Context: an optimization exercise on an open-source flow, tuned for small area, a short achievable clock period and few clock cycles per item. The choices shown serve that exercise and are no tape-out recipe.
The RTL was checked by simulation tests, not by an equivalence proof against the original design.
Some runs may be left out. An edit can pass the tests and still lose a function that they never use.

run_1/worst_path.png
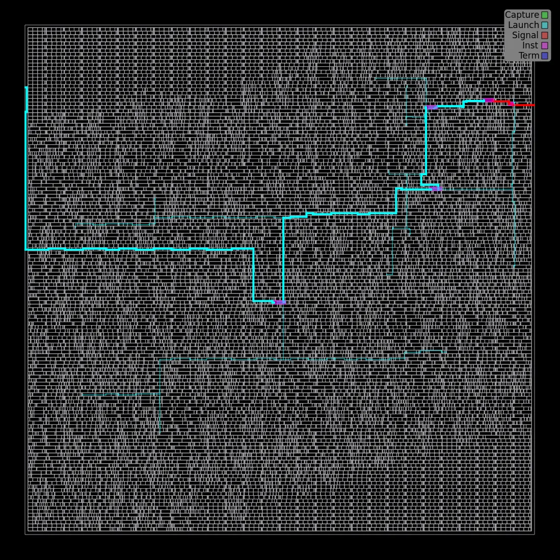
run_1/wires.png
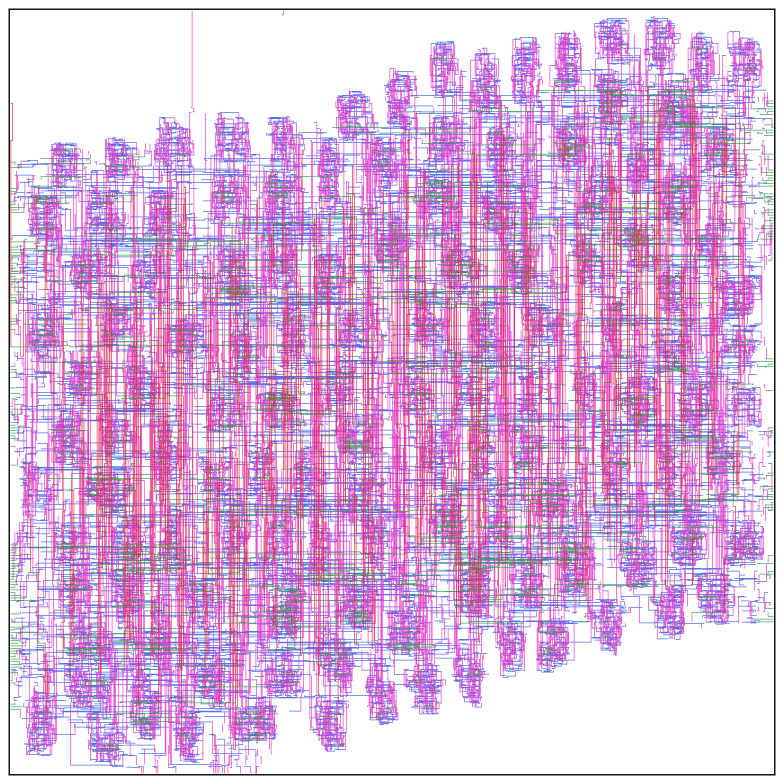
run_1/sizes.png
The bar under the picture is 100 um long.
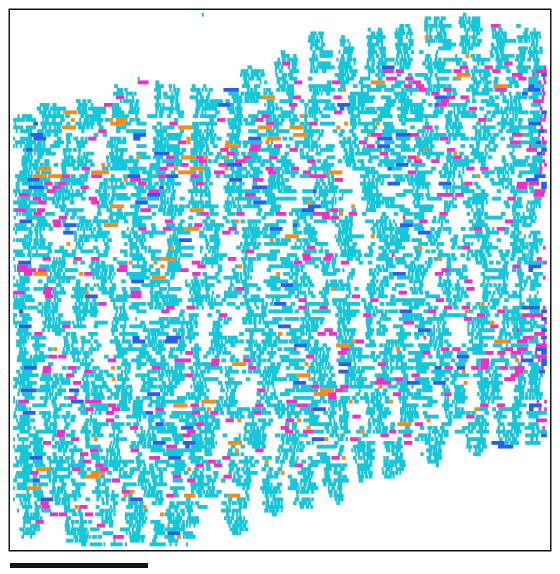
==> design/flow/design.v <==
module des_ip (
    input  [63:0] x,
    output [63:0] y
);
assign y = {x[6], x[14], x[22], x[30], x[38], x[46], x[54], x[62], x[4], x[12], x[20], x[28], x[36], x[44], x[52], x[60], x[2], x[10], x[18], x[26], x[34], x[42], x[50], x[58], x[0], x[8], x[16], x[24], x[32], x[40], x[48], x[56], x[7], x[15], x[23], x[31], x[39], x[47], x[55], x[63], x[5], x[13], x[21], x[29], x[37], x[45], x[53], x[61], x[3], x[11], x[19], x[27], x[35], x[43], x[51], x[59], x[1], x[9], x[17], x[25], x[33], x[41], x[49], x[57]};
endmodule
module des_fp (
    input  [63:0] x,
    output [63:0] y
);
assign y = {x[24], x[56], x[16], x[48], x[8], x[40], x[0], x[32], x[25], x[57], x[17], x[49], x[9], x[41], x[1], x[33], x[26], x[58], x[18], x[50], x[10], x[42], x[2], x[34], x[27], x[59], x[19], x[51], x[11], x[43], x[3], x[35], x[28], x[60], x[20], x[52], x[12], x[44], x[4], x[36], x[29], x[61], x[21], x[53], x[13], x[45], x[5], x[37], x[30], x[62], x[22], x[54], x[14], x[46], x[6], x[38], x[31], x[63], x[23], x[55], x[15], x[47], x[7], x[39]};
endmodule
module des_pc1 (
    input  [63:0] key,
    output [55:0] cd
);
assign cd = {key[7], key[15], key[23], key[31], key[39], key[47], key[55], key[63], key[6], key[14], key[22], key[30], key[38], key[46], key[54], key[62], key[5], key[13], key[21], key[29], key[37], key[45], key[53], key[61], key[4], key[12], key[20], key[28], key[1], key[9], key[17], key[25], key[33], key[41], key[49], key[57], key[2], key[10], key[18], key[26], key[34], key[42], key[50], key[58], key[3], key[11], key[19], key[27], key[35], key[43], key[51], key[59], key[36], key[44], key[52], key[60]};
endmodule
module des_subkey1 (
    input  [55:0] cd,
    output [47:0] k
);
assign k = {cd[41], cd[38], cd[44], cd[31], cd[54], cd[50], cd[52], cd[55], cd[40], cd[49], cd[34], cd[45], cd[32], cd[36], cd[43], cd[51], cd[29], cd[47], cd[39], cd[48], cd[28], cd[35], cd[42], cd[53], cd[14], cd[3], cd[24], cd[18], cd[8], cd[0], cd[25], cd[15], cd[4], cd[10], cd[22], cd[7], cd[11], cd[6], cd[16], cd[27], cd[21], cd[2], cd[9], cd[13], cd[5], cd[19], cd[26], cd[23]};
endmodule
module des_subkey2 (
    input  [55:0] cd,
    output [47:0] k
);
assign k = {cd[40], cd[37], cd[43], cd[30], cd[53], cd[49], cd[51], cd[54], cd[39], cd[48], cd[33], cd[44], cd[31], cd[35], cd[42], cd[50], cd[28], cd[46], cd[38], cd[47], cd[55], cd[34], cd[41], cd[52], cd[13], cd[2], cd[23], cd[17], cd[7], cd[27], cd[24], cd[14], cd[3], cd[9], cd[21], cd[6], cd[10], cd[5], cd[15], cd[26], cd[20], cd[1], cd[8], cd[12], cd[4], cd[18], cd[25], cd[22]};
endmodule
module des_subkey3 (
    input  [55:0] cd,
    output [47:0] k
);
assign k = {cd[38], cd[35], cd[41], cd[28], cd[51], cd[47], cd[49], cd[52], cd[37], cd[46], cd[31], cd[42], cd[29], cd[33], cd[40], cd[48], cd[54], cd[44], cd[36], cd[45], cd[53], cd[32], cd[39], cd[50], cd[11], cd[0], cd[21], cd[15], cd[5], cd[25], cd[22], cd[12], cd[1], cd[7], cd[19], cd[4], cd[8], cd[3], cd[13], cd[24], cd[18], cd[27], cd[6], cd[10], cd[2], cd[16], cd[23], cd[20]};
endmodule
module des_subkey4 (
    input  [55:0] cd,
    output [47:0] k
);
assign k = {cd[36], cd[33], cd[39], cd[54], cd[49], cd[45], cd[47], cd[50], cd[35], cd[44], cd[29], cd[40], cd[55], cd[31], cd[38], cd[46], cd[52], cd[42], cd[34], cd[43], cd[51], cd[30], cd[37], cd[48], cd[9], cd[26], cd[19], cd[13], cd[3], cd[23], cd[20], cd[10], cd[27], cd[5], cd[17], cd[2], cd[6], cd[1], cd[11], cd[22], cd[16], cd[25], cd[4], cd[8], cd[0], cd[14], cd[21], cd[18]};
endmodule
module des_subkey5 (
    input  [55:0] cd,
    output [47:0] k
);
assign k = {cd[34], cd[31], cd[37], cd[52], cd[47], cd[43], cd[45], cd[48], cd[33], cd[42], cd[55], cd[38], cd[53], cd[29], cd[36], cd[44], cd[50], cd[40], cd[32], cd[41], cd[49], cd[28], cd[35], cd[46], cd[7], cd[24], cd[17], cd[11], cd[1], cd[21], cd[18], cd[8], cd[25], cd[3], cd[15], cd[0], cd[4], cd[27], cd[9], cd[20], cd[14], cd[23], cd[2], cd[6], cd[26], cd[12], cd[19], cd[16]};
endmodule
module des_subkey6 (
    input  [55:0] cd,
    output [47:0] k
);
assign k = {cd[32], cd[29], cd[35], cd[50], cd[45], cd[41], cd[43], cd[46], cd[31], cd[40], cd[53], cd[36], cd[51], cd[55], cd[34], cd[42], cd[48], cd[38], cd[30], cd[39], cd[47], cd[54], cd[33], cd[44], cd[5], cd[22], cd[15], cd[9], cd[27], cd[19], cd[16], cd[6], cd[23], cd[1], cd[13], cd[26], cd[2], cd[25], cd[7], cd[18], cd[12], cd[21], cd[0], cd[4], cd[24], cd[10], cd[17], cd[14]};
endmodule
module des_subkey7 (
    input  [55:0] cd,
    output [47:0] k
);
assign k = {cd[30], cd[55], cd[33], cd[48], cd[43], cd[39], cd[41], cd[44], cd[29], cd[38], cd[51], cd[34], cd[49], cd[53], cd[32], cd[40], cd[46], cd[36], cd[28], cd[37], cd[45], cd[52], cd[31], cd[42], cd[3], cd[20], cd[13], cd[7], cd[25], cd[17], cd[14], cd[4], cd[21], cd[27], cd[11], cd[24], cd[0], cd[23], cd[5], cd[16], cd[10], cd[19], cd[26], cd[2], cd[22], cd[8], cd[15], cd[12]};
endmodule
module des_subkey8 (
    input  [55:0] cd,
    output [47:0] k
);
assign k = {cd[28], cd[53], cd[31], cd[46], cd[41], cd[37], cd[39], cd[42], cd[55], cd[36], cd[49], cd[32], cd[47], cd[51], cd[30], cd[38], cd[44], cd[34], cd[54], cd[35], cd[43], cd[50], cd[29], cd[40], cd[1], cd[18], cd[11], cd[5], cd[23], cd[15], cd[12], cd[2], cd[19], cd[25], cd[9], cd[22], cd[26], cd[21], cd[3], cd[14], cd[8], cd[17], cd[24], cd[0], cd[20], cd[6], cd[13], cd[10]};
endmodule
module des_subkey9 (
    input  [55:0] cd,
    output [47:0] k
);
assign k = {cd[55], cd[52], cd[30], cd[45], cd[40], cd[36], cd[38], cd[41], cd[54], cd[35], cd[48], cd[31], cd[46], cd[50], cd[29], cd[37], cd[43], cd[33], cd[53], cd[34], cd[42], cd[49], cd[28], cd[39], cd[0], cd[17], cd[10], cd[4], cd[22], cd[14], cd[11], cd[1], cd[18], cd[24], cd[8], cd[21], cd[25], cd[20], cd[2], cd[13], cd[7], cd[16], cd[23], cd[27], cd[19], cd[5], cd[12], cd[9]};
endmodule
module des_subkey10 (
    input  [55:0] cd,
    output [47:0] k
);
assign k = {cd[53], cd[50], cd[28], cd[43], cd[38], cd[34], cd[36], cd[39], cd[52], cd[33], cd[46], cd[29], cd[44], cd[48], cd[55], cd[35], cd[41], cd[31], cd[51], cd[32], cd[40], cd[47], cd[54], cd[37], cd[26], cd[15], cd[8], cd[2], cd[20], cd[12], cd[9], cd[27], cd[16], cd[22], cd[6], cd[19], cd[23], cd[18], cd[0], cd[11], cd[5], cd[14], cd[21], cd[25], cd[17], cd[3], cd[10], cd[7]};
endmodule
module des_subkey11 (
    input  [55:0] cd,
    output [47:0] k
);
assign k = {cd[51], cd[48], cd[54], cd[41], cd[36], cd[32], cd[34], cd[37], cd[50], cd[31], cd[44], cd[55], cd[42], cd[46], cd[53], cd[33], cd[39], cd[29], cd[49], cd[30], cd[38], cd[45], cd[52], cd[35], cd[24], cd[13], cd[6], cd[0], cd[18], cd[10], cd[7], cd[25], cd[14], cd[20], cd[4], cd[17], cd[21], cd[16], cd[26], cd[9], cd[3], cd[12], cd[19], cd[23], cd[15], cd[1], cd[8], cd[5]};
endmodule
module des_subkey12 (
    input  [55:0] cd,
    output [47:0] k
);
assign k = {cd[49], cd[46], cd[52], cd[39], cd[34], cd[30], cd[32], cd[35], cd[48], cd[29], cd[42], cd[53], cd[40], cd[44], cd[51], cd[31], cd[37], cd[55], cd[47], cd[28], cd[36], cd[43], cd[50], cd[33], cd[22], cd[11], cd[4], cd[26], cd[16], cd[8], cd[5], cd[23], cd[12], cd[18], cd[2], cd[15], cd[19], cd[14], cd[24], cd[7], cd[1], cd[10], cd[17], cd[21], cd[13], cd[27], cd[6], cd[3]};
endmodule
module des_subkey13 (
    input  [55:0] cd,
    output [47:0] k
);
assign k = {cd[47], cd[44], cd[50], cd[37], cd[32], cd[28], cd[30], cd[33], cd[46], cd[55], cd[40], cd[51], cd[38], cd[42], cd[49], cd[29], cd[35], cd[53], cd[45], cd[54], cd[34], cd[41], cd[48], cd[31], cd[20], cd[9], cd[2], cd[24], cd[14], cd[6], cd[3], cd[21], cd[10], cd[16], cd[0], cd[13], cd[17], cd[12], cd[22], cd[5], cd[27], cd[8], cd[15], cd[19], cd[11], cd[25], cd[4], cd[1]};
endmodule
module des_subkey14 (
    input  [55:0] cd,
    output [47:0] k
);
assign k = {cd[45], cd[42], cd[48], cd[35], cd[30], cd[54], cd[28], cd[31], cd[44], cd[53], cd[38], cd[49], cd[36], cd[40], cd[47], cd[55], cd[33], cd[51], cd[43], cd[52], cd[32], cd[39], cd[46], cd[29], cd[18], cd[7], cd[0], cd[22], cd[12], cd[4], cd[1], cd[19], cd[8], cd[14], cd[26], cd[11], cd[15], cd[10], cd[20], cd[3], cd[25], cd[6], cd[13], cd[17], cd[9], cd[23], cd[2], cd[27]};
endmodule
module des_subkey15 (
    input  [55:0] cd,
    output [47:0] k
);
assign k = {cd[43], cd[40], cd[46], cd[33], cd[28], cd[52], cd[54], cd[29], cd[42], cd[51], cd[36], cd[47], cd[34], cd[38], cd[45], cd[53], cd[31], cd[49], cd[41], cd[50], cd[30], cd[37], cd[44], cd[55], cd[16], cd[5], cd[26], cd[20], cd[10], cd[2], cd[27], cd[17], cd[6], cd[12], cd[24], cd[9], cd[13], cd[8], cd[18], cd[1], cd[23], cd[4], cd[11], cd[15], cd[7], cd[21], cd[0], cd[25]};
endmodule
module des_subkey16 (
    input  [55:0] cd,
    output [47:0] k
);
assign k = {cd[42], cd[39], cd[45], cd[32], cd[55], cd[51], cd[53], cd[28], cd[41], cd[50], cd[35], cd[46], cd[33], cd[37], cd[44], cd[52], cd[30], cd[48], cd[40], cd[49], cd[29], cd[36], cd[43], cd[54], cd[15], cd[4], cd[25], cd[19], cd[9], cd[1], cd[26], cd[16], cd[5], cd[11], cd[23], cd[8], cd[12], cd[7], cd[17], cd[0], cd[22], cd[3], cd[10], cd[14], cd[6], cd[20], cd[27], cd[24]};
endmodule
module des_sbk1 (
    input  [5:0] r,
    input  [5:0] k,
    input  [3:0] l,
    output [3:0] o
);
wire [5:0] b = r ^ k;
reg  [3:0] v;
always @* begin
    case (b)
        6'd0: v = 4'd14;
        6'd1: v = 4'd0;
        6'd2: v = 4'd4;
        6'd3: v = 4'd15;
        6'd4: v = 4'd13;
        6'd5: v = 4'd7;
        6'd6: v = 4'd1;
        6'd7: v = 4'd4;
        6'd8: v = 4'd2;
        6'd9: v = 4'd14;
        6'd10: v = 4'd15;
        6'd11: v = 4'd2;
        6'd12: v = 4'd11;
        6'd13: v = 4'd13;
        6'd14: v = 4'd8;
        6'd15: v = 4'd1;
        6'd16: v = 4'd3;
        6'd17: v = 4'd10;
        6'd18: v = 4'd10;
        6'd19: v = 4'd6;
        6'd20: v = 4'd6;
        6'd21: v = 4'd12;
        6'd22: v = 4'd12;
        6'd23: v = 4'd11;
        6'd24: v = 4'd5;
        6'd25: v = 4'd9;
        6'd26: v = 4'd9;
        6'd27: v = 4'd5;
        6'd28: v = 4'd0;
        6'd29: v = 4'd3;
        6'd30: v = 4'd7;
        6'd31: v = 4'd8;
        6'd32: v = 4'd4;
        6'd33: v = 4'd15;
        6'd34: v = 4'd1;
        6'd35: v = 4'd12;
        6'd36: v = 4'd14;
        6'd37: v = 4'd8;
        6'd38: v = 4'd8;
        6'd39: v = 4'd2;
        6'd40: v = 4'd13;
        6'd41: v = 4'd4;
        6'd42: v = 4'd6;
        6'd43: v = 4'd9;
        6'd44: v = 4'd2;
        6'd45: v = 4'd1;
        6'd46: v = 4'd11;
        6'd47: v = 4'd7;
        6'd48: v = 4'd15;
        6'd49: v = 4'd5;
        6'd50: v = 4'd12;
        6'd51: v = 4'd11;
        6'd52: v = 4'd9;
        6'd53: v = 4'd3;
        6'd54: v = 4'd7;
        6'd55: v = 4'd14;
        6'd56: v = 4'd3;
        6'd57: v = 4'd10;
        6'd58: v = 4'd10;
        6'd59: v = 4'd0;
        6'd60: v = 4'd5;
        6'd61: v = 4'd6;
        6'd62: v = 4'd0;
        6'd63: v = 4'd13;
        default: v = 4'd0;
    endcase
end
assign o = l ^ v;
endmodule
module des_sbk2 (
    input  [5:0] r,
    input  [5:0] k,
    input  [3:0] l,
    output [3:0] o
);
wire [5:0] b = r ^ k;
reg  [3:0] v;
always @* begin
    case (b)
        6'd0: v = 4'd15;
        6'd1: v = 4'd3;
        6'd2: v = 4'd1;
        6'd3: v = 4'd13;
        6'd4: v = 4'd8;
        6'd5: v = 4'd4;
        6'd6: v = 4'd14;
        6'd7: v = 4'd7;
        6'd8: v = 4'd6;
        6'd9: v = 4'd15;
        6'd10: v = 4'd11;
        6'd11: v = 4'd2;
        6'd12: v = 4'd3;
        6'd13: v = 4'd8;
        6'd14: v = 4'd4;
        6'd15: v = 4'd14;
        6'd16: v = 4'd9;
        6'd17: v = 4'd12;
        6'd18: v = 4'd7;
        6'd19: v = 4'd0;
        6'd20: v = 4'd2;
        6'd21: v = 4'd1;
        6'd22: v = 4'd13;
        6'd23: v = 4'd10;
        6'd24: v = 4'd12;
        6'd25: v = 4'd6;
        6'd26: v = 4'd0;
        6'd27: v = 4'd9;
        6'd28: v = 4'd5;
        6'd29: v = 4'd11;
        6'd30: v = 4'd10;
        6'd31: v = 4'd5;
        6'd32: v = 4'd0;
        6'd33: v = 4'd13;
        6'd34: v = 4'd14;
        6'd35: v = 4'd8;
        6'd36: v = 4'd7;
        6'd37: v = 4'd10;
        6'd38: v = 4'd11;
        6'd39: v = 4'd1;
        6'd40: v = 4'd10;
        6'd41: v = 4'd3;
        6'd42: v = 4'd4;
        6'd43: v = 4'd15;
        6'd44: v = 4'd13;
        6'd45: v = 4'd4;
        6'd46: v = 4'd1;
        6'd47: v = 4'd2;
        6'd48: v = 4'd5;
        6'd49: v = 4'd11;
        6'd50: v = 4'd8;
        6'd51: v = 4'd6;
        6'd52: v = 4'd12;
        6'd53: v = 4'd7;
        6'd54: v = 4'd6;
        6'd55: v = 4'd12;
        6'd56: v = 4'd9;
        6'd57: v = 4'd0;
        6'd58: v = 4'd3;
        6'd59: v = 4'd5;
        6'd60: v = 4'd2;
        6'd61: v = 4'd14;
        6'd62: v = 4'd15;
        6'd63: v = 4'd9;
        default: v = 4'd0;
    endcase
end
assign o = l ^ v;
endmodule
module des_sbk3 (
    input  [5:0] r,
    input  [5:0] k,
    input  [3:0] l,
    output [3:0] o
);
wire [5:0] b = r ^ k;
reg  [3:0] v;
always @* begin
    case (b)
        6'd0: v = 4'd10;
        6'd1: v = 4'd13;
        6'd2: v = 4'd0;
        6'd3: v = 4'd7;
        6'd4: v = 4'd9;
        6'd5: v = 4'd0;
        6'd6: v = 4'd14;
        6'd7: v = 4'd9;
        6'd8: v = 4'd6;
        6'd9: v = 4'd3;
        6'd10: v = 4'd3;
        6'd11: v = 4'd4;
        6'd12: v = 4'd15;
        6'd13: v = 4'd6;
        6'd14: v = 4'd5;
        6'd15: v = 4'd10;
        6'd16: v = 4'd1;
        6'd17: v = 4'd2;
        6'd18: v = 4'd13;
        6'd19: v = 4'd8;
        6'd20: v = 4'd12;
        6'd21: v = 4'd5;
        6'd22: v = 4'd7;
        6'd23: v = 4'd14;
        6'd24: v = 4'd11;
        6'd25: v = 4'd12;
        6'd26: v = 4'd4;
        6'd27: v = 4'd11;
        6'd28: v = 4'd2;
        6'd29: v = 4'd15;
        6'd30: v = 4'd8;
        6'd31: v = 4'd1;
        6'd32: v = 4'd13;
        6'd33: v = 4'd1;
        6'd34: v = 4'd6;
        6'd35: v = 4'd10;
        6'd36: v = 4'd4;
        6'd37: v = 4'd13;
        6'd38: v = 4'd9;
        6'd39: v = 4'd0;
        6'd40: v = 4'd8;
        6'd41: v = 4'd6;
        6'd42: v = 4'd15;
        6'd43: v = 4'd9;
        6'd44: v = 4'd3;
        6'd45: v = 4'd8;
        6'd46: v = 4'd0;
        6'd47: v = 4'd7;
        6'd48: v = 4'd11;
        6'd49: v = 4'd4;
        6'd50: v = 4'd1;
        6'd51: v = 4'd15;
        6'd52: v = 4'd2;
        6'd53: v = 4'd14;
        6'd54: v = 4'd12;
        6'd55: v = 4'd3;
        6'd56: v = 4'd5;
        6'd57: v = 4'd11;
        6'd58: v = 4'd10;
        6'd59: v = 4'd5;
        6'd60: v = 4'd14;
        6'd61: v = 4'd2;
        6'd62: v = 4'd7;
        6'd63: v = 4'd12;
        default: v = 4'd0;
    endcase
end
assign o = l ^ v;
endmodule
module des_sbk4 (
    input  [5:0] r,
    input  [5:0] k,
    input  [3:0] l,
    output [3:0] o
);
wire [5:0] b = r ^ k;
reg  [3:0] v;
always @* begin
    case (b)
        6'd0: v = 4'd7;
        6'd1: v = 4'd13;
        6'd2: v = 4'd13;
        6'd3: v = 4'd8;
        6'd4: v = 4'd14;
        6'd5: v = 4'd11;
        6'd6: v = 4'd3;
        6'd7: v = 4'd5;
        6'd8: v = 4'd0;
        6'd9: v = 4'd6;
        6'd10: v = 4'd6;
        6'd11: v = 4'd15;
        6'd12: v = 4'd9;
        6'd13: v = 4'd0;
        6'd14: v = 4'd10;
        6'd15: v = 4'd3;
        6'd16: v = 4'd1;
        6'd17: v = 4'd4;
        6'd18: v = 4'd2;
        6'd19: v = 4'd7;
        6'd20: v = 4'd8;
        6'd21: v = 4'd2;
        6'd22: v = 4'd5;
        6'd23: v = 4'd12;
        6'd24: v = 4'd11;
        6'd25: v = 4'd1;
        6'd26: v = 4'd12;
        6'd27: v = 4'd10;
        6'd28: v = 4'd4;
        6'd29: v = 4'd14;
        6'd30: v = 4'd15;
        6'd31: v = 4'd9;
        6'd32: v = 4'd10;
        6'd33: v = 4'd3;
        6'd34: v = 4'd6;
        6'd35: v = 4'd15;
        6'd36: v = 4'd9;
        6'd37: v = 4'd0;
        6'd38: v = 4'd0;
        6'd39: v = 4'd6;
        6'd40: v = 4'd12;
        6'd41: v = 4'd10;
        6'd42: v = 4'd11;
        6'd43: v = 4'd1;
        6'd44: v = 4'd7;
        6'd45: v = 4'd13;
        6'd46: v = 4'd13;
        6'd47: v = 4'd8;
        6'd48: v = 4'd15;
        6'd49: v = 4'd9;
        6'd50: v = 4'd1;
        6'd51: v = 4'd4;
        6'd52: v = 4'd3;
        6'd53: v = 4'd5;
        6'd54: v = 4'd14;
        6'd55: v = 4'd11;
        6'd56: v = 4'd5;
        6'd57: v = 4'd12;
        6'd58: v = 4'd2;
        6'd59: v = 4'd7;
        6'd60: v = 4'd8;
        6'd61: v = 4'd2;
        6'd62: v = 4'd4;
        6'd63: v = 4'd14;
        default: v = 4'd0;
    endcase
end
assign o = l ^ v;
endmodule
module des_sbk5 (
    input  [5:0] r,
    input  [5:0] k,
    input  [3:0] l,
    output [3:0] o
);
wire [5:0] b = r ^ k;
reg  [3:0] v;
always @* begin
    case (b)
        6'd0: v = 4'd2;
        6'd1: v = 4'd14;
        6'd2: v = 4'd12;
        6'd3: v = 4'd11;
        6'd4: v = 4'd4;
        6'd5: v = 4'd2;
        6'd6: v = 4'd1;
        6'd7: v = 4'd12;
        6'd8: v = 4'd7;
        6'd9: v = 4'd4;
        6'd10: v = 4'd10;
        6'd11: v = 4'd7;
        6'd12: v = 4'd11;
        6'd13: v = 4'd13;
        6'd14: v = 4'd6;
        6'd15: v = 4'd1;
        6'd16: v = 4'd8;
        6'd17: v = 4'd5;
        6'd18: v = 4'd5;
        6'd19: v = 4'd0;
        6'd20: v = 4'd3;
        6'd21: v = 4'd15;
        6'd22: v = 4'd15;
        6'd23: v = 4'd10;
        6'd24: v = 4'd13;
        6'd25: v = 4'd3;
        6'd26: v = 4'd0;
        6'd27: v = 4'd9;
        6'd28: v = 4'd14;
        6'd29: v = 4'd8;
        6'd30: v = 4'd9;
        6'd31: v = 4'd6;
        6'd32: v = 4'd4;
        6'd33: v = 4'd11;
        6'd34: v = 4'd2;
        6'd35: v = 4'd8;
        6'd36: v = 4'd1;
        6'd37: v = 4'd12;
        6'd38: v = 4'd11;
        6'd39: v = 4'd7;
        6'd40: v = 4'd10;
        6'd41: v = 4'd1;
        6'd42: v = 4'd13;
        6'd43: v = 4'd14;
        6'd44: v = 4'd7;
        6'd45: v = 4'd2;
        6'd46: v = 4'd8;
        6'd47: v = 4'd13;
        6'd48: v = 4'd15;
        6'd49: v = 4'd6;
        6'd50: v = 4'd9;
        6'd51: v = 4'd15;
        6'd52: v = 4'd12;
        6'd53: v = 4'd0;
        6'd54: v = 4'd5;
        6'd55: v = 4'd9;
        6'd56: v = 4'd6;
        6'd57: v = 4'd10;
        6'd58: v = 4'd3;
        6'd59: v = 4'd4;
        6'd60: v = 4'd0;
        6'd61: v = 4'd5;
        6'd62: v = 4'd14;
        6'd63: v = 4'd3;
        default: v = 4'd0;
    endcase
end
assign o = l ^ v;
endmodule
module des_sbk6 (
    input  [5:0] r,
    input  [5:0] k,
    input  [3:0] l,
    output [3:0] o
);
wire [5:0] b = r ^ k;
reg  [3:0] v;
always @* begin
    case (b)
        6'd0: v = 4'd12;
        6'd1: v = 4'd10;
        6'd2: v = 4'd1;
        6'd3: v = 4'd15;
        6'd4: v = 4'd10;
        6'd5: v = 4'd4;
        6'd6: v = 4'd15;
        6'd7: v = 4'd2;
        6'd8: v = 4'd9;
        6'd9: v = 4'd7;
        6'd10: v = 4'd2;
        6'd11: v = 4'd12;
        6'd12: v = 4'd6;
        6'd13: v = 4'd9;
        6'd14: v = 4'd8;
        6'd15: v = 4'd5;
        6'd16: v = 4'd0;
        6'd17: v = 4'd6;
        6'd18: v = 4'd13;
        6'd19: v = 4'd1;
        6'd20: v = 4'd3;
        6'd21: v = 4'd13;
        6'd22: v = 4'd4;
        6'd23: v = 4'd14;
        6'd24: v = 4'd14;
        6'd25: v = 4'd0;
        6'd26: v = 4'd7;
        6'd27: v = 4'd11;
        6'd28: v = 4'd5;
        6'd29: v = 4'd3;
        6'd30: v = 4'd11;
        6'd31: v = 4'd8;
        6'd32: v = 4'd9;
        6'd33: v = 4'd4;
        6'd34: v = 4'd14;
        6'd35: v = 4'd3;
        6'd36: v = 4'd15;
        6'd37: v = 4'd2;
        6'd38: v = 4'd5;
        6'd39: v = 4'd12;
        6'd40: v = 4'd2;
        6'd41: v = 4'd9;
        6'd42: v = 4'd8;
        6'd43: v = 4'd5;
        6'd44: v = 4'd12;
        6'd45: v = 4'd15;
        6'd46: v = 4'd3;
        6'd47: v = 4'd10;
        6'd48: v = 4'd7;
        6'd49: v = 4'd11;
        6'd50: v = 4'd0;
        6'd51: v = 4'd14;
        6'd52: v = 4'd4;
        6'd53: v = 4'd1;
        6'd54: v = 4'd10;
        6'd55: v = 4'd7;
        6'd56: v = 4'd1;
        6'd57: v = 4'd6;
        6'd58: v = 4'd13;
        6'd59: v = 4'd0;
        6'd60: v = 4'd11;
        6'd61: v = 4'd8;
        6'd62: v = 4'd6;
        6'd63: v = 4'd13;
        default: v = 4'd0;
    endcase
end
assign o = l ^ v;
endmodule
module des_sbk7 (
    input  [5:0] r,
    input  [5:0] k,
    input  [3:0] l,
    output [3:0] o
);
wire [5:0] b = r ^ k;
reg  [3:0] v;
always @* begin
    case (b)
        6'd0: v = 4'd4;
        6'd1: v = 4'd13;
        6'd2: v = 4'd11;
        6'd3: v = 4'd0;
        6'd4: v = 4'd2;
        6'd5: v = 4'd11;
        6'd6: v = 4'd14;
        6'd7: v = 4'd7;
        6'd8: v = 4'd15;
        6'd9: v = 4'd4;
        6'd10: v = 4'd0;
        6'd11: v = 4'd9;
        6'd12: v = 4'd8;
        6'd13: v = 4'd1;
        6'd14: v = 4'd13;
        6'd15: v = 4'd10;
        6'd16: v = 4'd3;
        6'd17: v = 4'd14;
        6'd18: v = 4'd12;
        6'd19: v = 4'd3;
        6'd20: v = 4'd9;
        6'd21: v = 4'd5;
        6'd22: v = 4'd7;
        6'd23: v = 4'd12;
        6'd24: v = 4'd5;
        6'd25: v = 4'd2;
        6'd26: v = 4'd10;
        6'd27: v = 4'd15;
        6'd28: v = 4'd6;
        6'd29: v = 4'd8;
        6'd30: v = 4'd1;
        6'd31: v = 4'd6;
        6'd32: v = 4'd1;
        6'd33: v = 4'd6;
        6'd34: v = 4'd4;
        6'd35: v = 4'd11;
        6'd36: v = 4'd11;
        6'd37: v = 4'd13;
        6'd38: v = 4'd13;
        6'd39: v = 4'd8;
        6'd40: v = 4'd12;
        6'd41: v = 4'd1;
        6'd42: v = 4'd3;
        6'd43: v = 4'd4;
        6'd44: v = 4'd7;
        6'd45: v = 4'd10;
        6'd46: v = 4'd14;
        6'd47: v = 4'd7;
        6'd48: v = 4'd10;
        6'd49: v = 4'd9;
        6'd50: v = 4'd15;
        6'd51: v = 4'd5;
        6'd52: v = 4'd6;
        6'd53: v = 4'd0;
        6'd54: v = 4'd8;
        6'd55: v = 4'd15;
        6'd56: v = 4'd0;
        6'd57: v = 4'd14;
        6'd58: v = 4'd5;
        6'd59: v = 4'd2;
        6'd60: v = 4'd9;
        6'd61: v = 4'd3;
        6'd62: v = 4'd2;
        6'd63: v = 4'd12;
        default: v = 4'd0;
    endcase
end
assign o = l ^ v;
endmodule
module des_sbk8 (
    input  [5:0] r,
    input  [5:0] k,
    input  [3:0] l,
    output [3:0] o
);
wire [5:0] b = r ^ k;
reg  [3:0] v;
always @* begin
    case (b)
        6'd0: v = 4'd13;
        6'd1: v = 4'd1;
        6'd2: v = 4'd2;
        6'd3: v = 4'd15;
        6'd4: v = 4'd8;
        6'd5: v = 4'd13;
        6'd6: v = 4'd4;
        6'd7: v = 4'd8;
        6'd8: v = 4'd6;
        6'd9: v = 4'd10;
        6'd10: v = 4'd15;
        6'd11: v = 4'd3;
        6'd12: v = 4'd11;
        6'd13: v = 4'd7;
        6'd14: v = 4'd1;
        6'd15: v = 4'd4;
        6'd16: v = 4'd10;
        6'd17: v = 4'd12;
        6'd18: v = 4'd9;
        6'd19: v = 4'd5;
        6'd20: v = 4'd3;
        6'd21: v = 4'd6;
        6'd22: v = 4'd14;
        6'd23: v = 4'd11;
        6'd24: v = 4'd5;
        6'd25: v = 4'd0;
        6'd26: v = 4'd0;
        6'd27: v = 4'd14;
        6'd28: v = 4'd12;
        6'd29: v = 4'd9;
        6'd30: v = 4'd7;
        6'd31: v = 4'd2;
        6'd32: v = 4'd7;
        6'd33: v = 4'd2;
        6'd34: v = 4'd11;
        6'd35: v = 4'd1;
        6'd36: v = 4'd4;
        6'd37: v = 4'd14;
        6'd38: v = 4'd1;
        6'd39: v = 4'd7;
        6'd40: v = 4'd9;
        6'd41: v = 4'd4;
        6'd42: v = 4'd12;
        6'd43: v = 4'd10;
        6'd44: v = 4'd14;
        6'd45: v = 4'd8;
        6'd46: v = 4'd2;
        6'd47: v = 4'd13;
        6'd48: v = 4'd0;
        6'd49: v = 4'd15;
        6'd50: v = 4'd6;
        6'd51: v = 4'd12;
        6'd52: v = 4'd10;
        6'd53: v = 4'd9;
        6'd54: v = 4'd13;
        6'd55: v = 4'd0;
        6'd56: v = 4'd15;
        6'd57: v = 4'd3;
        6'd58: v = 4'd3;
        6'd59: v = 4'd5;
        6'd60: v = 4'd5;
        6'd61: v = 4'd6;
        6'd62: v = 4'd8;
        6'd63: v = 4'd11;
        default: v = 4'd0;
    endcase
end
assign o = l ^ v;
endmodule
module des_round (
    input  [31:0] l,
    input  [31:0] r,
    input  [47:0] k,
    output [31:0] r_new
);
des_sbk1 u_s1 (.r({r[0], r[31], r[30], r[29], r[28], r[27]}), .k({k[47], k[46], k[45], k[44], k[43], k[42]}), .l({l[23], l[15], l[9], l[1]}), .o({r_new[23], r_new[15], r_new[9], r_new[1]}));
des_sbk2 u_s2 (.r({r[28], r[27], r[26], r[25], r[24], r[23]}), .k({k[41], k[40], k[39], k[38], k[37], k[36]}), .l({l[19], l[4], l[30], l[14]}), .o({r_new[19], r_new[4], r_new[30], r_new[14]}));
des_sbk3 u_s3 (.r({r[24], r[23], r[22], r[21], r[20], r[19]}), .k({k[35], k[34], k[33], k[32], k[31], k[30]}), .l({l[8], l[16], l[2], l[26]}), .o({r_new[8], r_new[16], r_new[2], r_new[26]}));
des_sbk4 u_s4 (.r({r[20], r[19], r[18], r[17], r[16], r[15]}), .k({k[29], k[28], k[27], k[26], k[25], k[24]}), .l({l[6], l[12], l[22], l[31]}), .o({r_new[6], r_new[12], r_new[22], r_new[31]}));
des_sbk5 u_s5 (.r({r[16], r[15], r[14], r[13], r[12], r[11]}), .k({k[23], k[22], k[21], k[20], k[19], k[18]}), .l({l[24], l[18], l[7], l[29]}), .o({r_new[24], r_new[18], r_new[7], r_new[29]}));
des_sbk6 u_s6 (.r({r[12], r[11], r[10], r[9], r[8], r[7]}), .k({k[17], k[16], k[15], k[14], k[13], k[12]}), .l({l[28], l[3], l[21], l[13]}), .o({r_new[28], r_new[3], r_new[21], r_new[13]}));
des_sbk7 u_s7 (.r({r[8], r[7], r[6], r[5], r[4], r[3]}), .k({k[11], k[10], k[9], k[8], k[7], k[6]}), .l({l[0], l[20], l[10], l[25]}), .o({r_new[0], r_new[20], r_new[10], r_new[25]}));
des_sbk8 u_s8 (.r({r[4], r[3], r[2], r[1], r[0], r[31]}), .k({k[5], k[4], k[3], k[2], k[1], k[0]}), .l({l[27], l[5], l[17], l[11]}), .o({r_new[27], r_new[5], r_new[17], r_new[11]}));
endmodule
module des_rounds_1_4 (
    input  [63:0] lr_in,
    input  [55:0] cd,
    output [63:0] lr_out
);
wire [31:0] h [0:5];
assign h[0] = lr_in[63:32];
assign h[1] = lr_in[31:0];
wire [47:0] k1;
des_subkey1 u_k1 (.cd(cd), .k(k1));
des_round u_r1 (.l(h[0]), .r(h[1]), .k(k1), .r_new(h[2]));
wire [47:0] k2;
des_subkey2 u_k2 (.cd(cd), .k(k2));
des_round u_r2 (.l(h[1]), .r(h[2]), .k(k2), .r_new(h[3]));
wire [47:0] k3;
des_subkey3 u_k3 (.cd(cd), .k(k3));
des_round u_r3 (.l(h[2]), .r(h[3]), .k(k3), .r_new(h[4]));
wire [47:0] k4;
des_subkey4 u_k4 (.cd(cd), .k(k4));
des_round u_r4 (.l(h[3]), .r(h[4]), .k(k4), .r_new(h[5]));
assign lr_out = {h[4], h[5]};
endmodule
module des_rounds_5_8 (
    input  [63:0] lr_in,
    input  [55:0] cd,
    output [63:0] lr_out
);
wire [31:0] h [4:9];
assign h[4] = lr_in[63:32];
assign h[5] = lr_in[31:0];
wire [47:0] k5;
des_subkey5 u_k5 (.cd(cd), .k(k5));
des_round u_r5 (.l(h[4]), .r(h[5]), .k(k5), .r_new(h[6]));
wire [47:0] k6;
des_subkey6 u_k6 (.cd(cd), .k(k6));
des_round u_r6 (.l(h[5]), .r(h[6]), .k(k6), .r_new(h[7]));
wire [47:0] k7;
des_subkey7 u_k7 (.cd(cd), .k(k7));
des_round u_r7 (.l(h[6]), .r(h[7]), .k(k7), .r_new(h[8]));
wire [47:0] k8;
des_subkey8 u_k8 (.cd(cd), .k(k8));
des_round u_r8 (.l(h[7]), .r(h[8]), .k(k8), .r_new(h[9]));
assign lr_out = {h[8], h[9]};
endmodule
module des_rounds_9_12 (
    input  [63:0] lr_in,
    input  [55:0] cd,
    output [63:0] lr_out
);
wire [31:0] h [8:13];
assign h[8] = lr_in[63:32];
assign h[9] = lr_in[31:0];
wire [47:0] k9;
des_subkey9 u_k9 (.cd(cd), .k(k9));
des_round u_r9 (.l(h[8]), .r(h[9]), .k(k9), .r_new(h[10]));
wire [47:0] k10;
des_subkey10 u_k10 (.cd(cd), .k(k10));
des_round u_r10 (.l(h[9]), .r(h[10]), .k(k10), .r_new(h[11]));
wire [47:0] k11;
des_subkey11 u_k11 (.cd(cd), .k(k11));
des_round u_r11 (.l(h[10]), .r(h[11]), .k(k11), .r_new(h[12]));
wire [47:0] k12;
des_subkey12 u_k12 (.cd(cd), .k(k12));
des_round u_r12 (.l(h[11]), .r(h[12]), .k(k12), .r_new(h[13]));
assign lr_out = {h[12], h[13]};
endmodule
module des_rounds_13_16 (
    input  [63:0] lr_in,
    input  [55:0] cd,
    output [63:0] lr_out
);
wire [31:0] h [12:17];
assign h[12] = lr_in[63:32];
assign h[13] = lr_in[31:0];
wire [47:0] k13;
des_subkey13 u_k13 (.cd(cd), .k(k13));
des_round u_r13 (.l(h[12]), .r(h[13]), .k(k13), .r_new(h[14]));
wire [47:0] k14;
des_subkey14 u_k14 (.cd(cd), .k(k14));
des_round u_r14 (.l(h[13]), .r(h[14]), .k(k14), .r_new(h[15]));
wire [47:0] k15;
des_subkey15 u_k15 (.cd(cd), .k(k15));
des_round u_r15 (.l(h[14]), .r(h[15]), .k(k15), .r_new(h[16]));
wire [47:0] k16;
des_subkey16 u_k16 (.cd(cd), .k(k16));
des_round u_r16 (.l(h[15]), .r(h[16]), .k(k16), .r_new(h[17]));
assign lr_out = {h[16], h[17]};
endmodule
module des_enc (
    input         clk,
    input         rst,
    input         in_valid,
    output        in_ready,
    input  [63:0] in_block,
    input  [63:0] in_key,
    output        out_valid,
    output [63:0] out_block
);
wire [63:0] ip_w;
wire [55:0] cd_w;
des_ip u_ip (.x(in_block), .y(ip_w));
des_pc1 u_pc1 (.key(in_key), .cd(cd_w));
reg [4:0] v_q;
reg [63:0] lr0_q;
reg [55:0] cd0_q;
reg [63:0] lr1_q;
reg [55:0] cd1_q;
reg [63:0] lr2_q;
reg [55:0] cd2_q;
reg [63:0] lr3_q;
reg [55:0] cd3_q;
reg [63:0] out_q;
wire [63:0] st0_w;
des_rounds_1_4 u_st0 (.lr_in(lr0_q), .cd(cd0_q), .lr_out(st0_w));
wire [63:0] st1_w;
des_rounds_5_8 u_st1 (.lr_in(lr1_q), .cd(cd1_q), .lr_out(st1_w));
wire [63:0] st2_w;
des_rounds_9_12 u_st2 (.lr_in(lr2_q), .cd(cd2_q), .lr_out(st2_w));
wire [63:0] st3_w;
des_rounds_13_16 u_st3 (.lr_in(lr3_q), .cd(cd3_q), .lr_out(st3_w));
wire [63:0] fp_w;
des_fp u_fp (.x({st3_w[31:0], st3_w[63:32]}), .y(fp_w));
always @(posedge clk) begin
    if (rst) v_q <= 0;
    else v_q <= {v_q[3:0], in_valid};
    lr0_q <= ip_w;
    cd0_q <= cd_w;
    lr1_q <= st0_w;
    cd1_q <= cd0_q;
    lr2_q <= st1_w;
    cd2_q <= cd1_q;
    lr3_q <= st2_w;
    cd3_q <= cd2_q;
    out_q <= fp_w;
end
assign in_ready = 1'b1;
assign out_valid = v_q[4];
assign out_block = out_q;
endmodule
==> design/flow/flow/run.sh <==
#!/bin/bash
# Own flow: the standard layout (standard.sh), with the S-box modules replaced by
# pre-mapped gate-level netlists during synthesis (see swap.tcl).
set -euo pipefail
W=$(pwd)
export SYNTH_CANONICALIZE_TCL=$W/flow/swap.tcl
BUFFER_PORTS_ARGS="-buffer_cell sky130_fd_sc_hd__buf_1" bash standard.sh SETUP_SLACK_MARGIN=39 finish > $W/standard.log 2>&1 || { tail -50 $W/standard.log; exit 1; }
for f in $W/orfs/logs/*/*/*/*.log; do cp "$f" $W/ 2>/dev/null || true; done
tail -5 $W/standard.log
==> design/flow/flow/sbk_gates.v <==
// Gate-level DES S-box modules (o = l ^ S(r ^ k)) put in place of the RTL's
// behavioural des_sbk1..8 by swap.tcl. Generated by gen/gen_flow.py.
module des_sbk1 (r, k, l, o);
input [5:0] r;
input [5:0] k;
input [3:0] l;
output [3:0] o;
wire [5:0] x;
wire [3:0] y;
wire [7:0] z;
wire n14, n15, n16, n17, n18, n19, n20, n21, n22, n23, n25, n26, n27, n28, n29, n30, n31, n32, n33, n35, n36, n37, n38, n39, n41, n42, n43, n44, n45, n46, n47, n48, n50, n51, n53, n54, n55, n57, n58, n60, n61, n62;
sky130_fd_sc_hd__xor2_1 i0 (.A(r[0]), .B(k[0]), .X(x[0]));
sky130_fd_sc_hd__xnor2_1 i1 (.A(r[1]), .B(k[1]), .Y(x[1]));
sky130_fd_sc_hd__xor2_1 i2 (.A(r[2]), .B(k[2]), .X(x[2]));
sky130_fd_sc_hd__xnor2_1 i3 (.A(r[3]), .B(k[3]), .Y(x[3]));
sky130_fd_sc_hd__xnor2_1 i4 (.A(r[4]), .B(k[4]), .Y(x[4]));
sky130_fd_sc_hd__xor2_1 i5 (.A(r[5]), .B(k[5]), .X(x[5]));
sky130_fd_sc_hd__clkinv_1 g0 (.A(x[5]), .Y(n14));
sky130_fd_sc_hd__clkinv_1 g1 (.A(x[2]), .Y(n15));
sky130_fd_sc_hd__clkinv_1 g2 (.A(x[0]), .Y(n16));
sky130_fd_sc_hd__nor2_1 g3 (.A(x[1]), .B(n16), .Y(n17));
sky130_fd_sc_hd__xnor2_1 g4 (.A(x[1]), .B(x[0]), .Y(n18));
sky130_fd_sc_hd__a32o_1 g5 (.A1(n14), .A2(x[3]), .A3(n18), .B1(n17), .B2(x[2]), .X(n19));
sky130_fd_sc_hd__nand2_1 g6 (.A(x[3]), .B(x[1]), .Y(n20));
sky130_fd_sc_hd__and2_0 g7 (.A(x[5]), .B(x[3]), .X(n21));
sky130_fd_sc_hd__nand2_1 g8 (.A(x[5]), .B(x[3]), .Y(n22));
sky130_fd_sc_hd__nor2_1 g9 (.A(n18), .B(n22), .Y(n23));
sky130_fd_sc_hd__a311o_1 g10 (.A1(n15), .A2(n18), .A3(n20), .B1(n23), .C1(n19), .X(z[0]));
sky130_fd_sc_hd__nand2_1 g11 (.A(n14), .B(x[2]), .Y(n25));
sky130_fd_sc_hd__a211oi_1 g12 (.A1(n22), .A2(n25), .B1(x[1]), .C1(x[0]), .Y(n26));
sky130_fd_sc_hd__nand2_1 g13 (.A(x[5]), .B(n15), .Y(n27));
sky130_fd_sc_hd__nand2_1 g14 (.A(n25), .B(n27), .Y(n28));
sky130_fd_sc_hd__o211ai_1 g15 (.A1(x[5]), .A2(n16), .B1(n25), .C1(x[1]), .Y(n29));
sky130_fd_sc_hd__nor2_1 g16 (.A(x[0]), .B(n27), .Y(n30));
sky130_fd_sc_hd__nor3_1 g17 (.A(x[3]), .B(n29), .C(n30), .Y(n31));
sky130_fd_sc_hd__nor3_1 g18 (.A(n17), .B(n28), .C(n31), .Y(n32));
sky130_fd_sc_hd__a21oi_1 g19 (.A1(n20), .A2(n28), .B1(n32), .Y(n33));
sky130_fd_sc_hd__or2_0 g20 (.A(n26), .B(n33), .X(z[1]));
sky130_fd_sc_hd__nor2b_1 g21 (.A(x[3]), .B_N(x[1]), .Y(n35));
sky130_fd_sc_hd__nor2_1 g22 (.A(n19), .B(z[1]), .Y(n36));
sky130_fd_sc_hd__nor2_1 g23 (.A(n35), .B(n36), .Y(n37));
sky130_fd_sc_hd__a221oi_1 g24 (.A1(x[5]), .A2(x[1]), .B1(n18), .B2(n28), .C1(x[3]), .Y(n38));
sky130_fd_sc_hd__a31oi_1 g25 (.A1(x[3]), .A2(n18), .A3(n28), .B1(n38), .Y(n39));
sky130_fd_sc_hd__o31a_1 g26 (.A1(n15), .A2(x[0]), .A3(n37), .B1(n39), .X(z[2]));
sky130_fd_sc_hd__nor2_1 g27 (.A(x[5]), .B(x[3]), .Y(n41));
sky130_fd_sc_hd__a21oi_1 g28 (.A1(x[2]), .A2(n17), .B1(n41), .Y(n42));
sky130_fd_sc_hd__nor3_1 g29 (.A(x[5]), .B(x[3]), .C(n18), .Y(n43));
sky130_fd_sc_hd__a21oi_1 g30 (.A1(x[2]), .A2(n43), .B1(n42), .Y(n44));
sky130_fd_sc_hd__mux2i_1 g31 (.A0(n16), .A1(n17), .S(n15), .Y(n45));
sky130_fd_sc_hd__nand2_1 g32 (.A(n21), .B(n45), .Y(n46));
sky130_fd_sc_hd__o21ai_0 g33 (.A1(n21), .A2(n44), .B1(n46), .Y(n47));
sky130_fd_sc_hd__nor2_1 g34 (.A(x[3]), .B(n16), .Y(n48));
sky130_fd_sc_hd__o21ai_0 g35 (.A1(n29), .A2(n48), .B1(n47), .Y(z[3]));
sky130_fd_sc_hd__nor2_1 g36 (.A(n30), .B(n43), .Y(n50));
sky130_fd_sc_hd__nor2_1 g37 (.A(n35), .B(n50), .Y(n51));
sky130_fd_sc_hd__nor3_1 g38 (.A(n19), .B(n31), .C(n51), .Y(z[4]));
sky130_fd_sc_hd__nand3_1 g39 (.A(x[1]), .B(x[0]), .C(n39), .Y(n53));
sky130_fd_sc_hd__a21oi_1 g40 (.A1(n46), .A2(n53), .B1(n28), .Y(n54));
sky130_fd_sc_hd__nor2_1 g41 (.A(x[3]), .B(n45), .Y(n55));
sky130_fd_sc_hd__nor4_1 g42 (.A(n26), .B(n43), .C(n54), .D(n55), .Y(z[5]));
sky130_fd_sc_hd__nand2_1 g43 (.A(x[0]), .B(n33), .Y(n57));
sky130_fd_sc_hd__o21ai_0 g44 (.A1(n18), .A2(n27), .B1(n53), .Y(n58));
sky130_fd_sc_hd__a21oi_1 g45 (.A1(n37), .A2(n57), .B1(n58), .Y(z[6]));
sky130_fd_sc_hd__a21oi_1 g46 (.A1(n14), .A2(x[1]), .B1(n48), .Y(n60));
sky130_fd_sc_hd__o211ai_1 g47 (.A1(x[2]), .A2(z[0]), .B1(n39), .C1(n60), .Y(n61));
sky130_fd_sc_hd__o21ai_0 g48 (.A1(x[2]), .A2(n60), .B1(n61), .Y(n62));
sky130_fd_sc_hd__o31ai_1 g49 (.A1(x[3]), .A2(n18), .A3(n27), .B1(n62), .Y(z[7]));
sky130_fd_sc_hd__mux2i_1 m0 (.A0(z[3]), .A1(z[7]), .S(x[4]), .Y(y[0]));
sky130_fd_sc_hd__mux2i_1 m1 (.A0(z[2]), .A1(z[6]), .S(x[4]), .Y(y[1]));
sky130_fd_sc_hd__mux2i_1 m2 (.A0(z[1]), .A1(z[5]), .S(x[4]), .Y(y[2]));
sky130_fd_sc_hd__mux2i_1 m3 (.A0(z[0]), .A1(z[4]), .S(x[4]), .Y(y[3]));
sky130_fd_sc_hd__xnor2_1 o0 (.A(l[0]), .B(y[0]), .Y(o[0]));
sky130_fd_sc_hd__xnor2_1 o1 (.A(l[1]), .B(y[1]), .Y(o[1]));
sky130_fd_sc_hd__xnor2_1 o2 (.A(l[2]), .B(y[2]), .Y(o[2]));
sky130_fd_sc_hd__xnor2_1 o3 (.A(l[3]), .B(y[3]), .Y(o[3]));
endmodule

module des_sbk2 (r, k, l, o);
input [5:0] r;
input [5:0] k;
input [3:0] l;
output [3:0] o;
wire [5:0] x;
wire [3:0] y;
wire [7:0] z;
wire n14, n15, n16, n17, n18, n19, n20, n21, n22, n23, n24, n25, n26, n28, n29, n30, n31, n33, n34, n35, n36, n37, n39, n40, n41, n42, n44, n45, n46, n48, n49, n50, n52, n53, n54, n56, n57;
sky130_fd_sc_hd__xnor2_1 i0 (.A(r[0]), .B(k[0]), .Y(x[0]));
sky130_fd_sc_hd__xnor2_1 i1 (.A(r[1]), .B(k[1]), .Y(x[1]));
sky130_fd_sc_hd__xnor2_1 i2 (.A(r[2]), .B(k[2]), .Y(x[2]));
sky130_fd_sc_hd__xnor2_1 i3 (.A(r[3]), .B(k[3]), .Y(x[3]));
sky130_fd_sc_hd__xor2_1 i4 (.A(r[4]), .B(k[4]), .X(x[4]));
sky130_fd_sc_hd__xor2_1 i5 (.A(r[5]), .B(k[5]), .X(x[5]));
sky130_fd_sc_hd__nor2_1 g0 (.A(x[5]), .B(x[3]), .Y(n14));
sky130_fd_sc_hd__and2_0 g1 (.A(x[5]), .B(x[3]), .X(n15));
sky130_fd_sc_hd__nor2_1 g2 (.A(n14), .B(n15), .Y(n16));
sky130_fd_sc_hd__nand2_1 g3 (.A(x[0]), .B(n16), .Y(n17));
sky130_fd_sc_hd__xnor2_1 g4 (.A(x[1]), .B(x[0]), .Y(n18));
sky130_fd_sc_hd__o21ai_0 g5 (.A1(n14), .A2(n15), .B1(n18), .Y(n19));
sky130_fd_sc_hd__nand2_1 g6 (.A(x[0]), .B(n19), .Y(n20));
sky130_fd_sc_hd__nor2b_1 g7 (.A(x[1]), .B_N(x[2]), .Y(n21));
sky130_fd_sc_hd__xnor2_1 g8 (.A(n14), .B(n21), .Y(n22));
sky130_fd_sc_hd__or3_1 g9 (.A(x[3]), .B(x[2]), .C(n18), .X(n23));
sky130_fd_sc_hd__nand4_1 g10 (.A(x[0]), .B(n19), .C(n22), .D(n23), .Y(n24));
sky130_fd_sc_hd__or2_0 g11 (.A(x[0]), .B(n22), .X(n25));
sky130_fd_sc_hd__nand2b_1 g12 (.A_N(n18), .B(n15), .Y(n26));
sky130_fd_sc_hd__nand3_1 g13 (.A(n24), .B(n25), .C(n26), .Y(z[0]));
sky130_fd_sc_hd__nand2b_1 g14 (.A_N(x[0]), .B(x[3]), .Y(n28));
sky130_fd_sc_hd__o21ai_0 g15 (.A1(x[2]), .A2(x[1]), .B1(n28), .Y(n29));
sky130_fd_sc_hd__nand2_1 g16 (.A(x[2]), .B(x[1]), .Y(n30));
sky130_fd_sc_hd__xor2_1 g17 (.A(x[5]), .B(n30), .X(n31));
sky130_fd_sc_hd__xnor2_1 g18 (.A(n29), .B(n31), .Y(z[1]));
sky130_fd_sc_hd__nand2b_1 g19 (.A_N(x[2]), .B(x[1]), .Y(n33));
sky130_fd_sc_hd__nor2b_1 g20 (.A(n21), .B_N(n33), .Y(n34));
sky130_fd_sc_hd__nor2_1 g21 (.A(x[3]), .B(x[0]), .Y(n35));
sky130_fd_sc_hd__a21oi_1 g22 (.A1(x[0]), .A2(n15), .B1(n35), .Y(n36));
sky130_fd_sc_hd__o41ai_1 g23 (.A1(n14), .A2(n15), .A3(n34), .A4(n35), .B1(n23), .Y(n37));
sky130_fd_sc_hd__a31oi_1 g24 (.A1(n15), .A2(n20), .A3(n33), .B1(n37), .Y(z[2]));
sky130_fd_sc_hd__nand2_1 g25 (.A(x[5]), .B(x[0]), .Y(n39));
sky130_fd_sc_hd__nand3_1 g26 (.A(x[2]), .B(n19), .C(n39), .Y(n40));
sky130_fd_sc_hd__nor2_1 g27 (.A(x[1]), .B(n35), .Y(n41));
sky130_fd_sc_hd__o22ai_1 g28 (.A1(x[5]), .A2(n20), .B1(n41), .B2(x[0]), .Y(n42));
sky130_fd_sc_hd__o21ai_0 g29 (.A1(x[2]), .A2(n42), .B1(n40), .Y(z[3]));
sky130_fd_sc_hd__nor2_1 g30 (.A(x[3]), .B(n40), .Y(n44));
sky130_fd_sc_hd__o21ai_0 g31 (.A1(n14), .A2(n15), .B1(n34), .Y(n45));
sky130_fd_sc_hd__mux2i_1 g32 (.A0(n45), .A1(n34), .S(n36), .Y(n46));
sky130_fd_sc_hd__nor2_1 g33 (.A(n44), .B(n46), .Y(z[4]));
sky130_fd_sc_hd__a21oi_1 g34 (.A1(x[5]), .A2(x[2]), .B1(n18), .Y(n48));
sky130_fd_sc_hd__o21ai_0 g35 (.A1(x[5]), .A2(x[3]), .B1(n48), .Y(n49));
sky130_fd_sc_hd__nand3_1 g36 (.A(n19), .B(n25), .C(n49), .Y(n50));
sky130_fd_sc_hd__o31a_1 g37 (.A1(x[5]), .A2(x[0]), .A3(n34), .B1(n50), .X(z[5]));
sky130_fd_sc_hd__a21boi_0 g38 (.A1(x[5]), .A2(x[2]), .B1_N(n50), .Y(n52));
sky130_fd_sc_hd__nand2_1 g39 (.A(x[0]), .B(n37), .Y(n53));
sky130_fd_sc_hd__o21ai_0 g40 (.A1(x[5]), .A2(n35), .B1(n48), .Y(n54));
sky130_fd_sc_hd__o211ai_1 g41 (.A1(n28), .A2(n52), .B1(n53), .C1(n54), .Y(z[6]));
sky130_fd_sc_hd__o22ai_1 g42 (.A1(n15), .A2(n30), .B1(n35), .B2(x[1]), .Y(n56));
sky130_fd_sc_hd__nor2_1 g43 (.A(n14), .B(n33), .Y(n57));
sky130_fd_sc_hd__a22oi_1 g44 (.A1(n17), .A2(n56), .B1(n57), .B2(n28), .Y(z[7]));
sky130_fd_sc_hd__mux2i_1 m0 (.A0(z[3]), .A1(z[7]), .S(x[4]), .Y(y[0]));
sky130_fd_sc_hd__mux2i_1 m1 (.A0(z[2]), .A1(z[6]), .S(x[4]), .Y(y[1]));
sky130_fd_sc_hd__mux2i_1 m2 (.A0(z[1]), .A1(z[5]), .S(x[4]), .Y(y[2]));
sky130_fd_sc_hd__mux2i_1 m3 (.A0(z[0]), .A1(z[4]), .S(x[4]), .Y(y[3]));
sky130_fd_sc_hd__xnor2_1 o0 (.A(l[0]), .B(y[0]), .Y(o[0]));
sky130_fd_sc_hd__xnor2_1 o1 (.A(l[1]), .B(y[1]), .Y(o[1]));
sky130_fd_sc_hd__xnor2_1 o2 (.A(l[2]), .B(y[2]), .Y(o[2]));
sky130_fd_sc_hd__xnor2_1 o3 (.A(l[3]), .B(y[3]), .Y(o[3]));
endmodule

module des_sbk3 (r, k, l, o);
input [5:0] r;
input [5:0] k;
input [3:0] l;
output [3:0] o;
wire [5:0] x;
wire [3:0] y;
wire [15:0] z;
wire n21, n22, n23, n24, n25, n26, n27, n29, n30, n31, n32, n33, n34, n37, n39, n40, n42, n49, n51, n52, n55;
sky130_fd_sc_hd__xnor2_1 i0 (.A(r[0]), .B(k[0]), .Y(x[0]));
sky130_fd_sc_hd__xor2_1 i1 (.A(r[1]), .B(k[1]), .X(x[1]));
sky130_fd_sc_hd__xor2_1 i2 (.A(r[2]), .B(k[2]), .X(x[2]));
sky130_fd_sc_hd__xnor2_1 i3 (.A(r[3]), .B(k[3]), .Y(x[3]));
sky130_fd_sc_hd__xnor2_1 i4 (.A(r[4]), .B(k[4]), .Y(x[4]));
sky130_fd_sc_hd__xor2_1 i5 (.A(r[5]), .B(k[5]), .X(x[5]));
sky130_fd_sc_hd__clkinv_1 g0 (.A(x[2]), .Y(n21));
sky130_fd_sc_hd__clkinv_1 g1 (.A(x[0]), .Y(n22));
sky130_fd_sc_hd__nand2_1 g2 (.A(x[3]), .B(x[1]), .Y(n23));
sky130_fd_sc_hd__xnor2_1 g3 (.A(x[3]), .B(x[1]), .Y(n24));
sky130_fd_sc_hd__nand2_1 g4 (.A(x[2]), .B(n22), .Y(n25));
sky130_fd_sc_hd__xor2_1 g5 (.A(x[2]), .B(x[0]), .X(n26));
sky130_fd_sc_hd__xnor2_1 g6 (.A(n24), .B(n26), .Y(n27));
sky130_fd_sc_hd__clkinv_1 g7 (.A(n27), .Y(z[04]));
sky130_fd_sc_hd__nand2b_1 g8 (.A_N(x[3]), .B(n27), .Y(n29));
sky130_fd_sc_hd__xor2_1 g9 (.A(x[3]), .B(x[0]), .X(n30));
sky130_fd_sc_hd__nor2_1 g10 (.A(x[1]), .B(n30), .Y(n31));
sky130_fd_sc_hd__nand2_1 g11 (.A(x[1]), .B(n30), .Y(n32));
sky130_fd_sc_hd__nor2b_1 g12 (.A(n31), .B_N(n32), .Y(n33));
sky130_fd_sc_hd__nor2_1 g13 (.A(n26), .B(n33), .Y(n34));
sky130_fd_sc_hd__a21oi_1 g14 (.A1(n24), .A2(n26), .B1(n34), .Y(z[15]));
sky130_fd_sc_hd__nand2_1 g15 (.A(n29), .B(z[15]), .Y(z[00]));
sky130_fd_sc_hd__nor2_1 g16 (.A(n23), .B(n25), .Y(n37));
sky130_fd_sc_hd__a311oi_1 g17 (.A1(n21), .A2(x[1]), .A3(x[0]), .B1(n31), .C1(n37), .Y(z[05]));
sky130_fd_sc_hd__nor2b_1 g18 (.A(x[1]), .B_N(x[3]), .Y(n39));
sky130_fd_sc_hd__nand2_1 g19 (.A(x[3]), .B(x[2]), .Y(n40));
sky130_fd_sc_hd__o21ai_0 g20 (.A1(z[05]), .A2(n39), .B1(n40), .Y(z[01]));
sky130_fd_sc_hd__nand2_1 g21 (.A(n25), .B(z[05]), .Y(n42));
sky130_fd_sc_hd__nand2_1 g22 (.A(n29), .B(n42), .Y(z[09]));
sky130_fd_sc_hd__nor2_1 g23 (.A(n37), .B(z[09]), .Y(z[13]));
sky130_fd_sc_hd__nor2_1 g24 (.A(n34), .B(z[13]), .Y(z[02]));
sky130_fd_sc_hd__o21ai_0 g25 (.A1(x[1]), .A2(n26), .B1(n32), .Y(z[11]));
sky130_fd_sc_hd__clkinv_1 g26 (.A(z[11]), .Y(z[03]));
sky130_fd_sc_hd__o21ai_0 g27 (.A1(n21), .A2(x[1]), .B1(n33), .Y(z[06]));
sky130_fd_sc_hd__nand2_1 g28 (.A(x[2]), .B(n32), .Y(n49));
sky130_fd_sc_hd__a21boi_0 g29 (.A1(n30), .A2(z[15]), .B1_N(n49), .Y(z[07]));
sky130_fd_sc_hd__nor2_1 g30 (.A(x[1]), .B(n25), .Y(n51));
sky130_fd_sc_hd__a21oi_1 g31 (.A1(x[3]), .A2(x[2]), .B1(n39), .Y(n52));
sky130_fd_sc_hd__a21oi_1 g32 (.A1(n49), .A2(n52), .B1(n51), .Y(z[08]));
sky130_fd_sc_hd__o22ai_1 g33 (.A1(x[3]), .A2(x[1]), .B1(n27), .B2(n51), .Y(z[10]));
sky130_fd_sc_hd__o21ai_0 g34 (.A1(x[3]), .A2(n22), .B1(x[1]), .Y(n55));
sky130_fd_sc_hd__xnor2_1 g35 (.A(n26), .B(n55), .Y(z[12]));
sky130_fd_sc_hd__and2_0 g36 (.A(n29), .B(n52), .X(z[14]));
sky130_fd_sc_hd__mux4_1 m0 (.A0(z[3]), .A1(z[7]), .A2(z[11]), .A3(z[15]), .S0(x[5]), .S1(x[4]), .X(y[0]));
sky130_fd_sc_hd__mux4_1 m1 (.A0(z[2]), .A1(z[6]), .A2(z[10]), .A3(z[14]), .S0(x[5]), .S1(x[4]), .X(y[1]));
sky130_fd_sc_hd__mux4_1 m2 (.A0(z[1]), .A1(z[5]), .A2(z[9]), .A3(z[13]), .S0(x[5]), .S1(x[4]), .X(y[2]));
sky130_fd_sc_hd__mux4_1 m3 (.A0(z[0]), .A1(z[4]), .A2(z[8]), .A3(z[12]), .S0(x[5]), .S1(x[4]), .X(y[3]));
sky130_fd_sc_hd__xor2_1 o0 (.A(l[0]), .B(y[0]), .X(o[0]));
sky130_fd_sc_hd__xor2_1 o1 (.A(l[1]), .B(y[1]), .X(o[1]));
sky130_fd_sc_hd__xor2_1 o2 (.A(l[2]), .B(y[2]), .X(o[2]));
sky130_fd_sc_hd__xor2_1 o3 (.A(l[3]), .B(y[3]), .X(o[3]));
endmodule

module des_sbk4 (r, k, l, o);
input [5:0] r;
input [5:0] k;
input [3:0] l;
output [3:0] o;
wire [5:0] x;
wire [3:0] y;
wire [7:0] z;
wire n14, n15, n16, n17, n18, n19, n20, n21, n22, n23, n24, n25, n26, n27, n28, n31, n32, n33, n35, n36, n37, n38, n39, n41, n42, n43, n44;
sky130_fd_sc_hd__xor2_1 i0 (.A(r[0]), .B(k[0]), .X(x[0]));
sky130_fd_sc_hd__xor2_1 i1 (.A(r[1]), .B(k[1]), .X(x[1]));
sky130_fd_sc_hd__xor2_1 i2 (.A(r[2]), .B(k[2]), .X(x[2]));
sky130_fd_sc_hd__xor2_1 i3 (.A(r[3]), .B(k[3]), .X(x[3]));
sky130_fd_sc_hd__xnor2_1 i4 (.A(r[4]), .B(k[4]), .Y(x[4]));
sky130_fd_sc_hd__xor2_1 i5 (.A(r[5]), .B(k[5]), .X(x[5]));
sky130_fd_sc_hd__clkinv_1 g0 (.A(x[5]), .Y(n14));
sky130_fd_sc_hd__clkinv_1 g1 (.A(x[2]), .Y(n15));
sky130_fd_sc_hd__clkinv_1 g2 (.A(x[1]), .Y(n16));
sky130_fd_sc_hd__xor2_1 g3 (.A(x[5]), .B(x[4]), .X(n17));
sky130_fd_sc_hd__nor2_1 g4 (.A(x[3]), .B(n17), .Y(n18));
sky130_fd_sc_hd__xor2_1 g5 (.A(x[5]), .B(x[2]), .X(n19));
sky130_fd_sc_hd__nor2_1 g6 (.A(n18), .B(n19), .Y(n20));
sky130_fd_sc_hd__nor3_1 g7 (.A(x[3]), .B(n16), .C(n20), .Y(n21));
sky130_fd_sc_hd__nand2_1 g8 (.A(x[3]), .B(n17), .Y(n22));
sky130_fd_sc_hd__a21oi_1 g9 (.A1(n14), .A2(x[3]), .B1(x[1]), .Y(n23));
sky130_fd_sc_hd__a21boi_0 g10 (.A1(n14), .A2(n23), .B1_N(n22), .Y(n24));
sky130_fd_sc_hd__xor2_1 g11 (.A(x[5]), .B(x[3]), .X(n25));
sky130_fd_sc_hd__a21oi_1 g12 (.A1(x[4]), .A2(n25), .B1(x[1]), .Y(n26));
sky130_fd_sc_hd__or3_1 g13 (.A(x[4]), .B(n15), .C(n23), .X(n27));
sky130_fd_sc_hd__a21oi_1 g14 (.A1(x[2]), .A2(n27), .B1(n24), .Y(n28));
sky130_fd_sc_hd__a311oi_1 g15 (.A1(x[2]), .A2(n24), .A3(n26), .B1(n28), .C1(n21), .Y(z[5]));
sky130_fd_sc_hd__clkinv_1 g16 (.A(z[5]), .Y(z[0]));
sky130_fd_sc_hd__xnor2_1 g17 (.A(n18), .B(n19), .Y(n31));
sky130_fd_sc_hd__o21ai_0 g18 (.A1(x[4]), .A2(n15), .B1(n23), .Y(n32));
sky130_fd_sc_hd__o21ai_0 g19 (.A1(n18), .A2(n32), .B1(n27), .Y(n33));
sky130_fd_sc_hd__a21oi_1 g20 (.A1(x[1]), .A2(n31), .B1(n33), .Y(z[1]));
sky130_fd_sc_hd__nor2_1 g21 (.A(x[4]), .B(x[2]), .Y(n35));
sky130_fd_sc_hd__o21ai_0 g22 (.A1(x[4]), .A2(x[2]), .B1(n25), .Y(n36));
sky130_fd_sc_hd__o211ai_1 g23 (.A1(n25), .A2(n31), .B1(n36), .C1(x[1]), .Y(n37));
sky130_fd_sc_hd__o21ai_0 g24 (.A1(x[2]), .A2(n26), .B1(n18), .Y(n38));
sky130_fd_sc_hd__o211ai_1 g25 (.A1(n17), .A2(n19), .B1(x[3]), .C1(n16), .Y(n39));
sky130_fd_sc_hd__nand3_1 g26 (.A(n37), .B(n38), .C(n39), .Y(z[2]));
sky130_fd_sc_hd__xnor2_1 g27 (.A(n19), .B(n22), .Y(n41));
sky130_fd_sc_hd__o21ai_0 g28 (.A1(n14), .A2(x[3]), .B1(x[1]), .Y(n42));
sky130_fd_sc_hd__nor3b_1 g29 (.A(n35), .B(n42), .C_N(n24), .Y(n43));
sky130_fd_sc_hd__a21oi_1 g30 (.A1(n35), .A2(n42), .B1(n43), .Y(n44));
sky130_fd_sc_hd__o21ai_0 g31 (.A1(x[1]), .A2(n41), .B1(n44), .Y(z[6]));
sky130_fd_sc_hd__clkinv_1 g32 (.A(z[6]), .Y(z[3]));
sky130_fd_sc_hd__a21oi_1 g33 (.A1(x[1]), .A2(n31), .B1(n33), .Y(z[4]));
sky130_fd_sc_hd__nand3_1 g34 (.A(n37), .B(n38), .C(n39), .Y(z[7]));
sky130_fd_sc_hd__mux2i_1 m0 (.A0(z[3]), .A1(z[7]), .S(x[0]), .Y(y[0]));
sky130_fd_sc_hd__mux2i_1 m1 (.A0(z[2]), .A1(z[6]), .S(x[0]), .Y(y[1]));
sky130_fd_sc_hd__mux2i_1 m2 (.A0(z[1]), .A1(z[5]), .S(x[0]), .Y(y[2]));
sky130_fd_sc_hd__mux2i_1 m3 (.A0(z[0]), .A1(z[4]), .S(x[0]), .Y(y[3]));
sky130_fd_sc_hd__xor2_1 o0 (.A(l[0]), .B(y[0]), .X(o[0]));
sky130_fd_sc_hd__xor2_1 o1 (.A(l[1]), .B(y[1]), .X(o[1]));
sky130_fd_sc_hd__xor2_1 o2 (.A(l[2]), .B(y[2]), .X(o[2]));
sky130_fd_sc_hd__xor2_1 o3 (.A(l[3]), .B(y[3]), .X(o[3]));
endmodule

module des_sbk5 (r, k, l, o);
input [5:0] r;
input [5:0] k;
input [3:0] l;
output [3:0] o;
wire [5:0] x;
wire [3:0] y;
wire [15:0] z;
wire n21, n22, n23, n24, n25, n26, n27, n28, n29, n30, n33, n34, n36, n37, n39, n40, n42, n43, n45, n46, n48, n50, n53, n56, n57, n59, n62;
sky130_fd_sc_hd__xor2_1 i0 (.A(r[0]), .B(k[0]), .X(x[0]));
sky130_fd_sc_hd__xnor2_1 i1 (.A(r[1]), .B(k[1]), .Y(x[1]));
sky130_fd_sc_hd__xor2_1 i2 (.A(r[2]), .B(k[2]), .X(x[2]));
sky130_fd_sc_hd__xor2_1 i3 (.A(r[3]), .B(k[3]), .X(x[3]));
sky130_fd_sc_hd__xnor2_1 i4 (.A(r[4]), .B(k[4]), .Y(x[4]));
sky130_fd_sc_hd__xnor2_1 i5 (.A(r[5]), .B(k[5]), .Y(x[5]));
sky130_fd_sc_hd__nand2_1 g0 (.A(x[3]), .B(x[0]), .Y(n21));
sky130_fd_sc_hd__nor2_1 g1 (.A(x[5]), .B(x[1]), .Y(n22));
sky130_fd_sc_hd__nand2_1 g2 (.A(x[5]), .B(x[1]), .Y(n23));
sky130_fd_sc_hd__nor2b_1 g3 (.A(n22), .B_N(n23), .Y(n24));
sky130_fd_sc_hd__nand2b_1 g4 (.A_N(n22), .B(n23), .Y(n25));
sky130_fd_sc_hd__nor2_1 g5 (.A(n21), .B(n24), .Y(n26));
sky130_fd_sc_hd__nand2_1 g6 (.A(x[0]), .B(n22), .Y(n27));
sky130_fd_sc_hd__nand2b_1 g7 (.A_N(x[0]), .B(x[5]), .Y(n28));
sky130_fd_sc_hd__xor2_1 g8 (.A(x[3]), .B(x[0]), .X(n29));
sky130_fd_sc_hd__nor2_1 g9 (.A(x[1]), .B(n28), .Y(n30));
sky130_fd_sc_hd__a221o_1 g10 (.A1(x[0]), .A2(n22), .B1(n28), .B2(n29), .C1(n30), .X(z[04]));
sky130_fd_sc_hd__a21oi_1 g11 (.A1(n27), .A2(z[04]), .B1(n26), .Y(z[00]));
sky130_fd_sc_hd__or3_1 g12 (.A(x[3]), .B(x[0]), .C(n25), .X(n33));
sky130_fd_sc_hd__nand2_1 g13 (.A(x[1]), .B(n29), .Y(n34));
sky130_fd_sc_hd__nand3_1 g14 (.A(n27), .B(n33), .C(n34), .Y(z[01]));
sky130_fd_sc_hd__nand2_1 g15 (.A(x[5]), .B(n21), .Y(n36));
sky130_fd_sc_hd__nor2_1 g16 (.A(x[1]), .B(n29), .Y(n37));
sky130_fd_sc_hd__a21oi_1 g17 (.A1(x[5]), .A2(n21), .B1(n37), .Y(z[02]));
sky130_fd_sc_hd__a21oi_1 g18 (.A1(n25), .A2(n28), .B1(x[3]), .Y(n39));
sky130_fd_sc_hd__nand2b_1 g19 (.A_N(x[1]), .B(x[3]), .Y(n40));
sky130_fd_sc_hd__a22oi_1 g20 (.A1(x[3]), .A2(n30), .B1(n36), .B2(n40), .Y(z[10]));
sky130_fd_sc_hd__nand2b_1 g21 (.A_N(z[10]), .B(n23), .Y(n42));
sky130_fd_sc_hd__nand2b_1 g22 (.A_N(n39), .B(n42), .Y(n43));
sky130_fd_sc_hd__nand2_1 g23 (.A(n33), .B(n43), .Y(z[05]));
sky130_fd_sc_hd__nor2_1 g24 (.A(n22), .B(z[05]), .Y(n45));
sky130_fd_sc_hd__nor2_1 g25 (.A(x[5]), .B(n21), .Y(n46));
sky130_fd_sc_hd__nor2_1 g26 (.A(n45), .B(n46), .Y(z[03]));
sky130_fd_sc_hd__nand2_1 g27 (.A(n24), .B(n29), .Y(n48));
sky130_fd_sc_hd__o21ai_0 g28 (.A1(n30), .A2(z[02]), .B1(n48), .Y(z[06]));
sky130_fd_sc_hd__nand2_1 g29 (.A(x[0]), .B(n24), .Y(n50));
sky130_fd_sc_hd__o21ai_0 g30 (.A1(x[0]), .A2(n43), .B1(n50), .Y(z[07]));
sky130_fd_sc_hd__a32oi_1 g31 (.A1(x[1]), .A2(n33), .A3(n43), .B1(n37), .B2(n28), .Y(z[08]));
sky130_fd_sc_hd__o21ai_0 g32 (.A1(n23), .A2(n29), .B1(n48), .Y(n53));
sky130_fd_sc_hd__nand2b_1 g33 (.A_N(n53), .B(n27), .Y(z[13]));
sky130_fd_sc_hd__clkinv_1 g34 (.A(z[13]), .Y(z[09]));
sky130_fd_sc_hd__nor2_1 g35 (.A(x[3]), .B(n23), .Y(n56));
sky130_fd_sc_hd__nor2_1 g36 (.A(n46), .B(n56), .Y(n57));
sky130_fd_sc_hd__o21ai_0 g37 (.A1(x[1]), .A2(z[07]), .B1(n57), .Y(z[11]));
sky130_fd_sc_hd__o21ai_0 g38 (.A1(x[3]), .A2(n37), .B1(n25), .Y(n59));
sky130_fd_sc_hd__o21ai_0 g39 (.A1(x[3]), .A2(n50), .B1(n59), .Y(z[12]));
sky130_fd_sc_hd__a21oi_1 g40 (.A1(n34), .A2(n42), .B1(n39), .Y(z[14]));
sky130_fd_sc_hd__a21oi_1 g41 (.A1(n40), .A2(n50), .B1(n37), .Y(n62));
sky130_fd_sc_hd__nor2_1 g42 (.A(n56), .B(n62), .Y(z[15]));
sky130_fd_sc_hd__mux4_1 m0 (.A0(z[3]), .A1(z[7]), .A2(z[11]), .A3(z[15]), .S0(x[4]), .S1(x[2]), .X(y[0]));
sky130_fd_sc_hd__mux4_1 m1 (.A0(z[2]), .A1(z[6]), .A2(z[10]), .A3(z[14]), .S0(x[4]), .S1(x[2]), .X(y[1]));
sky130_fd_sc_hd__mux4_1 m2 (.A0(z[1]), .A1(z[5]), .A2(z[9]), .A3(z[13]), .S0(x[4]), .S1(x[2]), .X(y[2]));
sky130_fd_sc_hd__mux4_1 m3 (.A0(z[0]), .A1(z[4]), .A2(z[8]), .A3(z[12]), .S0(x[4]), .S1(x[2]), .X(y[3]));
sky130_fd_sc_hd__xor2_1 o0 (.A(l[0]), .B(y[0]), .X(o[0]));
sky130_fd_sc_hd__xor2_1 o1 (.A(l[1]), .B(y[1]), .X(o[1]));
sky130_fd_sc_hd__xor2_1 o2 (.A(l[2]), .B(y[2]), .X(o[2]));
sky130_fd_sc_hd__xor2_1 o3 (.A(l[3]), .B(y[3]), .X(o[3]));
endmodule

module des_sbk6 (r, k, l, o);
input [5:0] r;
input [5:0] k;
input [3:0] l;
output [3:0] o;
wire [5:0] x;
wire [3:0] y;
wire [15:0] z;
wire n21, n22, n23, n24, n25, n26, n27, n29, n30, n31, n32, n33, n34, n36, n37, n38, n40, n42, n44;
sky130_fd_sc_hd__xnor2_1 i0 (.A(r[0]), .B(k[0]), .Y(x[0]));
sky130_fd_sc_hd__xor2_1 i1 (.A(r[1]), .B(k[1]), .X(x[1]));
sky130_fd_sc_hd__xnor2_1 i2 (.A(r[2]), .B(k[2]), .Y(x[2]));
sky130_fd_sc_hd__xor2_1 i3 (.A(r[3]), .B(k[3]), .X(x[3]));
sky130_fd_sc_hd__xnor2_1 i4 (.A(r[4]), .B(k[4]), .Y(x[4]));
sky130_fd_sc_hd__xnor2_1 i5 (.A(r[5]), .B(k[5]), .Y(x[5]));
sky130_fd_sc_hd__nand2_1 g0 (.A(x[5]), .B(x[2]), .Y(n21));
sky130_fd_sc_hd__xor2_1 g1 (.A(x[5]), .B(x[2]), .X(n22));
sky130_fd_sc_hd__nand2_1 g2 (.A(x[4]), .B(n22), .Y(n23));
sky130_fd_sc_hd__nor2_1 g3 (.A(x[2]), .B(x[1]), .Y(n24));
sky130_fd_sc_hd__or2_0 g4 (.A(x[2]), .B(x[1]), .X(n25));
sky130_fd_sc_hd__and2_0 g5 (.A(x[4]), .B(n25), .X(n26));
sky130_fd_sc_hd__nand2_1 g6 (.A(x[4]), .B(n25), .Y(n27));
sky130_fd_sc_hd__o21ai_0 g7 (.A1(n22), .A2(n26), .B1(n23), .Y(z[00]));
sky130_fd_sc_hd__nand2_1 g8 (.A(x[5]), .B(n24), .Y(n29));
sky130_fd_sc_hd__xnor2_1 g9 (.A(x[4]), .B(x[1]), .Y(n30));
sky130_fd_sc_hd__nor2_1 g10 (.A(n21), .B(n30), .Y(n31));
sky130_fd_sc_hd__nor2_1 g11 (.A(n24), .B(n31), .Y(n32));
sky130_fd_sc_hd__nand2_1 g12 (.A(n22), .B(n30), .Y(n33));
sky130_fd_sc_hd__nand2_1 g13 (.A(n32), .B(n33), .Y(n34));
sky130_fd_sc_hd__nand2_1 g14 (.A(n29), .B(n34), .Y(z[01]));
sky130_fd_sc_hd__nor3b_1 g15 (.A(x[1]), .B(n22), .C_N(x[4]), .Y(n36));
sky130_fd_sc_hd__nand2_1 g16 (.A(x[2]), .B(x[1]), .Y(n37));
sky130_fd_sc_hd__nand4_1 g17 (.A(x[4]), .B(n32), .C(n33), .D(n37), .Y(n38));
sky130_fd_sc_hd__o21ai_0 g18 (.A1(n32), .A2(n36), .B1(n38), .Y(z[02]));
sky130_fd_sc_hd__nand2_1 g19 (.A(n25), .B(n37), .Y(n40));
sky130_fd_sc_hd__xnor2_1 g20 (.A(x[5]), .B(n40), .Y(z[12]));
sky130_fd_sc_hd__nor2_1 g21 (.A(x[4]), .B(z[12]), .Y(n42));
sky130_fd_sc_hd__a22oi_1 g22 (.A1(x[4]), .A2(n37), .B1(n42), .B2(n25), .Y(z[03]));
sky130_fd_sc_hd__nand2b_1 g23 (.A_N(z[12]), .B(x[2]), .Y(n44));
sky130_fd_sc_hd__nand2_1 g24 (.A(n33), .B(n44), .Y(z[04]));
sky130_fd_sc_hd__nor2_1 g25 (.A(z[02]), .B(n42), .Y(z[05]));
sky130_fd_sc_hd__o21a_1 g26 (.A1(n22), .A2(n30), .B1(n23), .X(z[08]));
sky130_fd_sc_hd__a21o_1 g27 (.A1(n21), .A2(z[08]), .B1(n31), .X(z[15]));
sky130_fd_sc_hd__a21oi_1 g28 (.A1(z[12]), .A2(z[15]), .B1(n36), .Y(z[06]));
sky130_fd_sc_hd__nand2_1 g29 (.A(n29), .B(z[08]), .Y(z[07]));
sky130_fd_sc_hd__a31oi_1 g30 (.A1(n29), .A2(n44), .A3(z[08]), .B1(n26), .Y(z[13]));
sky130_fd_sc_hd__o21ai_0 g31 (.A1(x[2]), .A2(z[13]), .B1(z[01]), .Y(z[09]));
sky130_fd_sc_hd__o211ai_1 g32 (.A1(x[4]), .A2(z[12]), .B1(n38), .C1(n21), .Y(z[10]));
sky130_fd_sc_hd__a21boi_0 g33 (.A1(n27), .A2(z[06]), .B1_N(n44), .Y(z[11]));
sky130_fd_sc_hd__a21o_1 g34 (.A1(n22), .A2(z[04]), .B1(n36), .X(z[14]));
sky130_fd_sc_hd__mux4_1 m0 (.A0(z[3]), .A1(z[7]), .A2(z[11]), .A3(z[15]), .S0(x[3]), .S1(x[0]), .X(y[0]));
sky130_fd_sc_hd__mux4_1 m1 (.A0(z[2]), .A1(z[6]), .A2(z[10]), .A3(z[14]), .S0(x[3]), .S1(x[0]), .X(y[1]));
sky130_fd_sc_hd__mux4_1 m2 (.A0(z[1]), .A1(z[5]), .A2(z[9]), .A3(z[13]), .S0(x[3]), .S1(x[0]), .X(y[2]));
sky130_fd_sc_hd__mux4_1 m3 (.A0(z[0]), .A1(z[4]), .A2(z[8]), .A3(z[12]), .S0(x[3]), .S1(x[0]), .X(y[3]));
sky130_fd_sc_hd__xor2_1 o0 (.A(l[0]), .B(y[0]), .X(o[0]));
sky130_fd_sc_hd__xnor2_1 o1 (.A(l[1]), .B(y[1]), .Y(o[1]));
sky130_fd_sc_hd__xor2_1 o2 (.A(l[2]), .B(y[2]), .X(o[2]));
sky130_fd_sc_hd__xnor2_1 o3 (.A(l[3]), .B(y[3]), .Y(o[3]));
endmodule

module des_sbk7 (r, k, l, o);
input [5:0] r;
input [5:0] k;
input [3:0] l;
output [3:0] o;
wire [5:0] x;
wire [3:0] y;
wire [7:0] z;
wire n14, n15, n16, n17, n18, n19, n20, n21, n22, n23, n24, n25, n26, n27, n29, n30, n31, n32, n33, n34, n35, n36, n37, n39, n40, n41, n43, n44, n45, n46, n48, n49, n50, n51, n53, n55, n56, n57, n59;
sky130_fd_sc_hd__xor2_1 i0 (.A(r[0]), .B(k[0]), .X(x[0]));
sky130_fd_sc_hd__xnor2_1 i1 (.A(r[1]), .B(k[1]), .Y(x[1]));
sky130_fd_sc_hd__xnor2_1 i2 (.A(r[2]), .B(k[2]), .Y(x[2]));
sky130_fd_sc_hd__xor2_1 i3 (.A(r[3]), .B(k[3]), .X(x[3]));
sky130_fd_sc_hd__xor2_1 i4 (.A(r[4]), .B(k[4]), .X(x[4]));
sky130_fd_sc_hd__xnor2_1 i5 (.A(r[5]), .B(k[5]), .Y(x[5]));
sky130_fd_sc_hd__clkinv_1 g0 (.A(x[3]), .Y(n14));
sky130_fd_sc_hd__clkinv_1 g1 (.A(x[2]), .Y(n15));
sky130_fd_sc_hd__and2_0 g2 (.A(x[2]), .B(x[1]), .X(n16));
sky130_fd_sc_hd__nor2_1 g3 (.A(x[2]), .B(x[1]), .Y(n17));
sky130_fd_sc_hd__nor2_1 g4 (.A(n16), .B(n17), .Y(n18));
sky130_fd_sc_hd__nand2_1 g5 (.A(x[5]), .B(n18), .Y(n19));
sky130_fd_sc_hd__nor4_1 g6 (.A(x[5]), .B(n15), .C(x[1]), .D(x[0]), .Y(n20));
sky130_fd_sc_hd__nand2_1 g7 (.A(x[3]), .B(n20), .Y(n21));
sky130_fd_sc_hd__xnor2_1 g8 (.A(x[3]), .B(x[0]), .Y(n22));
sky130_fd_sc_hd__nand2_1 g9 (.A(x[1]), .B(n22), .Y(n23));
sky130_fd_sc_hd__or2_0 g10 (.A(x[5]), .B(n23), .X(n24));
sky130_fd_sc_hd__nand2_1 g11 (.A(x[5]), .B(x[3]), .Y(n25));
sky130_fd_sc_hd__xnor2_1 g12 (.A(x[5]), .B(x[3]), .Y(n26));
sky130_fd_sc_hd__nand3b_1 g13 (.A_N(x[1]), .B(x[0]), .C(n26), .Y(n27));
sky130_fd_sc_hd__nand4_1 g14 (.A(n19), .B(n21), .C(n24), .D(n27), .Y(z[1]));
sky130_fd_sc_hd__nor3_1 g15 (.A(x[5]), .B(x[3]), .C(n16), .Y(n29));
sky130_fd_sc_hd__nand2_1 g16 (.A(z[1]), .B(n29), .Y(n30));
sky130_fd_sc_hd__nor2_1 g17 (.A(x[1]), .B(n22), .Y(n31));
sky130_fd_sc_hd__nand2_1 g18 (.A(x[5]), .B(n23), .Y(n32));
sky130_fd_sc_hd__o21ai_0 g19 (.A1(n31), .A2(n32), .B1(n30), .Y(n33));
sky130_fd_sc_hd__nand2_1 g20 (.A(n15), .B(x[1]), .Y(n34));
sky130_fd_sc_hd__o21ai_0 g21 (.A1(x[5]), .A2(n34), .B1(x[0]), .Y(n35));
sky130_fd_sc_hd__a21oi_1 g22 (.A1(x[3]), .A2(n16), .B1(n17), .Y(n36));
sky130_fd_sc_hd__nand2b_1 g23 (.A_N(x[0]), .B(n36), .Y(n37));
sky130_fd_sc_hd__a21oi_1 g24 (.A1(n35), .A2(n37), .B1(n33), .Y(z[0]));
sky130_fd_sc_hd__o21ai_0 g25 (.A1(x[1]), .A2(x[0]), .B1(x[2]), .Y(n39));
sky130_fd_sc_hd__a21boi_0 g26 (.A1(n24), .A2(n26), .B1_N(n39), .Y(n40));
sky130_fd_sc_hd__nor3b_1 g27 (.A(n39), .B(n22), .C_N(n26), .Y(n41));
sky130_fd_sc_hd__a311oi_1 g28 (.A1(x[3]), .A2(x[0]), .A3(n17), .B1(n40), .C1(n41), .Y(z[2]));
sky130_fd_sc_hd__xor2_1 g29 (.A(x[5]), .B(n22), .X(n43));
sky130_fd_sc_hd__and3_1 g30 (.A(n18), .B(z[2]), .C(n43), .X(n44));
sky130_fd_sc_hd__nor2_1 g31 (.A(n18), .B(n43), .Y(n45));
sky130_fd_sc_hd__nor2_1 g32 (.A(n26), .B(n34), .Y(n46));
sky130_fd_sc_hd__a211o_1 g33 (.A1(n22), .A2(n46), .B1(n45), .C1(n44), .X(z[3]));
sky130_fd_sc_hd__nand2_1 g34 (.A(x[0]), .B(n25), .Y(n48));
sky130_fd_sc_hd__o21ai_0 g35 (.A1(x[5]), .A2(x[3]), .B1(n19), .Y(n49));
sky130_fd_sc_hd__nand3_1 g36 (.A(n34), .B(n48), .C(n49), .Y(n50));
sky130_fd_sc_hd__o21ai_0 g37 (.A1(n18), .A2(n48), .B1(n50), .Y(n51));
sky130_fd_sc_hd__a21oi_1 g38 (.A1(n15), .A2(z[0]), .B1(n51), .Y(z[4]));
sky130_fd_sc_hd__nor2_1 g39 (.A(n36), .B(n48), .Y(n53));
sky130_fd_sc_hd__nor3_1 g40 (.A(n20), .B(n33), .C(n53), .Y(z[5]));
sky130_fd_sc_hd__nor3b_1 g41 (.A(x[0]), .B(n18), .C_N(x[5]), .Y(n55));
sky130_fd_sc_hd__nand3_1 g42 (.A(x[5]), .B(x[2]), .C(x[0]), .Y(n56));
sky130_fd_sc_hd__o311ai_0 g43 (.A1(x[2]), .A2(x[1]), .A3(n43), .B1(n56), .C1(n24), .Y(n57));
sky130_fd_sc_hd__a211oi_1 g44 (.A1(n14), .A2(n55), .B1(n57), .C1(n44), .Y(z[6]));
sky130_fd_sc_hd__and3_1 g45 (.A(x[0]), .B(n34), .C(n49), .X(n59));
sky130_fd_sc_hd__nor4_1 g46 (.A(n20), .B(n46), .C(n55), .D(n59), .Y(z[7]));
sky130_fd_sc_hd__mux2i_1 m0 (.A0(z[3]), .A1(z[7]), .S(x[4]), .Y(y[0]));
sky130_fd_sc_hd__mux2i_1 m1 (.A0(z[2]), .A1(z[6]), .S(x[4]), .Y(y[1]));
sky130_fd_sc_hd__mux2i_1 m2 (.A0(z[1]), .A1(z[5]), .S(x[4]), .Y(y[2]));
sky130_fd_sc_hd__mux2i_1 m3 (.A0(z[0]), .A1(z[4]), .S(x[4]), .Y(y[3]));
sky130_fd_sc_hd__xor2_1 o0 (.A(l[0]), .B(y[0]), .X(o[0]));
sky130_fd_sc_hd__xor2_1 o1 (.A(l[1]), .B(y[1]), .X(o[1]));
sky130_fd_sc_hd__xor2_1 o2 (.A(l[2]), .B(y[2]), .X(o[2]));
sky130_fd_sc_hd__xor2_1 o3 (.A(l[3]), .B(y[3]), .X(o[3]));
endmodule

module des_sbk8 (r, k, l, o);
input [5:0] r;
input [5:0] k;
input [3:0] l;
output [3:0] o;
wire [5:0] x;
wire [3:0] y;
wire [15:0] z;
wire n21, n22, n23, n24, n25, n26, n29, n30, n31, n33, n34, n36, n37, n40, n41, n43, n49;
sky130_fd_sc_hd__xnor2_1 i0 (.A(r[0]), .B(k[0]), .Y(x[0]));
sky130_fd_sc_hd__xor2_1 i1 (.A(r[1]), .B(k[1]), .X(x[1]));
sky130_fd_sc_hd__xor2_1 i2 (.A(r[2]), .B(k[2]), .X(x[2]));
sky130_fd_sc_hd__xor2_1 i3 (.A(r[3]), .B(k[3]), .X(x[3]));
sky130_fd_sc_hd__xor2_1 i4 (.A(r[4]), .B(k[4]), .X(x[4]));
sky130_fd_sc_hd__xnor2_1 i5 (.A(r[5]), .B(k[5]), .Y(x[5]));
sky130_fd_sc_hd__nand2_1 g0 (.A(x[2]), .B(x[1]), .Y(n21));
sky130_fd_sc_hd__nand2b_1 g1 (.A_N(x[4]), .B(x[2]), .Y(n22));
sky130_fd_sc_hd__nand2b_1 g2 (.A_N(x[3]), .B(x[4]), .Y(n23));
sky130_fd_sc_hd__a21boi_0 g3 (.A1(n22), .A2(n23), .B1_N(n21), .Y(n24));
sky130_fd_sc_hd__nand2b_1 g4 (.A_N(x[2]), .B(x[4]), .Y(n25));
sky130_fd_sc_hd__nand2_1 g5 (.A(x[3]), .B(x[1]), .Y(n26));
sky130_fd_sc_hd__a31o_1 g6 (.A1(x[3]), .A2(x[1]), .A3(n25), .B1(n24), .X(z[00]));
sky130_fd_sc_hd__clkinv_1 g7 (.A(z[00]), .Y(z[11]));
sky130_fd_sc_hd__nand2_1 g8 (.A(n22), .B(n25), .Y(n29));
sky130_fd_sc_hd__nor2b_1 g9 (.A(x[1]), .B_N(x[3]), .Y(n30));
sky130_fd_sc_hd__nand2_1 g10 (.A(n29), .B(n30), .Y(n31));
sky130_fd_sc_hd__xor2_1 g11 (.A(n29), .B(n30), .X(z[01]));
sky130_fd_sc_hd__nand2b_1 g12 (.A_N(x[4]), .B(x[3]), .Y(n33));
sky130_fd_sc_hd__o21a_1 g13 (.A1(x[1]), .A2(n23), .B1(n33), .X(n34));
sky130_fd_sc_hd__xor2_1 g14 (.A(x[2]), .B(n34), .X(z[10]));
sky130_fd_sc_hd__nand2b_1 g15 (.A_N(x[1]), .B(n34), .Y(n36));
sky130_fd_sc_hd__nand2_1 g16 (.A(n21), .B(n23), .Y(n37));
sky130_fd_sc_hd__a21boi_0 g17 (.A1(n29), .A2(n37), .B1_N(n36), .Y(z[06]));
sky130_fd_sc_hd__a22oi_1 g18 (.A1(x[1]), .A2(z[10]), .B1(z[06]), .B2(n26), .Y(z[02]));
sky130_fd_sc_hd__o21ai_0 g19 (.A1(x[2]), .A2(n33), .B1(n23), .Y(n40));
sky130_fd_sc_hd__a22oi_1 g20 (.A1(x[2]), .A2(n30), .B1(n40), .B2(x[1]), .Y(n41));
sky130_fd_sc_hd__o21a_1 g21 (.A1(x[4]), .A2(x[1]), .B1(n41), .X(z[03]));
sky130_fd_sc_hd__nor2_1 g22 (.A(x[1]), .B(z[01]), .Y(n43));
sky130_fd_sc_hd__a21o_1 g23 (.A1(x[1]), .A2(z[00]), .B1(n43), .X(z[15]));
sky130_fd_sc_hd__clkinv_1 g24 (.A(z[15]), .Y(z[04]));
sky130_fd_sc_hd__a21oi_1 g25 (.A1(x[1]), .A2(z[10]), .B1(n24), .Y(z[13]));
sky130_fd_sc_hd__clkinv_1 g26 (.A(z[13]), .Y(z[05]));
sky130_fd_sc_hd__o21ai_0 g27 (.A1(x[3]), .A2(n37), .B1(n41), .Y(z[07]));
sky130_fd_sc_hd__nand2_1 g28 (.A(n25), .B(z[06]), .Y(n49));
sky130_fd_sc_hd__nand2_1 g29 (.A(n31), .B(n49), .Y(z[08]));
sky130_fd_sc_hd__nand2_1 g30 (.A(n36), .B(n41), .Y(z[09]));
sky130_fd_sc_hd__o21ai_0 g31 (.A1(x[1]), .A2(z[08]), .B1(n41), .Y(z[12]));
sky130_fd_sc_hd__o21ai_0 g32 (.A1(x[1]), .A2(n23), .B1(n49), .Y(z[14]));
sky130_fd_sc_hd__mux4_1 m0 (.A0(z[3]), .A1(z[7]), .A2(z[11]), .A3(z[15]), .S0(x[5]), .S1(x[0]), .X(y[0]));
sky130_fd_sc_hd__mux4_1 m1 (.A0(z[2]), .A1(z[6]), .A2(z[10]), .A3(z[14]), .S0(x[5]), .S1(x[0]), .X(y[1]));
sky130_fd_sc_hd__mux4_1 m2 (.A0(z[1]), .A1(z[5]), .A2(z[9]), .A3(z[13]), .S0(x[5]), .S1(x[0]), .X(y[2]));
sky130_fd_sc_hd__mux4_1 m3 (.A0(z[0]), .A1(z[4]), .A2(z[8]), .A3(z[12]), .S0(x[5]), .S1(x[0]), .X(y[3]));
sky130_fd_sc_hd__xor2_1 o0 (.A(l[0]), .B(y[0]), .X(o[0]));
sky130_fd_sc_hd__xor2_1 o1 (.A(l[1]), .B(y[1]), .X(o[1]));
sky130_fd_sc_hd__xor2_1 o2 (.A(l[2]), .B(y[2]), .X(o[2]));
sky130_fd_sc_hd__xor2_1 o3 (.A(l[3]), .B(y[3]), .X(o[3]));
endmodule

==> design/flow/flow/swap.tcl <==
# Run by ORFS's synthesis canonicalize step (SYNTH_CANONICALIZE_TCL): replace the
# behavioural S-box modules with the gate-level ones in sbk_gates.v. Registers and
# everything else go through the standard synthesis unchanged.
foreach m {des_sbk1 des_sbk2 des_sbk3 des_sbk4 des_sbk5 des_sbk6 des_sbk7 des_sbk8} {
  delete $m
}
read_verilog [file join [file dirname [info script]] sbk_gates.v]
hierarchy -check -top $::env(DESIGN_NAME)
==> design/flow/standard.sh <==
#!/bin/bash
# synth_recipe.tcl (not shown) runs the flow's synth.tcl, then flattens the netlist and writes it again
# the make line also repeats each setting of config.mk as NAME=value (left out here)
make -C /OpenROAD-flow-scripts/flow DESIGN_CONFIG=/design/flow/config.mk WORK_HOME=/design/flow/orfs CLKGATE_MAP_FILE= SYNTH_SCRIPT=/design/flow/synth_recipe.tcl "${@:-finish}"
==> design/flow/config.mk <==
export PLATFORM = sky130hd
export DESIGN_NAME = des_enc
export DESIGN_NICKNAME = des_enc
export VERILOG_FILES = /design/flow/design.v
export SDC_FILE = /design/flow/constraint.sdc
export NUM_CORES = 8
export LEC_CHECK = 0
export CAP_MARGIN = 20
export CORE_MARGIN = 2
export CORE_UTILIZATION = 40
export SLEW_MARGIN = 20
==> design/flow/constraint.sdc <==
create_clock -name core_clock -period 50.0 [get_ports {clk}]
set_input_delay 10.0000 -clock core_clock [delete_from_list [all_inputs] [get_ports {clk}]]
set_output_delay 10.0000 -clock core_clock [all_outputs]
set_load 0.01 [all_outputs]
==> impl_metrics.toml, run 1 <==
[finish]
multiInputGateArea_um2 = 50830
mostFrequentLayoutCell = "nand2_1"
drive_above_1_share_pct = 8.099
clkbuf_count = 79
final_cell_mix = "nand2_1, nor2_1, xor2_1"

[synthesis]
synthTopCellsByCount = "xor2_1, nand2_1, nor2_1, xnor2_1, o21ai_0"
synth-seq-cells = 549
synth_top_area_share_pct = 18.35
syn-num-nets = 7679
yosysSeqAreaShare_pct = 18.35
synth-adder-area-share_pct = 0
synthSimpleGateAreaFrac_pct = 20.97
syn_area_um2 = 59900
synth_most_common_cell = "xor2_1"

[global_route]
grt_busiest_layer = "met2"

[timing]
skew_ns = 0.04797
worst_pin_slew_ns = 1.080
tns_ns = 0
hold_ws_ns = 0.4214

[worst_setup_path]
cp_top_family = "flip-flops"
crit_type = "register to output port"
endpoint = "out_block[43]"

[place]
place_area_um2 = 63510
hpwl_um = 190500

[floorplanning]
num_rows = 142
start_util_pct = 40.14

[clock_tree]
clockRootBuffer = "clkbuf_16"
hold_buffers = 0
cts_setup_buffers = 0

[detailed_routing]
drt_first_iter_violations = 5930
post_drt_via_cell_ratio = 6.026
drtAntennaViolNets = 0

[outcome]
status = "no timing/DRC/antenna violations"
Testbench counts for the RTL of run 1, summed over its fixed seeds: cycles 2,088, items 2,048.
Notes on worst_path.png above:
Core Util, Final: 46.41%
minimum clock period: 11.16 ns

Notes on wires.png above:
[metal 1] blue | wire length: 85.2 mm
[metal 3] green | wire length: 13900 um
[metal 2] magenta | wire length: 107 mm
[metal 4] red | wire length: 26.2 mm
Via Count: 59490
routed wire length: 232800 um
GR Util All Layers: 29.19%

Notes on sizes.png above:
[_3 and _4 cells] orange | cells: 127 | share: 1.6% | most used: buf_4
[_2 cells] magenta | cells: 392 | share: 4.9% | most used: xor2_2
[_0 and _1 cells] cyan | cells: 7285 | share: 92% | most used: nand2_1
[_6 and larger] blue | cells: 123 | share: 1.6% | most used: clkbuf_16
Final Cell Area: 69260 um2
final worst setup slack: 38.84 ns
Signal buffers: 260
Area Growth Syn to Fin: 15.62%

--- run 2 (diff from run 1) ---
--- a/design/flow/config.mk
+++ b/design/flow/config.mk
@@ -9,3 +9,5 @@
 export CORE_MARGIN = 2
 export CORE_UTILIZATION = 40
+export CTS_CLUSTER_DIAMETER = 100
+export CTS_CLUSTER_SIZE = 30
 export SLEW_MARGIN = 20
run_2/layer_met4.png
The bar under the picture is 100 um long.
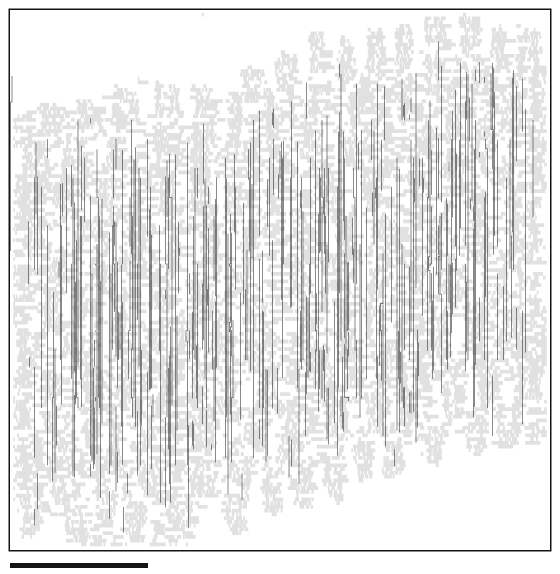
wire length on this layer: 26.1 mm
nets with wire on the layer: 294
share of all routed wire: 11%
routed wire length: 231900 um
Via Count: 59300

run_2/wires.png
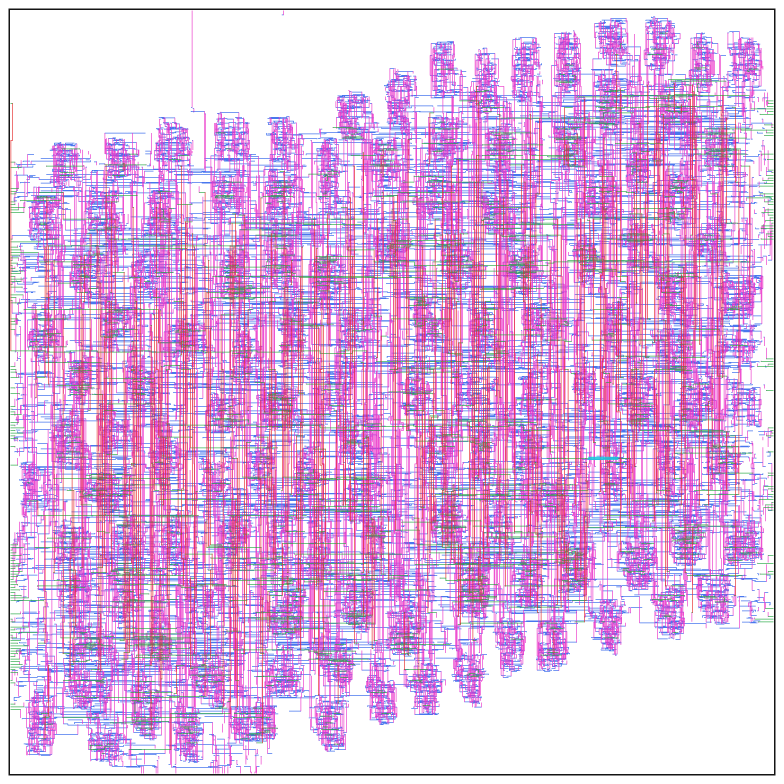
[metal 1] blue | wire length: 85.8 mm
[metal 5] cyan | wire length: 13.8 um
[metal 2] magenta | wire length: 107 mm
[metal 4] red | wire length: 26.1 mm
[metal 3] green | wire length: 13000 um
detailed-route wire length per cell: 23.64 um
GR Util All Layers: 28.91%

==> impl_metrics.toml, run 2 <==
[floorplanning]
start_util_pct = 40.14
num_rows = 142

[synthesis]
synth_most_common_cell = "xor2_1"
synthTopCellsByCount = "xor2_1, nand2_1, nor2_1, xnor2_1, o21ai_0"
yosysSeqAreaShare_pct = 18.35
synthSimpleGateAreaFrac_pct = 20.97
syn-num-nets = 7679
synth-adder-area-share_pct = 0
synth-seq-cells = 549
syn_area_um2 = 59900
synth_top_area_share_pct = 18.35

[detailed_routing]
drt_first_iter_violations = 6253
post_drt_via_cell_ratio = 6.044
drtAntennaViolNets = 0

[place]
place_area_um2 = 63510
hpwl_um = 190500

[timing]
tns_ns = 0
period_minus_slack_ns = 11.11
skew_ns = 0.05063
fin_ws_ns = 38.89
hold_ws_ns = 0.4396
worst_pin_slew_ns = 1.123

[finish]
final_cell_area_um2 = 68260
multiInputGateArea_um2 = 50880
area_growth_pct = 13.96
signal_buffers = 263
post-route-util_pct = 45.74
clkbuf_count = 35
final_cell_mix = "nand2_1, nor2_1, xor2_1"
mostFrequentLayoutCell = "nand2_1"

[clock_tree]
hold_buffers = 0
cts_num_sinks = 549
cts_setup_buffers = 0
clockRootBuffer = "clkbuf_16"

[worst_setup_path]
cp_top_family = "flip-flops"
cp_cell_sequence = "buf_2"
crit_type = "register to output port"

[worst_hold_path]
hold_path_startpoint = "v_q[3]"
hold_class = "register to register"

[outcome]
status = "no timing/DRC/antenna violations"

[global_route]
grt_busiest_layer = "met2"
run_2/worst_path.png
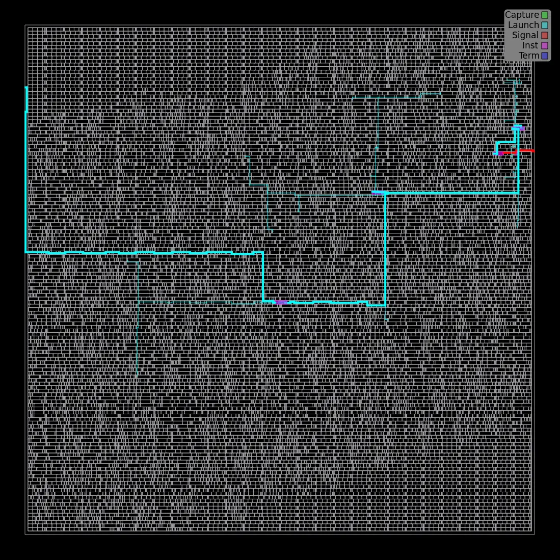

--- run 3 (diff from run 2) ---
==> design/flow/flow/run.sh (replaced) <==
#!/bin/bash
# Own flow: the standard layout (standard.sh), with the S-box modules replaced by
# pre-mapped gate-level netlists during synthesis (see swap.tcl).
set -euo pipefail
W=$(pwd)
export SYNTH_CANONICALIZE_TCL=$W/flow/swap.tcl
BUFFER_PORTS_ARGS="-buffer_cell sky130_fd_sc_hd__buf_1" bash standard.sh SETUP_SLACK_MARGIN=39.3 finish > $W/standard.log 2>&1 || { tail -50 $W/standard.log; exit 1; }
for f in $W/orfs/logs/*/*/*/*.log; do cp "$f" $W/ 2>/dev/null || true; done
tail -5 $W/standard.log
run_3/worst_path.png
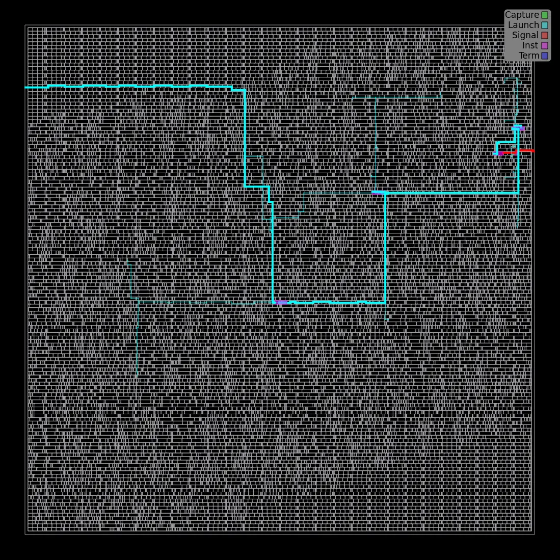
TNS Setup: 0 ns
Layout Cells excl Fill: 9830
final worst setup slack: 38.89 ns

==> impl_metrics.toml, run 3 <==
[outcome]
status = "no timing/DRC/antenna violations"

[floorplanning]
start_util_pct = 40.14
num_rows = 142
coreArea_um2 = 149200

[detailed_routing]
drt_first_iter_violations = 6026
dr_total_vias = 59570
drc_errors = 0
postRouteWirelength_um = 232600
wire_per_inst_um = 23.66
post_drt_via_cell_ratio = 6.060

[finish]
final_cell_mix = "nand2_1, nor2_1, xor2_1"
final_cell_area_um2 = 69800
area_growth_pct = 16.52
signal_buffers = 280
multiInputGateArea_um2 = 52220
clkbuf_count = 35
mostFrequentLayoutCell = "nand2_1"
drive_above_1_share_pct = 9.552
post-route-util_pct = 46.77

[worst_hold_path]
hold_path_startpoint = "v_q[3]"
hold_class = "register to register"

[timing]
period_minus_slack_ns = 11.11
skew_ns = 0.05792
worst_pin_slew_ns = 1.144
hold_ws_ns = 0.4399
slew_violations = 0

[clock_tree]
cts_setup_buffers = 0
hold_buffers = 0
clockRootBuffer = "clkbuf_16"
cts_num_sinks = 549

[synthesis]
yosysSeqAreaShare_pct = 18.35
synth_top_area_cell = "dfxtp_1"
synth-seq-cells = 549
synthSimpleGateAreaFrac_pct = 20.97
synth-adder-area-share_pct = 0
synth_most_common_cell = "xor2_1"
synth_top_area_share_pct = 18.35
syn-num-nets = 7679
syn_area_um2 = 59900
muxShareOfSynthArea_pct = 16.04
synthTopCellsByCount = "xor2_1, nand2_1, nor2_1, xnor2_1, o21ai_0"

[place]
place_area_um2 = 63510
place_ws_ns = 37.83

[worst_setup_path]
endpoint = "out_block[3]"
cp_cell_sequence = "buf_2"
rr_startpoint = "lr2_q[28]"
cp_top_family = "flip-flops"
critPathMaxStageDelay_ns = 0.32

[global_route]
grt_busiest_layer = "met2"
use_met1_pct = 32.42
grt_util_all_layers_pct = 28.97
run_3/logic_types.png
The bar under the picture is 100 um long.
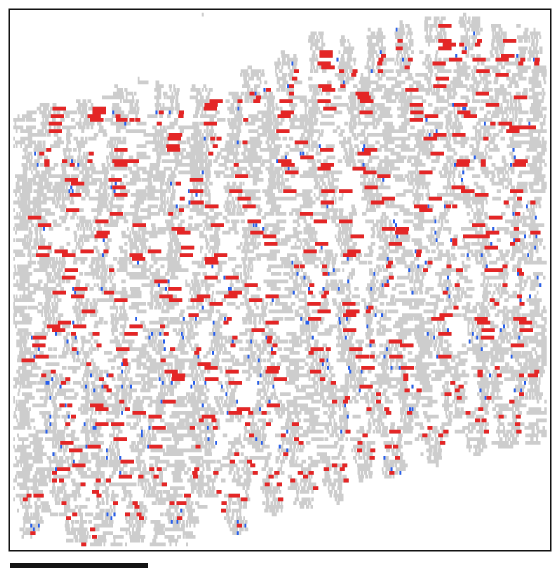
[inverters] blue | cells: 288 | most used: clkinv_1
[multiplexers] red | cells: 544 | most used: mux2i_1 | where: widely spread

--- run 4 (diff from run 3) ---
==> design/flow/flow/run.sh (replaced) <==
#!/bin/bash
# Own flow: the standard layout (standard.sh), with the S-box modules replaced by
# pre-mapped gate-level netlists during synthesis (see swap.tcl).
set -euo pipefail
W=$(pwd)
export SYNTH_CANONICALIZE_TCL=$W/flow/swap.tcl
BUFFER_PORTS_ARGS="-buffer_cell sky130_fd_sc_hd__buf_1" bash standard.sh SETUP_SLACK_MARGIN=38.5 finish > $W/standard.log 2>&1 || { tail -50 $W/standard.log; exit 1; }
for f in $W/orfs/logs/*/*/*/*.log; do cp "$f" $W/ 2>/dev/null || true; done
tail -5 $W/standard.log
run_4/logic_types.png
The bar under the picture is 100 um long.
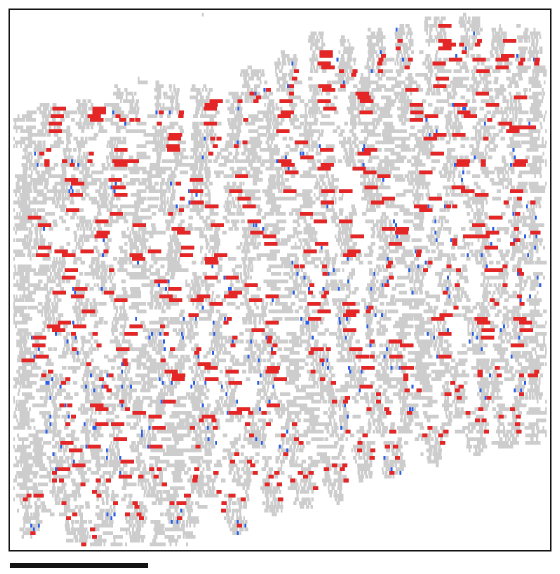
[inverters] blue | cells: 288 | most used: clkinv_1
[multiplexers] red | cells: 544 | most used: mux2i_1 | where: widely spread
fraction of area in multi-input gates: 74.39%
Layout Cells excl Fill: 9802

run_4/layer_met4.png
The bar under the picture is 100 um long.
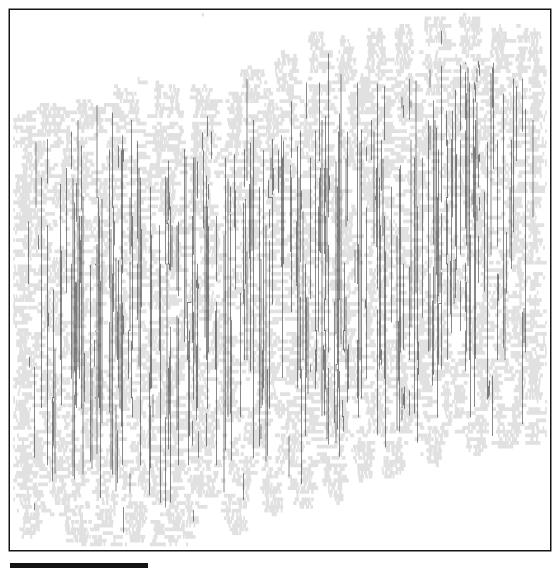
longest straight run: 244 um
share of all routed wire: 11%
wire length on this layer: 25.8 mm
main direction: vertical
nets with wire on the layer: 298

==> impl_metrics.toml, run 4 <==
[timing]
skew_ns = 0.05395
worst_pin_slew_ns = 1.132
slew_violations = 0
period_minus_slack_ns = 11.14
tns_ns = 0
fin_ws_ns = 38.86
hold_ws_ns = 0.4307

[clock_tree]
clockRootBuffer = "clkbuf_16"
cts_num_sinks = 549

[finish]
clkbuf_count = 35
final_cell_area_um2 = 66350
signal_buffers = 252
multiInputGateArea_um2 = 49360
post-route-util_pct = 44.46
mostFrequentLayoutCell = "nand2_1"
area_growth_pct = 10.77

[place]
hpwl_um = 190500
place_area_um2 = 63510

[synthesis]
synth_most_common_cell = "xor2_1"
syn_area_um2 = 59900
muxShareOfSynthArea_pct = 16.04
synth-adder-area-share_pct = 0
synth-seq-cells = 549
synth_top_area_share_pct = 18.35
syn-num-nets = 7679
yosysSeqAreaShare_pct = 18.35
synthTopCellsByCount = "xor2_1, nand2_1, nor2_1, xnor2_1, o21ai_0"
synth_top_area_cell = "dfxtp_1"

[worst_setup_path]
endpoint = "out_block[3]"
cp_top_family = "flip-flops"
crit_type = "register to output port"
rr_startpoint = "cd0_q[51]"

[detailed_routing]
wire_per_inst_um = 23.61
drtAntennaViolNets = 0
dr_total_vias = 59160
drc_errors = 0
drt_first_iter_violations = 6080
postRouteWirelength_um = 231400

[global_route]
use_met1_pct = 32.29
grt_busiest_layer = "met2"
grt_util_all_layers_pct = 28.88

[outcome]
status = "no timing/DRC/antenna violations"

[floorplanning]
start_util_pct = 40.14
coreArea_um2 = 149200

[worst_hold_path]
hold_path_startpoint = "cd0_q[12]"
run_4/worst_path.png
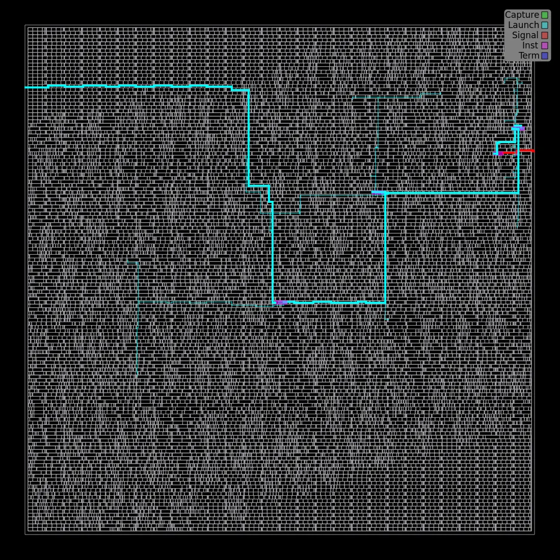

--- run 5 (diff from run 4) ---
==> design/flow/flow/run.sh (replaced) <==
#!/bin/bash
# Own flow: the standard layout (standard.sh), with the S-box modules replaced by
# pre-mapped gate-level netlists during synthesis (see swap.tcl).
set -euo pipefail
W=$(pwd)
export SYNTH_CANONICALIZE_TCL=$W/flow/swap.tcl
BUFFER_PORTS_ARGS="-buffer_cell sky130_fd_sc_hd__buf_1" bash standard.sh SETUP_SLACK_MARGIN=38 finish > $W/standard.log 2>&1 || { tail -50 $W/standard.log; exit 1; }
for f in $W/orfs/logs/*/*/*/*.log; do cp "$f" $W/ 2>/dev/null || true; done
tail -5 $W/standard.log
run_5/worst_path.png
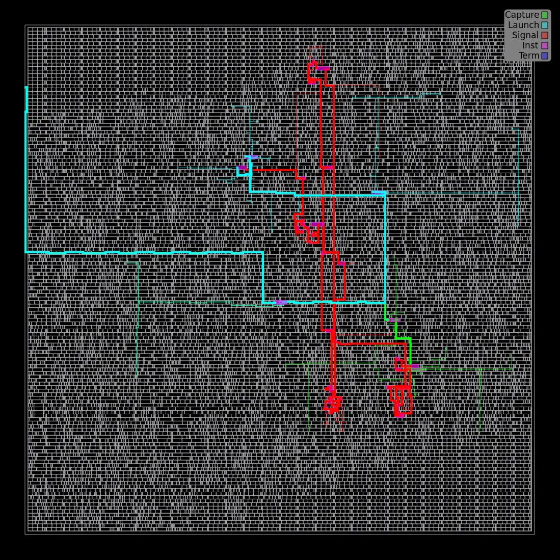
minimum clock period: 11.57 ns
Core Util, Final: 43.79%
final worst setup slack: 38.43 ns
Layout Cells excl Fill: 9801

==> impl_metrics.toml, run 5 <==
[detailed_routing]
post_drt_via_cell_ratio = 6.032
drt_first_iter_violations = 6213
drc_errors = 0

[outcome]
status = "no timing/DRC/antenna violations"

[worst_hold_path]
hold_path_startpoint = "cd0_q[12]"
hold_class = "register to register"

[floorplanning]
num_rows = 142

[finish]
multi_input_area_share_pct = 74.02
mostFrequentLayoutCell = "nand2_1"
drive_above_1_share_pct = 2.508
final_cell_mix = "nand2_1, xor2_1, nor2_1"
signal_buffers = 252

[synthesis]
synth_top_area_cell = "dfxtp_1"
syn-num-nets = 7679
synthTopCellsByCount = "xor2_1, nand2_1, nor2_1, xnor2_1, o21ai_0"
synth-seq-cells = 549
synth_top_area_share_pct = 18.35

[timing]
skew_ns = 0.05766
slew_violations = 0

[global_route]
grt_busiest_layer = "met2"

[place]
hpwl_um = 190500
place_area_um2 = 63510

[clock_tree]
cts_num_sinks = 549
cts_setup_buffers = 0

[worst_setup_path]
cp_top_family = "XOR/XNOR gates"
run_5/layer_met4.png
The bar under the picture is 100 um long.
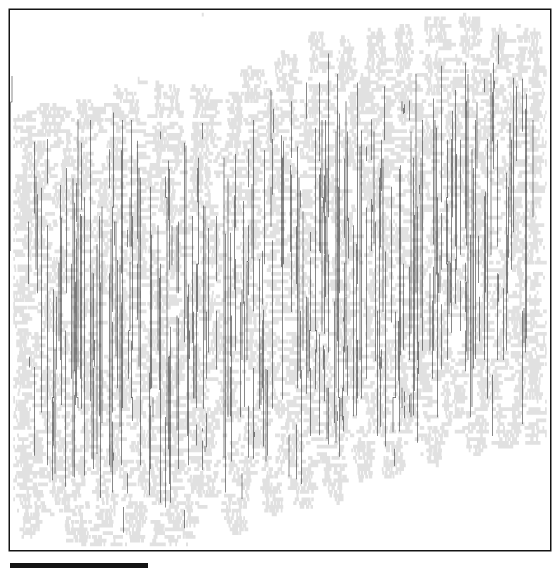
main direction: vertical
wire length on this layer: 25.1 mm
Via Count: 59120
routed wire length: 231400 um

--- run 6 (diff from run 5) ---
==> design/flow/flow/run.sh (replaced) <==
#!/bin/bash
# Own flow: the standard layout (standard.sh), with the S-box modules replaced by
# pre-mapped gate-level netlists during synthesis (see swap.tcl).
set -euo pipefail
W=$(pwd)
export SYNTH_CANONICALIZE_TCL=$W/flow/swap.tcl
BUFFER_PORTS_ARGS="-buffer_cell sky130_fd_sc_hd__buf_1" bash standard.sh SETUP_SLACK_MARGIN=37.5 finish > $W/standard.log 2>&1 || { tail -50 $W/standard.log; exit 1; }
for f in $W/orfs/logs/*/*/*/*.log; do cp "$f" $W/ 2>/dev/null || true; done
tail -5 $W/standard.log
==> impl_metrics.toml, run 6 <==
[worst_setup_path]
cp_top_family = "XOR/XNOR gates"
endpoint = "lr1_q[9]"
crit_type = "register to register"
rr_startpoint = "cd0_q[10]"
critPathMaxStageDelay_ns = 0.91

[synthesis]
synthSimpleGateAreaFrac_pct = 20.97
synthTopCellsByCount = "xor2_1, nand2_1, nor2_1, xnor2_1, o21ai_0"
synth_most_common_cell = "xor2_1"
synth-seq-cells = 549
synth_top_area_cell = "dfxtp_1"
muxShareOfSynthArea_pct = 16.04
synth_top_area_share_pct = 18.35
syn-num-nets = 7679

[finish]
area_growth_pct = 8.430
final_cell_mix = "xor2_1, nand2_1, nor2_1"
multi_input_area_share_pct = 73.85
signal_buffers = 252
drive_above_1_share_pct = 1.782
final_cell_area_um2 = 64950
mostFrequentLayoutCell = "xor2_1"
clkbuf_count = 35

[floorplanning]
coreArea_um2 = 149200
start_util_pct = 40.14
num_rows = 142

[clock_tree]
clkLatencyLatePin_ns = 0.66
cts_num_sinks = 549
cts_setup_buffers = 0
clockRootBuffer = "clkbuf_16"
hold_buffers = 0

[timing]
skew_ns = 0.05269
slew_violations = 0
fin_ws_ns = 37.94
tns_ns = 0
worst_pin_slew_ns = 1.204
hold_ws_ns = 0.4335

[detailed_routing]
dr_total_vias = 59290
drc_errors = 0
postRouteWirelength_um = 231300
wire_per_inst_um = 23.60
drt_first_iter_violations = 6229

[global_route]
grt_busiest_layer = "met2"
grt_util_all_layers_pct = 28.87

[worst_hold_path]
hold_depth = 0
hold_class = "register to register"
hold_path_startpoint = "cd0_q[12]"

[place]
place_ws_ns = 37.83
hpwl_um = 190500
place_area_um2 = 63510

[outcome]
status = "no timing/DRC/antenna violations"
run_6/worst_path.png
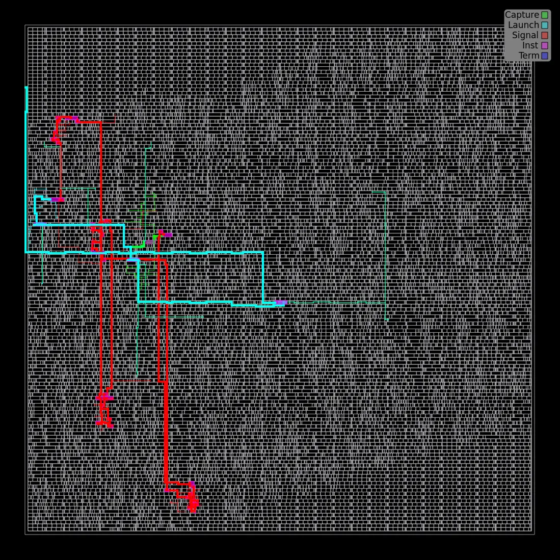
Layout Cells excl Fill: 9802
Core Util, Final: 43.52%
minimum clock period: 12.06 ns

run_6/sizes.png
The bar under the picture is 100 um long.
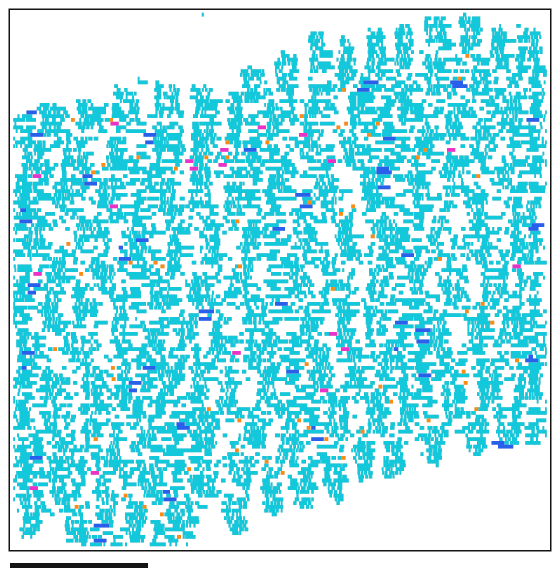
[_2 cells] magenta | cells: 19 | share: 0.24% | most used: xor2_2
[_6 and larger] blue | cells: 56 | share: 0.71% | most used: clkbuf_16
[_0 and _1 cells] cyan | cells: 7715 | share: 98% | most used: xor2_1
[_3 and _4 cells] orange | cells: 65 | share: 0.83% | most used: buf_4

run_6/wires.png
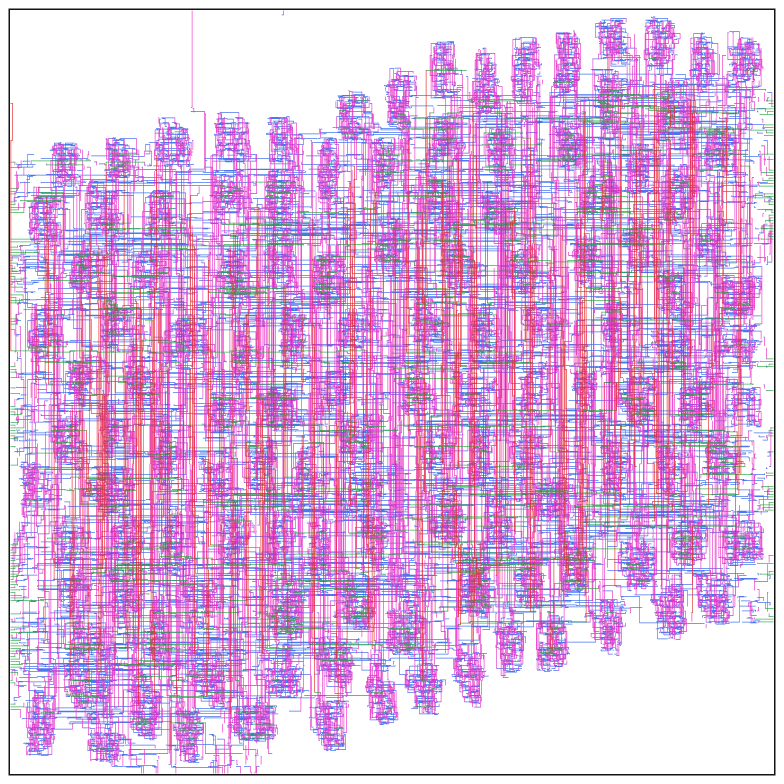

--- run 7 (diff from run 6) ---
==> design/flow/flow/run.sh (replaced) <==
#!/bin/bash
# Own flow: the standard layout (standard.sh), with the S-box modules replaced by
# pre-mapped gate-level netlists during synthesis (see swap.tcl).
set -euo pipefail
W=$(pwd)
export SYNTH_CANONICALIZE_TCL=$W/flow/swap.tcl
BUFFER_PORTS_ARGS="-buffer_cell sky130_fd_sc_hd__buf_1" bash standard.sh SETUP_SLACK_MARGIN=38.75 finish > $W/standard.log 2>&1 || { tail -50 $W/standard.log; exit 1; }
for f in $W/orfs/logs/*/*/*/*.log; do cp "$f" $W/ 2>/dev/null || true; done
tail -5 $W/standard.log
run_7/wires.png
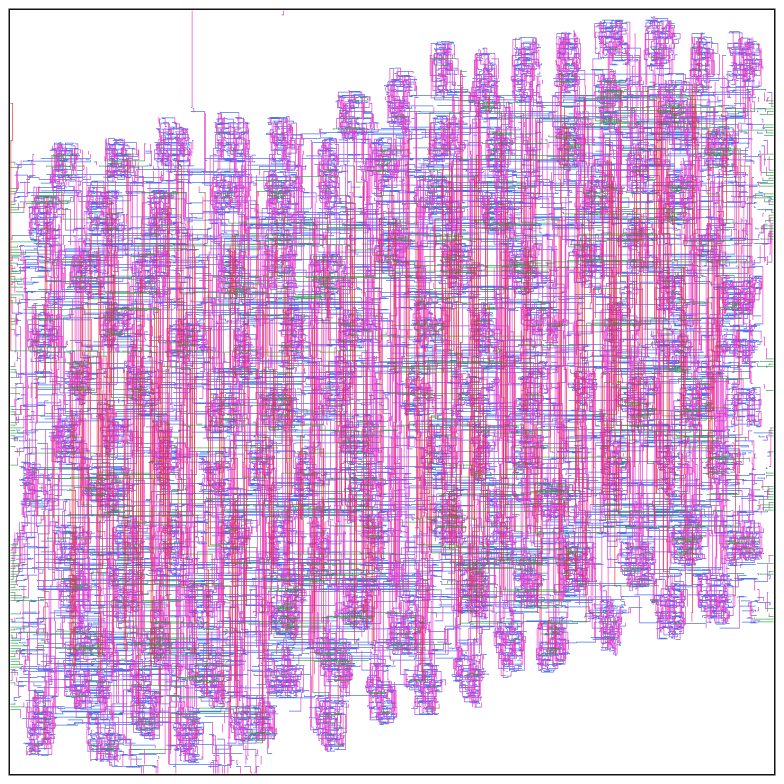
[metal 2] magenta | wire length: 107 mm
[metal 3] green | wire length: 13800 um
[metal 4] red | wire length: 25.6 mm
[metal 1] blue | wire length: 85.4 mm
routed wire length: 231700 um
Via Count: 59120
GR Util All Layers: 28.89%

==> impl_metrics.toml, run 7 <==
[detailed_routing]
post_drt_via_cell_ratio = 6.030
wire_per_inst_um = 23.63
drt_first_iter_violations = 5964

[timing]
tns_ns = 0
period_minus_slack_ns = 11.15
fin_ws_ns = 38.85

[worst_setup_path]
crit_type = "register to output port"
endpoint = "out_block[3]"
cp_top_family = "flip-flops"
rr_startpoint = "cd0_q[16]"
cp_cell_sequence = "buf_1"

[global_route]
use_met1_pct = 32.29
grt_busiest_layer = "met2"

[finish]
multiInputGateArea_um2 = 49990
final_cell_area_um2 = 67020
mostFrequentLayoutCell = "nand2_1"
post-route-util_pct = 44.91
drive_above_1_share_pct = 5.193
stdcell_count = 9804
clkbuf_count = 35

[synthesis]
synthSimpleGateAreaFrac_pct = 20.97
syn-num-nets = 7679
synth_top_area_cell = "dfxtp_1"

[worst_hold_path]
hold_path_startpoint = "cd0_q[12]"
hold_depth = 0

[clock_tree]
cts_num_sinks = 549
cts_setup_buffers = 0
clkLatencyLatePin_ns = 0.67
hold_buffers = 0

[place]
hpwl_um = 190500
place_area_um2 = 63510

[floorplanning]
start_util_pct = 40.14
num_rows = 142
coreArea_um2 = 149200

[outcome]
status = "no timing/DRC/antenna violations"
run_7/sizes.png
The bar under the picture is 100 um long.
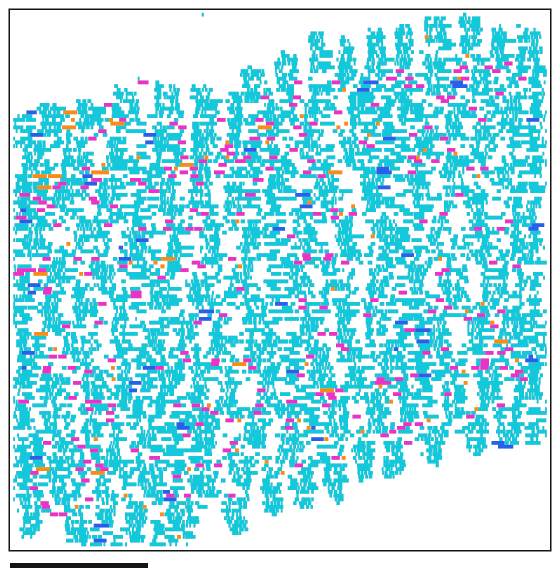
[_6 and larger] blue | cells: 56 | share: 0.71% | most used: clkbuf_16
[_0 and _1 cells] cyan | cells: 7449 | share: 95% | most used: nand2_1
[_2 cells] magenta | cells: 267 | share: 3.4% | most used: xor2_2
[_3 and _4 cells] orange | cells: 85 | share: 1.1% | most used: buf_4

run_7/worst_path.png
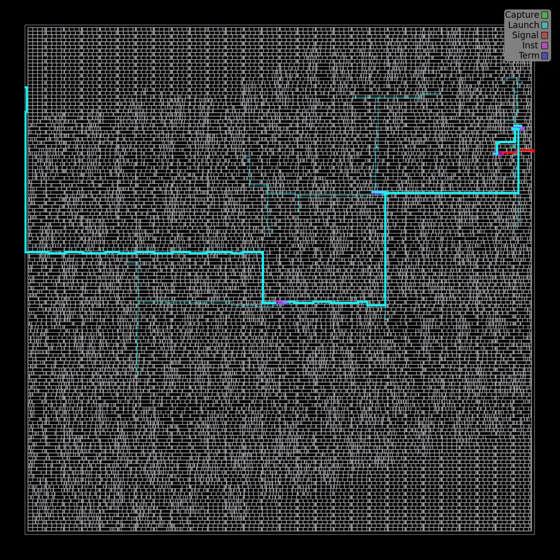

--- run 8 (diff from run 7) ---
==> design/flow/flow/run.sh (replaced) <==
#!/bin/bash
# Own flow: the standard layout (standard.sh), with the S-box modules replaced by
# pre-mapped gate-level netlists during synthesis (see swap.tcl).
set -euo pipefail
W=$(pwd)
export SYNTH_CANONICALIZE_TCL=$W/flow/swap.tcl
BUFFER_PORTS_ARGS="-buffer_cell sky130_fd_sc_hd__buf_1" bash standard.sh SETUP_SLACK_MARGIN=38.3 finish > $W/standard.log 2>&1 || { tail -50 $W/standard.log; exit 1; }
for f in $W/orfs/logs/*/*/*/*.log; do cp "$f" $W/ 2>/dev/null || true; done
tail -5 $W/standard.log
run_8/worst_path.png
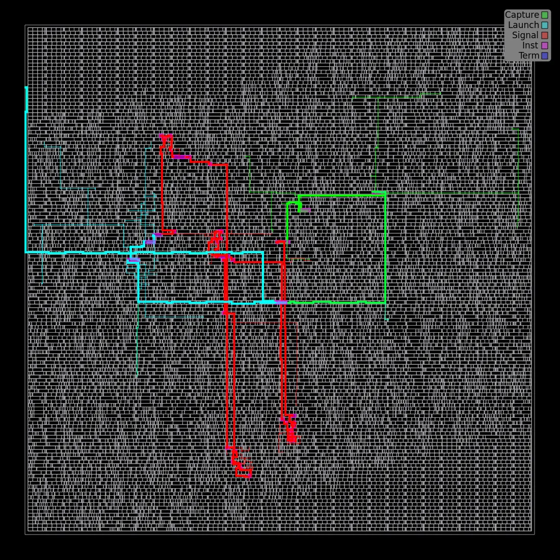
Layout Cells excl Fill: 9801
minimum clock period: 11.35 ns
Core Util, Final: 44.18%
final worst setup slack: 38.65 ns

run_8/layer_met4.png
The bar under the picture is 100 um long.
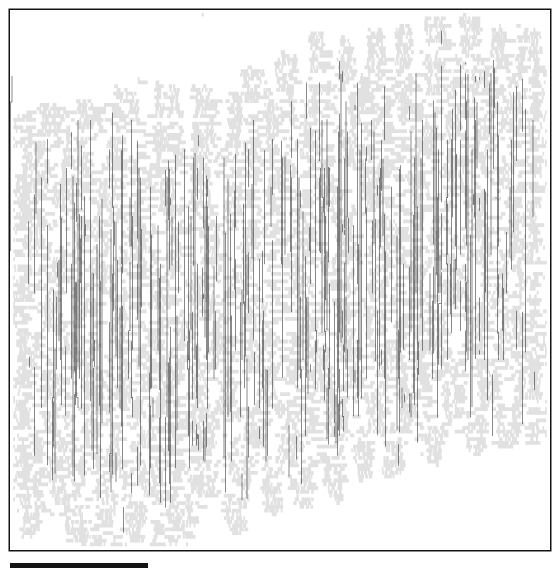
nets with wire on the layer: 295
longest straight run: 226 um
wire length on this layer: 25.7 mm
main direction: vertical
share of all routed wire: 11%
routed wire length: 231600 um
Via Count: 59300

==> impl_metrics.toml, run 8 <==
[synthesis]
synth_most_common_cell = "xor2_1"
synth_top_area_cell = "dfxtp_1"
synth-adder-area-share_pct = 0
yosysSeqAreaShare_pct = 18.35
syn_area_um2 = 59900
syn-num-nets = 7679
synthSimpleGateAreaFrac_pct = 20.97
synthTopCellsByCount = "xor2_1, nand2_1, nor2_1, xnor2_1, o21ai_0"
synth-seq-cells = 549

[clock_tree]
hold_buffers = 0
clkLatencyLatePin_ns = 0.66
cts_num_sinks = 549

[floorplanning]
coreArea_um2 = 149200
num_rows = 142
start_util_pct = 40.14

[detailed_routing]
drt_first_iter_violations = 6362
drc_errors = 0
drtAntennaViolNets = 0
wire_per_inst_um = 23.63
post_drt_via_cell_ratio = 6.050

[outcome]
status = "no timing/DRC/antenna violations"

[worst_hold_path]
hold_depth = 0
hold_class = "register to register"

[finish]
final_cell_mix = "nand2_1, xor2_1, nor2_1"
area_growth_pct = 10.08
signal_buffers = 252
final_cell_area_um2 = 65940
drive_above_1_share_pct = 3.425
multiInputGateArea_um2 = 48950
multi_input_area_share_pct = 74.24
mostFrequentLayoutCell = "nand2_1"
clkbuf_count = 35

[place]
place_ws_ns = 37.83
place_area_um2 = 63510

[global_route]
grt_util_all_layers_pct = 28.87

[timing]
skew_ns = 0.05255
worst_pin_slew_ns = 1.195
slew_violations = 0
hold_ws_ns = 0.4301

[worst_setup_path]
rr_startpoint = "cd1_q[3]"
endpoint = "lr2_q[9]"
crit_type = "register to register"
critPathMaxStageDelay_ns = 0.71
==> run 9: a larger rewrite; changed files in full <==
==> design/flow/flow/run.sh <==
#!/bin/bash
# Own flow: the standard layout (standard.sh), with the S-box modules replaced by
# pre-mapped gate-level netlists during synthesis (see swap.tcl).
set -euo pipefail
W=$(pwd)
export SYNTH_CANONICALIZE_TCL=$W/flow/swap.tcl
BUFFER_PORTS_ARGS="-buffer_cell sky130_fd_sc_hd__buf_1" bash standard.sh SETUP_SLACK_MARGIN=39 finish > $W/standard.log 2>&1 || { tail -50 $W/standard.log; exit 1; }
for f in $W/orfs/logs/*/*/*/*.log; do cp "$f" $W/ 2>/dev/null || true; done
tail -5 $W/standard.log
==> design/flow/flow/sbk_gates.v <==
// Gate-level DES S-box modules (o = l ^ S(r ^ k)) put in place of the RTL's
// behavioural des_sbk1..8 by swap.tcl. Generated by gen/gen_flow.py.
module des_sbk1 (r, k, l, o);
input [5:0] r;
input [5:0] k;
input [3:0] l;
output [3:0] o;
wire [5:0] x;
wire [3:0] y;
wire [15:0] z;
wire n21, n22, n23, n24, n25, n26, n28, n29, n30, n31, n32, n34, n35, n36, n37, n39, n40, n41, n42, n43, n44, n45, n49, n52, n53, n54;
sky130_fd_sc_hd__xnor2_1 i0 (.A(r[0]), .B(k[0]), .Y(x[0]));
sky130_fd_sc_hd__xnor2_1 i1 (.A(r[1]), .B(k[1]), .Y(x[1]));
sky130_fd_sc_hd__xor2_1 i2 (.A(r[2]), .B(k[2]), .X(x[2]));
sky130_fd_sc_hd__xor2_1 i3 (.A(r[3]), .B(k[3]), .X(x[3]));
sky130_fd_sc_hd__xnor2_1 i4 (.A(r[4]), .B(k[4]), .Y(x[4]));
sky130_fd_sc_hd__xnor2_1 i5 (.A(r[5]), .B(k[5]), .Y(x[5]));
sky130_fd_sc_hd__clkinv_1 g0 (.A(x[5]), .Y(n21));
sky130_fd_sc_hd__nand2_1 g1 (.A(n21), .B(x[2]), .Y(n22));
sky130_fd_sc_hd__xor2_1 g2 (.A(x[5]), .B(x[2]), .X(n23));
sky130_fd_sc_hd__nor2_1 g3 (.A(x[3]), .B(n23), .Y(n24));
sky130_fd_sc_hd__nor2_1 g4 (.A(x[2]), .B(x[0]), .Y(n25));
sky130_fd_sc_hd__xor2_1 g5 (.A(x[2]), .B(x[0]), .X(n26));
sky130_fd_sc_hd__nor2_1 g6 (.A(n24), .B(n26), .Y(z[00]));
sky130_fd_sc_hd__nor2_1 g7 (.A(x[5]), .B(x[3]), .Y(n28));
sky130_fd_sc_hd__nand2b_1 g8 (.A_N(x[0]), .B(n23), .Y(n29));
sky130_fd_sc_hd__and2_0 g9 (.A(x[5]), .B(x[2]), .X(n30));
sky130_fd_sc_hd__nand2_1 g10 (.A(x[0]), .B(n30), .Y(n31));
sky130_fd_sc_hd__nand2_1 g11 (.A(n29), .B(n31), .Y(n32));
sky130_fd_sc_hd__a21oi_1 g12 (.A1(x[0]), .A2(n28), .B1(n32), .Y(z[01]));
sky130_fd_sc_hd__nand2_1 g13 (.A(x[3]), .B(n23), .Y(n34));
sky130_fd_sc_hd__nor2_1 g14 (.A(x[3]), .B(x[0]), .Y(n35));
sky130_fd_sc_hd__xnor2_1 g15 (.A(x[3]), .B(x[0]), .Y(n36));
sky130_fd_sc_hd__or2_0 g16 (.A(n23), .B(n36), .X(n37));
sky130_fd_sc_hd__nand2_1 g17 (.A(n34), .B(n37), .Y(z[02]));
sky130_fd_sc_hd__nor2_1 g18 (.A(n22), .B(n36), .Y(n39));
sky130_fd_sc_hd__nand2_1 g19 (.A(x[5]), .B(x[3]), .Y(n40));
sky130_fd_sc_hd__nor2_1 g20 (.A(x[0]), .B(n28), .Y(n41));
sky130_fd_sc_hd__nand2_1 g21 (.A(x[5]), .B(n35), .Y(n42));
sky130_fd_sc_hd__nand2_1 g22 (.A(n40), .B(n41), .Y(n43));
sky130_fd_sc_hd__o21ai_0 g23 (.A1(n30), .A2(n43), .B1(n37), .Y(n44));
sky130_fd_sc_hd__nor2_1 g24 (.A(n25), .B(n34), .Y(n45));
sky130_fd_sc_hd__nor2_1 g25 (.A(n24), .B(n45), .Y(z[09]));
sky130_fd_sc_hd__a21oi_1 g26 (.A1(n26), .A2(z[09]), .B1(n44), .Y(z[10]));
sky130_fd_sc_hd__a21oi_1 g27 (.A1(n22), .A2(z[10]), .B1(n39), .Y(z[03]));
sky130_fd_sc_hd__and2_0 g28 (.A(n21), .B(n26), .X(n49));
sky130_fd_sc_hd__a21o_1 g29 (.A1(n32), .A2(n36), .B1(n45), .X(z[13]));
sky130_fd_sc_hd__o21bai_1 g30 (.A1(n21), .A2(z[13]), .B1_N(n49), .Y(z[04]));
sky130_fd_sc_hd__nor2_1 g31 (.A(n25), .B(n28), .Y(n52));
sky130_fd_sc_hd__nor2_1 g32 (.A(n35), .B(n52), .Y(n53));
sky130_fd_sc_hd__a21oi_1 g33 (.A1(x[2]), .A2(n43), .B1(n53), .Y(n54));
sky130_fd_sc_hd__clkinv_1 g34 (.A(n54), .Y(z[05]));
sky130_fd_sc_hd__or2_0 g35 (.A(n44), .B(n49), .X(z[14]));
sky130_fd_sc_hd__a21boi_0 g36 (.A1(n36), .A2(z[14]), .B1_N(n34), .Y(z[06]));
sky130_fd_sc_hd__nor2_1 g37 (.A(n44), .B(n45), .Y(z[07]));
sky130_fd_sc_hd__a21oi_1 g38 (.A1(x[5]), .A2(n35), .B1(n53), .Y(z[08]));
sky130_fd_sc_hd__nand2_1 g39 (.A(n31), .B(n43), .Y(z[11]));
sky130_fd_sc_hd__o21ai_0 g40 (.A1(n30), .A2(z[07]), .B1(n42), .Y(z[12]));
sky130_fd_sc_hd__a21oi_1 g41 (.A1(n21), .A2(n54), .B1(n30), .Y(z[15]));
wire na, nb, d0, d1, d2, d3;
sky130_fd_sc_hd__clkinv_1 ia (.A(x[1]), .Y(na));
sky130_fd_sc_hd__clkinv_1 ib (.A(x[4]), .Y(nb));
sky130_fd_sc_hd__nor2_1 e0 (.A(x[1]), .B(x[4]), .Y(d0));
sky130_fd_sc_hd__nor2_1 e1 (.A(x[1]), .B(nb), .Y(d1));
sky130_fd_sc_hd__nor2_1 e2 (.A(na), .B(x[4]), .Y(d2));
sky130_fd_sc_hd__nor2_1 e3 (.A(na), .B(nb), .Y(d3));
wire p0, q0;
sky130_fd_sc_hd__a222oi_1 a0 (.A1(d0), .A2(z[3]), .B1(d1), .B2(z[7]), .C1(d2), .C2(z[11]), .Y(p0));
sky130_fd_sc_hd__nand2_1 b0 (.A(d3), .B(z[15]), .Y(q0));
sky130_fd_sc_hd__nand2_1 c0 (.A(p0), .B(q0), .Y(y[0]));
wire p1, q1;
sky130_fd_sc_hd__a222oi_1 a1 (.A1(d0), .A2(z[2]), .B1(d1), .B2(z[6]), .C1(d2), .C2(z[10]), .Y(p1));
sky130_fd_sc_hd__nand2_1 b1 (.A(d3), .B(z[14]), .Y(q1));
sky130_fd_sc_hd__nand2_1 c1 (.A(p1), .B(q1), .Y(y[1]));
wire p2, q2;
sky130_fd_sc_hd__a222oi_1 a2 (.A1(d0), .A2(z[1]), .B1(d1), .B2(z[5]), .C1(d2), .C2(z[9]), .Y(p2));
sky130_fd_sc_hd__nand2_1 b2 (.A(d3), .B(z[13]), .Y(q2));
sky130_fd_sc_hd__nand2_1 c2 (.A(p2), .B(q2), .Y(y[2]));
wire p3, q3;
sky130_fd_sc_hd__a222oi_1 a3 (.A1(d0), .A2(z[0]), .B1(d1), .B2(z[4]), .C1(d2), .C2(z[8]), .Y(p3));
sky130_fd_sc_hd__nand2_1 b3 (.A(d3), .B(z[12]), .Y(q3));
sky130_fd_sc_hd__nand2_1 c3 (.A(p3), .B(q3), .Y(y[3]));
sky130_fd_sc_hd__xnor2_1 o0 (.A(l[0]), .B(y[0]), .Y(o[0]));
sky130_fd_sc_hd__xnor2_1 o1 (.A(l[1]), .B(y[1]), .Y(o[1]));
sky130_fd_sc_hd__xnor2_1 o2 (.A(l[2]), .B(y[2]), .Y(o[2]));
sky130_fd_sc_hd__xnor2_1 o3 (.A(l[3]), .B(y[3]), .Y(o[3]));
endmodule

module des_sbk2 (r, k, l, o);
input [5:0] r;
input [5:0] k;
input [3:0] l;
output [3:0] o;
wire [5:0] x;
wire [3:0] y;
wire [7:0] z;
wire n14, n15, n16, n17, n18, n19, n20, n21, n22, n23, n24, n25, n27, n28, n29, n30, n32, n33, n34, n35, n36, n37, n39, n40, n41, n42, n44, n46, n47, n48, n49, n51, n52, n53, n54, n56, n57;
sky130_fd_sc_hd__xnor2_1 i0 (.A(r[0]), .B(k[0]), .Y(x[0]));
sky130_fd_sc_hd__xnor2_1 i1 (.A(r[1]), .B(k[1]), .Y(x[1]));
sky130_fd_sc_hd__xnor2_1 i2 (.A(r[2]), .B(k[2]), .Y(x[2]));
sky130_fd_sc_hd__xnor2_1 i3 (.A(r[3]), .B(k[3]), .Y(x[3]));
sky130_fd_sc_hd__xor2_1 i4 (.A(r[4]), .B(k[4]), .X(x[4]));
sky130_fd_sc_hd__xor2_1 i5 (.A(r[5]), .B(k[5]), .X(x[5]));
sky130_fd_sc_hd__or2_0 g0 (.A(x[5]), .B(x[3]), .X(n14));
sky130_fd_sc_hd__nand2_1 g1 (.A(x[5]), .B(x[3]), .Y(n15));
sky130_fd_sc_hd__nand2_1 g2 (.A(n14), .B(n15), .Y(n16));
sky130_fd_sc_hd__nand2_1 g3 (.A(x[0]), .B(n15), .Y(n17));
sky130_fd_sc_hd__xnor2_1 g4 (.A(x[1]), .B(x[0]), .Y(n18));
sky130_fd_sc_hd__nand2_1 g5 (.A(n16), .B(n18), .Y(n19));
sky130_fd_sc_hd__nand2_1 g6 (.A(x[0]), .B(n19), .Y(n20));
sky130_fd_sc_hd__nor2b_1 g7 (.A(x[1]), .B_N(x[2]), .Y(n21));
sky130_fd_sc_hd__xor2_1 g8 (.A(n14), .B(n21), .X(n22));
sky130_fd_sc_hd__nor3_1 g9 (.A(x[3]), .B(x[2]), .C(n18), .Y(n23));
sky130_fd_sc_hd__nor2_1 g10 (.A(n20), .B(n23), .Y(n24));
sky130_fd_sc_hd__o22ai_1 g11 (.A1(n15), .A2(n18), .B1(n22), .B2(x[0]), .Y(n25));
sky130_fd_sc_hd__a21oi_1 g12 (.A1(n22), .A2(n24), .B1(n25), .Y(z[0]));
sky130_fd_sc_hd__nand2b_1 g13 (.A_N(x[0]), .B(x[3]), .Y(n27));
sky130_fd_sc_hd__o21ai_0 g14 (.A1(x[2]), .A2(x[1]), .B1(n27), .Y(n28));
sky130_fd_sc_hd__nand2_1 g15 (.A(x[2]), .B(x[1]), .Y(n29));
sky130_fd_sc_hd__xor2_1 g16 (.A(x[5]), .B(n29), .X(n30));
sky130_fd_sc_hd__xnor2_1 g17 (.A(n28), .B(n30), .Y(z[1]));
sky130_fd_sc_hd__nor2b_1 g18 (.A(x[2]), .B_N(x[1]), .Y(n32));
sky130_fd_sc_hd__nor2_1 g19 (.A(n21), .B(n32), .Y(n33));
sky130_fd_sc_hd__nor2_1 g20 (.A(x[3]), .B(x[0]), .Y(n34));
sky130_fd_sc_hd__a21o_1 g21 (.A1(n17), .A2(n27), .B1(n33), .X(n35));
sky130_fd_sc_hd__nor2_1 g22 (.A(n16), .B(n35), .Y(n36));
sky130_fd_sc_hd__nor2_1 g23 (.A(n15), .B(n32), .Y(n37));
sky130_fd_sc_hd__a211o_1 g24 (.A1(n20), .A2(n37), .B1(n36), .C1(n23), .X(z[2]));
sky130_fd_sc_hd__nand2_1 g25 (.A(x[5]), .B(x[0]), .Y(n39));
sky130_fd_sc_hd__nand3_1 g26 (.A(x[2]), .B(n19), .C(n39), .Y(n40));
sky130_fd_sc_hd__nor2_1 g27 (.A(x[1]), .B(n34), .Y(n41));
sky130_fd_sc_hd__o22ai_1 g28 (.A1(x[5]), .A2(n20), .B1(n41), .B2(x[0]), .Y(n42));
sky130_fd_sc_hd__o21ai_0 g29 (.A1(x[2]), .A2(n42), .B1(n40), .Y(z[3]));
sky130_fd_sc_hd__nand4_1 g30 (.A(n16), .B(n17), .C(n27), .D(n33), .Y(n44));
sky130_fd_sc_hd__o211ai_1 g31 (.A1(x[3]), .A2(n40), .B1(n44), .C1(n35), .Y(z[4]));
sky130_fd_sc_hd__nand2_1 g32 (.A(x[5]), .B(x[2]), .Y(n46));
sky130_fd_sc_hd__a21oi_1 g33 (.A1(x[5]), .A2(x[2]), .B1(n18), .Y(n47));
sky130_fd_sc_hd__nand2_1 g34 (.A(n14), .B(n47), .Y(n48));
sky130_fd_sc_hd__o211ai_1 g35 (.A1(x[0]), .A2(n22), .B1(n48), .C1(n19), .Y(n49));
sky130_fd_sc_hd__o31a_1 g36 (.A1(x[5]), .A2(x[0]), .A3(n33), .B1(n49), .X(z[5]));
sky130_fd_sc_hd__a21oi_1 g37 (.A1(n46), .A2(n49), .B1(n27), .Y(n51));
sky130_fd_sc_hd__o21ai_0 g38 (.A1(n23), .A2(n36), .B1(x[0]), .Y(n52));
sky130_fd_sc_hd__o21ai_0 g39 (.A1(x[5]), .A2(n34), .B1(n47), .Y(n53));
sky130_fd_sc_hd__nand2_1 g40 (.A(n52), .B(n53), .Y(n54));
sky130_fd_sc_hd__nor2_1 g41 (.A(n51), .B(n54), .Y(z[6]));
sky130_fd_sc_hd__a31oi_1 g42 (.A1(x[2]), .A2(x[1]), .A3(n15), .B1(n41), .Y(n56));
sky130_fd_sc_hd__a31oi_1 g43 (.A1(x[0]), .A2(n14), .A3(n15), .B1(n56), .Y(n57));
sky130_fd_sc_hd__a31oi_1 g44 (.A1(n14), .A2(n27), .A3(n32), .B1(n57), .Y(z[7]));
sky130_fd_sc_hd__mux2i_1 m0 (.A0(z[3]), .A1(z[7]), .S(x[4]), .Y(y[0]));
sky130_fd_sc_hd__mux2i_1 m1 (.A0(z[2]), .A1(z[6]), .S(x[4]), .Y(y[1]));
sky130_fd_sc_hd__mux2i_1 m2 (.A0(z[1]), .A1(z[5]), .S(x[4]), .Y(y[2]));
sky130_fd_sc_hd__mux2i_1 m3 (.A0(z[0]), .A1(z[4]), .S(x[4]), .Y(y[3]));
sky130_fd_sc_hd__xnor2_1 o0 (.A(l[0]), .B(y[0]), .Y(o[0]));
sky130_fd_sc_hd__xor2_1 o1 (.A(l[1]), .B(y[1]), .X(o[1]));
sky130_fd_sc_hd__xnor2_1 o2 (.A(l[2]), .B(y[2]), .Y(o[2]));
sky130_fd_sc_hd__xor2_1 o3 (.A(l[3]), .B(y[3]), .X(o[3]));
endmodule

module des_sbk3 (r, k, l, o);
input [5:0] r;
input [5:0] k;
input [3:0] l;
output [3:0] o;
wire [5:0] x;
wire [3:0] y;
wire [15:0] z;
wire n21, n22, n23, n24, n25, n26, n29, n31, n33, n34, n35, n36, n37, n38, n41, n44, n46, n47, n52;
sky130_fd_sc_hd__xor2_1 i0 (.A(r[0]), .B(k[0]), .X(x[0]));
sky130_fd_sc_hd__xor2_1 i1 (.A(r[1]), .B(k[1]), .X(x[1]));
sky130_fd_sc_hd__xor2_1 i2 (.A(r[2]), .B(k[2]), .X(x[2]));
sky130_fd_sc_hd__xor2_1 i3 (.A(r[3]), .B(k[3]), .X(x[3]));
sky130_fd_sc_hd__xnor2_1 i4 (.A(r[4]), .B(k[4]), .Y(x[4]));
sky130_fd_sc_hd__xnor2_1 i5 (.A(r[5]), .B(k[5]), .Y(x[5]));
sky130_fd_sc_hd__clkinv_1 g0 (.A(x[4]), .Y(n21));
sky130_fd_sc_hd__clkinv_1 g1 (.A(x[3]), .Y(n22));
sky130_fd_sc_hd__xnor2_1 g2 (.A(x[4]), .B(x[3]), .Y(n23));
sky130_fd_sc_hd__a21oi_1 g3 (.A1(x[4]), .A2(x[0]), .B1(n22), .Y(n24));
sky130_fd_sc_hd__xnor2_1 g4 (.A(x[2]), .B(x[0]), .Y(n25));
sky130_fd_sc_hd__nand2_1 g5 (.A(x[4]), .B(n25), .Y(n26));
sky130_fd_sc_hd__xnor2_1 g6 (.A(x[4]), .B(n25), .Y(z[07]));
sky130_fd_sc_hd__o22ai_1 g7 (.A1(n24), .A2(n25), .B1(z[07]), .B2(n22), .Y(z[00]));
sky130_fd_sc_hd__nor2_1 g8 (.A(x[3]), .B(n26), .Y(n29));
sky130_fd_sc_hd__xnor2_1 g9 (.A(x[0]), .B(n23), .Y(z[15]));
sky130_fd_sc_hd__clkinv_1 g10 (.A(z[15]), .Y(n31));
sky130_fd_sc_hd__a21oi_1 g11 (.A1(n26), .A2(z[15]), .B1(n29), .Y(z[01]));
sky130_fd_sc_hd__nor2b_1 g12 (.A(x[3]), .B_N(x[2]), .Y(n33));
sky130_fd_sc_hd__nand2_1 g13 (.A(n22), .B(x[2]), .Y(n34));
sky130_fd_sc_hd__nand2_1 g14 (.A(x[3]), .B(x[0]), .Y(n35));
sky130_fd_sc_hd__nand3_1 g15 (.A(x[4]), .B(x[2]), .C(n35), .Y(n36));
sky130_fd_sc_hd__or3_1 g16 (.A(x[4]), .B(x[3]), .C(x[0]), .X(n37));
sky130_fd_sc_hd__a21o_1 g17 (.A1(x[4]), .A2(x[2]), .B1(n35), .X(n38));
sky130_fd_sc_hd__nand3_1 g18 (.A(n36), .B(n37), .C(n38), .Y(z[10]));
sky130_fd_sc_hd__a22oi_1 g19 (.A1(n21), .A2(x[2]), .B1(n34), .B2(z[10]), .Y(z[02]));
sky130_fd_sc_hd__nor2_1 g20 (.A(x[2]), .B(n23), .Y(n41));
sky130_fd_sc_hd__xor2_1 g21 (.A(n24), .B(n25), .X(z[08]));
sky130_fd_sc_hd__a21oi_1 g22 (.A1(z[10]), .A2(z[08]), .B1(n41), .Y(z[03]));
sky130_fd_sc_hd__and2_0 g23 (.A(x[2]), .B(z[00]), .X(n44));
sky130_fd_sc_hd__nor2_1 g24 (.A(n41), .B(n44), .Y(z[04]));
sky130_fd_sc_hd__a21oi_1 g25 (.A1(x[0]), .A2(n41), .B1(n33), .Y(n46));
sky130_fd_sc_hd__a21oi_1 g26 (.A1(n26), .A2(n46), .B1(n29), .Y(n47));
sky130_fd_sc_hd__clkinv_1 g27 (.A(n47), .Y(z[14]));
sky130_fd_sc_hd__o22ai_1 g28 (.A1(x[0]), .A2(n23), .B1(n24), .B2(n47), .Y(z[05]));
sky130_fd_sc_hd__nand2_1 g29 (.A(n37), .B(n46), .Y(z[06]));
sky130_fd_sc_hd__o21ai_0 g30 (.A1(z[07]), .A2(n44), .B1(n36), .Y(z[09]));
sky130_fd_sc_hd__o21ai_0 g31 (.A1(n24), .A2(n31), .B1(z[00]), .Y(n52));
sky130_fd_sc_hd__o21ai_0 g32 (.A1(x[3]), .A2(n26), .B1(n52), .Y(z[11]));
sky130_fd_sc_hd__o21ai_0 g33 (.A1(n21), .A2(x[2]), .B1(n52), .Y(z[12]));
sky130_fd_sc_hd__o21ai_0 g34 (.A1(n33), .A2(z[09]), .B1(n26), .Y(z[13]));
wire na, nb, d0, d1, d2, d3;
sky130_fd_sc_hd__clkinv_1 ia (.A(x[1]), .Y(na));
sky130_fd_sc_hd__clkinv_1 ib (.A(x[5]), .Y(nb));
sky130_fd_sc_hd__nor2_1 e0 (.A(x[1]), .B(x[5]), .Y(d0));
sky130_fd_sc_hd__nor2_1 e1 (.A(x[1]), .B(nb), .Y(d1));
sky130_fd_sc_hd__nor2_1 e2 (.A(na), .B(x[5]), .Y(d2));
sky130_fd_sc_hd__nor2_1 e3 (.A(na), .B(nb), .Y(d3));
wire p0, q0;
sky130_fd_sc_hd__a222oi_1 a0 (.A1(d0), .A2(z[3]), .B1(d1), .B2(z[7]), .C1(d2), .C2(z[11]), .Y(p0));
sky130_fd_sc_hd__nand2_1 b0 (.A(d3), .B(z[15]), .Y(q0));
sky130_fd_sc_hd__nand2_1 c0 (.A(p0), .B(q0), .Y(y[0]));
wire p1, q1;
sky130_fd_sc_hd__a222oi_1 a1 (.A1(d0), .A2(z[2]), .B1(d1), .B2(z[6]), .C1(d2), .C2(z[10]), .Y(p1));
sky130_fd_sc_hd__nand2_1 b1 (.A(d3), .B(z[14]), .Y(q1));
sky130_fd_sc_hd__nand2_1 c1 (.A(p1), .B(q1), .Y(y[1]));
wire p2, q2;
sky130_fd_sc_hd__a222oi_1 a2 (.A1(d0), .A2(z[1]), .B1(d1), .B2(z[5]), .C1(d2), .C2(z[9]), .Y(p2));
sky130_fd_sc_hd__nand2_1 b2 (.A(d3), .B(z[13]), .Y(q2));
sky130_fd_sc_hd__nand2_1 c2 (.A(p2), .B(q2), .Y(y[2]));
wire p3, q3;
sky130_fd_sc_hd__a222oi_1 a3 (.A1(d0), .A2(z[0]), .B1(d1), .B2(z[4]), .C1(d2), .C2(z[8]), .Y(p3));
sky130_fd_sc_hd__nand2_1 b3 (.A(d3), .B(z[12]), .Y(q3));
sky130_fd_sc_hd__nand2_1 c3 (.A(p3), .B(q3), .Y(y[3]));
sky130_fd_sc_hd__xnor2_1 o0 (.A(l[0]), .B(y[0]), .Y(o[0]));
sky130_fd_sc_hd__xnor2_1 o1 (.A(l[1]), .B(y[1]), .Y(o[1]));
sky130_fd_sc_hd__xnor2_1 o2 (.A(l[2]), .B(y[2]), .Y(o[2]));
sky130_fd_sc_hd__xnor2_1 o3 (.A(l[3]), .B(y[3]), .Y(o[3]));
endmodule

module des_sbk4 (r, k, l, o);
input [5:0] r;
input [5:0] k;
input [3:0] l;
output [3:0] o;
wire [5:0] x;
wire [3:0] y;
wire [7:0] z;
wire n14, n15, n16, n17, n18, n19, n20, n21, n22, n23, n24, n25, n26, n27, n28, n31, n32, n33, n35, n36, n37, n38, n39, n41, n42, n43, n44;
sky130_fd_sc_hd__xor2_1 i0 (.A(r[0]), .B(k[0]), .X(x[0]));
sky130_fd_sc_hd__xor2_1 i1 (.A(r[1]), .B(k[1]), .X(x[1]));
sky130_fd_sc_hd__xor2_1 i2 (.A(r[2]), .B(k[2]), .X(x[2]));
sky130_fd_sc_hd__xor2_1 i3 (.A(r[3]), .B(k[3]), .X(x[3]));
sky130_fd_sc_hd__xnor2_1 i4 (.A(r[4]), .B(k[4]), .Y(x[4]));
sky130_fd_sc_hd__xor2_1 i5 (.A(r[5]), .B(k[5]), .X(x[5]));
sky130_fd_sc_hd__clkinv_1 g0 (.A(x[5]), .Y(n14));
sky130_fd_sc_hd__clkinv_1 g1 (.A(x[2]), .Y(n15));
sky130_fd_sc_hd__clkinv_1 g2 (.A(x[1]), .Y(n16));
sky130_fd_sc_hd__xor2_1 g3 (.A(x[5]), .B(x[4]), .X(n17));
sky130_fd_sc_hd__nor2_1 g4 (.A(x[3]), .B(n17), .Y(n18));
sky130_fd_sc_hd__xor2_1 g5 (.A(x[5]), .B(x[2]), .X(n19));
sky130_fd_sc_hd__nor2_1 g6 (.A(n18), .B(n19), .Y(n20));
sky130_fd_sc_hd__nor3_1 g7 (.A(x[3]), .B(n16), .C(n20), .Y(n21));
sky130_fd_sc_hd__nand2_1 g8 (.A(x[3]), .B(n17), .Y(n22));
sky130_fd_sc_hd__a21oi_1 g9 (.A1(n14), .A2(x[3]), .B1(x[1]), .Y(n23));
sky130_fd_sc_hd__a21boi_0 g10 (.A1(n14), .A2(n23), .B1_N(n22), .Y(n24));
sky130_fd_sc_hd__xor2_1 g11 (.A(x[5]), .B(x[3]), .X(n25));
sky130_fd_sc_hd__a21oi_1 g12 (.A1(x[4]), .A2(n25), .B1(x[1]), .Y(n26));
sky130_fd_sc_hd__or3_1 g13 (.A(x[4]), .B(n15), .C(n23), .X(n27));
sky130_fd_sc_hd__a21oi_1 g14 (.A1(x[2]), .A2(n27), .B1(n24), .Y(n28));
sky130_fd_sc_hd__a311oi_1 g15 (.A1(x[2]), .A2(n24), .A3(n26), .B1(n28), .C1(n21), .Y(z[5]));
sky130_fd_sc_hd__clkinv_1 g16 (.A(z[5]), .Y(z[0]));
sky130_fd_sc_hd__xnor2_1 g17 (.A(n18), .B(n19), .Y(n31));
sky130_fd_sc_hd__o21ai_0 g18 (.A1(x[4]), .A2(n15), .B1(n23), .Y(n32));
sky130_fd_sc_hd__o21ai_0 g19 (.A1(n18), .A2(n32), .B1(n27), .Y(n33));
sky130_fd_sc_hd__a21oi_1 g20 (.A1(x[1]), .A2(n31), .B1(n33), .Y(z[1]));
sky130_fd_sc_hd__nor2_1 g21 (.A(x[4]), .B(x[2]), .Y(n35));
sky130_fd_sc_hd__o21ai_0 g22 (.A1(x[4]), .A2(x[2]), .B1(n25), .Y(n36));
sky130_fd_sc_hd__o211ai_1 g23 (.A1(n25), .A2(n31), .B1(n36), .C1(x[1]), .Y(n37));
sky130_fd_sc_hd__o21ai_0 g24 (.A1(x[2]), .A2(n26), .B1(n18), .Y(n38));
sky130_fd_sc_hd__o211ai_1 g25 (.A1(n17), .A2(n19), .B1(x[3]), .C1(n16), .Y(n39));
sky130_fd_sc_hd__nand3_1 g26 (.A(n37), .B(n38), .C(n39), .Y(z[2]));
sky130_fd_sc_hd__xnor2_1 g27 (.A(n19), .B(n22), .Y(n41));
sky130_fd_sc_hd__o21ai_0 g28 (.A1(n14), .A2(x[3]), .B1(x[1]), .Y(n42));
sky130_fd_sc_hd__nor3b_1 g29 (.A(n35), .B(n42), .C_N(n24), .Y(n43));
sky130_fd_sc_hd__a21oi_1 g30 (.A1(n35), .A2(n42), .B1(n43), .Y(n44));
sky130_fd_sc_hd__o21ai_0 g31 (.A1(x[1]), .A2(n41), .B1(n44), .Y(z[6]));
sky130_fd_sc_hd__clkinv_1 g32 (.A(z[6]), .Y(z[3]));
sky130_fd_sc_hd__a21oi_1 g33 (.A1(x[1]), .A2(n31), .B1(n33), .Y(z[4]));
sky130_fd_sc_hd__nand3_1 g34 (.A(n37), .B(n38), .C(n39), .Y(z[7]));
sky130_fd_sc_hd__mux2i_1 m0 (.A0(z[3]), .A1(z[7]), .S(x[0]), .Y(y[0]));
sky130_fd_sc_hd__mux2i_1 m1 (.A0(z[2]), .A1(z[6]), .S(x[0]), .Y(y[1]));
sky130_fd_sc_hd__mux2i_1 m2 (.A0(z[1]), .A1(z[5]), .S(x[0]), .Y(y[2]));
sky130_fd_sc_hd__mux2i_1 m3 (.A0(z[0]), .A1(z[4]), .S(x[0]), .Y(y[3]));
sky130_fd_sc_hd__xor2_1 o0 (.A(l[0]), .B(y[0]), .X(o[0]));
sky130_fd_sc_hd__xor2_1 o1 (.A(l[1]), .B(y[1]), .X(o[1]));
sky130_fd_sc_hd__xor2_1 o2 (.A(l[2]), .B(y[2]), .X(o[2]));
sky130_fd_sc_hd__xor2_1 o3 (.A(l[3]), .B(y[3]), .X(o[3]));
endmodule

module des_sbk5 (r, k, l, o);
input [5:0] r;
input [5:0] k;
input [3:0] l;
output [3:0] o;
wire [5:0] x;
wire [3:0] y;
wire [15:0] z;
wire n21, n22, n23, n24, n25, n26, n27, n28, n29, n30, n33, n34, n36, n37, n39, n40, n42, n43, n45, n46, n48, n50, n53, n56, n57, n59, n62;
sky130_fd_sc_hd__xor2_1 i0 (.A(r[0]), .B(k[0]), .X(x[0]));
sky130_fd_sc_hd__xnor2_1 i1 (.A(r[1]), .B(k[1]), .Y(x[1]));
sky130_fd_sc_hd__xor2_1 i2 (.A(r[2]), .B(k[2]), .X(x[2]));
sky130_fd_sc_hd__xor2_1 i3 (.A(r[3]), .B(k[3]), .X(x[3]));
sky130_fd_sc_hd__xnor2_1 i4 (.A(r[4]), .B(k[4]), .Y(x[4]));
sky130_fd_sc_hd__xnor2_1 i5 (.A(r[5]), .B(k[5]), .Y(x[5]));
sky130_fd_sc_hd__nand2_1 g0 (.A(x[3]), .B(x[0]), .Y(n21));
sky130_fd_sc_hd__nor2_1 g1 (.A(x[5]), .B(x[1]), .Y(n22));
sky130_fd_sc_hd__nand2_1 g2 (.A(x[5]), .B(x[1]), .Y(n23));
sky130_fd_sc_hd__nor2b_1 g3 (.A(n22), .B_N(n23), .Y(n24));
sky130_fd_sc_hd__nand2b_1 g4 (.A_N(n22), .B(n23), .Y(n25));
sky130_fd_sc_hd__nor2_1 g5 (.A(n21), .B(n24), .Y(n26));
sky130_fd_sc_hd__nand2_1 g6 (.A(x[0]), .B(n22), .Y(n27));
sky130_fd_sc_hd__nand2b_1 g7 (.A_N(x[0]), .B(x[5]), .Y(n28));
sky130_fd_sc_hd__xor2_1 g8 (.A(x[3]), .B(x[0]), .X(n29));
sky130_fd_sc_hd__nor2_1 g9 (.A(x[1]), .B(n28), .Y(n30));
sky130_fd_sc_hd__a221o_1 g10 (.A1(x[0]), .A2(n22), .B1(n28), .B2(n29), .C1(n30), .X(z[04]));
sky130_fd_sc_hd__a21oi_1 g11 (.A1(n27), .A2(z[04]), .B1(n26), .Y(z[00]));
sky130_fd_sc_hd__or3_1 g12 (.A(x[3]), .B(x[0]), .C(n25), .X(n33));
sky130_fd_sc_hd__nand2_1 g13 (.A(x[1]), .B(n29), .Y(n34));
sky130_fd_sc_hd__nand3_1 g14 (.A(n27), .B(n33), .C(n34), .Y(z[01]));
sky130_fd_sc_hd__nand2_1 g15 (.A(x[5]), .B(n21), .Y(n36));
sky130_fd_sc_hd__nor2_1 g16 (.A(x[1]), .B(n29), .Y(n37));
sky130_fd_sc_hd__a21oi_1 g17 (.A1(x[5]), .A2(n21), .B1(n37), .Y(z[02]));
sky130_fd_sc_hd__a21oi_1 g18 (.A1(n25), .A2(n28), .B1(x[3]), .Y(n39));
sky130_fd_sc_hd__nand2b_1 g19 (.A_N(x[1]), .B(x[3]), .Y(n40));
sky130_fd_sc_hd__a22oi_1 g20 (.A1(x[3]), .A2(n30), .B1(n36), .B2(n40), .Y(z[10]));
sky130_fd_sc_hd__nand2b_1 g21 (.A_N(z[10]), .B(n23), .Y(n42));
sky130_fd_sc_hd__nand2b_1 g22 (.A_N(n39), .B(n42), .Y(n43));
sky130_fd_sc_hd__nand2_1 g23 (.A(n33), .B(n43), .Y(z[05]));
sky130_fd_sc_hd__nor2_1 g24 (.A(n22), .B(z[05]), .Y(n45));
sky130_fd_sc_hd__nor2_1 g25 (.A(x[5]), .B(n21), .Y(n46));
sky130_fd_sc_hd__nor2_1 g26 (.A(n45), .B(n46), .Y(z[03]));
sky130_fd_sc_hd__nand2_1 g27 (.A(n24), .B(n29), .Y(n48));
sky130_fd_sc_hd__o21ai_0 g28 (.A1(n30), .A2(z[02]), .B1(n48), .Y(z[06]));
sky130_fd_sc_hd__nand2_1 g29 (.A(x[0]), .B(n24), .Y(n50));
sky130_fd_sc_hd__o21ai_0 g30 (.A1(x[0]), .A2(n43), .B1(n50), .Y(z[07]));
sky130_fd_sc_hd__a32oi_1 g31 (.A1(x[1]), .A2(n33), .A3(n43), .B1(n37), .B2(n28), .Y(z[08]));
sky130_fd_sc_hd__o21ai_0 g32 (.A1(n23), .A2(n29), .B1(n48), .Y(n53));
sky130_fd_sc_hd__nand2b_1 g33 (.A_N(n53), .B(n27), .Y(z[13]));
sky130_fd_sc_hd__clkinv_1 g34 (.A(z[13]), .Y(z[09]));
sky130_fd_sc_hd__nor2_1 g35 (.A(x[3]), .B(n23), .Y(n56));
sky130_fd_sc_hd__nor2_1 g36 (.A(n46), .B(n56), .Y(n57));
sky130_fd_sc_hd__o21ai_0 g37 (.A1(x[1]), .A2(z[07]), .B1(n57), .Y(z[11]));
sky130_fd_sc_hd__o21ai_0 g38 (.A1(x[3]), .A2(n37), .B1(n25), .Y(n59));
sky130_fd_sc_hd__o21ai_0 g39 (.A1(x[3]), .A2(n50), .B1(n59), .Y(z[12]));
sky130_fd_sc_hd__a21oi_1 g40 (.A1(n34), .A2(n42), .B1(n39), .Y(z[14]));
sky130_fd_sc_hd__a21oi_1 g41 (.A1(n40), .A2(n50), .B1(n37), .Y(n62));
sky130_fd_sc_hd__nor2_1 g42 (.A(n56), .B(n62), .Y(z[15]));
wire na, nb, d0, d1, d2, d3;
sky130_fd_sc_hd__clkinv_1 ia (.A(x[2]), .Y(na));
sky130_fd_sc_hd__clkinv_1 ib (.A(x[4]), .Y(nb));
sky130_fd_sc_hd__nor2_1 e0 (.A(x[2]), .B(x[4]), .Y(d0));
sky130_fd_sc_hd__nor2_1 e1 (.A(x[2]), .B(nb), .Y(d1));
sky130_fd_sc_hd__nor2_1 e2 (.A(na), .B(x[4]), .Y(d2));
sky130_fd_sc_hd__nor2_1 e3 (.A(na), .B(nb), .Y(d3));
wire p0, q0;
sky130_fd_sc_hd__a222oi_1 a0 (.A1(d0), .A2(z[3]), .B1(d1), .B2(z[7]), .C1(d2), .C2(z[11]), .Y(p0));
sky130_fd_sc_hd__nand2_1 b0 (.A(d3), .B(z[15]), .Y(q0));
sky130_fd_sc_hd__nand2_1 c0 (.A(p0), .B(q0), .Y(y[0]));
wire p1, q1;
sky130_fd_sc_hd__a222oi_1 a1 (.A1(d0), .A2(z[2]), .B1(d1), .B2(z[6]), .C1(d2), .C2(z[10]), .Y(p1));
sky130_fd_sc_hd__nand2_1 b1 (.A(d3), .B(z[14]), .Y(q1));
sky130_fd_sc_hd__nand2_1 c1 (.A(p1), .B(q1), .Y(y[1]));
wire p2, q2;
sky130_fd_sc_hd__a222oi_1 a2 (.A1(d0), .A2(z[1]), .B1(d1), .B2(z[5]), .C1(d2), .C2(z[9]), .Y(p2));
sky130_fd_sc_hd__nand2_1 b2 (.A(d3), .B(z[13]), .Y(q2));
sky130_fd_sc_hd__nand2_1 c2 (.A(p2), .B(q2), .Y(y[2]));
wire p3, q3;
sky130_fd_sc_hd__a222oi_1 a3 (.A1(d0), .A2(z[0]), .B1(d1), .B2(z[4]), .C1(d2), .C2(z[8]), .Y(p3));
sky130_fd_sc_hd__nand2_1 b3 (.A(d3), .B(z[12]), .Y(q3));
sky130_fd_sc_hd__nand2_1 c3 (.A(p3), .B(q3), .Y(y[3]));
sky130_fd_sc_hd__xor2_1 o0 (.A(l[0]), .B(y[0]), .X(o[0]));
sky130_fd_sc_hd__xor2_1 o1 (.A(l[1]), .B(y[1]), .X(o[1]));
sky130_fd_sc_hd__xor2_1 o2 (.A(l[2]), .B(y[2]), .X(o[2]));
sky130_fd_sc_hd__xor2_1 o3 (.A(l[3]), .B(y[3]), .X(o[3]));
endmodule

module des_sbk6 (r, k, l, o);
input [5:0] r;
input [5:0] k;
input [3:0] l;
output [3:0] o;
wire [5:0] x;
wire [3:0] y;
wire [15:0] z;
wire n21, n22, n23, n24, n25, n26, n27, n29, n30, n31, n32, n33, n34, n36, n37, n38, n40, n42, n44;
sky130_fd_sc_hd__xnor2_1 i0 (.A(r[0]), .B(k[0]), .Y(x[0]));
sky130_fd_sc_hd__xor2_1 i1 (.A(r[1]), .B(k[1]), .X(x[1]));
sky130_fd_sc_hd__xnor2_1 i2 (.A(r[2]), .B(k[2]), .Y(x[2]));
sky130_fd_sc_hd__xor2_1 i3 (.A(r[3]), .B(k[3]), .X(x[3]));
sky130_fd_sc_hd__xnor2_1 i4 (.A(r[4]), .B(k[4]), .Y(x[4]));
sky130_fd_sc_hd__xnor2_1 i5 (.A(r[5]), .B(k[5]), .Y(x[5]));
sky130_fd_sc_hd__nand2_1 g0 (.A(x[5]), .B(x[2]), .Y(n21));
sky130_fd_sc_hd__xor2_1 g1 (.A(x[5]), .B(x[2]), .X(n22));
sky130_fd_sc_hd__nand2_1 g2 (.A(x[4]), .B(n22), .Y(n23));
sky130_fd_sc_hd__nor2_1 g3 (.A(x[2]), .B(x[1]), .Y(n24));
sky130_fd_sc_hd__or2_0 g4 (.A(x[2]), .B(x[1]), .X(n25));
sky130_fd_sc_hd__and2_0 g5 (.A(x[4]), .B(n25), .X(n26));
sky130_fd_sc_hd__nand2_1 g6 (.A(x[4]), .B(n25), .Y(n27));
sky130_fd_sc_hd__o21ai_0 g7 (.A1(n22), .A2(n26), .B1(n23), .Y(z[00]));
sky130_fd_sc_hd__nand2_1 g8 (.A(x[5]), .B(n24), .Y(n29));
sky130_fd_sc_hd__xnor2_1 g9 (.A(x[4]), .B(x[1]), .Y(n30));
sky130_fd_sc_hd__nor2_1 g10 (.A(n21), .B(n30), .Y(n31));
sky130_fd_sc_hd__nor2_1 g11 (.A(n24), .B(n31), .Y(n32));
sky130_fd_sc_hd__nand2_1 g12 (.A(n22), .B(n30), .Y(n33));
sky130_fd_sc_hd__nand2_1 g13 (.A(n32), .B(n33), .Y(n34));
sky130_fd_sc_hd__nand2_1 g14 (.A(n29), .B(n34), .Y(z[01]));
sky130_fd_sc_hd__nor3b_1 g15 (.A(x[1]), .B(n22), .C_N(x[4]), .Y(n36));
sky130_fd_sc_hd__nand2_1 g16 (.A(x[2]), .B(x[1]), .Y(n37));
sky130_fd_sc_hd__nand4_1 g17 (.A(x[4]), .B(n32), .C(n33), .D(n37), .Y(n38));
sky130_fd_sc_hd__o21ai_0 g18 (.A1(n32), .A2(n36), .B1(n38), .Y(z[02]));
sky130_fd_sc_hd__nand2_1 g19 (.A(n25), .B(n37), .Y(n40));
sky130_fd_sc_hd__xnor2_1 g20 (.A(x[5]), .B(n40), .Y(z[12]));
sky130_fd_sc_hd__nor2_1 g21 (.A(x[4]), .B(z[12]), .Y(n42));
sky130_fd_sc_hd__a22oi_1 g22 (.A1(x[4]), .A2(n37), .B1(n42), .B2(n25), .Y(z[03]));
sky130_fd_sc_hd__nand2b_1 g23 (.A_N(z[12]), .B(x[2]), .Y(n44));
sky130_fd_sc_hd__nand2_1 g24 (.A(n33), .B(n44), .Y(z[04]));
sky130_fd_sc_hd__nor2_1 g25 (.A(z[02]), .B(n42), .Y(z[05]));
sky130_fd_sc_hd__o21a_1 g26 (.A1(n22), .A2(n30), .B1(n23), .X(z[08]));
sky130_fd_sc_hd__a21o_1 g27 (.A1(n21), .A2(z[08]), .B1(n31), .X(z[15]));
sky130_fd_sc_hd__a21oi_1 g28 (.A1(z[12]), .A2(z[15]), .B1(n36), .Y(z[06]));
sky130_fd_sc_hd__nand2_1 g29 (.A(n29), .B(z[08]), .Y(z[07]));
sky130_fd_sc_hd__a31oi_1 g30 (.A1(n29), .A2(n44), .A3(z[08]), .B1(n26), .Y(z[13]));
sky130_fd_sc_hd__o21ai_0 g31 (.A1(x[2]), .A2(z[13]), .B1(z[01]), .Y(z[09]));
sky130_fd_sc_hd__o211ai_1 g32 (.A1(x[4]), .A2(z[12]), .B1(n38), .C1(n21), .Y(z[10]));
sky130_fd_sc_hd__a21boi_0 g33 (.A1(n27), .A2(z[06]), .B1_N(n44), .Y(z[11]));
sky130_fd_sc_hd__a21o_1 g34 (.A1(n22), .A2(z[04]), .B1(n36), .X(z[14]));
wire na, nb, d0, d1, d2, d3;
sky130_fd_sc_hd__clkinv_1 ia (.A(x[0]), .Y(na));
sky130_fd_sc_hd__clkinv_1 ib (.A(x[3]), .Y(nb));
sky130_fd_sc_hd__nor2_1 e0 (.A(x[0]), .B(x[3]), .Y(d0));
sky130_fd_sc_hd__nor2_1 e1 (.A(x[0]), .B(nb), .Y(d1));
sky130_fd_sc_hd__nor2_1 e2 (.A(na), .B(x[3]), .Y(d2));
sky130_fd_sc_hd__nor2_1 e3 (.A(na), .B(nb), .Y(d3));
wire p0, q0;
sky130_fd_sc_hd__a222oi_1 a0 (.A1(d0), .A2(z[3]), .B1(d1), .B2(z[7]), .C1(d2), .C2(z[11]), .Y(p0));
sky130_fd_sc_hd__nand2_1 b0 (.A(d3), .B(z[15]), .Y(q0));
sky130_fd_sc_hd__nand2_1 c0 (.A(p0), .B(q0), .Y(y[0]));
wire p1, q1;
sky130_fd_sc_hd__a222oi_1 a1 (.A1(d0), .A2(z[2]), .B1(d1), .B2(z[6]), .C1(d2), .C2(z[10]), .Y(p1));
sky130_fd_sc_hd__nand2_1 b1 (.A(d3), .B(z[14]), .Y(q1));
sky130_fd_sc_hd__nand2_1 c1 (.A(p1), .B(q1), .Y(y[1]));
wire p2, q2;
sky130_fd_sc_hd__a222oi_1 a2 (.A1(d0), .A2(z[1]), .B1(d1), .B2(z[5]), .C1(d2), .C2(z[9]), .Y(p2));
sky130_fd_sc_hd__nand2_1 b2 (.A(d3), .B(z[13]), .Y(q2));
sky130_fd_sc_hd__nand2_1 c2 (.A(p2), .B(q2), .Y(y[2]));
wire p3, q3;
sky130_fd_sc_hd__a222oi_1 a3 (.A1(d0), .A2(z[0]), .B1(d1), .B2(z[4]), .C1(d2), .C2(z[8]), .Y(p3));
sky130_fd_sc_hd__nand2_1 b3 (.A(d3), .B(z[12]), .Y(q3));
sky130_fd_sc_hd__nand2_1 c3 (.A(p3), .B(q3), .Y(y[3]));
sky130_fd_sc_hd__xor2_1 o0 (.A(l[0]), .B(y[0]), .X(o[0]));
sky130_fd_sc_hd__xnor2_1 o1 (.A(l[1]), .B(y[1]), .Y(o[1]));
sky130_fd_sc_hd__xor2_1 o2 (.A(l[2]), .B(y[2]), .X(o[2]));
sky130_fd_sc_hd__xnor2_1 o3 (.A(l[3]), .B(y[3]), .Y(o[3]));
endmodule

module des_sbk7 (r, k, l, o);
input [5:0] r;
input [5:0] k;
input [3:0] l;
output [3:0] o;
wire [5:0] x;
wire [3:0] y;
wire [15:0] z;
wire n21, n22, n23, n24, n25, n26, n27, n28, n29, n30, n31, n32, n33, n35, n36, n38, n39, n40, n42, n44, n47, n48, n51, n54, n56, n61;
sky130_fd_sc_hd__xor2_1 i0 (.A(r[0]), .B(k[0]), .X(x[0]));
sky130_fd_sc_hd__xor2_1 i1 (.A(r[1]), .B(k[1]), .X(x[1]));
sky130_fd_sc_hd__xor2_1 i2 (.A(r[2]), .B(k[2]), .X(x[2]));
sky130_fd_sc_hd__xor2_1 i3 (.A(r[3]), .B(k[3]), .X(x[3]));
sky130_fd_sc_hd__xor2_1 i4 (.A(r[4]), .B(k[4]), .X(x[4]));
sky130_fd_sc_hd__xor2_1 i5 (.A(r[5]), .B(k[5]), .X(x[5]));
sky130_fd_sc_hd__clkinv_1 g0 (.A(x[3]), .Y(n21));
sky130_fd_sc_hd__nor2_1 g1 (.A(x[1]), .B(x[0]), .Y(n22));
sky130_fd_sc_hd__nand2_1 g2 (.A(x[3]), .B(n22), .Y(n23));
sky130_fd_sc_hd__nand2_1 g3 (.A(x[1]), .B(x[0]), .Y(n24));
sky130_fd_sc_hd__nor2b_1 g4 (.A(n22), .B_N(n24), .Y(n25));
sky130_fd_sc_hd__nor2b_1 g5 (.A(x[3]), .B_N(x[5]), .Y(n26));
sky130_fd_sc_hd__nand2_1 g6 (.A(x[5]), .B(n21), .Y(n27));
sky130_fd_sc_hd__nor2_1 g7 (.A(x[5]), .B(n21), .Y(n28));
sky130_fd_sc_hd__nor2_1 g8 (.A(n26), .B(n28), .Y(n29));
sky130_fd_sc_hd__nor2_1 g9 (.A(n25), .B(n29), .Y(n30));
sky130_fd_sc_hd__nand2b_1 g10 (.A_N(x[5]), .B(n25), .Y(n31));
sky130_fd_sc_hd__nor2_1 g11 (.A(x[3]), .B(n31), .Y(n32));
sky130_fd_sc_hd__nor2_1 g12 (.A(n30), .B(n32), .Y(n33));
sky130_fd_sc_hd__o21ai_0 g13 (.A1(n22), .A2(n33), .B1(n23), .Y(z[00]));
sky130_fd_sc_hd__nand2b_1 g14 (.A_N(x[5]), .B(x[0]), .Y(n35));
sky130_fd_sc_hd__nand2_1 g15 (.A(n27), .B(n35), .Y(n36));
sky130_fd_sc_hd__xnor2_1 g16 (.A(n25), .B(n36), .Y(z[01]));
sky130_fd_sc_hd__nor2b_1 g17 (.A(x[0]), .B_N(x[1]), .Y(n38));
sky130_fd_sc_hd__nor2_1 g18 (.A(n22), .B(n27), .Y(n39));
sky130_fd_sc_hd__a21oi_1 g19 (.A1(n24), .A2(n28), .B1(n39), .Y(n40));
sky130_fd_sc_hd__clkinv_1 g20 (.A(n40), .Y(z[10]));
sky130_fd_sc_hd__nor2_1 g21 (.A(n38), .B(n40), .Y(n42));
sky130_fd_sc_hd__a22oi_1 g22 (.A1(n29), .A2(n38), .B1(n42), .B2(n31), .Y(z[02]));
sky130_fd_sc_hd__nand4_1 g23 (.A(n25), .B(n27), .C(n35), .D(n40), .Y(n44));
sky130_fd_sc_hd__nor2b_1 g24 (.A(n30), .B_N(n44), .Y(z[14]));
sky130_fd_sc_hd__and2_0 g25 (.A(n33), .B(n44), .X(z[03]));
sky130_fd_sc_hd__a21oi_1 g26 (.A1(n21), .A2(n25), .B1(z[02]), .Y(n47));
sky130_fd_sc_hd__nor2_1 g27 (.A(n38), .B(n39), .Y(n48));
sky130_fd_sc_hd__nand2_1 g28 (.A(z[03]), .B(n48), .Y(z[08]));
sky130_fd_sc_hd__a21oi_1 g29 (.A1(z[03]), .A2(n48), .B1(n47), .Y(z[04]));
sky130_fd_sc_hd__nand2_1 g30 (.A(x[1]), .B(n26), .Y(n51));
sky130_fd_sc_hd__o21ai_0 g31 (.A1(n26), .A2(z[03]), .B1(n51), .Y(z[05]));
sky130_fd_sc_hd__nand2_1 g32 (.A(n23), .B(z[02]), .Y(z[06]));
sky130_fd_sc_hd__nand2_1 g33 (.A(x[5]), .B(n48), .Y(n54));
sky130_fd_sc_hd__nand2_1 g34 (.A(n31), .B(n54), .Y(z[07]));
sky130_fd_sc_hd__nor2_1 g35 (.A(x[1]), .B(z[06]), .Y(n56));
sky130_fd_sc_hd__nor2_1 g36 (.A(n30), .B(n56), .Y(z[09]));
sky130_fd_sc_hd__o21ai_0 g37 (.A1(z[07]), .A2(z[09]), .B1(n44), .Y(z[11]));
sky130_fd_sc_hd__nand2_1 g38 (.A(z[08]), .B(n51), .Y(z[12]));
sky130_fd_sc_hd__nand2_1 g39 (.A(n24), .B(n33), .Y(z[13]));
sky130_fd_sc_hd__nand2_1 g40 (.A(x[1]), .B(n31), .Y(n61));
sky130_fd_sc_hd__o22ai_1 g41 (.A1(x[1]), .A2(n29), .B1(n42), .B2(n61), .Y(z[15]));
wire na, nb, d0, d1, d2, d3;
sky130_fd_sc_hd__clkinv_1 ia (.A(x[2]), .Y(na));
sky130_fd_sc_hd__clkinv_1 ib (.A(x[4]), .Y(nb));
sky130_fd_sc_hd__nor2_1 e0 (.A(x[2]), .B(x[4]), .Y(d0));
sky130_fd_sc_hd__nor2_1 e1 (.A(x[2]), .B(nb), .Y(d1));
sky130_fd_sc_hd__nor2_1 e2 (.A(na), .B(x[4]), .Y(d2));
sky130_fd_sc_hd__nor2_1 e3 (.A(na), .B(nb), .Y(d3));
wire p0, q0;
sky130_fd_sc_hd__a222oi_1 a0 (.A1(d0), .A2(z[3]), .B1(d1), .B2(z[7]), .C1(d2), .C2(z[11]), .Y(p0));
sky130_fd_sc_hd__nand2_1 b0 (.A(d3), .B(z[15]), .Y(q0));
sky130_fd_sc_hd__nand2_1 c0 (.A(p0), .B(q0), .Y(y[0]));
wire p1, q1;
sky130_fd_sc_hd__a222oi_1 a1 (.A1(d0), .A2(z[2]), .B1(d1), .B2(z[6]), .C1(d2), .C2(z[10]), .Y(p1));
sky130_fd_sc_hd__nand2_1 b1 (.A(d3), .B(z[14]), .Y(q1));
sky130_fd_sc_hd__nand2_1 c1 (.A(p1), .B(q1), .Y(y[1]));
wire p2, q2;
sky130_fd_sc_hd__a222oi_1 a2 (.A1(d0), .A2(z[1]), .B1(d1), .B2(z[5]), .C1(d2), .C2(z[9]), .Y(p2));
sky130_fd_sc_hd__nand2_1 b2 (.A(d3), .B(z[13]), .Y(q2));
sky130_fd_sc_hd__nand2_1 c2 (.A(p2), .B(q2), .Y(y[2]));
wire p3, q3;
sky130_fd_sc_hd__a222oi_1 a3 (.A1(d0), .A2(z[0]), .B1(d1), .B2(z[4]), .C1(d2), .C2(z[8]), .Y(p3));
sky130_fd_sc_hd__nand2_1 b3 (.A(d3), .B(z[12]), .Y(q3));
sky130_fd_sc_hd__nand2_1 c3 (.A(p3), .B(q3), .Y(y[3]));
sky130_fd_sc_hd__xnor2_1 o0 (.A(l[0]), .B(y[0]), .Y(o[0]));
sky130_fd_sc_hd__xnor2_1 o1 (.A(l[1]), .B(y[1]), .Y(o[1]));
sky130_fd_sc_hd__xor2_1 o2 (.A(l[2]), .B(y[2]), .X(o[2]));
sky130_fd_sc_hd__xor2_1 o3 (.A(l[3]), .B(y[3]), .X(o[3]));
endmodule

module des_sbk8 (r, k, l, o);
input [5:0] r;
input [5:0] k;
input [3:0] l;
output [3:0] o;
wire [5:0] x;
wire [3:0] y;
wire [15:0] z;
wire n21, n22, n23, n24, n25, n27, n28, n30, n31, n32, n33, n34, n37, n38, n40, n42, n43, n44, n46, n49;
sky130_fd_sc_hd__xor2_1 i0 (.A(r[0]), .B(k[0]), .X(x[0]));
sky130_fd_sc_hd__xnor2_1 i1 (.A(r[1]), .B(k[1]), .Y(x[1]));
sky130_fd_sc_hd__xor2_1 i2 (.A(r[2]), .B(k[2]), .X(x[2]));
sky130_fd_sc_hd__xor2_1 i3 (.A(r[3]), .B(k[3]), .X(x[3]));
sky130_fd_sc_hd__xor2_1 i4 (.A(r[4]), .B(k[4]), .X(x[4]));
sky130_fd_sc_hd__xor2_1 i5 (.A(r[5]), .B(k[5]), .X(x[5]));
sky130_fd_sc_hd__nor2b_1 g0 (.A(x[2]), .B_N(x[4]), .Y(n21));
sky130_fd_sc_hd__nand2b_1 g1 (.A_N(x[3]), .B(x[4]), .Y(n22));
sky130_fd_sc_hd__nor2_1 g2 (.A(x[2]), .B(n22), .Y(n23));
sky130_fd_sc_hd__nand2b_1 g3 (.A_N(x[4]), .B(x[3]), .Y(n24));
sky130_fd_sc_hd__o21ai_0 g4 (.A1(x[2]), .A2(n24), .B1(n22), .Y(n25));
sky130_fd_sc_hd__xnor2_1 g5 (.A(x[1]), .B(n25), .Y(z[05]));
sky130_fd_sc_hd__and2_0 g6 (.A(x[3]), .B(n21), .X(n27));
sky130_fd_sc_hd__nor2_1 g7 (.A(z[05]), .B(n27), .Y(n28));
sky130_fd_sc_hd__nor2_1 g8 (.A(n23), .B(n28), .Y(z[00]));
sky130_fd_sc_hd__nor2_1 g9 (.A(x[2]), .B(x[1]), .Y(n30));
sky130_fd_sc_hd__or2_0 g10 (.A(x[2]), .B(x[1]), .X(n31));
sky130_fd_sc_hd__nor2_1 g11 (.A(x[3]), .B(x[1]), .Y(n32));
sky130_fd_sc_hd__nand2b_1 g12 (.A_N(x[4]), .B(x[2]), .Y(n33));
sky130_fd_sc_hd__a21oi_1 g13 (.A1(n22), .A2(n33), .B1(n32), .Y(n34));
sky130_fd_sc_hd__a21oi_1 g14 (.A1(n24), .A2(n30), .B1(n34), .Y(z[09]));
sky130_fd_sc_hd__clkinv_1 g15 (.A(z[09]), .Y(z[01]));
sky130_fd_sc_hd__nor2b_1 g16 (.A(n21), .B_N(n33), .Y(n37));
sky130_fd_sc_hd__nor2_1 g17 (.A(x[1]), .B(n37), .Y(n38));
sky130_fd_sc_hd__a31oi_1 g18 (.A1(x[1]), .A2(n22), .A3(n24), .B1(n38), .Y(z[02]));
sky130_fd_sc_hd__nand2_1 g19 (.A(x[3]), .B(x[1]), .Y(n40));
sky130_fd_sc_hd__xnor2_1 g20 (.A(n37), .B(n40), .Y(z[13]));
sky130_fd_sc_hd__nand2_1 g21 (.A(x[1]), .B(z[13]), .Y(n42));
sky130_fd_sc_hd__nor2_1 g22 (.A(x[1]), .B(n27), .Y(n43));
sky130_fd_sc_hd__o21ai_0 g23 (.A1(x[3]), .A2(n21), .B1(n43), .Y(n44));
sky130_fd_sc_hd__nand2_1 g24 (.A(n42), .B(n44), .Y(z[03]));
sky130_fd_sc_hd__nor2_1 g25 (.A(n30), .B(z[02]), .Y(n46));
sky130_fd_sc_hd__nor2_1 g26 (.A(n23), .B(n46), .Y(z[10]));
sky130_fd_sc_hd__o22ai_1 g27 (.A1(x[1]), .A2(n37), .B1(z[10]), .B2(n27), .Y(z[04]));
sky130_fd_sc_hd__nor2_1 g28 (.A(x[1]), .B(z[09]), .Y(n49));
sky130_fd_sc_hd__o21ai_0 g29 (.A1(x[1]), .A2(z[09]), .B1(n42), .Y(z[06]));
sky130_fd_sc_hd__nor2b_1 g30 (.A(n34), .B_N(n44), .Y(z[07]));
sky130_fd_sc_hd__a21oi_1 g31 (.A1(z[05]), .A2(n31), .B1(n27), .Y(z[11]));
sky130_fd_sc_hd__a21oi_1 g32 (.A1(n44), .A2(z[10]), .B1(n49), .Y(z[14]));
sky130_fd_sc_hd__a31oi_1 g33 (.A1(x[3]), .A2(x[1]), .A3(n37), .B1(n28), .Y(z[15]));
sky130_fd_sc_hd__nand2_1 g34 (.A(n42), .B(n44), .Y(z[08]));
sky130_fd_sc_hd__nor2b_1 g35 (.A(n34), .B_N(n44), .Y(z[12]));
wire na, nb, d0, d1, d2, d3;
sky130_fd_sc_hd__clkinv_1 ia (.A(x[0]), .Y(na));
sky130_fd_sc_hd__clkinv_1 ib (.A(x[5]), .Y(nb));
sky130_fd_sc_hd__nor2_1 e0 (.A(x[0]), .B(x[5]), .Y(d0));
sky130_fd_sc_hd__nor2_1 e1 (.A(x[0]), .B(nb), .Y(d1));
sky130_fd_sc_hd__nor2_1 e2 (.A(na), .B(x[5]), .Y(d2));
sky130_fd_sc_hd__nor2_1 e3 (.A(na), .B(nb), .Y(d3));
wire p0, q0;
sky130_fd_sc_hd__a222oi_1 a0 (.A1(d0), .A2(z[3]), .B1(d1), .B2(z[7]), .C1(d2), .C2(z[11]), .Y(p0));
sky130_fd_sc_hd__nand2_1 b0 (.A(d3), .B(z[15]), .Y(q0));
sky130_fd_sc_hd__nand2_1 c0 (.A(p0), .B(q0), .Y(y[0]));
wire p1, q1;
sky130_fd_sc_hd__a222oi_1 a1 (.A1(d0), .A2(z[2]), .B1(d1), .B2(z[6]), .C1(d2), .C2(z[10]), .Y(p1));
sky130_fd_sc_hd__nand2_1 b1 (.A(d3), .B(z[14]), .Y(q1));
sky130_fd_sc_hd__nand2_1 c1 (.A(p1), .B(q1), .Y(y[1]));
wire p2, q2;
sky130_fd_sc_hd__a222oi_1 a2 (.A1(d0), .A2(z[1]), .B1(d1), .B2(z[5]), .C1(d2), .C2(z[9]), .Y(p2));
sky130_fd_sc_hd__nand2_1 b2 (.A(d3), .B(z[13]), .Y(q2));
sky130_fd_sc_hd__nand2_1 c2 (.A(p2), .B(q2), .Y(y[2]));
wire p3, q3;
sky130_fd_sc_hd__a222oi_1 a3 (.A1(d0), .A2(z[0]), .B1(d1), .B2(z[4]), .C1(d2), .C2(z[8]), .Y(p3));
sky130_fd_sc_hd__nand2_1 b3 (.A(d3), .B(z[12]), .Y(q3));
sky130_fd_sc_hd__nand2_1 c3 (.A(p3), .B(q3), .Y(y[3]));
sky130_fd_sc_hd__xor2_1 o0 (.A(l[0]), .B(y[0]), .X(o[0]));
sky130_fd_sc_hd__xor2_1 o1 (.A(l[1]), .B(y[1]), .X(o[1]));
sky130_fd_sc_hd__xnor2_1 o2 (.A(l[2]), .B(y[2]), .Y(o[2]));
sky130_fd_sc_hd__xnor2_1 o3 (.A(l[3]), .B(y[3]), .Y(o[3]));
endmodule

run_9/worst_path.png
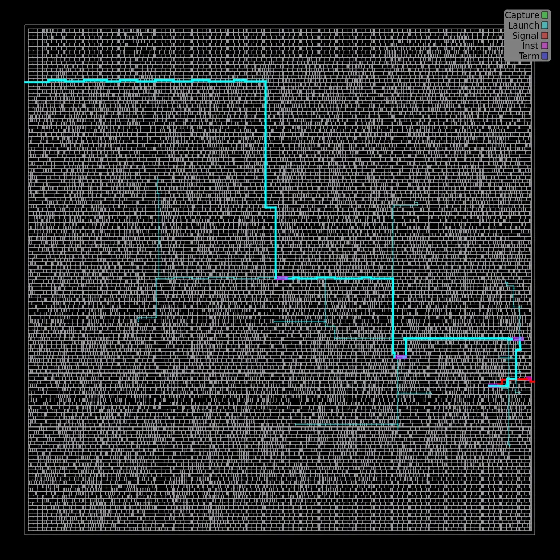
Core Util, Final: 44.98%
final worst setup slack: 38.89 ns
minimum clock period: 11.11 ns
Layout Cells excl Fill: 10930

run_9/sizes.png
The bar under the picture is 100 um long.
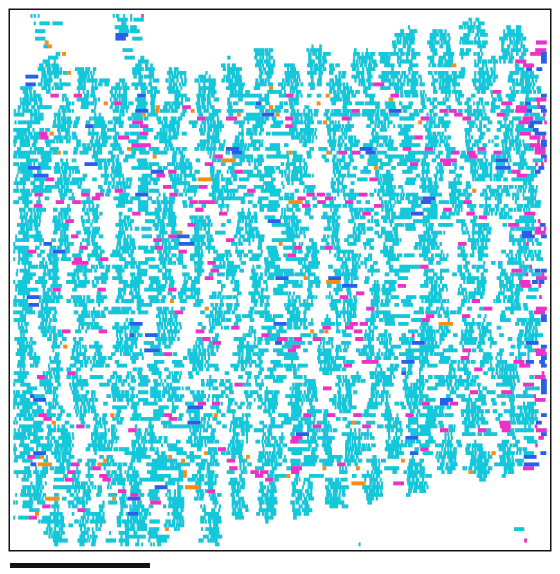
[_0 and _1 cells] cyan | cells: 8580 | share: 95% | most used: nand2_1
[_3 and _4 cells] orange | cells: 66 | share: 0.73% | most used: buf_4
[_6 and larger] blue | cells: 103 | share: 1.1% | most used: buf_6
[_2 cells] magenta | cells: 260 | share: 2.9% | most used: xnor2_2

==> impl_metrics.toml, run 9 <==
[outcome]
status = "no timing/DRC/antenna violations"

[detailed_routing]
wire_per_inst_um = 21.84
postRouteWirelength_um = 238600
post_drt_via_cell_ratio = 5.880
drc_errors = 0
drtAntennaViolNets = 0

[clock_tree]
hold_buffers = 0
clockRootBuffer = "clkbuf_16"
cts_num_sinks = 549

[timing]
skew_ns = 0.04868
tns_ns = 0
slew_violations = 0

[worst_setup_path]
endpoint = "out_block[11]"
rr_startpoint = "cd0_q[19]"
cp_top_family = "flip-flops"
cp_cell_sequence = "buf_6"

[synthesis]
synth_most_common_cell = "nand2_1"
synth_top_area_share_pct = 18.79
synth-adder-area-share_pct = 0
muxShareOfSynthArea_pct = 2.191

[finish]
final_cell_mix = "nand2_1, nor2_1, xor2_1"
multi_input_area_share_pct = 72.48
final_cell_area_um2 = 65400
drive_above_1_share_pct = 4.762

[global_route]
use_met1_pct = 33.47
grt_busiest_layer = "met2"
grt_util_all_layers_pct = 30.67

[worst_hold_path]
hold_path_startpoint = "cd0_q[12]"
hold_depth = 0

[place]
place_area_um2 = 62010
hpwl_um = 197300

[floorplanning]
num_rows = 140
coreArea_um2 = 145400
run_9/logic_types.png
The bar under the picture is 100 um long.
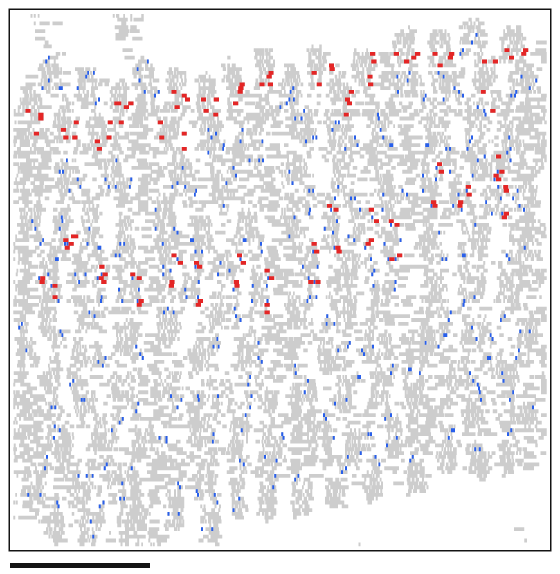

--- run 10 (diff from run 9) ---
==> design/flow/flow/run.sh (replaced) <==
#!/bin/bash
# Own flow: the standard layout (standard.sh), with the S-box modules replaced by
# pre-mapped gate-level netlists during synthesis (see swap.tcl).
set -euo pipefail
W=$(pwd)
export SYNTH_CANONICALIZE_TCL=$W/flow/swap.tcl
BUFFER_PORTS_ARGS="-buffer_cell sky130_fd_sc_hd__buf_1" bash standard.sh SETUP_SLACK_MARGIN=38.75 finish > $W/standard.log 2>&1 || { tail -50 $W/standard.log; exit 1; }
for f in $W/orfs/logs/*/*/*/*.log; do cp "$f" $W/ 2>/dev/null || true; done
tail -5 $W/standard.log
run_10/logic_types.png
The bar under the picture is 100 um long.
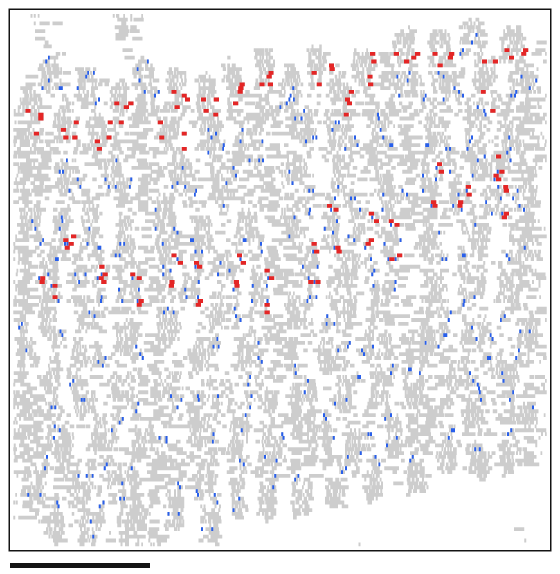
[inverters] blue | cells: 432 | most used: clkinv_1 | where: widely spread
[multiplexers] red | cells: 128 | most used: mux2i_1
fraction of area in multi-input gates: 72.60%
most common cell after layout, fill and taps aside: nand2_1

run_10/wires.png
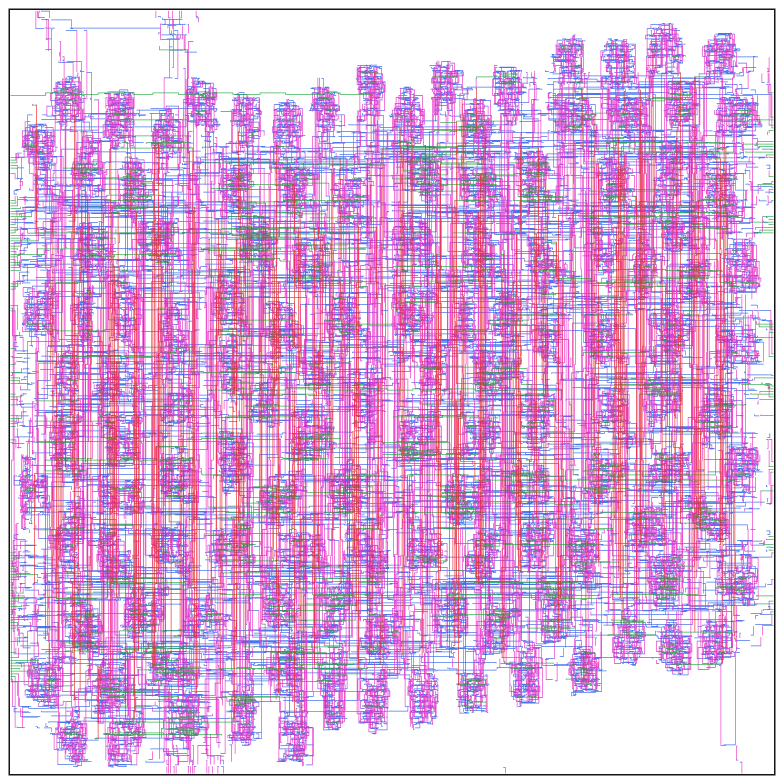
[metal 1] blue | wire length: 85.2 mm
[metal 2] magenta | wire length: 107 mm
[metal 4] red | wire length: 30.0 mm
[metal 3] green | wire length: 15900 um

==> impl_metrics.toml, run 10 <==
[detailed_routing]
dr_total_vias = 64270
post_drt_via_cell_ratio = 5.882
drtAntennaViolNets = 0
drc_errors = 0
drt_first_iter_violations = 9002
postRouteWirelength_um = 238500

[finish]
post-route-util_pct = 44.23
area_growth_pct = 9.953
clkbuf_count = 38
signal_buffers = 243
final_cell_area_um2 = 64300
multiInputGateArea_um2 = 46680
stdcell_count = 10930

[timing]
worst_pin_slew_ns = 1.209
fin_ws_ns = 38.85
tns_ns = 0
hold_ws_ns = 0.4172
skew_ns = 0.04674
slew_violations = 0

[synthesis]
synthTopCellsByCount = "nand2_1, nor2_1, xor2_1, xnor2_1, dfxtp_1"
synthSimpleGateAreaFrac_pct = 28.64
syn_area_um2 = 58480
synth_most_common_cell = "nand2_1"
synth_top_area_cell = "dfxtp_1"
synth-seq-cells = 549
syn-num-nets = 8831
synth_top_area_share_pct = 18.79
synth-adder-area-share_pct = 0
yosysSeqAreaShare_pct = 18.79

[floorplanning]
start_util_pct = 40.22
num_rows = 140
coreArea_um2 = 145400

[clock_tree]
cts_setup_buffers = 0
clkLatencyLatePin_ns = 0.67
hold_buffers = 0
clockRootBuffer = "clkbuf_16"

[worst_hold_path]
hold_class = "register to register"
hold_depth = 0
hold_path_startpoint = "cd0_q[12]"

[place]
hpwl_um = 197300
place_ws_ns = 38.64

[worst_setup_path]
crit_type = "register to output port"
rr_startpoint = "cd2_q[45]"
critPathMaxStageDelay_ns = 0.35
endpoint = "out_block[35]"
cp_cell_sequence = "buf_1"
cp_top_family = "flip-flops"

[run]
cap_violations = 0

[outcome]
status = "no timing/DRC/antenna violations"

[global_route]
grt_busiest_layer = "met2"
use_met1_pct = 33.45
--- run 11 (diff from run 10) ---
--- a/design/flow/flow/sbk_gates.v
+++ b/design/flow/flow/sbk_gates.v
@@ -147,8 +147,10 @@
 sky130_fd_sc_hd__a31oi_1 g43 (.A1(x[0]), .A2(n14), .A3(n15), .B1(n56), .Y(n57));
 sky130_fd_sc_hd__a31oi_1 g44 (.A1(n14), .A2(n27), .A3(n32), .B1(n57), .Y(z[7]));
-sky130_fd_sc_hd__mux2i_1 m0 (.A0(z[3]), .A1(z[7]), .S(x[4]), .Y(y[0]));
-sky130_fd_sc_hd__mux2i_1 m1 (.A0(z[2]), .A1(z[6]), .S(x[4]), .Y(y[1]));
-sky130_fd_sc_hd__mux2i_1 m2 (.A0(z[1]), .A1(z[5]), .S(x[4]), .Y(y[2]));
-sky130_fd_sc_hd__mux2i_1 m3 (.A0(z[0]), .A1(z[4]), .S(x[4]), .Y(y[3]));
+wire ns;
+sky130_fd_sc_hd__clkinv_1 is (.A(x[4]), .Y(ns));
+sky130_fd_sc_hd__a22oi_1 m0 (.A1(ns), .A2(z[3]), .B1(x[4]), .B2(z[7]), .Y(y[0]));
+sky130_fd_sc_hd__a22oi_1 m1 (.A1(ns), .A2(z[2]), .B1(x[4]), .B2(z[6]), .Y(y[1]));
+sky130_fd_sc_hd__a22oi_1 m2 (.A1(ns), .A2(z[1]), .B1(x[4]), .B2(z[5]), .Y(y[2]));
+sky130_fd_sc_hd__a22oi_1 m3 (.A1(ns), .A2(z[0]), .B1(x[4]), .B2(z[4]), .Y(y[3]));
 sky130_fd_sc_hd__xnor2_1 o0 (.A(l[0]), .B(y[0]), .Y(o[0]));
 sky130_fd_sc_hd__xor2_1 o1 (.A(l[1]), .B(y[1]), .X(o[1]));
@@ -286,8 +288,10 @@
 sky130_fd_sc_hd__a21oi_1 g33 (.A1(x[1]), .A2(n31), .B1(n33), .Y(z[4]));
 sky130_fd_sc_hd__nand3_1 g34 (.A(n37), .B(n38), .C(n39), .Y(z[7]));
-sky130_fd_sc_hd__mux2i_1 m0 (.A0(z[3]), .A1(z[7]), .S(x[0]), .Y(y[0]));
-sky130_fd_sc_hd__mux2i_1 m1 (.A0(z[2]), .A1(z[6]), .S(x[0]), .Y(y[1]));
-sky130_fd_sc_hd__mux2i_1 m2 (.A0(z[1]), .A1(z[5]), .S(x[0]), .Y(y[2]));
-sky130_fd_sc_hd__mux2i_1 m3 (.A0(z[0]), .A1(z[4]), .S(x[0]), .Y(y[3]));
+wire ns;
+sky130_fd_sc_hd__clkinv_1 is (.A(x[0]), .Y(ns));
+sky130_fd_sc_hd__a22oi_1 m0 (.A1(ns), .A2(z[3]), .B1(x[0]), .B2(z[7]), .Y(y[0]));
+sky130_fd_sc_hd__a22oi_1 m1 (.A1(ns), .A2(z[2]), .B1(x[0]), .B2(z[6]), .Y(y[1]));
+sky130_fd_sc_hd__a22oi_1 m2 (.A1(ns), .A2(z[1]), .B1(x[0]), .B2(z[5]), .Y(y[2]));
+sky130_fd_sc_hd__a22oi_1 m3 (.A1(ns), .A2(z[0]), .B1(x[0]), .B2(z[4]), .Y(y[3]));
 sky130_fd_sc_hd__xor2_1 o0 (.A(l[0]), .B(y[0]), .X(o[0]));
 sky130_fd_sc_hd__xor2_1 o1 (.A(l[1]), .B(y[1]), .X(o[1]));
@@ -391,52 +395,54 @@
 wire [3:0] y;
 wire [15:0] z;
-wire n21, n22, n23, n24, n25, n26, n27, n29, n30, n31, n32, n33, n34, n36, n37, n38, n40, n42, n44;
+wire n21, n22, n23, n24, n25, n26, n29, n30, n31, n33, n34, n35, n36, n37, n38, n40, n41, n43, n44, n46, n47;
 sky130_fd_sc_hd__xnor2_1 i0 (.A(r[0]), .B(k[0]), .Y(x[0]));
 sky130_fd_sc_hd__xor2_1 i1 (.A(r[1]), .B(k[1]), .X(x[1]));
 sky130_fd_sc_hd__xnor2_1 i2 (.A(r[2]), .B(k[2]), .Y(x[2]));
 sky130_fd_sc_hd__xor2_1 i3 (.A(r[3]), .B(k[3]), .X(x[3]));
-sky130_fd_sc_hd__xnor2_1 i4 (.A(r[4]), .B(k[4]), .Y(x[4]));
+sky130_fd_sc_hd__xor2_1 i4 (.A(r[4]), .B(k[4]), .X(x[4]));
 sky130_fd_sc_hd__xnor2_1 i5 (.A(r[5]), .B(k[5]), .Y(x[5]));
-sky130_fd_sc_hd__nand2_1 g0 (.A(x[5]), .B(x[2]), .Y(n21));
-sky130_fd_sc_hd__xor2_1 g1 (.A(x[5]), .B(x[2]), .X(n22));
-sky130_fd_sc_hd__nand2_1 g2 (.A(x[4]), .B(n22), .Y(n23));
-sky130_fd_sc_hd__nor2_1 g3 (.A(x[2]), .B(x[1]), .Y(n24));
-sky130_fd_sc_hd__or2_0 g4 (.A(x[2]), .B(x[1]), .X(n25));
-sky130_fd_sc_hd__and2_0 g5 (.A(x[4]), .B(n25), .X(n26));
-sky130_fd_sc_hd__nand2_1 g6 (.A(x[4]), .B(n25), .Y(n27));
-sky130_fd_sc_hd__o21ai_0 g7 (.A1(n22), .A2(n26), .B1(n23), .Y(z[00]));
-sky130_fd_sc_hd__nand2_1 g8 (.A(x[5]), .B(n24), .Y(n29));
-sky130_fd_sc_hd__xnor2_1 g9 (.A(x[4]), .B(x[1]), .Y(n30));
-sky130_fd_sc_hd__nor2_1 g10 (.A(n21), .B(n30), .Y(n31));
-sky130_fd_sc_hd__nor2_1 g11 (.A(n24), .B(n31), .Y(n32));
-sky130_fd_sc_hd__nand2_1 g12 (.A(n22), .B(n30), .Y(n33));
-sky130_fd_sc_hd__nand2_1 g13 (.A(n32), .B(n33), .Y(n34));
-sky130_fd_sc_hd__nand2_1 g14 (.A(n29), .B(n34), .Y(z[01]));
-sky130_fd_sc_hd__nor3b_1 g15 (.A(x[1]), .B(n22), .C_N(x[4]), .Y(n36));
-sky130_fd_sc_hd__nand2_1 g16 (.A(x[2]), .B(x[1]), .Y(n37));
-sky130_fd_sc_hd__nand4_1 g17 (.A(x[4]), .B(n32), .C(n33), .D(n37), .Y(n38));
-sky130_fd_sc_hd__o21ai_0 g18 (.A1(n32), .A2(n36), .B1(n38), .Y(z[02]));
-sky130_fd_sc_hd__nand2_1 g19 (.A(n25), .B(n37), .Y(n40));
-sky130_fd_sc_hd__xnor2_1 g20 (.A(x[5]), .B(n40), .Y(z[12]));
-sky130_fd_sc_hd__nor2_1 g21 (.A(x[4]), .B(z[12]), .Y(n42));
-sky130_fd_sc_hd__a22oi_1 g22 (.A1(x[4]), .A2(n37), .B1(n42), .B2(n25), .Y(z[03]));
-sky130_fd_sc_hd__nand2b_1 g23 (.A_N(z[12]), .B(x[2]), .Y(n44));
-sky130_fd_sc_hd__nand2_1 g24 (.A(n33), .B(n44), .Y(z[04]));
-sky130_fd_sc_hd__nor2_1 g25 (.A(z[02]), .B(n42), .Y(z[05]));
-sky130_fd_sc_hd__o21a_1 g26 (.A1(n22), .A2(n30), .B1(n23), .X(z[08]));
-sky130_fd_sc_hd__a21o_1 g27 (.A1(n21), .A2(z[08]), .B1(n31), .X(z[15]));
-sky130_fd_sc_hd__a21oi_1 g28 (.A1(z[12]), .A2(z[15]), .B1(n36), .Y(z[06]));
-sky130_fd_sc_hd__nand2_1 g29 (.A(n29), .B(z[08]), .Y(z[07]));
-sky130_fd_sc_hd__a31oi_1 g30 (.A1(n29), .A2(n44), .A3(z[08]), .B1(n26), .Y(z[13]));
-sky130_fd_sc_hd__o21ai_0 g31 (.A1(x[2]), .A2(z[13]), .B1(z[01]), .Y(z[09]));
-sky130_fd_sc_hd__o211ai_1 g32 (.A1(x[4]), .A2(z[12]), .B1(n38), .C1(n21), .Y(z[10]));
-sky130_fd_sc_hd__a21boi_0 g33 (.A1(n27), .A2(z[06]), .B1_N(n44), .Y(z[11]));
-sky130_fd_sc_hd__a21o_1 g34 (.A1(n22), .A2(z[04]), .B1(n36), .X(z[14]));
+sky130_fd_sc_hd__nor2_1 g0 (.A(x[5]), .B(x[2]), .Y(n21));
+sky130_fd_sc_hd__nand2_1 g1 (.A(x[5]), .B(x[2]), .Y(n22));
+sky130_fd_sc_hd__nand2b_1 g2 (.A_N(n21), .B(n22), .Y(n23));
+sky130_fd_sc_hd__nor2_1 g3 (.A(x[0]), .B(n23), .Y(n24));
+sky130_fd_sc_hd__nand2_1 g4 (.A(x[1]), .B(x[0]), .Y(n25));
+sky130_fd_sc_hd__nor2b_1 g5 (.A(n25), .B_N(n23), .Y(n26));
+sky130_fd_sc_hd__nor2_1 g6 (.A(n24), .B(n26), .Y(z[04]));
+sky130_fd_sc_hd__o31ai_1 g7 (.A1(x[5]), .A2(x[1]), .A3(x[0]), .B1(z[04]), .Y(z[00]));
+sky130_fd_sc_hd__nand2_1 g8 (.A(x[1]), .B(n21), .Y(n29));
+sky130_fd_sc_hd__xnor2_1 g9 (.A(x[1]), .B(x[0]), .Y(n30));
+sky130_fd_sc_hd__xor2_1 g10 (.A(n23), .B(n30), .X(n31));
+sky130_fd_sc_hd__a21oi_1 g11 (.A1(x[1]), .A2(n21), .B1(n31), .Y(z[01]));
+sky130_fd_sc_hd__nand3_1 g12 (.A(x[5]), .B(x[2]), .C(x[0]), .Y(n33));
+sky130_fd_sc_hd__nand2_1 g13 (.A(n29), .B(n33), .Y(n34));
+sky130_fd_sc_hd__nor2_1 g14 (.A(x[2]), .B(x[0]), .Y(n35));
+sky130_fd_sc_hd__clkinv_1 g15 (.A(n35), .Y(n36));
+sky130_fd_sc_hd__nor2b_1 g16 (.A(n35), .B_N(x[5]), .Y(n37));
+sky130_fd_sc_hd__nor3_1 g17 (.A(x[1]), .B(n23), .C(n37), .Y(n38));
+sky130_fd_sc_hd__nor2_1 g18 (.A(n34), .B(n38), .Y(z[02]));
+sky130_fd_sc_hd__nor2_1 g19 (.A(x[1]), .B(n22), .Y(n40));
+sky130_fd_sc_hd__nand2_1 g20 (.A(x[5]), .B(n30), .Y(n41));
+sky130_fd_sc_hd__o21a_1 g21 (.A1(n30), .A2(n37), .B1(n41), .X(z[05]));
+sky130_fd_sc_hd__nor2b_1 g22 (.A(n23), .B_N(z[05]), .Y(n43));
+sky130_fd_sc_hd__nor2_1 g23 (.A(n35), .B(n43), .Y(n44));
+sky130_fd_sc_hd__nor3_1 g24 (.A(n35), .B(n40), .C(n43), .Y(z[03]));
+sky130_fd_sc_hd__nor2_1 g25 (.A(n21), .B(n31), .Y(n46));
+sky130_fd_sc_hd__nand2_1 g26 (.A(n25), .B(n46), .Y(n47));
+sky130_fd_sc_hd__o21ai_0 g27 (.A1(x[5]), .A2(z[02]), .B1(n47), .Y(z[06]));
+sky130_fd_sc_hd__xnor2_1 g28 (.A(x[0]), .B(n46), .Y(z[07]));
+sky130_fd_sc_hd__nand2b_1 g29 (.A_N(n26), .B(n47), .Y(z[08]));
+sky130_fd_sc_hd__nand2_1 g30 (.A(n25), .B(z[02]), .Y(z[09]));
+sky130_fd_sc_hd__a21oi_1 g31 (.A1(n31), .A2(n36), .B1(n24), .Y(z[10]));
+sky130_fd_sc_hd__a21oi_1 g32 (.A1(z[00]), .A2(n41), .B1(n40), .Y(z[15]));
+sky130_fd_sc_hd__o21ai_0 g33 (.A1(x[1]), .A2(x[0]), .B1(z[15]), .Y(z[11]));
+sky130_fd_sc_hd__o21bai_1 g34 (.A1(n31), .A2(n35), .B1_N(n38), .Y(z[12]));
+sky130_fd_sc_hd__nor2_1 g35 (.A(n34), .B(n43), .Y(z[13]));
+sky130_fd_sc_hd__o21a_1 g36 (.A1(n24), .A2(n44), .B1(n47), .X(z[14]));
 wire na, nb, d0, d1, d2, d3;
-sky130_fd_sc_hd__clkinv_1 ia (.A(x[0]), .Y(na));
-sky130_fd_sc_hd__clkinv_1 ib (.A(x[3]), .Y(nb));
-sky130_fd_sc_hd__nor2_1 e0 (.A(x[0]), .B(x[3]), .Y(d0));
-sky130_fd_sc_hd__nor2_1 e1 (.A(x[0]), .B(nb), .Y(d1));
-sky130_fd_sc_hd__nor2_1 e2 (.A(na), .B(x[3]), .Y(d2));
+sky130_fd_sc_hd__clkinv_1 ia (.A(x[3]), .Y(na));
+sky130_fd_sc_hd__clkinv_1 ib (.A(x[4]), .Y(nb));
+sky130_fd_sc_hd__nor2_1 e0 (.A(x[3]), .B(x[4]), .Y(d0));
+sky130_fd_sc_hd__nor2_1 e1 (.A(x[3]), .B(nb), .Y(d1));
+sky130_fd_sc_hd__nor2_1 e2 (.A(na), .B(x[4]), .Y(d2));
 sky130_fd_sc_hd__nor2_1 e3 (.A(na), .B(nb), .Y(d3));
 wire p0, q0;
@@ -457,6 +463,6 @@
 sky130_fd_sc_hd__nand2_1 c3 (.A(p3), .B(q3), .Y(y[3]));
 sky130_fd_sc_hd__xor2_1 o0 (.A(l[0]), .B(y[0]), .X(o[0]));
-sky130_fd_sc_hd__xnor2_1 o1 (.A(l[1]), .B(y[1]), .Y(o[1]));
-sky130_fd_sc_hd__xor2_1 o2 (.A(l[2]), .B(y[2]), .X(o[2]));
+sky130_fd_sc_hd__xor2_1 o1 (.A(l[1]), .B(y[1]), .X(o[1]));
+sky130_fd_sc_hd__xnor2_1 o2 (.A(l[2]), .B(y[2]), .Y(o[2]));
 sky130_fd_sc_hd__xnor2_1 o3 (.A(l[3]), .B(y[3]), .Y(o[3]));
 endmodule
run_11/wires.png
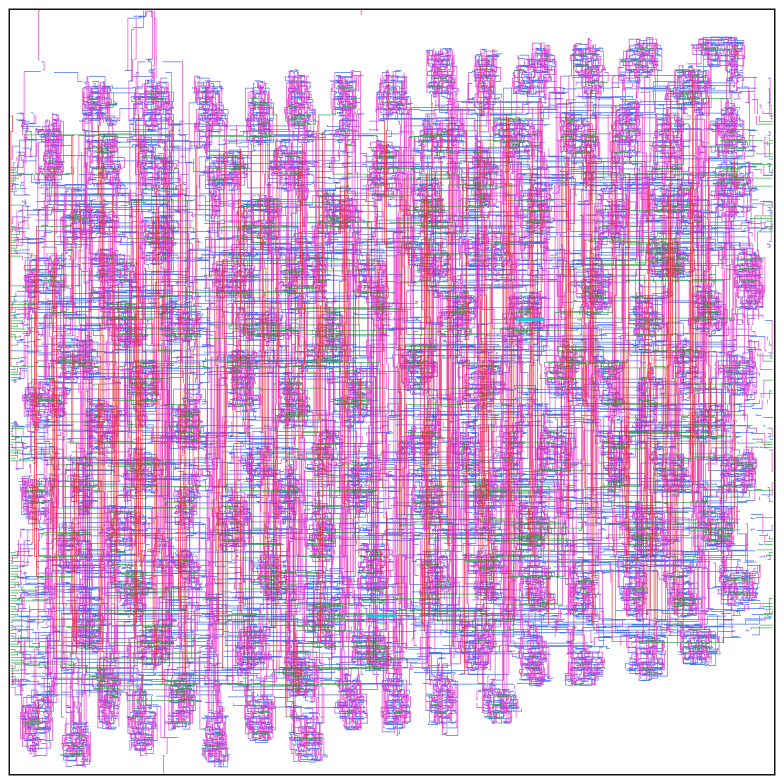
[metal 5] cyan | wire length: 26.7 um
[metal 3] green | wire length: 17400 um
[metal 4] red | wire length: 29.7 mm
[metal 2] magenta | wire length: 107 mm
[metal 1] blue | wire length: 84.9 mm
GR Util All Layers: 30.68%
Via Count: 65010
detailed-route wire length per cell: 21.75 um
routed wire length: 239100 um

run_11/sizes.png
The bar under the picture is 100 um long.
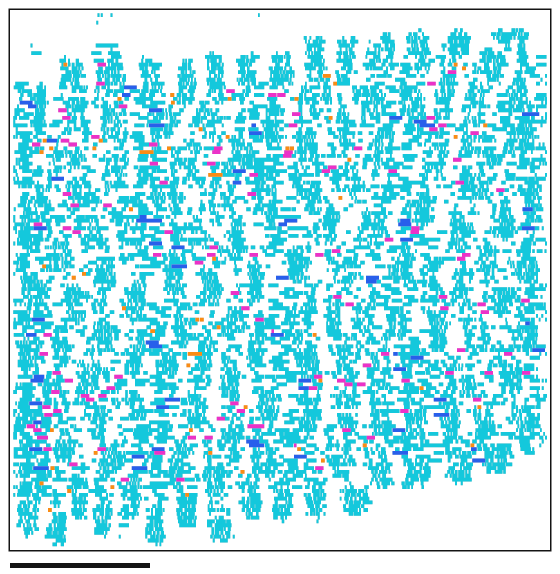
[_2 cells] magenta | cells: 115 | share: 1.3% | most used: xor2_2
[_0 and _1 cells] cyan | cells: 8835 | share: 97% | most used: nand2_1
[_3 and _4 cells] orange | cells: 60 | share: 0.66% | most used: buf_4
[_6 and larger] blue | cells: 66 | share: 0.73% | most used: clkbuf_16

==> impl_metrics.toml, run 11 <==
[outcome]
status = "no timing/DRC/antenna violations"

[finish]
multiInputGateArea_um2 = 46390
signal_buffers = 243
final_cell_mix = "nand2_1, nor2_1, xor2_1"
stdcell_count = 11000
area_growth_pct = 10.23
drive_above_1_share_pct = 2.655
final_cell_area_um2 = 64260

[clock_tree]
cts_num_sinks = 549
clockRootBuffer = "clkbuf_16"
clkLatencyLatePin_ns = 0.65
hold_buffers = 0
cts_setup_buffers = 0

[synthesis]
yosysSeqAreaShare_pct = 18.85
syn-num-nets = 8895
synth-adder-area-share_pct = 0
synth_most_common_cell = "nand2_1"
synth_top_area_cell = "dfxtp_1"
synth_top_area_share_pct = 18.85
synthSimpleGateAreaFrac_pct = 29.10
synthTopCellsByCount = "nand2_1, nor2_1, xor2_1, xnor2_1, a21oi_1"

[floorplanning]
num_rows = 140
coreArea_um2 = 145200

[detailed_routing]
drtAntennaViolNets = 0
drc_errors = 0
post_drt_via_cell_ratio = 5.912
drt_first_iter_violations = 9254

[worst_setup_path]
rr_startpoint = "lr3_q[4]"
cp_cell_sequence = "buf_1"
endpoint = "out_block[19]"
cp_top_family = "flip-flops"
crit_type = "register to output port"

[place]
place_area_um2 = 61820
place_ws_ns = 38.44
hpwl_um = 197100

[timing]
skew_ns = 0.03506
period_minus_slack_ns = 11.14
worst_pin_slew_ns = 1.264
fin_ws_ns = 38.86
tns_ns = 0
slew_violations = 0

[worst_hold_path]
hold_path_startpoint = "cd1_q[4]"
hold_class = "register to register"
hold_depth = 0

[run]
cap_violations = 0

[global_route]
use_met1_pct = 33.40
## Run 12: large edit since run 11, in outline
--- a/design/flow/flow/sbk_gates.v
+++ b/design/flow/flow/sbk_gates.v
@@ -9,53 +9,47 @@
 wire [3:0] y;
 wire [15:0] z;
-wire n21, n22, n23, n24, n25, n26, n28, n29, n30, n31, n32, n34, n35, n36, n37, n39, n40, n41, n42, n43, n44, n45, n49, n52, n53, n54;
-sky130_fd_sc_hd__xnor2_1 i0 (.A(r[0]), .B(k[0]), .Y(x[0]));
+wire n21, n22, n23, n24, n25, n26, n27, n28, n29, n30, n33, n34, n35, n36, n39, n41, n42, n45, n49, n53;
+sky130_fd_sc_hd__xor2_1 i0 (.A(r[0]), .B(k[0]), .X(x[0]));
 sky130_fd_sc_hd__xnor2_1 i1 (.A(r[1]), .B(k[1]), .Y(x[1]));
-sky130_fd_sc_hd__xor2_1 i2 (.A(r[2]), .B(k[2]), .X(x[2]));
+sky130_fd_sc_hd__xnor2_1 i2 (.A(r[2]), .B(k[2]), .Y(x[2]));
 sky130_fd_sc_hd__xor2_1 i3 (.A(r[3]), .B(k[3]), .X(x[3]));
-sky130_fd_sc_hd__xnor2_1 i4 (.A(r[4]), .B(k[4]), .Y(x[4]));
+sky130_fd_sc_hd__xor2_1 i4 (.A(r[4]), .B(k[4]), .X(x[4]));
 sky130_fd_sc_hd__xnor2_1 i5 (.A(r[5]), .B(k[5]), .Y(x[5]));
-sky130_fd_sc_hd__clkinv_1 g0 (.A(x[5]), .Y(n21));
-sky130_fd_sc_hd__nand2_1 g1 (.A(n21), .B(x[2]), .Y(n22));
-sky130_fd_sc_hd__xor2_1 g2 (.A(x[5]), .B(x[2]), .X(n23));
-sky130_fd_sc_hd__nor2_1 g3 (.A(x[3]), .B(n23), .Y(n24));
-sky130_fd_sc_hd__nor2_1 g4 (.A(x[2]), .B(x[0]), .Y(n25));
-sky130_fd_sc_hd__xor2_1 g5 (.A(x[2]), .B(x[0]), .X(n26));
-sky130_fd_sc_hd__nor2_1 g6 (.A(n24), .B(n26), .Y(z[00]));
-sky130_fd_sc_hd__nor2_1 g7 (.A(x[5]), .B(x[3]), .Y(n28));
-sky130_fd_sc_hd__nand2b_1 g8 (.A_N(x[0]), .B(n23), .Y(n29));
-sky130_fd_sc_hd__and2_0 g9 (.A(x[5]), .B(x[2]), .X(n30));
-sky130_fd_sc_hd__nand2_1 g10 (.A(x[0]), .B(n30), .Y(n31));
-sky130_fd_sc_hd__nand2_1 g11 (.A(n29), .B(n31), .Y(n32));
-sky130_fd_sc_hd__a21oi_1 g12 (.A1(x[0]), .A2(n28), .B1(n32), .Y(z[01]));
-sky130_fd_sc_hd__nand2_1 g13 (.A(x[3]), .B(n23), .Y(n34));
-sky130_fd_sc_hd__nor2_1 g14 (.A(x[3]), .B(x[0]), .Y(n35));
-sky130_fd_sc_hd__xnor2_1 g15 (.A(x[3]), .B(x[0]), .Y(n36));
-sky130_fd_sc_hd__or2_0 g16 (.A(n23), .B(n36), .X(n37));
-sky130_fd_sc_hd__nand2_1 g17 (.A(n34), .B(n37), .Y(z[02]));
-sky130_fd_sc_hd__nor2_1 g18 (.A(n22), .B(n36), .Y(n39));
-sky130_fd_sc_hd__nand2_1 g19 (.A(x[5]), .B(x[3]), .Y(n40));
-sky130_fd_sc_hd__nor2_1 g20 (.A(x[0]), .B(n28), .Y(n41));
-sky130_fd_sc_hd__nand2_1 g21 (.A(x[5]), .B(n35), .Y(n42));
-sky130_fd_sc_hd__nand2_1 g22 (.A(n40), .B(n41), .Y(n43));
-sky130_fd_sc_hd__o21ai_0 g23 (.A1(n30), .A2(n43), .B1(n37), .Y(n44));
-sky130_fd_sc_hd__nor2_1 g24 (.A(n25), .B(n34), .Y(n45));
-sky130_fd_sc_hd__nor2_1 g25 (.A(n24), .B(n45), .Y(z[09]));
-sky130_fd_sc_hd__a21oi_1 g26 (.A1(n26), .A2(z[09]), .B1(n44), .Y(z[10]));
-sky130_fd_sc_hd__a21oi_1 g27 (.A1(n22), .A2(z[10]), .B1(n39), .Y(z[03]));
-sky130_fd_sc_hd__and2_0 g28 (.A(n21), .B(n26), .X(n49));
-sky130_fd_sc_hd__a21o_1 g29 (.A1(n32), .A2(n36), .B1(n45), .X(z[13]));
-sky130_fd_sc_hd__o21bai_1 g30 (.A1(n21), .A2(z[13]), .B1_N(n49), .Y(z[04]));
-sky130_fd_sc_hd__nor2_1 g31 (.A(n25), .B(n28), .Y(n52));
-sky130_fd_sc_hd__nor2_1 g32 (.A(n35), .B(n52), .Y(n53));
-sky130_fd_sc_hd__a21oi_1 g33 (.A1(x[2]), .A2(n43), .B1(n53), .Y(n54));
-sky130_fd_sc_hd__clkinv_1 g34 (.A(n54), .Y(z[05]));
-sky130_fd_sc_hd__or2_0 g35 (.A(n44), .B(n49), .X(z[14]));
-sky130_fd_sc_hd__a21boi_0 g36 (.A1(n36), .A2(z[14]), .B1_N(n34), .Y(z[06]));
-sky130_fd_sc_hd__nor2_1 g37 (.A(n44), .B(n45), .Y(z[07]));
-sky130_fd_sc_hd__a21oi_1 g38 (.A1(x[5]), .A2(n35), .B1(n53), .Y(z[08]));
-sky130_fd_sc_hd__nand2_1 g39 (.A(n31), .B(n43), .Y(z[11]));
-sky130_fd_sc_hd__o21ai_0 g40 (.A1(n30), .A2(z[07]), .B1(n42), .Y(z[12]));
-sky130_fd_sc_hd__a21oi_1 g41 (.A1(n21), .A2(n54), .B1(n30), .Y(z[15]));
+sky130_fd_sc_hd__clkinv_1 g0 (.A(x[2]), .Y(n21));
+sky130_fd_sc_hd__nor2_1 g1 (.A(x[2]), .B(x[0]), .Y(n22));
+sky130_fd_sc_hd__xnor2_1 g2 (.A(x[2]), .B(x[0]), .Y(n23));
+sky130_fd_sc_hd__nor2_1 g3 (.A(x[5]), .B(n23), .Y(n24));
+sky130_fd_sc_hd__nand2_1 g4 (.A(x[5]), .B(x[2]), .Y(n25));
+sky130_fd_sc_hd__xnor2_1 g5 (.A(x[5]), .B(x[2]), .Y(n26));
+sky130_fd_sc_hd__nor2_1 g6 (.A(x[3]), .B(x[0]), .Y(n27));
+sky130_fd_sc_hd__nand2_1 g7 (.A(x[3]), .B(x[0]), .Y(n28));
+sky130_fd_sc_hd__nor2_1 g8 (.A(n21), .B(n28), .Y(n29));
+sky130_fd_sc_hd__nor2_1 g9 (.A(n27), .B(n29), .Y(n30));
+sky130_fd_sc_hd__o21ai_0 g10 (.A1(n22), .A2(n26), .B1(n30), .Y(z[09]));
+sky130_fd_sc_hd__a21oi_1 g11 (.A1(x[5]), .A2(z[09]), .B1(n24), .Y(z[00]));
+sky130_fd_sc_hd__nor2b_1 g12 (.A(x[3]), .B_N(x[5]), .Y(n33));
+sky130_fd_sc_hd__nand2b_1 g13 (.A_N(x[5]), .B(x[3]), .Y(n34));
+sky130_fd_sc_hd__nand2b_1 g14 (.A_N(n33), .B(n34), .Y(n35));
+sky130_fd_sc_hd__and2_0 g15 (.A(x[0]), .B(n35), .X(n36));
+sky130_fd_sc_hd__o22a_1 g16 (.A1(n30), .A2(n33), .B1(n36), .B2(x[2]), .X(z[01]));
+sky130_fd_sc_hd__o22ai_1 g17 (.A1(x[3]), .A2(x[0]), .B1(n24), .B2(n26), .Y(z[02]));
+sky130_fd_sc_hd__xor2_1 g18 (.A(x[3]), .B(n26), .X(n39));
+sky130_fd_sc_hd__nor2_1 g19 (.A(n29), .B(n39), .Y(z[13]));
+sky130_fd_sc_hd__o21a_1 g20 (.A1(n24), .A2(n26), .B1(z[13]), .X(n41));
+sky130_fd_sc_hd__a32o_1 g21 (.A1(x[3]), .A2(x[0]), .A3(n25), .B1(n33), .B2(n23), .X(n42));
+sky130_fd_sc_hd__nor2_1 g22 (.A(n41), .B(n42), .Y(z[03]));
+sky130_fd_sc_hd__o21ai_0 g23 (.A1(x[3]), .A2(n26), .B1(n23), .Y(z[04]));
+sky130_fd_sc_hd__a21oi_1 g24 (.A1(x[5]), .A2(x[2]), .B1(x[0]), .Y(n45));
+sky130_fd_sc_hd__a22o_1 g25 (.A1(x[0]), .A2(n26), .B1(n34), .B2(n45), .X(z[05]));
+sky130_fd_sc_hd__o21ai_0 g26 (.A1(x[0]), .A2(n39), .B1(n28), .Y(z[06]));
+sky130_fd_sc_hd__or2_0 g27 (.A(n24), .B(n42), .X(z[10]));
+sky130_fd_sc_hd__nor2_1 g28 (.A(n35), .B(z[10]), .Y(n49));
+sky130_fd_sc_hd__a21oi_1 g29 (.A1(n21), .A2(n36), .B1(n49), .Y(z[07]));
+sky130_fd_sc_hd__nor2_1 g30 (.A(n36), .B(n41), .Y(z[08]));
+sky130_fd_sc_hd__o21ai_0 g31 (.A1(x[5]), .A2(z[01]), .B1(n25), .Y(z[11]));
+sky130_fd_sc_hd__nand2_1 g32 (.A(x[0]), .B(n33), .Y(n53));
+sky130_fd_sc_hd__o21ai_0 g33 (.A1(n30), .A2(n33), .B1(n53), .Y(z[12]));
+sky130_fd_sc_hd__a21oi_1 g34 (.A1(x[5]), .A2(n27), .B1(z[10]), .Y(z[14]));
+sky130_fd_sc_hd__a21o_1 g35 (.A1(x[5]), .A2(n22), .B1(n36), .X(z[15]));
 wire na, nb, d0, d1, d2, d3;
 sky130_fd_sc_hd__clkinv_1 ia (.A(x[1]), .Y(na));
@@ -83,6 +77,6 @@
 sky130_fd_sc_hd__xnor2_1 o0 (.A(l[0]), .B(y[0]), .Y(o[0]));
 sky130_fd_sc_hd__xnor2_1 o1 (.A(l[1]), .B(y[1]), .Y(o[1]));
-sky130_fd_sc_hd__xnor2_1 o2 (.A(l[2]), .B(y[2]), .Y(o[2]));
-sky130_fd_sc_hd__xnor2_1 o3 (.A(l[3]), .B(y[3]), .Y(o[3]));
+sky130_fd_sc_hd__xor2_1 o2 (.A(l[2]), .B(y[2]), .X(o[2]));
+sky130_fd_sc_hd__xor2_1 o3 (.A(l[3]), .B(y[3]), .X(o[3]));
 endmodule
 
@@ -476,5 +470,5 @@
 wire [3:0] y;
 wire [15:0] z;
-wire n21, n22, n23, n24, n25, n26, n27, n28, n29, n30, n31, n32, n33, n35, n36, n38, n39, n40, n42, n44, n47, n48, n51, n54, n56, n61;
+wire n21, n22, n23, n24, n25, n26, n27, n28, n29, n30, n31, n32, n35, n38, n39, n40, n42, n43, n46, n50, n56;
 sky130_fd_sc_hd__xor2_1 i0 (.A(r[0]), .B(k[0]), .X(x[0]));
 sky130_fd_sc_hd__xor2_1 i1 (.A(r[1]), .B(k[1]), .X(x[1]));
@@ -483,46 +477,41 @@
 sky130_fd_sc_hd__xor2_1 i4 (.A(r[4]), .B(k[4]), .X(x[4]));
 sky130_fd_sc_hd__xor2_1 i5 (.A(r[5]), .B(k[5]), .X(x[5]));
-sky130_fd_sc_hd__clkinv_1 g0 (.A(x[3]), .Y(n21));
+sky130_fd_sc_hd__clkinv_1 g0 (.A(x[1]), .Y(n21));
 sky130_fd_sc_hd__nor2_1 g1 (.A(x[1]), .B(x[0]), .Y(n22));
 sky130_fd_sc_hd__nand2_1 g2 (.A(x[3]), .B(n22), .Y(n23));
-sky130_fd_sc_hd__nand2_1 g3 (.A(x[1]), .B(x[0]), .Y(n24));
-sky130_fd_sc_hd__nor2b_1 g4 (.A(n22), .B_N(n24), .Y(n25));
-sky130_fd_sc_hd__nor2b_1 g5 (.A(x[3]), .B_N(x[5]), .Y(n26));
-sky130_fd_sc_hd__nand2_1 g6 (.A(x[5]), .B(n21), .Y(n27));
-sky130_fd_sc_hd__nor2_1 g7 (.A(x[5]), .B(n21), .Y(n28));
-sky130_fd_sc_hd__nor2_1 g8 (.A(n26), .B(n28), .Y(n29));
-sky130_fd_sc_hd__nor2_1 g9 (.A(n25), .B(n29), .Y(n30));
-sky130_fd_sc_hd__nand2b_1 g10 (.A_N(x[5]), .B(n25), .Y(n31));
-sky130_fd_sc_hd__nor2_1 g11 (.A(x[3]), .B(n31), .Y(n32));
-sky130_fd_sc_hd__nor2_1 g12 (.A(n30), .B(n32), .Y(n33));
-sky130_fd_sc_hd__o21ai_0 g13 (.A1(n22), .A2(n33), .B1(n23), .Y(z[00]));
-sky130_fd_sc_hd__nand2b_1 g14 (.A_N(x[5]), .B(x[0]), .Y(n35));
-sky130_fd_sc_hd__nand2_1 g15 (.A(n27), .B(n35), .Y(n36));
-sky130_fd_sc_hd__xnor2_1 g16 (.A(n25), .B(n36), .Y(z[01]));
-sky130_fd_sc_hd__nor2b_1 g17 (.A(x[0]), .B_N(x[1]), .Y(n38));
-sky130_fd_sc_hd__nor2_1 g18 (.A(n22), .B(n27), .Y(n39));
-sky130_fd_sc_hd__a21oi_1 g19 (.A1(n24), .A2(n28), .B1(n39), .Y(n40));
-sky130_fd_sc_hd__clkinv_1 g20 (.A(n40), .Y(z[10]));
-sky130_fd_sc_hd__nor2_1 g21 (.A(n38), .B(n40), .Y(n42));
-sky130_fd_sc_hd__a22oi_1 g22 (.A1(n29), .A2(n38), .B1(n42), .B2(n31), .Y(z[02]));
-sky130_fd_sc_hd__nand4_1 g23 (.A(n25), .B(n27), .C(n35), .D(n40), .Y(n44));
-sky130_fd_sc_hd__nor2b_1 g24 (.A(n30), .B_N(n44), .Y(z[14]));
-sky130_fd_sc_hd__and2_0 g25 (.A(n33), .B(n44), .X(z[03]));
-sky130_fd_sc_hd__a21oi_1 g26 (.A1(n21), .A2(n25), .B1(z[02]), .Y(n47));
-sky130_fd_sc_hd__nor2_1 g27 (.A(n38), .B(n39), .Y(n48));
-sky130_fd_sc_hd__nand2_1 g28 (.A(z[03]), .B(n48), .Y(z[08]));
-sky130_fd_sc_hd__a21oi_1 g29 (.A1(z[03]), .A2(n48), .B1(n47), .Y(z[04]));
-sky130_fd_sc_hd__nand2_1 g30 (.A(x[1]), .B(n26), .Y(n51));
-sky130_fd_sc_hd__o21ai_0 g31 (.A1(n26), .A2(z[03]), .B1(n51), .Y(z[05]));
-sky130_fd_sc_hd__nand2_1 g32 (.A(n23), .B(z[02]), .Y(z[06]));
-sky130_fd_sc_hd__nand2_1 g33 (.A(x[5]), .B(n48), .Y(n54));
-sky130_fd_sc_hd__nand2_1 g34 (.A(n31), .B(n54), .Y(z[07]));
-sky130_fd_sc_hd__nor2_1 g35 (.A(x[1]), .B(z[06]), .Y(n56));
-sky130_fd_sc_hd__nor2_1 g36 (.A(n30), .B(n56), .Y(z[09]));
-sky130_fd_sc_hd__o21ai_0 g37 (.A1(z[07]), .A2(z[09]), .B1(n44), .Y(z[11]));
-sky130_fd_sc_hd__nand2_1 g38 (.A(z[08]), .B(n51), .Y(z[12]));
-sky130_fd_sc_hd__nand2_1 g39 (.A(n24), .B(n33), .Y(z[13]));
-sky130_fd_sc_hd__nand2_1 g40 (.A(x[1]), .B(n31), .Y(n61));
-sky130_fd_sc_hd__o22ai_1 g41 (.A1(x[1]), .A2(n29), .B1(n42), .B2(n61), .Y(z[15]));
+sky130_fd_sc_hd__nand2_1 g3 (.A(x[5]), .B(x[3]), .Y(n24));
+sky130_fd_sc_hd__nand2_1 g4 (.A(x[1]), .B(x[0]), .Y(n25));
+sky130_fd_sc_hd__nor2b_1 g5 (.A(n22), .B_N(n25), .Y(n26));
+sky130_fd_sc_hd__nand2b_1 g6 (.A_N(n22), .B(n25), .Y(n27));
+sky130_fd_sc_hd__or2_0 g7 (.A(x[5]), .B(x[3]), .X(n28));
+sky130_fd_sc_hd__nand2_1 g8 (.A(n24), .B(n28), .Y(n29));
+sky130_fd_sc_hd__nor2_1 g9 (.A(n26), .B(n29), .Y(n30));
+sky130_fd_sc_hd__o21ai_0 g10 (.A1(x[5]), .A2(x[0]), .B1(n24), .Y(n31));
+sky130_fd_sc_hd__nand3_1 g11 (.A(n26), .B(n29), .C(n31), .Y(n32));
+sky130_fd_sc_hd__nor2b_1 g12 (.A(n30), .B_N(n32), .Y(z[14]));
+sky130_fd_sc_hd__o21a_1 g13 (.A1(n27), .A2(n28), .B1(z[14]), .X(z[03]));
+sky130_fd_sc_hd__a21o_1 g14 (.A1(x[5]), .A2(x[3]), .B1(z[03]), .X(n35));
+sky130_fd_sc_hd__o21ai_0 g15 (.A1(n22), .A2(n35), .B1(n23), .Y(z[00]));
+sky130_fd_sc_hd__xnor2_1 g16 (.A(n27), .B(n31), .Y(z[01]));
+sky130_fd_sc_hd__nor2b_1 g17 (.A(x[3]), .B_N(x[5]), .Y(n38));
+sky130_fd_sc_hd__nand2_1 g18 (.A(x[0]), .B(n38), .Y(n39));
+sky130_fd_sc_hd__nand2b_1 g19 (.A_N(x[0]), .B(x[1]), .Y(n40));
+sky130_fd_sc_hd__nand3_1 g20 (.A(z[03]), .B(n39), .C(n40), .Y(z[08]));
+sky130_fd_sc_hd__o21ai_0 g21 (.A1(x[0]), .A2(n24), .B1(n23), .Y(n42));
+sky130_fd_sc_hd__a21oi_1 g22 (.A1(x[0]), .A2(n38), .B1(n42), .Y(n43));
+sky130_fd_sc_hd__o21ai_0 g23 (.A1(n28), .A2(n40), .B1(n43), .Y(z[06]));
+sky130_fd_sc_hd__nand2_1 g24 (.A(z[08]), .B(z[06]), .Y(z[02]));
+sky130_fd_sc_hd__nand2_1 g25 (.A(x[1]), .B(n38), .Y(n46));
+sky130_fd_sc_hd__nand2_1 g26 (.A(z[08]), .B(n46), .Y(z[12]));
+sky130_fd_sc_hd__a21oi_1 g27 (.A1(n40), .A2(z[12]), .B1(n42), .Y(z[04]));
+sky130_fd_sc_hd__o21ai_0 g28 (.A1(z[03]), .A2(n38), .B1(n46), .Y(z[05]));
+sky130_fd_sc_hd__nand3_1 g29 (.A(x[5]), .B(n39), .C(n40), .Y(n50));
+sky130_fd_sc_hd__o21ai_0 g30 (.A1(x[5]), .A2(n27), .B1(n50), .Y(z[07]));
+sky130_fd_sc_hd__a21oi_1 g31 (.A1(n21), .A2(n43), .B1(n30), .Y(z[09]));
+sky130_fd_sc_hd__a21oi_1 g32 (.A1(n27), .A2(n43), .B1(n29), .Y(z[10]));
+sky130_fd_sc_hd__o21ai_0 g33 (.A1(z[07]), .A2(z[09]), .B1(n32), .Y(z[11]));
+sky130_fd_sc_hd__nand2_1 g34 (.A(n25), .B(n35), .Y(z[13]));
+sky130_fd_sc_hd__o211ai_1 g35 (.A1(x[5]), .A2(x[0]), .B1(n39), .C1(x[1]), .Y(n56));
+sky130_fd_sc_hd__o21ai_0 g36 (.A1(x[1]), .A2(n29), .B1(n56), .Y(z[15]));
 wire na, nb, d0, d1, d2, d3;
 sky130_fd_sc_hd__clkinv_1 ia (.A(x[2]), .Y(na));
==> impl_metrics.toml, run 12 <==
[worst_hold_path]
hold_class = "register to register"

[clock_tree]
cts_setup_buffers = 0
clkLatencyLatePin_ns = 0.68
cts_num_sinks = 549

[place]
hpwl_um = 197500

[detailed_routing]
postRouteWirelength_um = 239400
drc_errors = 0

[synthesis]
syn-num-nets = 8719
muxShareOfSynthArea_pct = 0
synthTopCellsByCount = "nand2_1, nor2_1, xor2_1, xnor2_1, o21ai_0"

[worst_setup_path]
cp_cell_sequence = "buf_1"
endpoint = "out_valid"
critPathMaxStageDelay_ns = 0.32

[floorplanning]
coreArea_um2 = 143800

[timing]
skew_ns = 0.05494
tns_ns = 0

[global_route]
grt_util_all_layers_pct = 30.87
use_met1_pct = 33.50

[finish]
signal_buffers = 244
multi_input_area_share_pct = 72.44
stdcell_count = 10800

[outcome]
status = "no timing/DRC/antenna violations"
run_12/layer_met4.png
The bar under the picture is 100 um long.
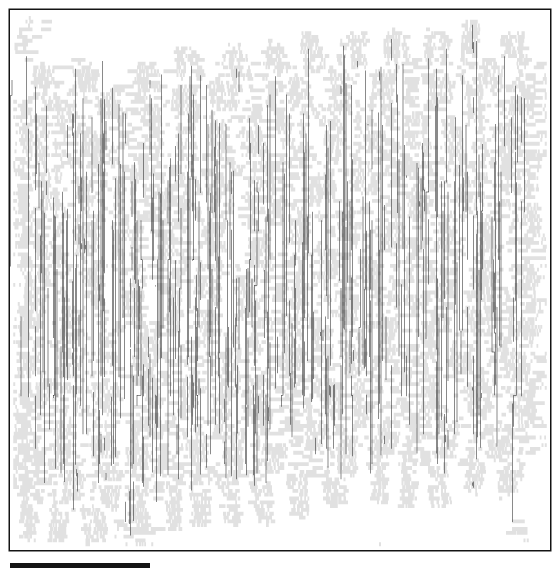
longest straight run: 277 um
main direction: vertical
nets with wire on the layer: 327
wire length on this layer: 29.5 mm

run_12/worst_path.png
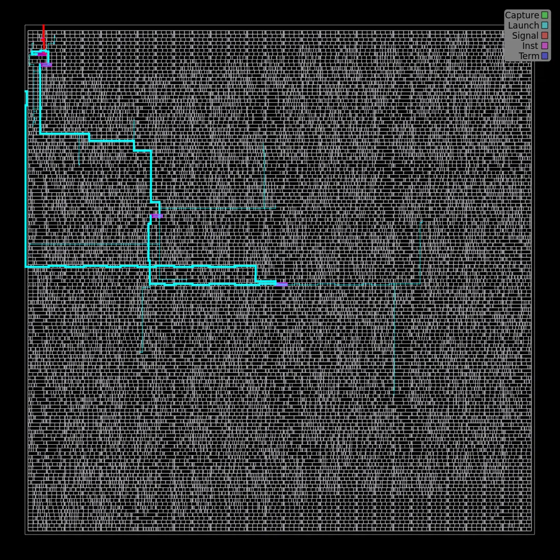
minimum clock period: 11.13 ns
final worst setup slack: 38.87 ns

## Run 13: large edit since run 12, in outline
changed, not shown: design/flow/flow/sbk_gates.v
run_13/layer_met4.png
The bar under the picture is 100 um long.
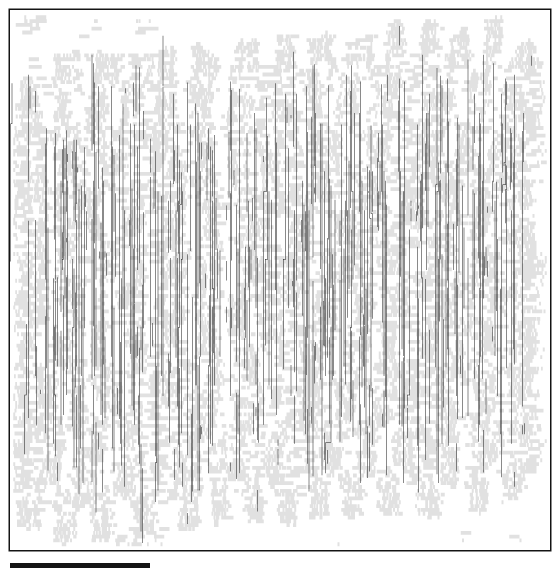
share of all routed wire: 13%
longest straight run: 273 um
wire length on this layer: 30.9 mm
main direction: vertical
routed wire length: 243400 um
Via Count: 64550

run_13/worst_path.png
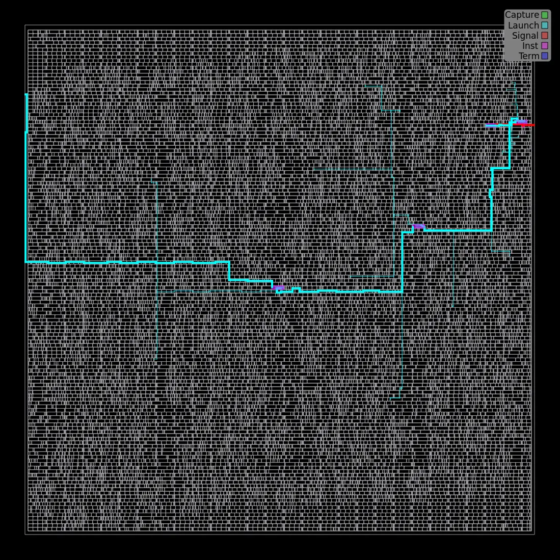
minimum clock period: 11.17 ns
Layout Cells excl Fill: 10810
Core Util, Final: 45.19%
final worst setup slack: 38.83 ns

==> impl_metrics.toml, run 13 <==
[synthesis]
synth_top_area_cell = "dfxtp_1"
synth-adder-area-share_pct = 0
muxShareOfSynthArea_pct = 0
synth_top_area_share_pct = 18.97
synth_most_common_cell = "nand2_1"
syn-num-nets = 8719

[timing]
skew_ns = 0.04535
worst_pin_slew_ns = 1.196

[outcome]
status = "no timing/DRC/antenna violations"

[worst_hold_path]
hold_path_startpoint = "cd2_q[45]"
hold_depth = 0

[detailed_routing]
drc_errors = 0
wire_per_inst_um = 22.51
drt_first_iter_violations = 8930

[worst_setup_path]
rr_startpoint = "lr3_q[21]"
crit_type = "register to output port"
cp_top_family = "flip-flops"

[clock_tree]
clockRootBuffer = "clkbuf_16"
cts_setup_buffers = 0
clkLatencyLatePin_ns = 0.69

[global_route]
grt_busiest_layer = "met2"

[finish]
multiInputGateArea_um2 = 46610
--- run 14: outline of the changes from run 13 ---
changed, not shown: design/flow/flow/sbk_gates.v
==> impl_metrics.toml, run 14 <==
[outcome]
status = "no timing/DRC/antenna violations"

[synthesis]
synthSimpleGateAreaFrac_pct = 27.25
synthTopCellsByCount = "nand2_1, nor2_1, xor2_1, xnor2_1, o21ai_0"
synth_most_common_cell = "nand2_1"
syn_area_um2 = 56100
synth-seq-cells = 549
synth-adder-area-share_pct = 0

[place]
place_area_um2 = 59510
hpwl_um = 201800

[finish]
clkbuf_count = 44
drive_above_1_share_pct = 4.109
final_cell_mix = "nand2_1, nor2_1, xor2_1"
mostFrequentLayoutCell = "nand2_1"

[floorplanning]
num_rows = 137
coreArea_um2 = 139400

[worst_setup_path]
critPathMaxStageDelay_ns = 0.35
cp_cell_sequence = "buf_1"
endpoint = "out_block[19]"
cp_top_family = "flip-flops"
crit_type = "register to output port"

[timing]
hold_ws_ns = 0.4297
slew_violations = 0
period_minus_slack_ns = 11.15

[detailed_routing]
drt_first_iter_violations = 8469
postRouteWirelength_um = 244700

[global_route]
grt_util_all_layers_pct = 32.71

[clock_tree]
clkLatencyLatePin_ns = 0.69

[worst_hold_path]
hold_depth = 0
run_14/layer_met4.png
The bar under the picture is 100 um long.
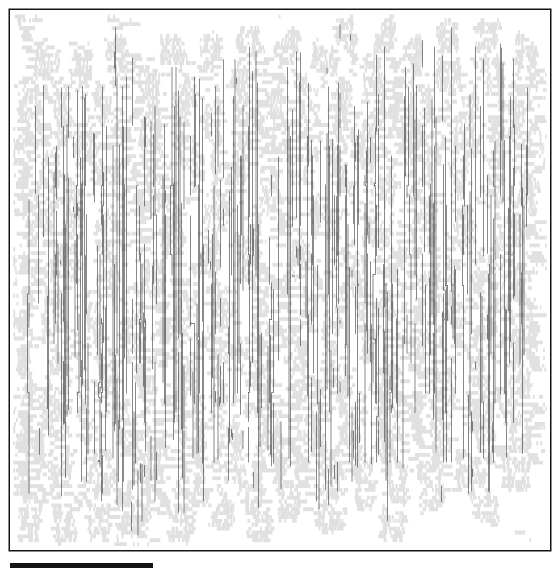
main direction: vertical
nets with wire on the layer: 338
share of all routed wire: 13%
wire length on this layer: 31.2 mm

run_14/logic_types.png
The bar under the picture is 100 um long.
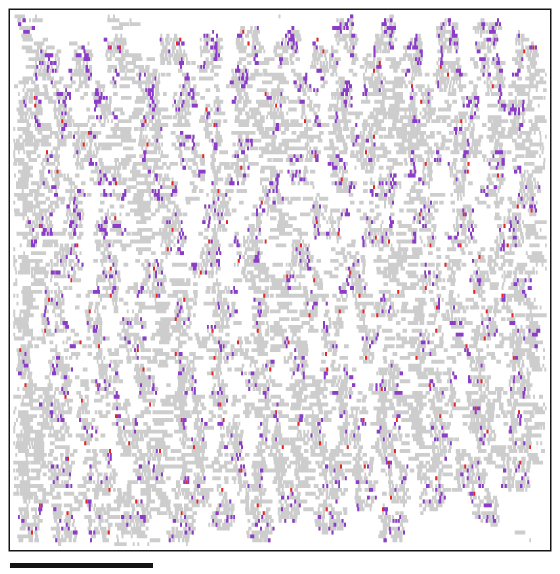
[NOR gates] purple | cells: 1445 | most used: nor2_1 | where: widely spread
[inverters] red | cells: 176 | most used: inv_1 | where: widely spread
Layout Cells excl Fill: 10370
fraction of area in multi-input gates: 73.58%

## Run 15: large edit since run 14, in outline
changed, not shown: design/flow/flow/run.sh
changed, not shown: design/flow/flow/sbk_gates.v
run_15/sizes.png
The bar under the picture is 100 um long.
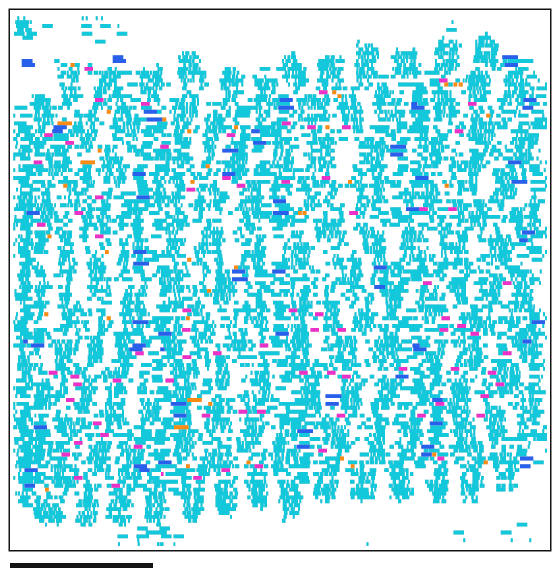
[_3 and _4 cells] orange | cells: 40 | share: 0.47% | most used: buf_4
[_0 and _1 cells] cyan | cells: 8245 | share: 98% | most used: nand2_1
[_6 and larger] blue | cells: 71 | share: 0.84% | most used: clkbuf_16
[_2 cells] magenta | cells: 78 | share: 0.92% | most used: xor2_2

run_15/wires.png
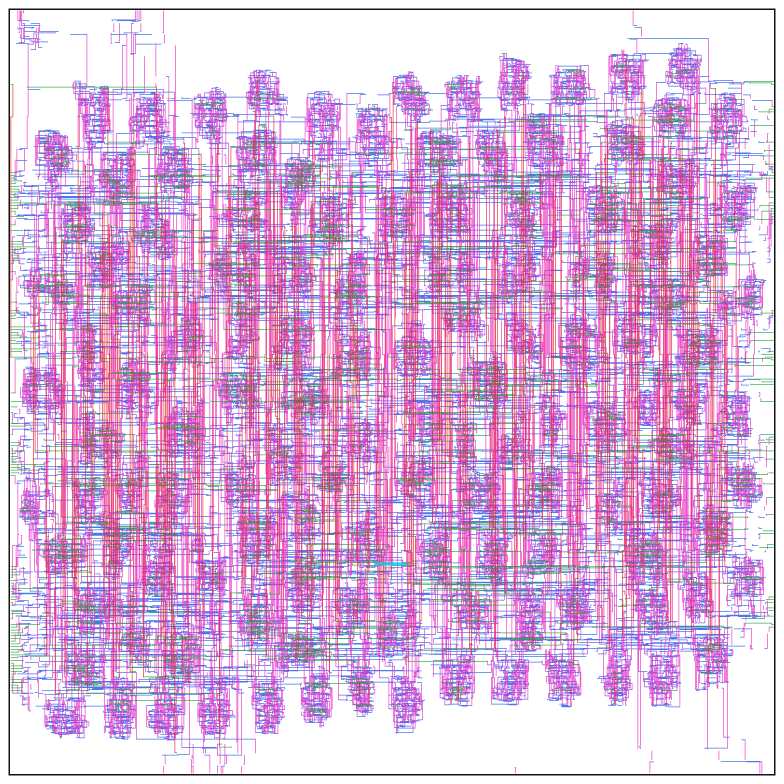
[metal 4] red | wire length: 28.9 mm
[metal 2] magenta | wire length: 101 mm
[metal 1] blue | wire length: 81.2 mm
[metal 5] cyan | wire length: 13.8 um
[metal 3] green | wire length: 17600 um
GR Util All Layers: 30.60%
Via Count: 62420
detailed-route wire length per cell: 22.33 um

==> impl_metrics.toml, run 15 <==
[finish]
clkbuf_count = 42
multi_input_area_share_pct = 72.71
final_cell_mix = "nand2_1, nor2_1, xor2_1"
mostFrequentLayoutCell = "nand2_1"

[floorplanning]
start_util_pct = 40.38

[timing]
tns_ns = 0
worst_pin_slew_ns = 1.138
slew_violations = 0
skew_ns = 0.04604

[worst_setup_path]
crit_type = "register to output port"
critPathMaxStageDelay_ns = 0.35
cp_cell_sequence = "buf_1"

[clock_tree]
hold_buffers = 0

[synthesis]
syn_area_um2 = 55660
synth_top_area_share_pct = 19.75
syn-num-nets = 8271
synth-adder-area-share_pct = 0

[detailed_routing]
drtAntennaViolNets = 0
postRouteWirelength_um = 228500
drt_first_iter_violations = 8934

[run]
cap_violations = 0

[outcome]
status = "no timing/DRC/antenna violations"
--- run 16 (diff from run 15) ---
==> design/flow/flow/run.sh (replaced) <==
#!/bin/bash
# Own flow: the standard layout (standard.sh), with the S-box modules replaced by
# pre-mapped gate-level netlists during synthesis (see swap.tcl).
set -euo pipefail
W=$(pwd)
export SYNTH_CANONICALIZE_TCL=$W/flow/swap.tcl
BUFFER_PORTS_ARGS="-buffer_cell sky130_fd_sc_hd__buf_1" bash standard.sh SETUP_SLACK_MARGIN=38.6 finish > $W/standard.log 2>&1 || { tail -50 $W/standard.log; exit 1; }
for f in $W/orfs/logs/*/*/*/*.log; do cp "$f" $W/ 2>/dev/null || true; done
tail -5 $W/standard.log
run_16/sizes.png
The bar under the picture is 100 um long.
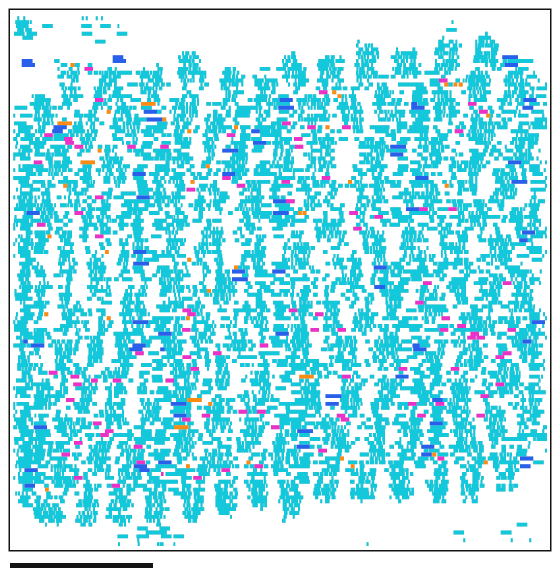
[_6 and larger] blue | cells: 71 | share: 0.84% | most used: clkbuf_16
[_0 and _1 cells] cyan | cells: 8224 | share: 98% | most used: nand2_1
[_2 cells] magenta | cells: 97 | share: 1.2% | most used: xor2_2
[_3 and _4 cells] orange | cells: 42 | share: 0.50% | most used: buf_4

run_16/layer_met4.png
The bar under the picture is 100 um long.
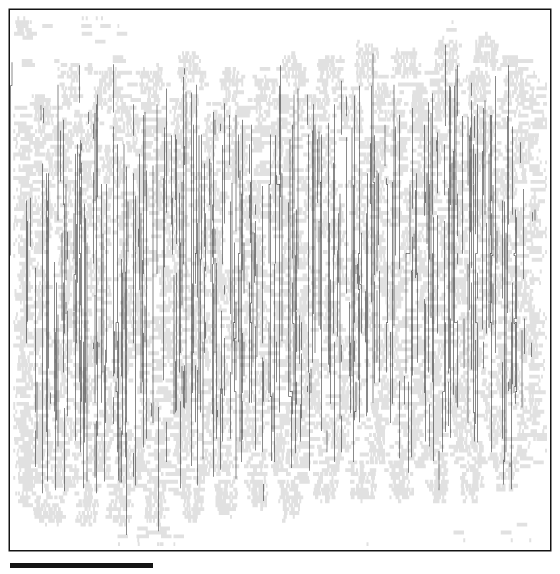
share of all routed wire: 13%
longest straight run: 260 um
nets with wire on the layer: 327

==> impl_metrics.toml, run 16 <==
[outcome]
status = "no timing/DRC/antenna violations"

[synthesis]
muxShareOfSynthArea_pct = 0
synth-seq-cells = 549
yosysSeqAreaShare_pct = 19.75
synth_top_area_share_pct = 19.75
syn_area_um2 = 55660
synthSimpleGateAreaFrac_pct = 26.49
synth_top_area_cell = "dfxtp_1"
syn-num-nets = 8271

[detailed_routing]
dr_total_vias = 62420
post_drt_via_cell_ratio = 6.101
drc_errors = 0
postRouteWirelength_um = 228500
wire_per_inst_um = 22.34
drtAntennaViolNets = 0
drt_first_iter_violations = 8782

[worst_hold_path]
hold_depth = 0
hold_path_startpoint = "cd1_q[54]"

[worst_setup_path]
endpoint = "out_block[39]"
cp_top_family = "flip-flops"
crit_type = "register to output port"

[clock_tree]
clkLatencyLatePin_ns = 0.68
clockRootBuffer = "clkbuf_16"
cts_num_sinks = 549

[finish]
post-route-util_pct = 44.56
clkbuf_count = 42
drive_above_1_share_pct = 2.490
final_cell_mix = "nand2_1, nor2_1, xor2_1"
final_cell_area_um2 = 61410
signal_buffers = 223

[place]
hpwl_um = 187400
place_area_um2 = 58870
place_ws_ns = 38.27

[timing]
period_minus_slack_ns = 11.17
worst_pin_slew_ns = 1.118
fin_ws_ns = 38.83

[floorplanning]
start_util_pct = 40.38
coreArea_um2 = 137800

[global_route]
grt_busiest_layer = "met2"

[run]
cap_violations = 0

## Gallery

Logic cells by family.
The bar under the picture is 100 um long.
shot_01.png
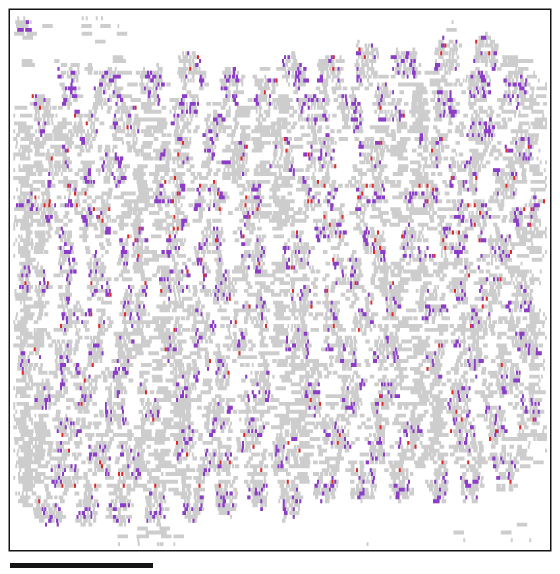
shot_02.png
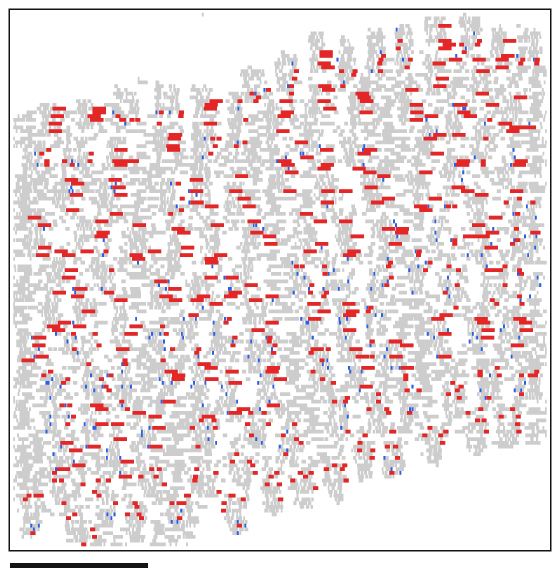
shot_01.png comes from run 16.
shot_02.png comes from run 8.


## Gallery

Logic cells by family.
The bar under the picture is 100 um long.
(a)
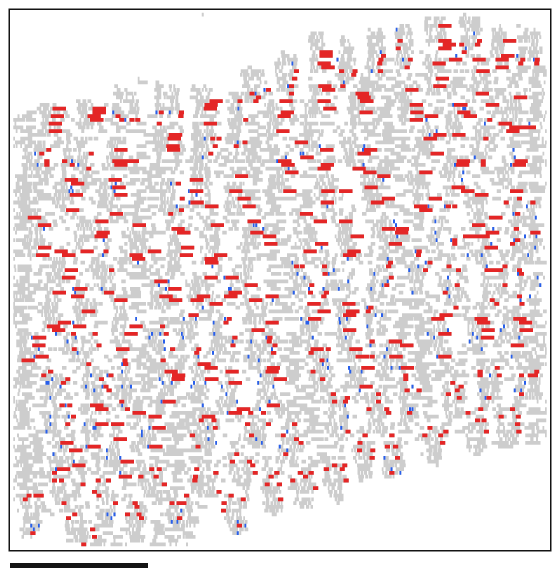
(b)
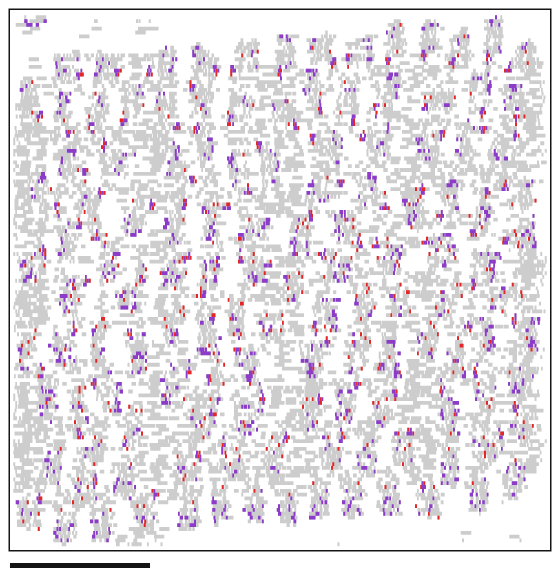
Run 6 is (a).
Run 13 is (b).

port drivers added, routing unchanged:
The flow's constraints put no driver on any port. The routed layouts listed below were extracted and timed again, unchanged, in two steps. Step 1, drivers: a clkbuf_16 drives clk and a buf_2 each remaining input, both assumed. Step 2 moves the port delays by t, midway between the first and last clock arrival at a register: inputs arrive t later, outputs are due t later. That takes back most of the time a late clock gives input paths. Three values: ideal, step 1, step 2; two values: the first two.
| run | t, ns | setup slack, ns | hold WS [ns] | worst setup path after step 2 | clock arrival spread, ns |
|---|---|---|---|---|---|
| run 1 | 0.780 | 38.843 / 38.761 / 39.326 | 0.421 / 0.421 / 0.421 | register to register | 0.052 / 0.051 |
| run 2 | 0.720 | 38.894 / 38.813 / 39.346 | 0.440 / 0.440 / 0.440 | register to register | 0.051 / 0.051 |
| run 3 | 0.720 | 38.890 / 38.814 / 39.429 | 0.440 / 0.440 / 0.440 | register to register | 0.058 / 0.058 |
| run 4 | 0.714 | 38.859 / 38.782 / 38.863 | 0.431 / 0.431 / 0.431 | register to register | 0.054 / 0.054 |
| run 5 | 0.721 | 38.435 / 38.435 / 38.435 | 0.433 / 0.433 / 0.433 | register to register | 0.058 / 0.058 |
| run 6 | 0.718 | 37.936 / 37.936 / 37.936 | 0.433 / 0.433 / 0.433 | register to register | 0.052 / 0.053 |
| run 7 | 0.720 | 38.855 / 38.774 / 39.093 | 0.424 / 0.424 / 0.424 | register to register | 0.057 / 0.056 |
| run 8 | 0.719 | 38.645 / 38.645 / 38.645 | 0.430 / 0.430 / 0.430 | register to register | 0.054 / 0.054 |
| run 9 | 0.728 | 38.893 / 38.815 / 39.479 | 0.411 / 0.411 / 0.411 | register to register | 0.049 / 0.049 |
| run 10 | 0.726 | 38.851 / 38.772 / 39.165 | 0.417 / 0.417 / 0.417 | register to register | 0.047 / 0.047 |
| run 11 | 0.714 | 38.856 / 38.778 / 39.314 | 0.441 / 0.441 / 0.441 | register to register | 0.035 / 0.035 |
| run 12 | 0.720 | 38.871 / 38.794 / 39.198 | 0.422 / 0.422 / 0.422 | register to register | 0.067 / 0.067 |
| run 13 | 0.746 | 38.829 / 38.750 / 39.172 | 0.432 / 0.432 / 0.432 | register to register | 0.052 / 0.052 |
| run 14 | 0.740 | 38.849 / 38.768 / 39.244 | 0.430 / 0.430 / 0.430 | register to register | 0.059 / 0.059 |
| run 15 | 0.734 | 38.832 / 38.757 / 38.936 | 0.414 / 0.414 / 0.414 | register to register | 0.046 / 0.047 |
| run 16 | 0.736 | 38.828 / 38.752 / 39.009 | 0.412 / 0.412 / 0.412 | register to register | 0.046 / 0.047 |
After both steps every run listed still meets setup and hold.
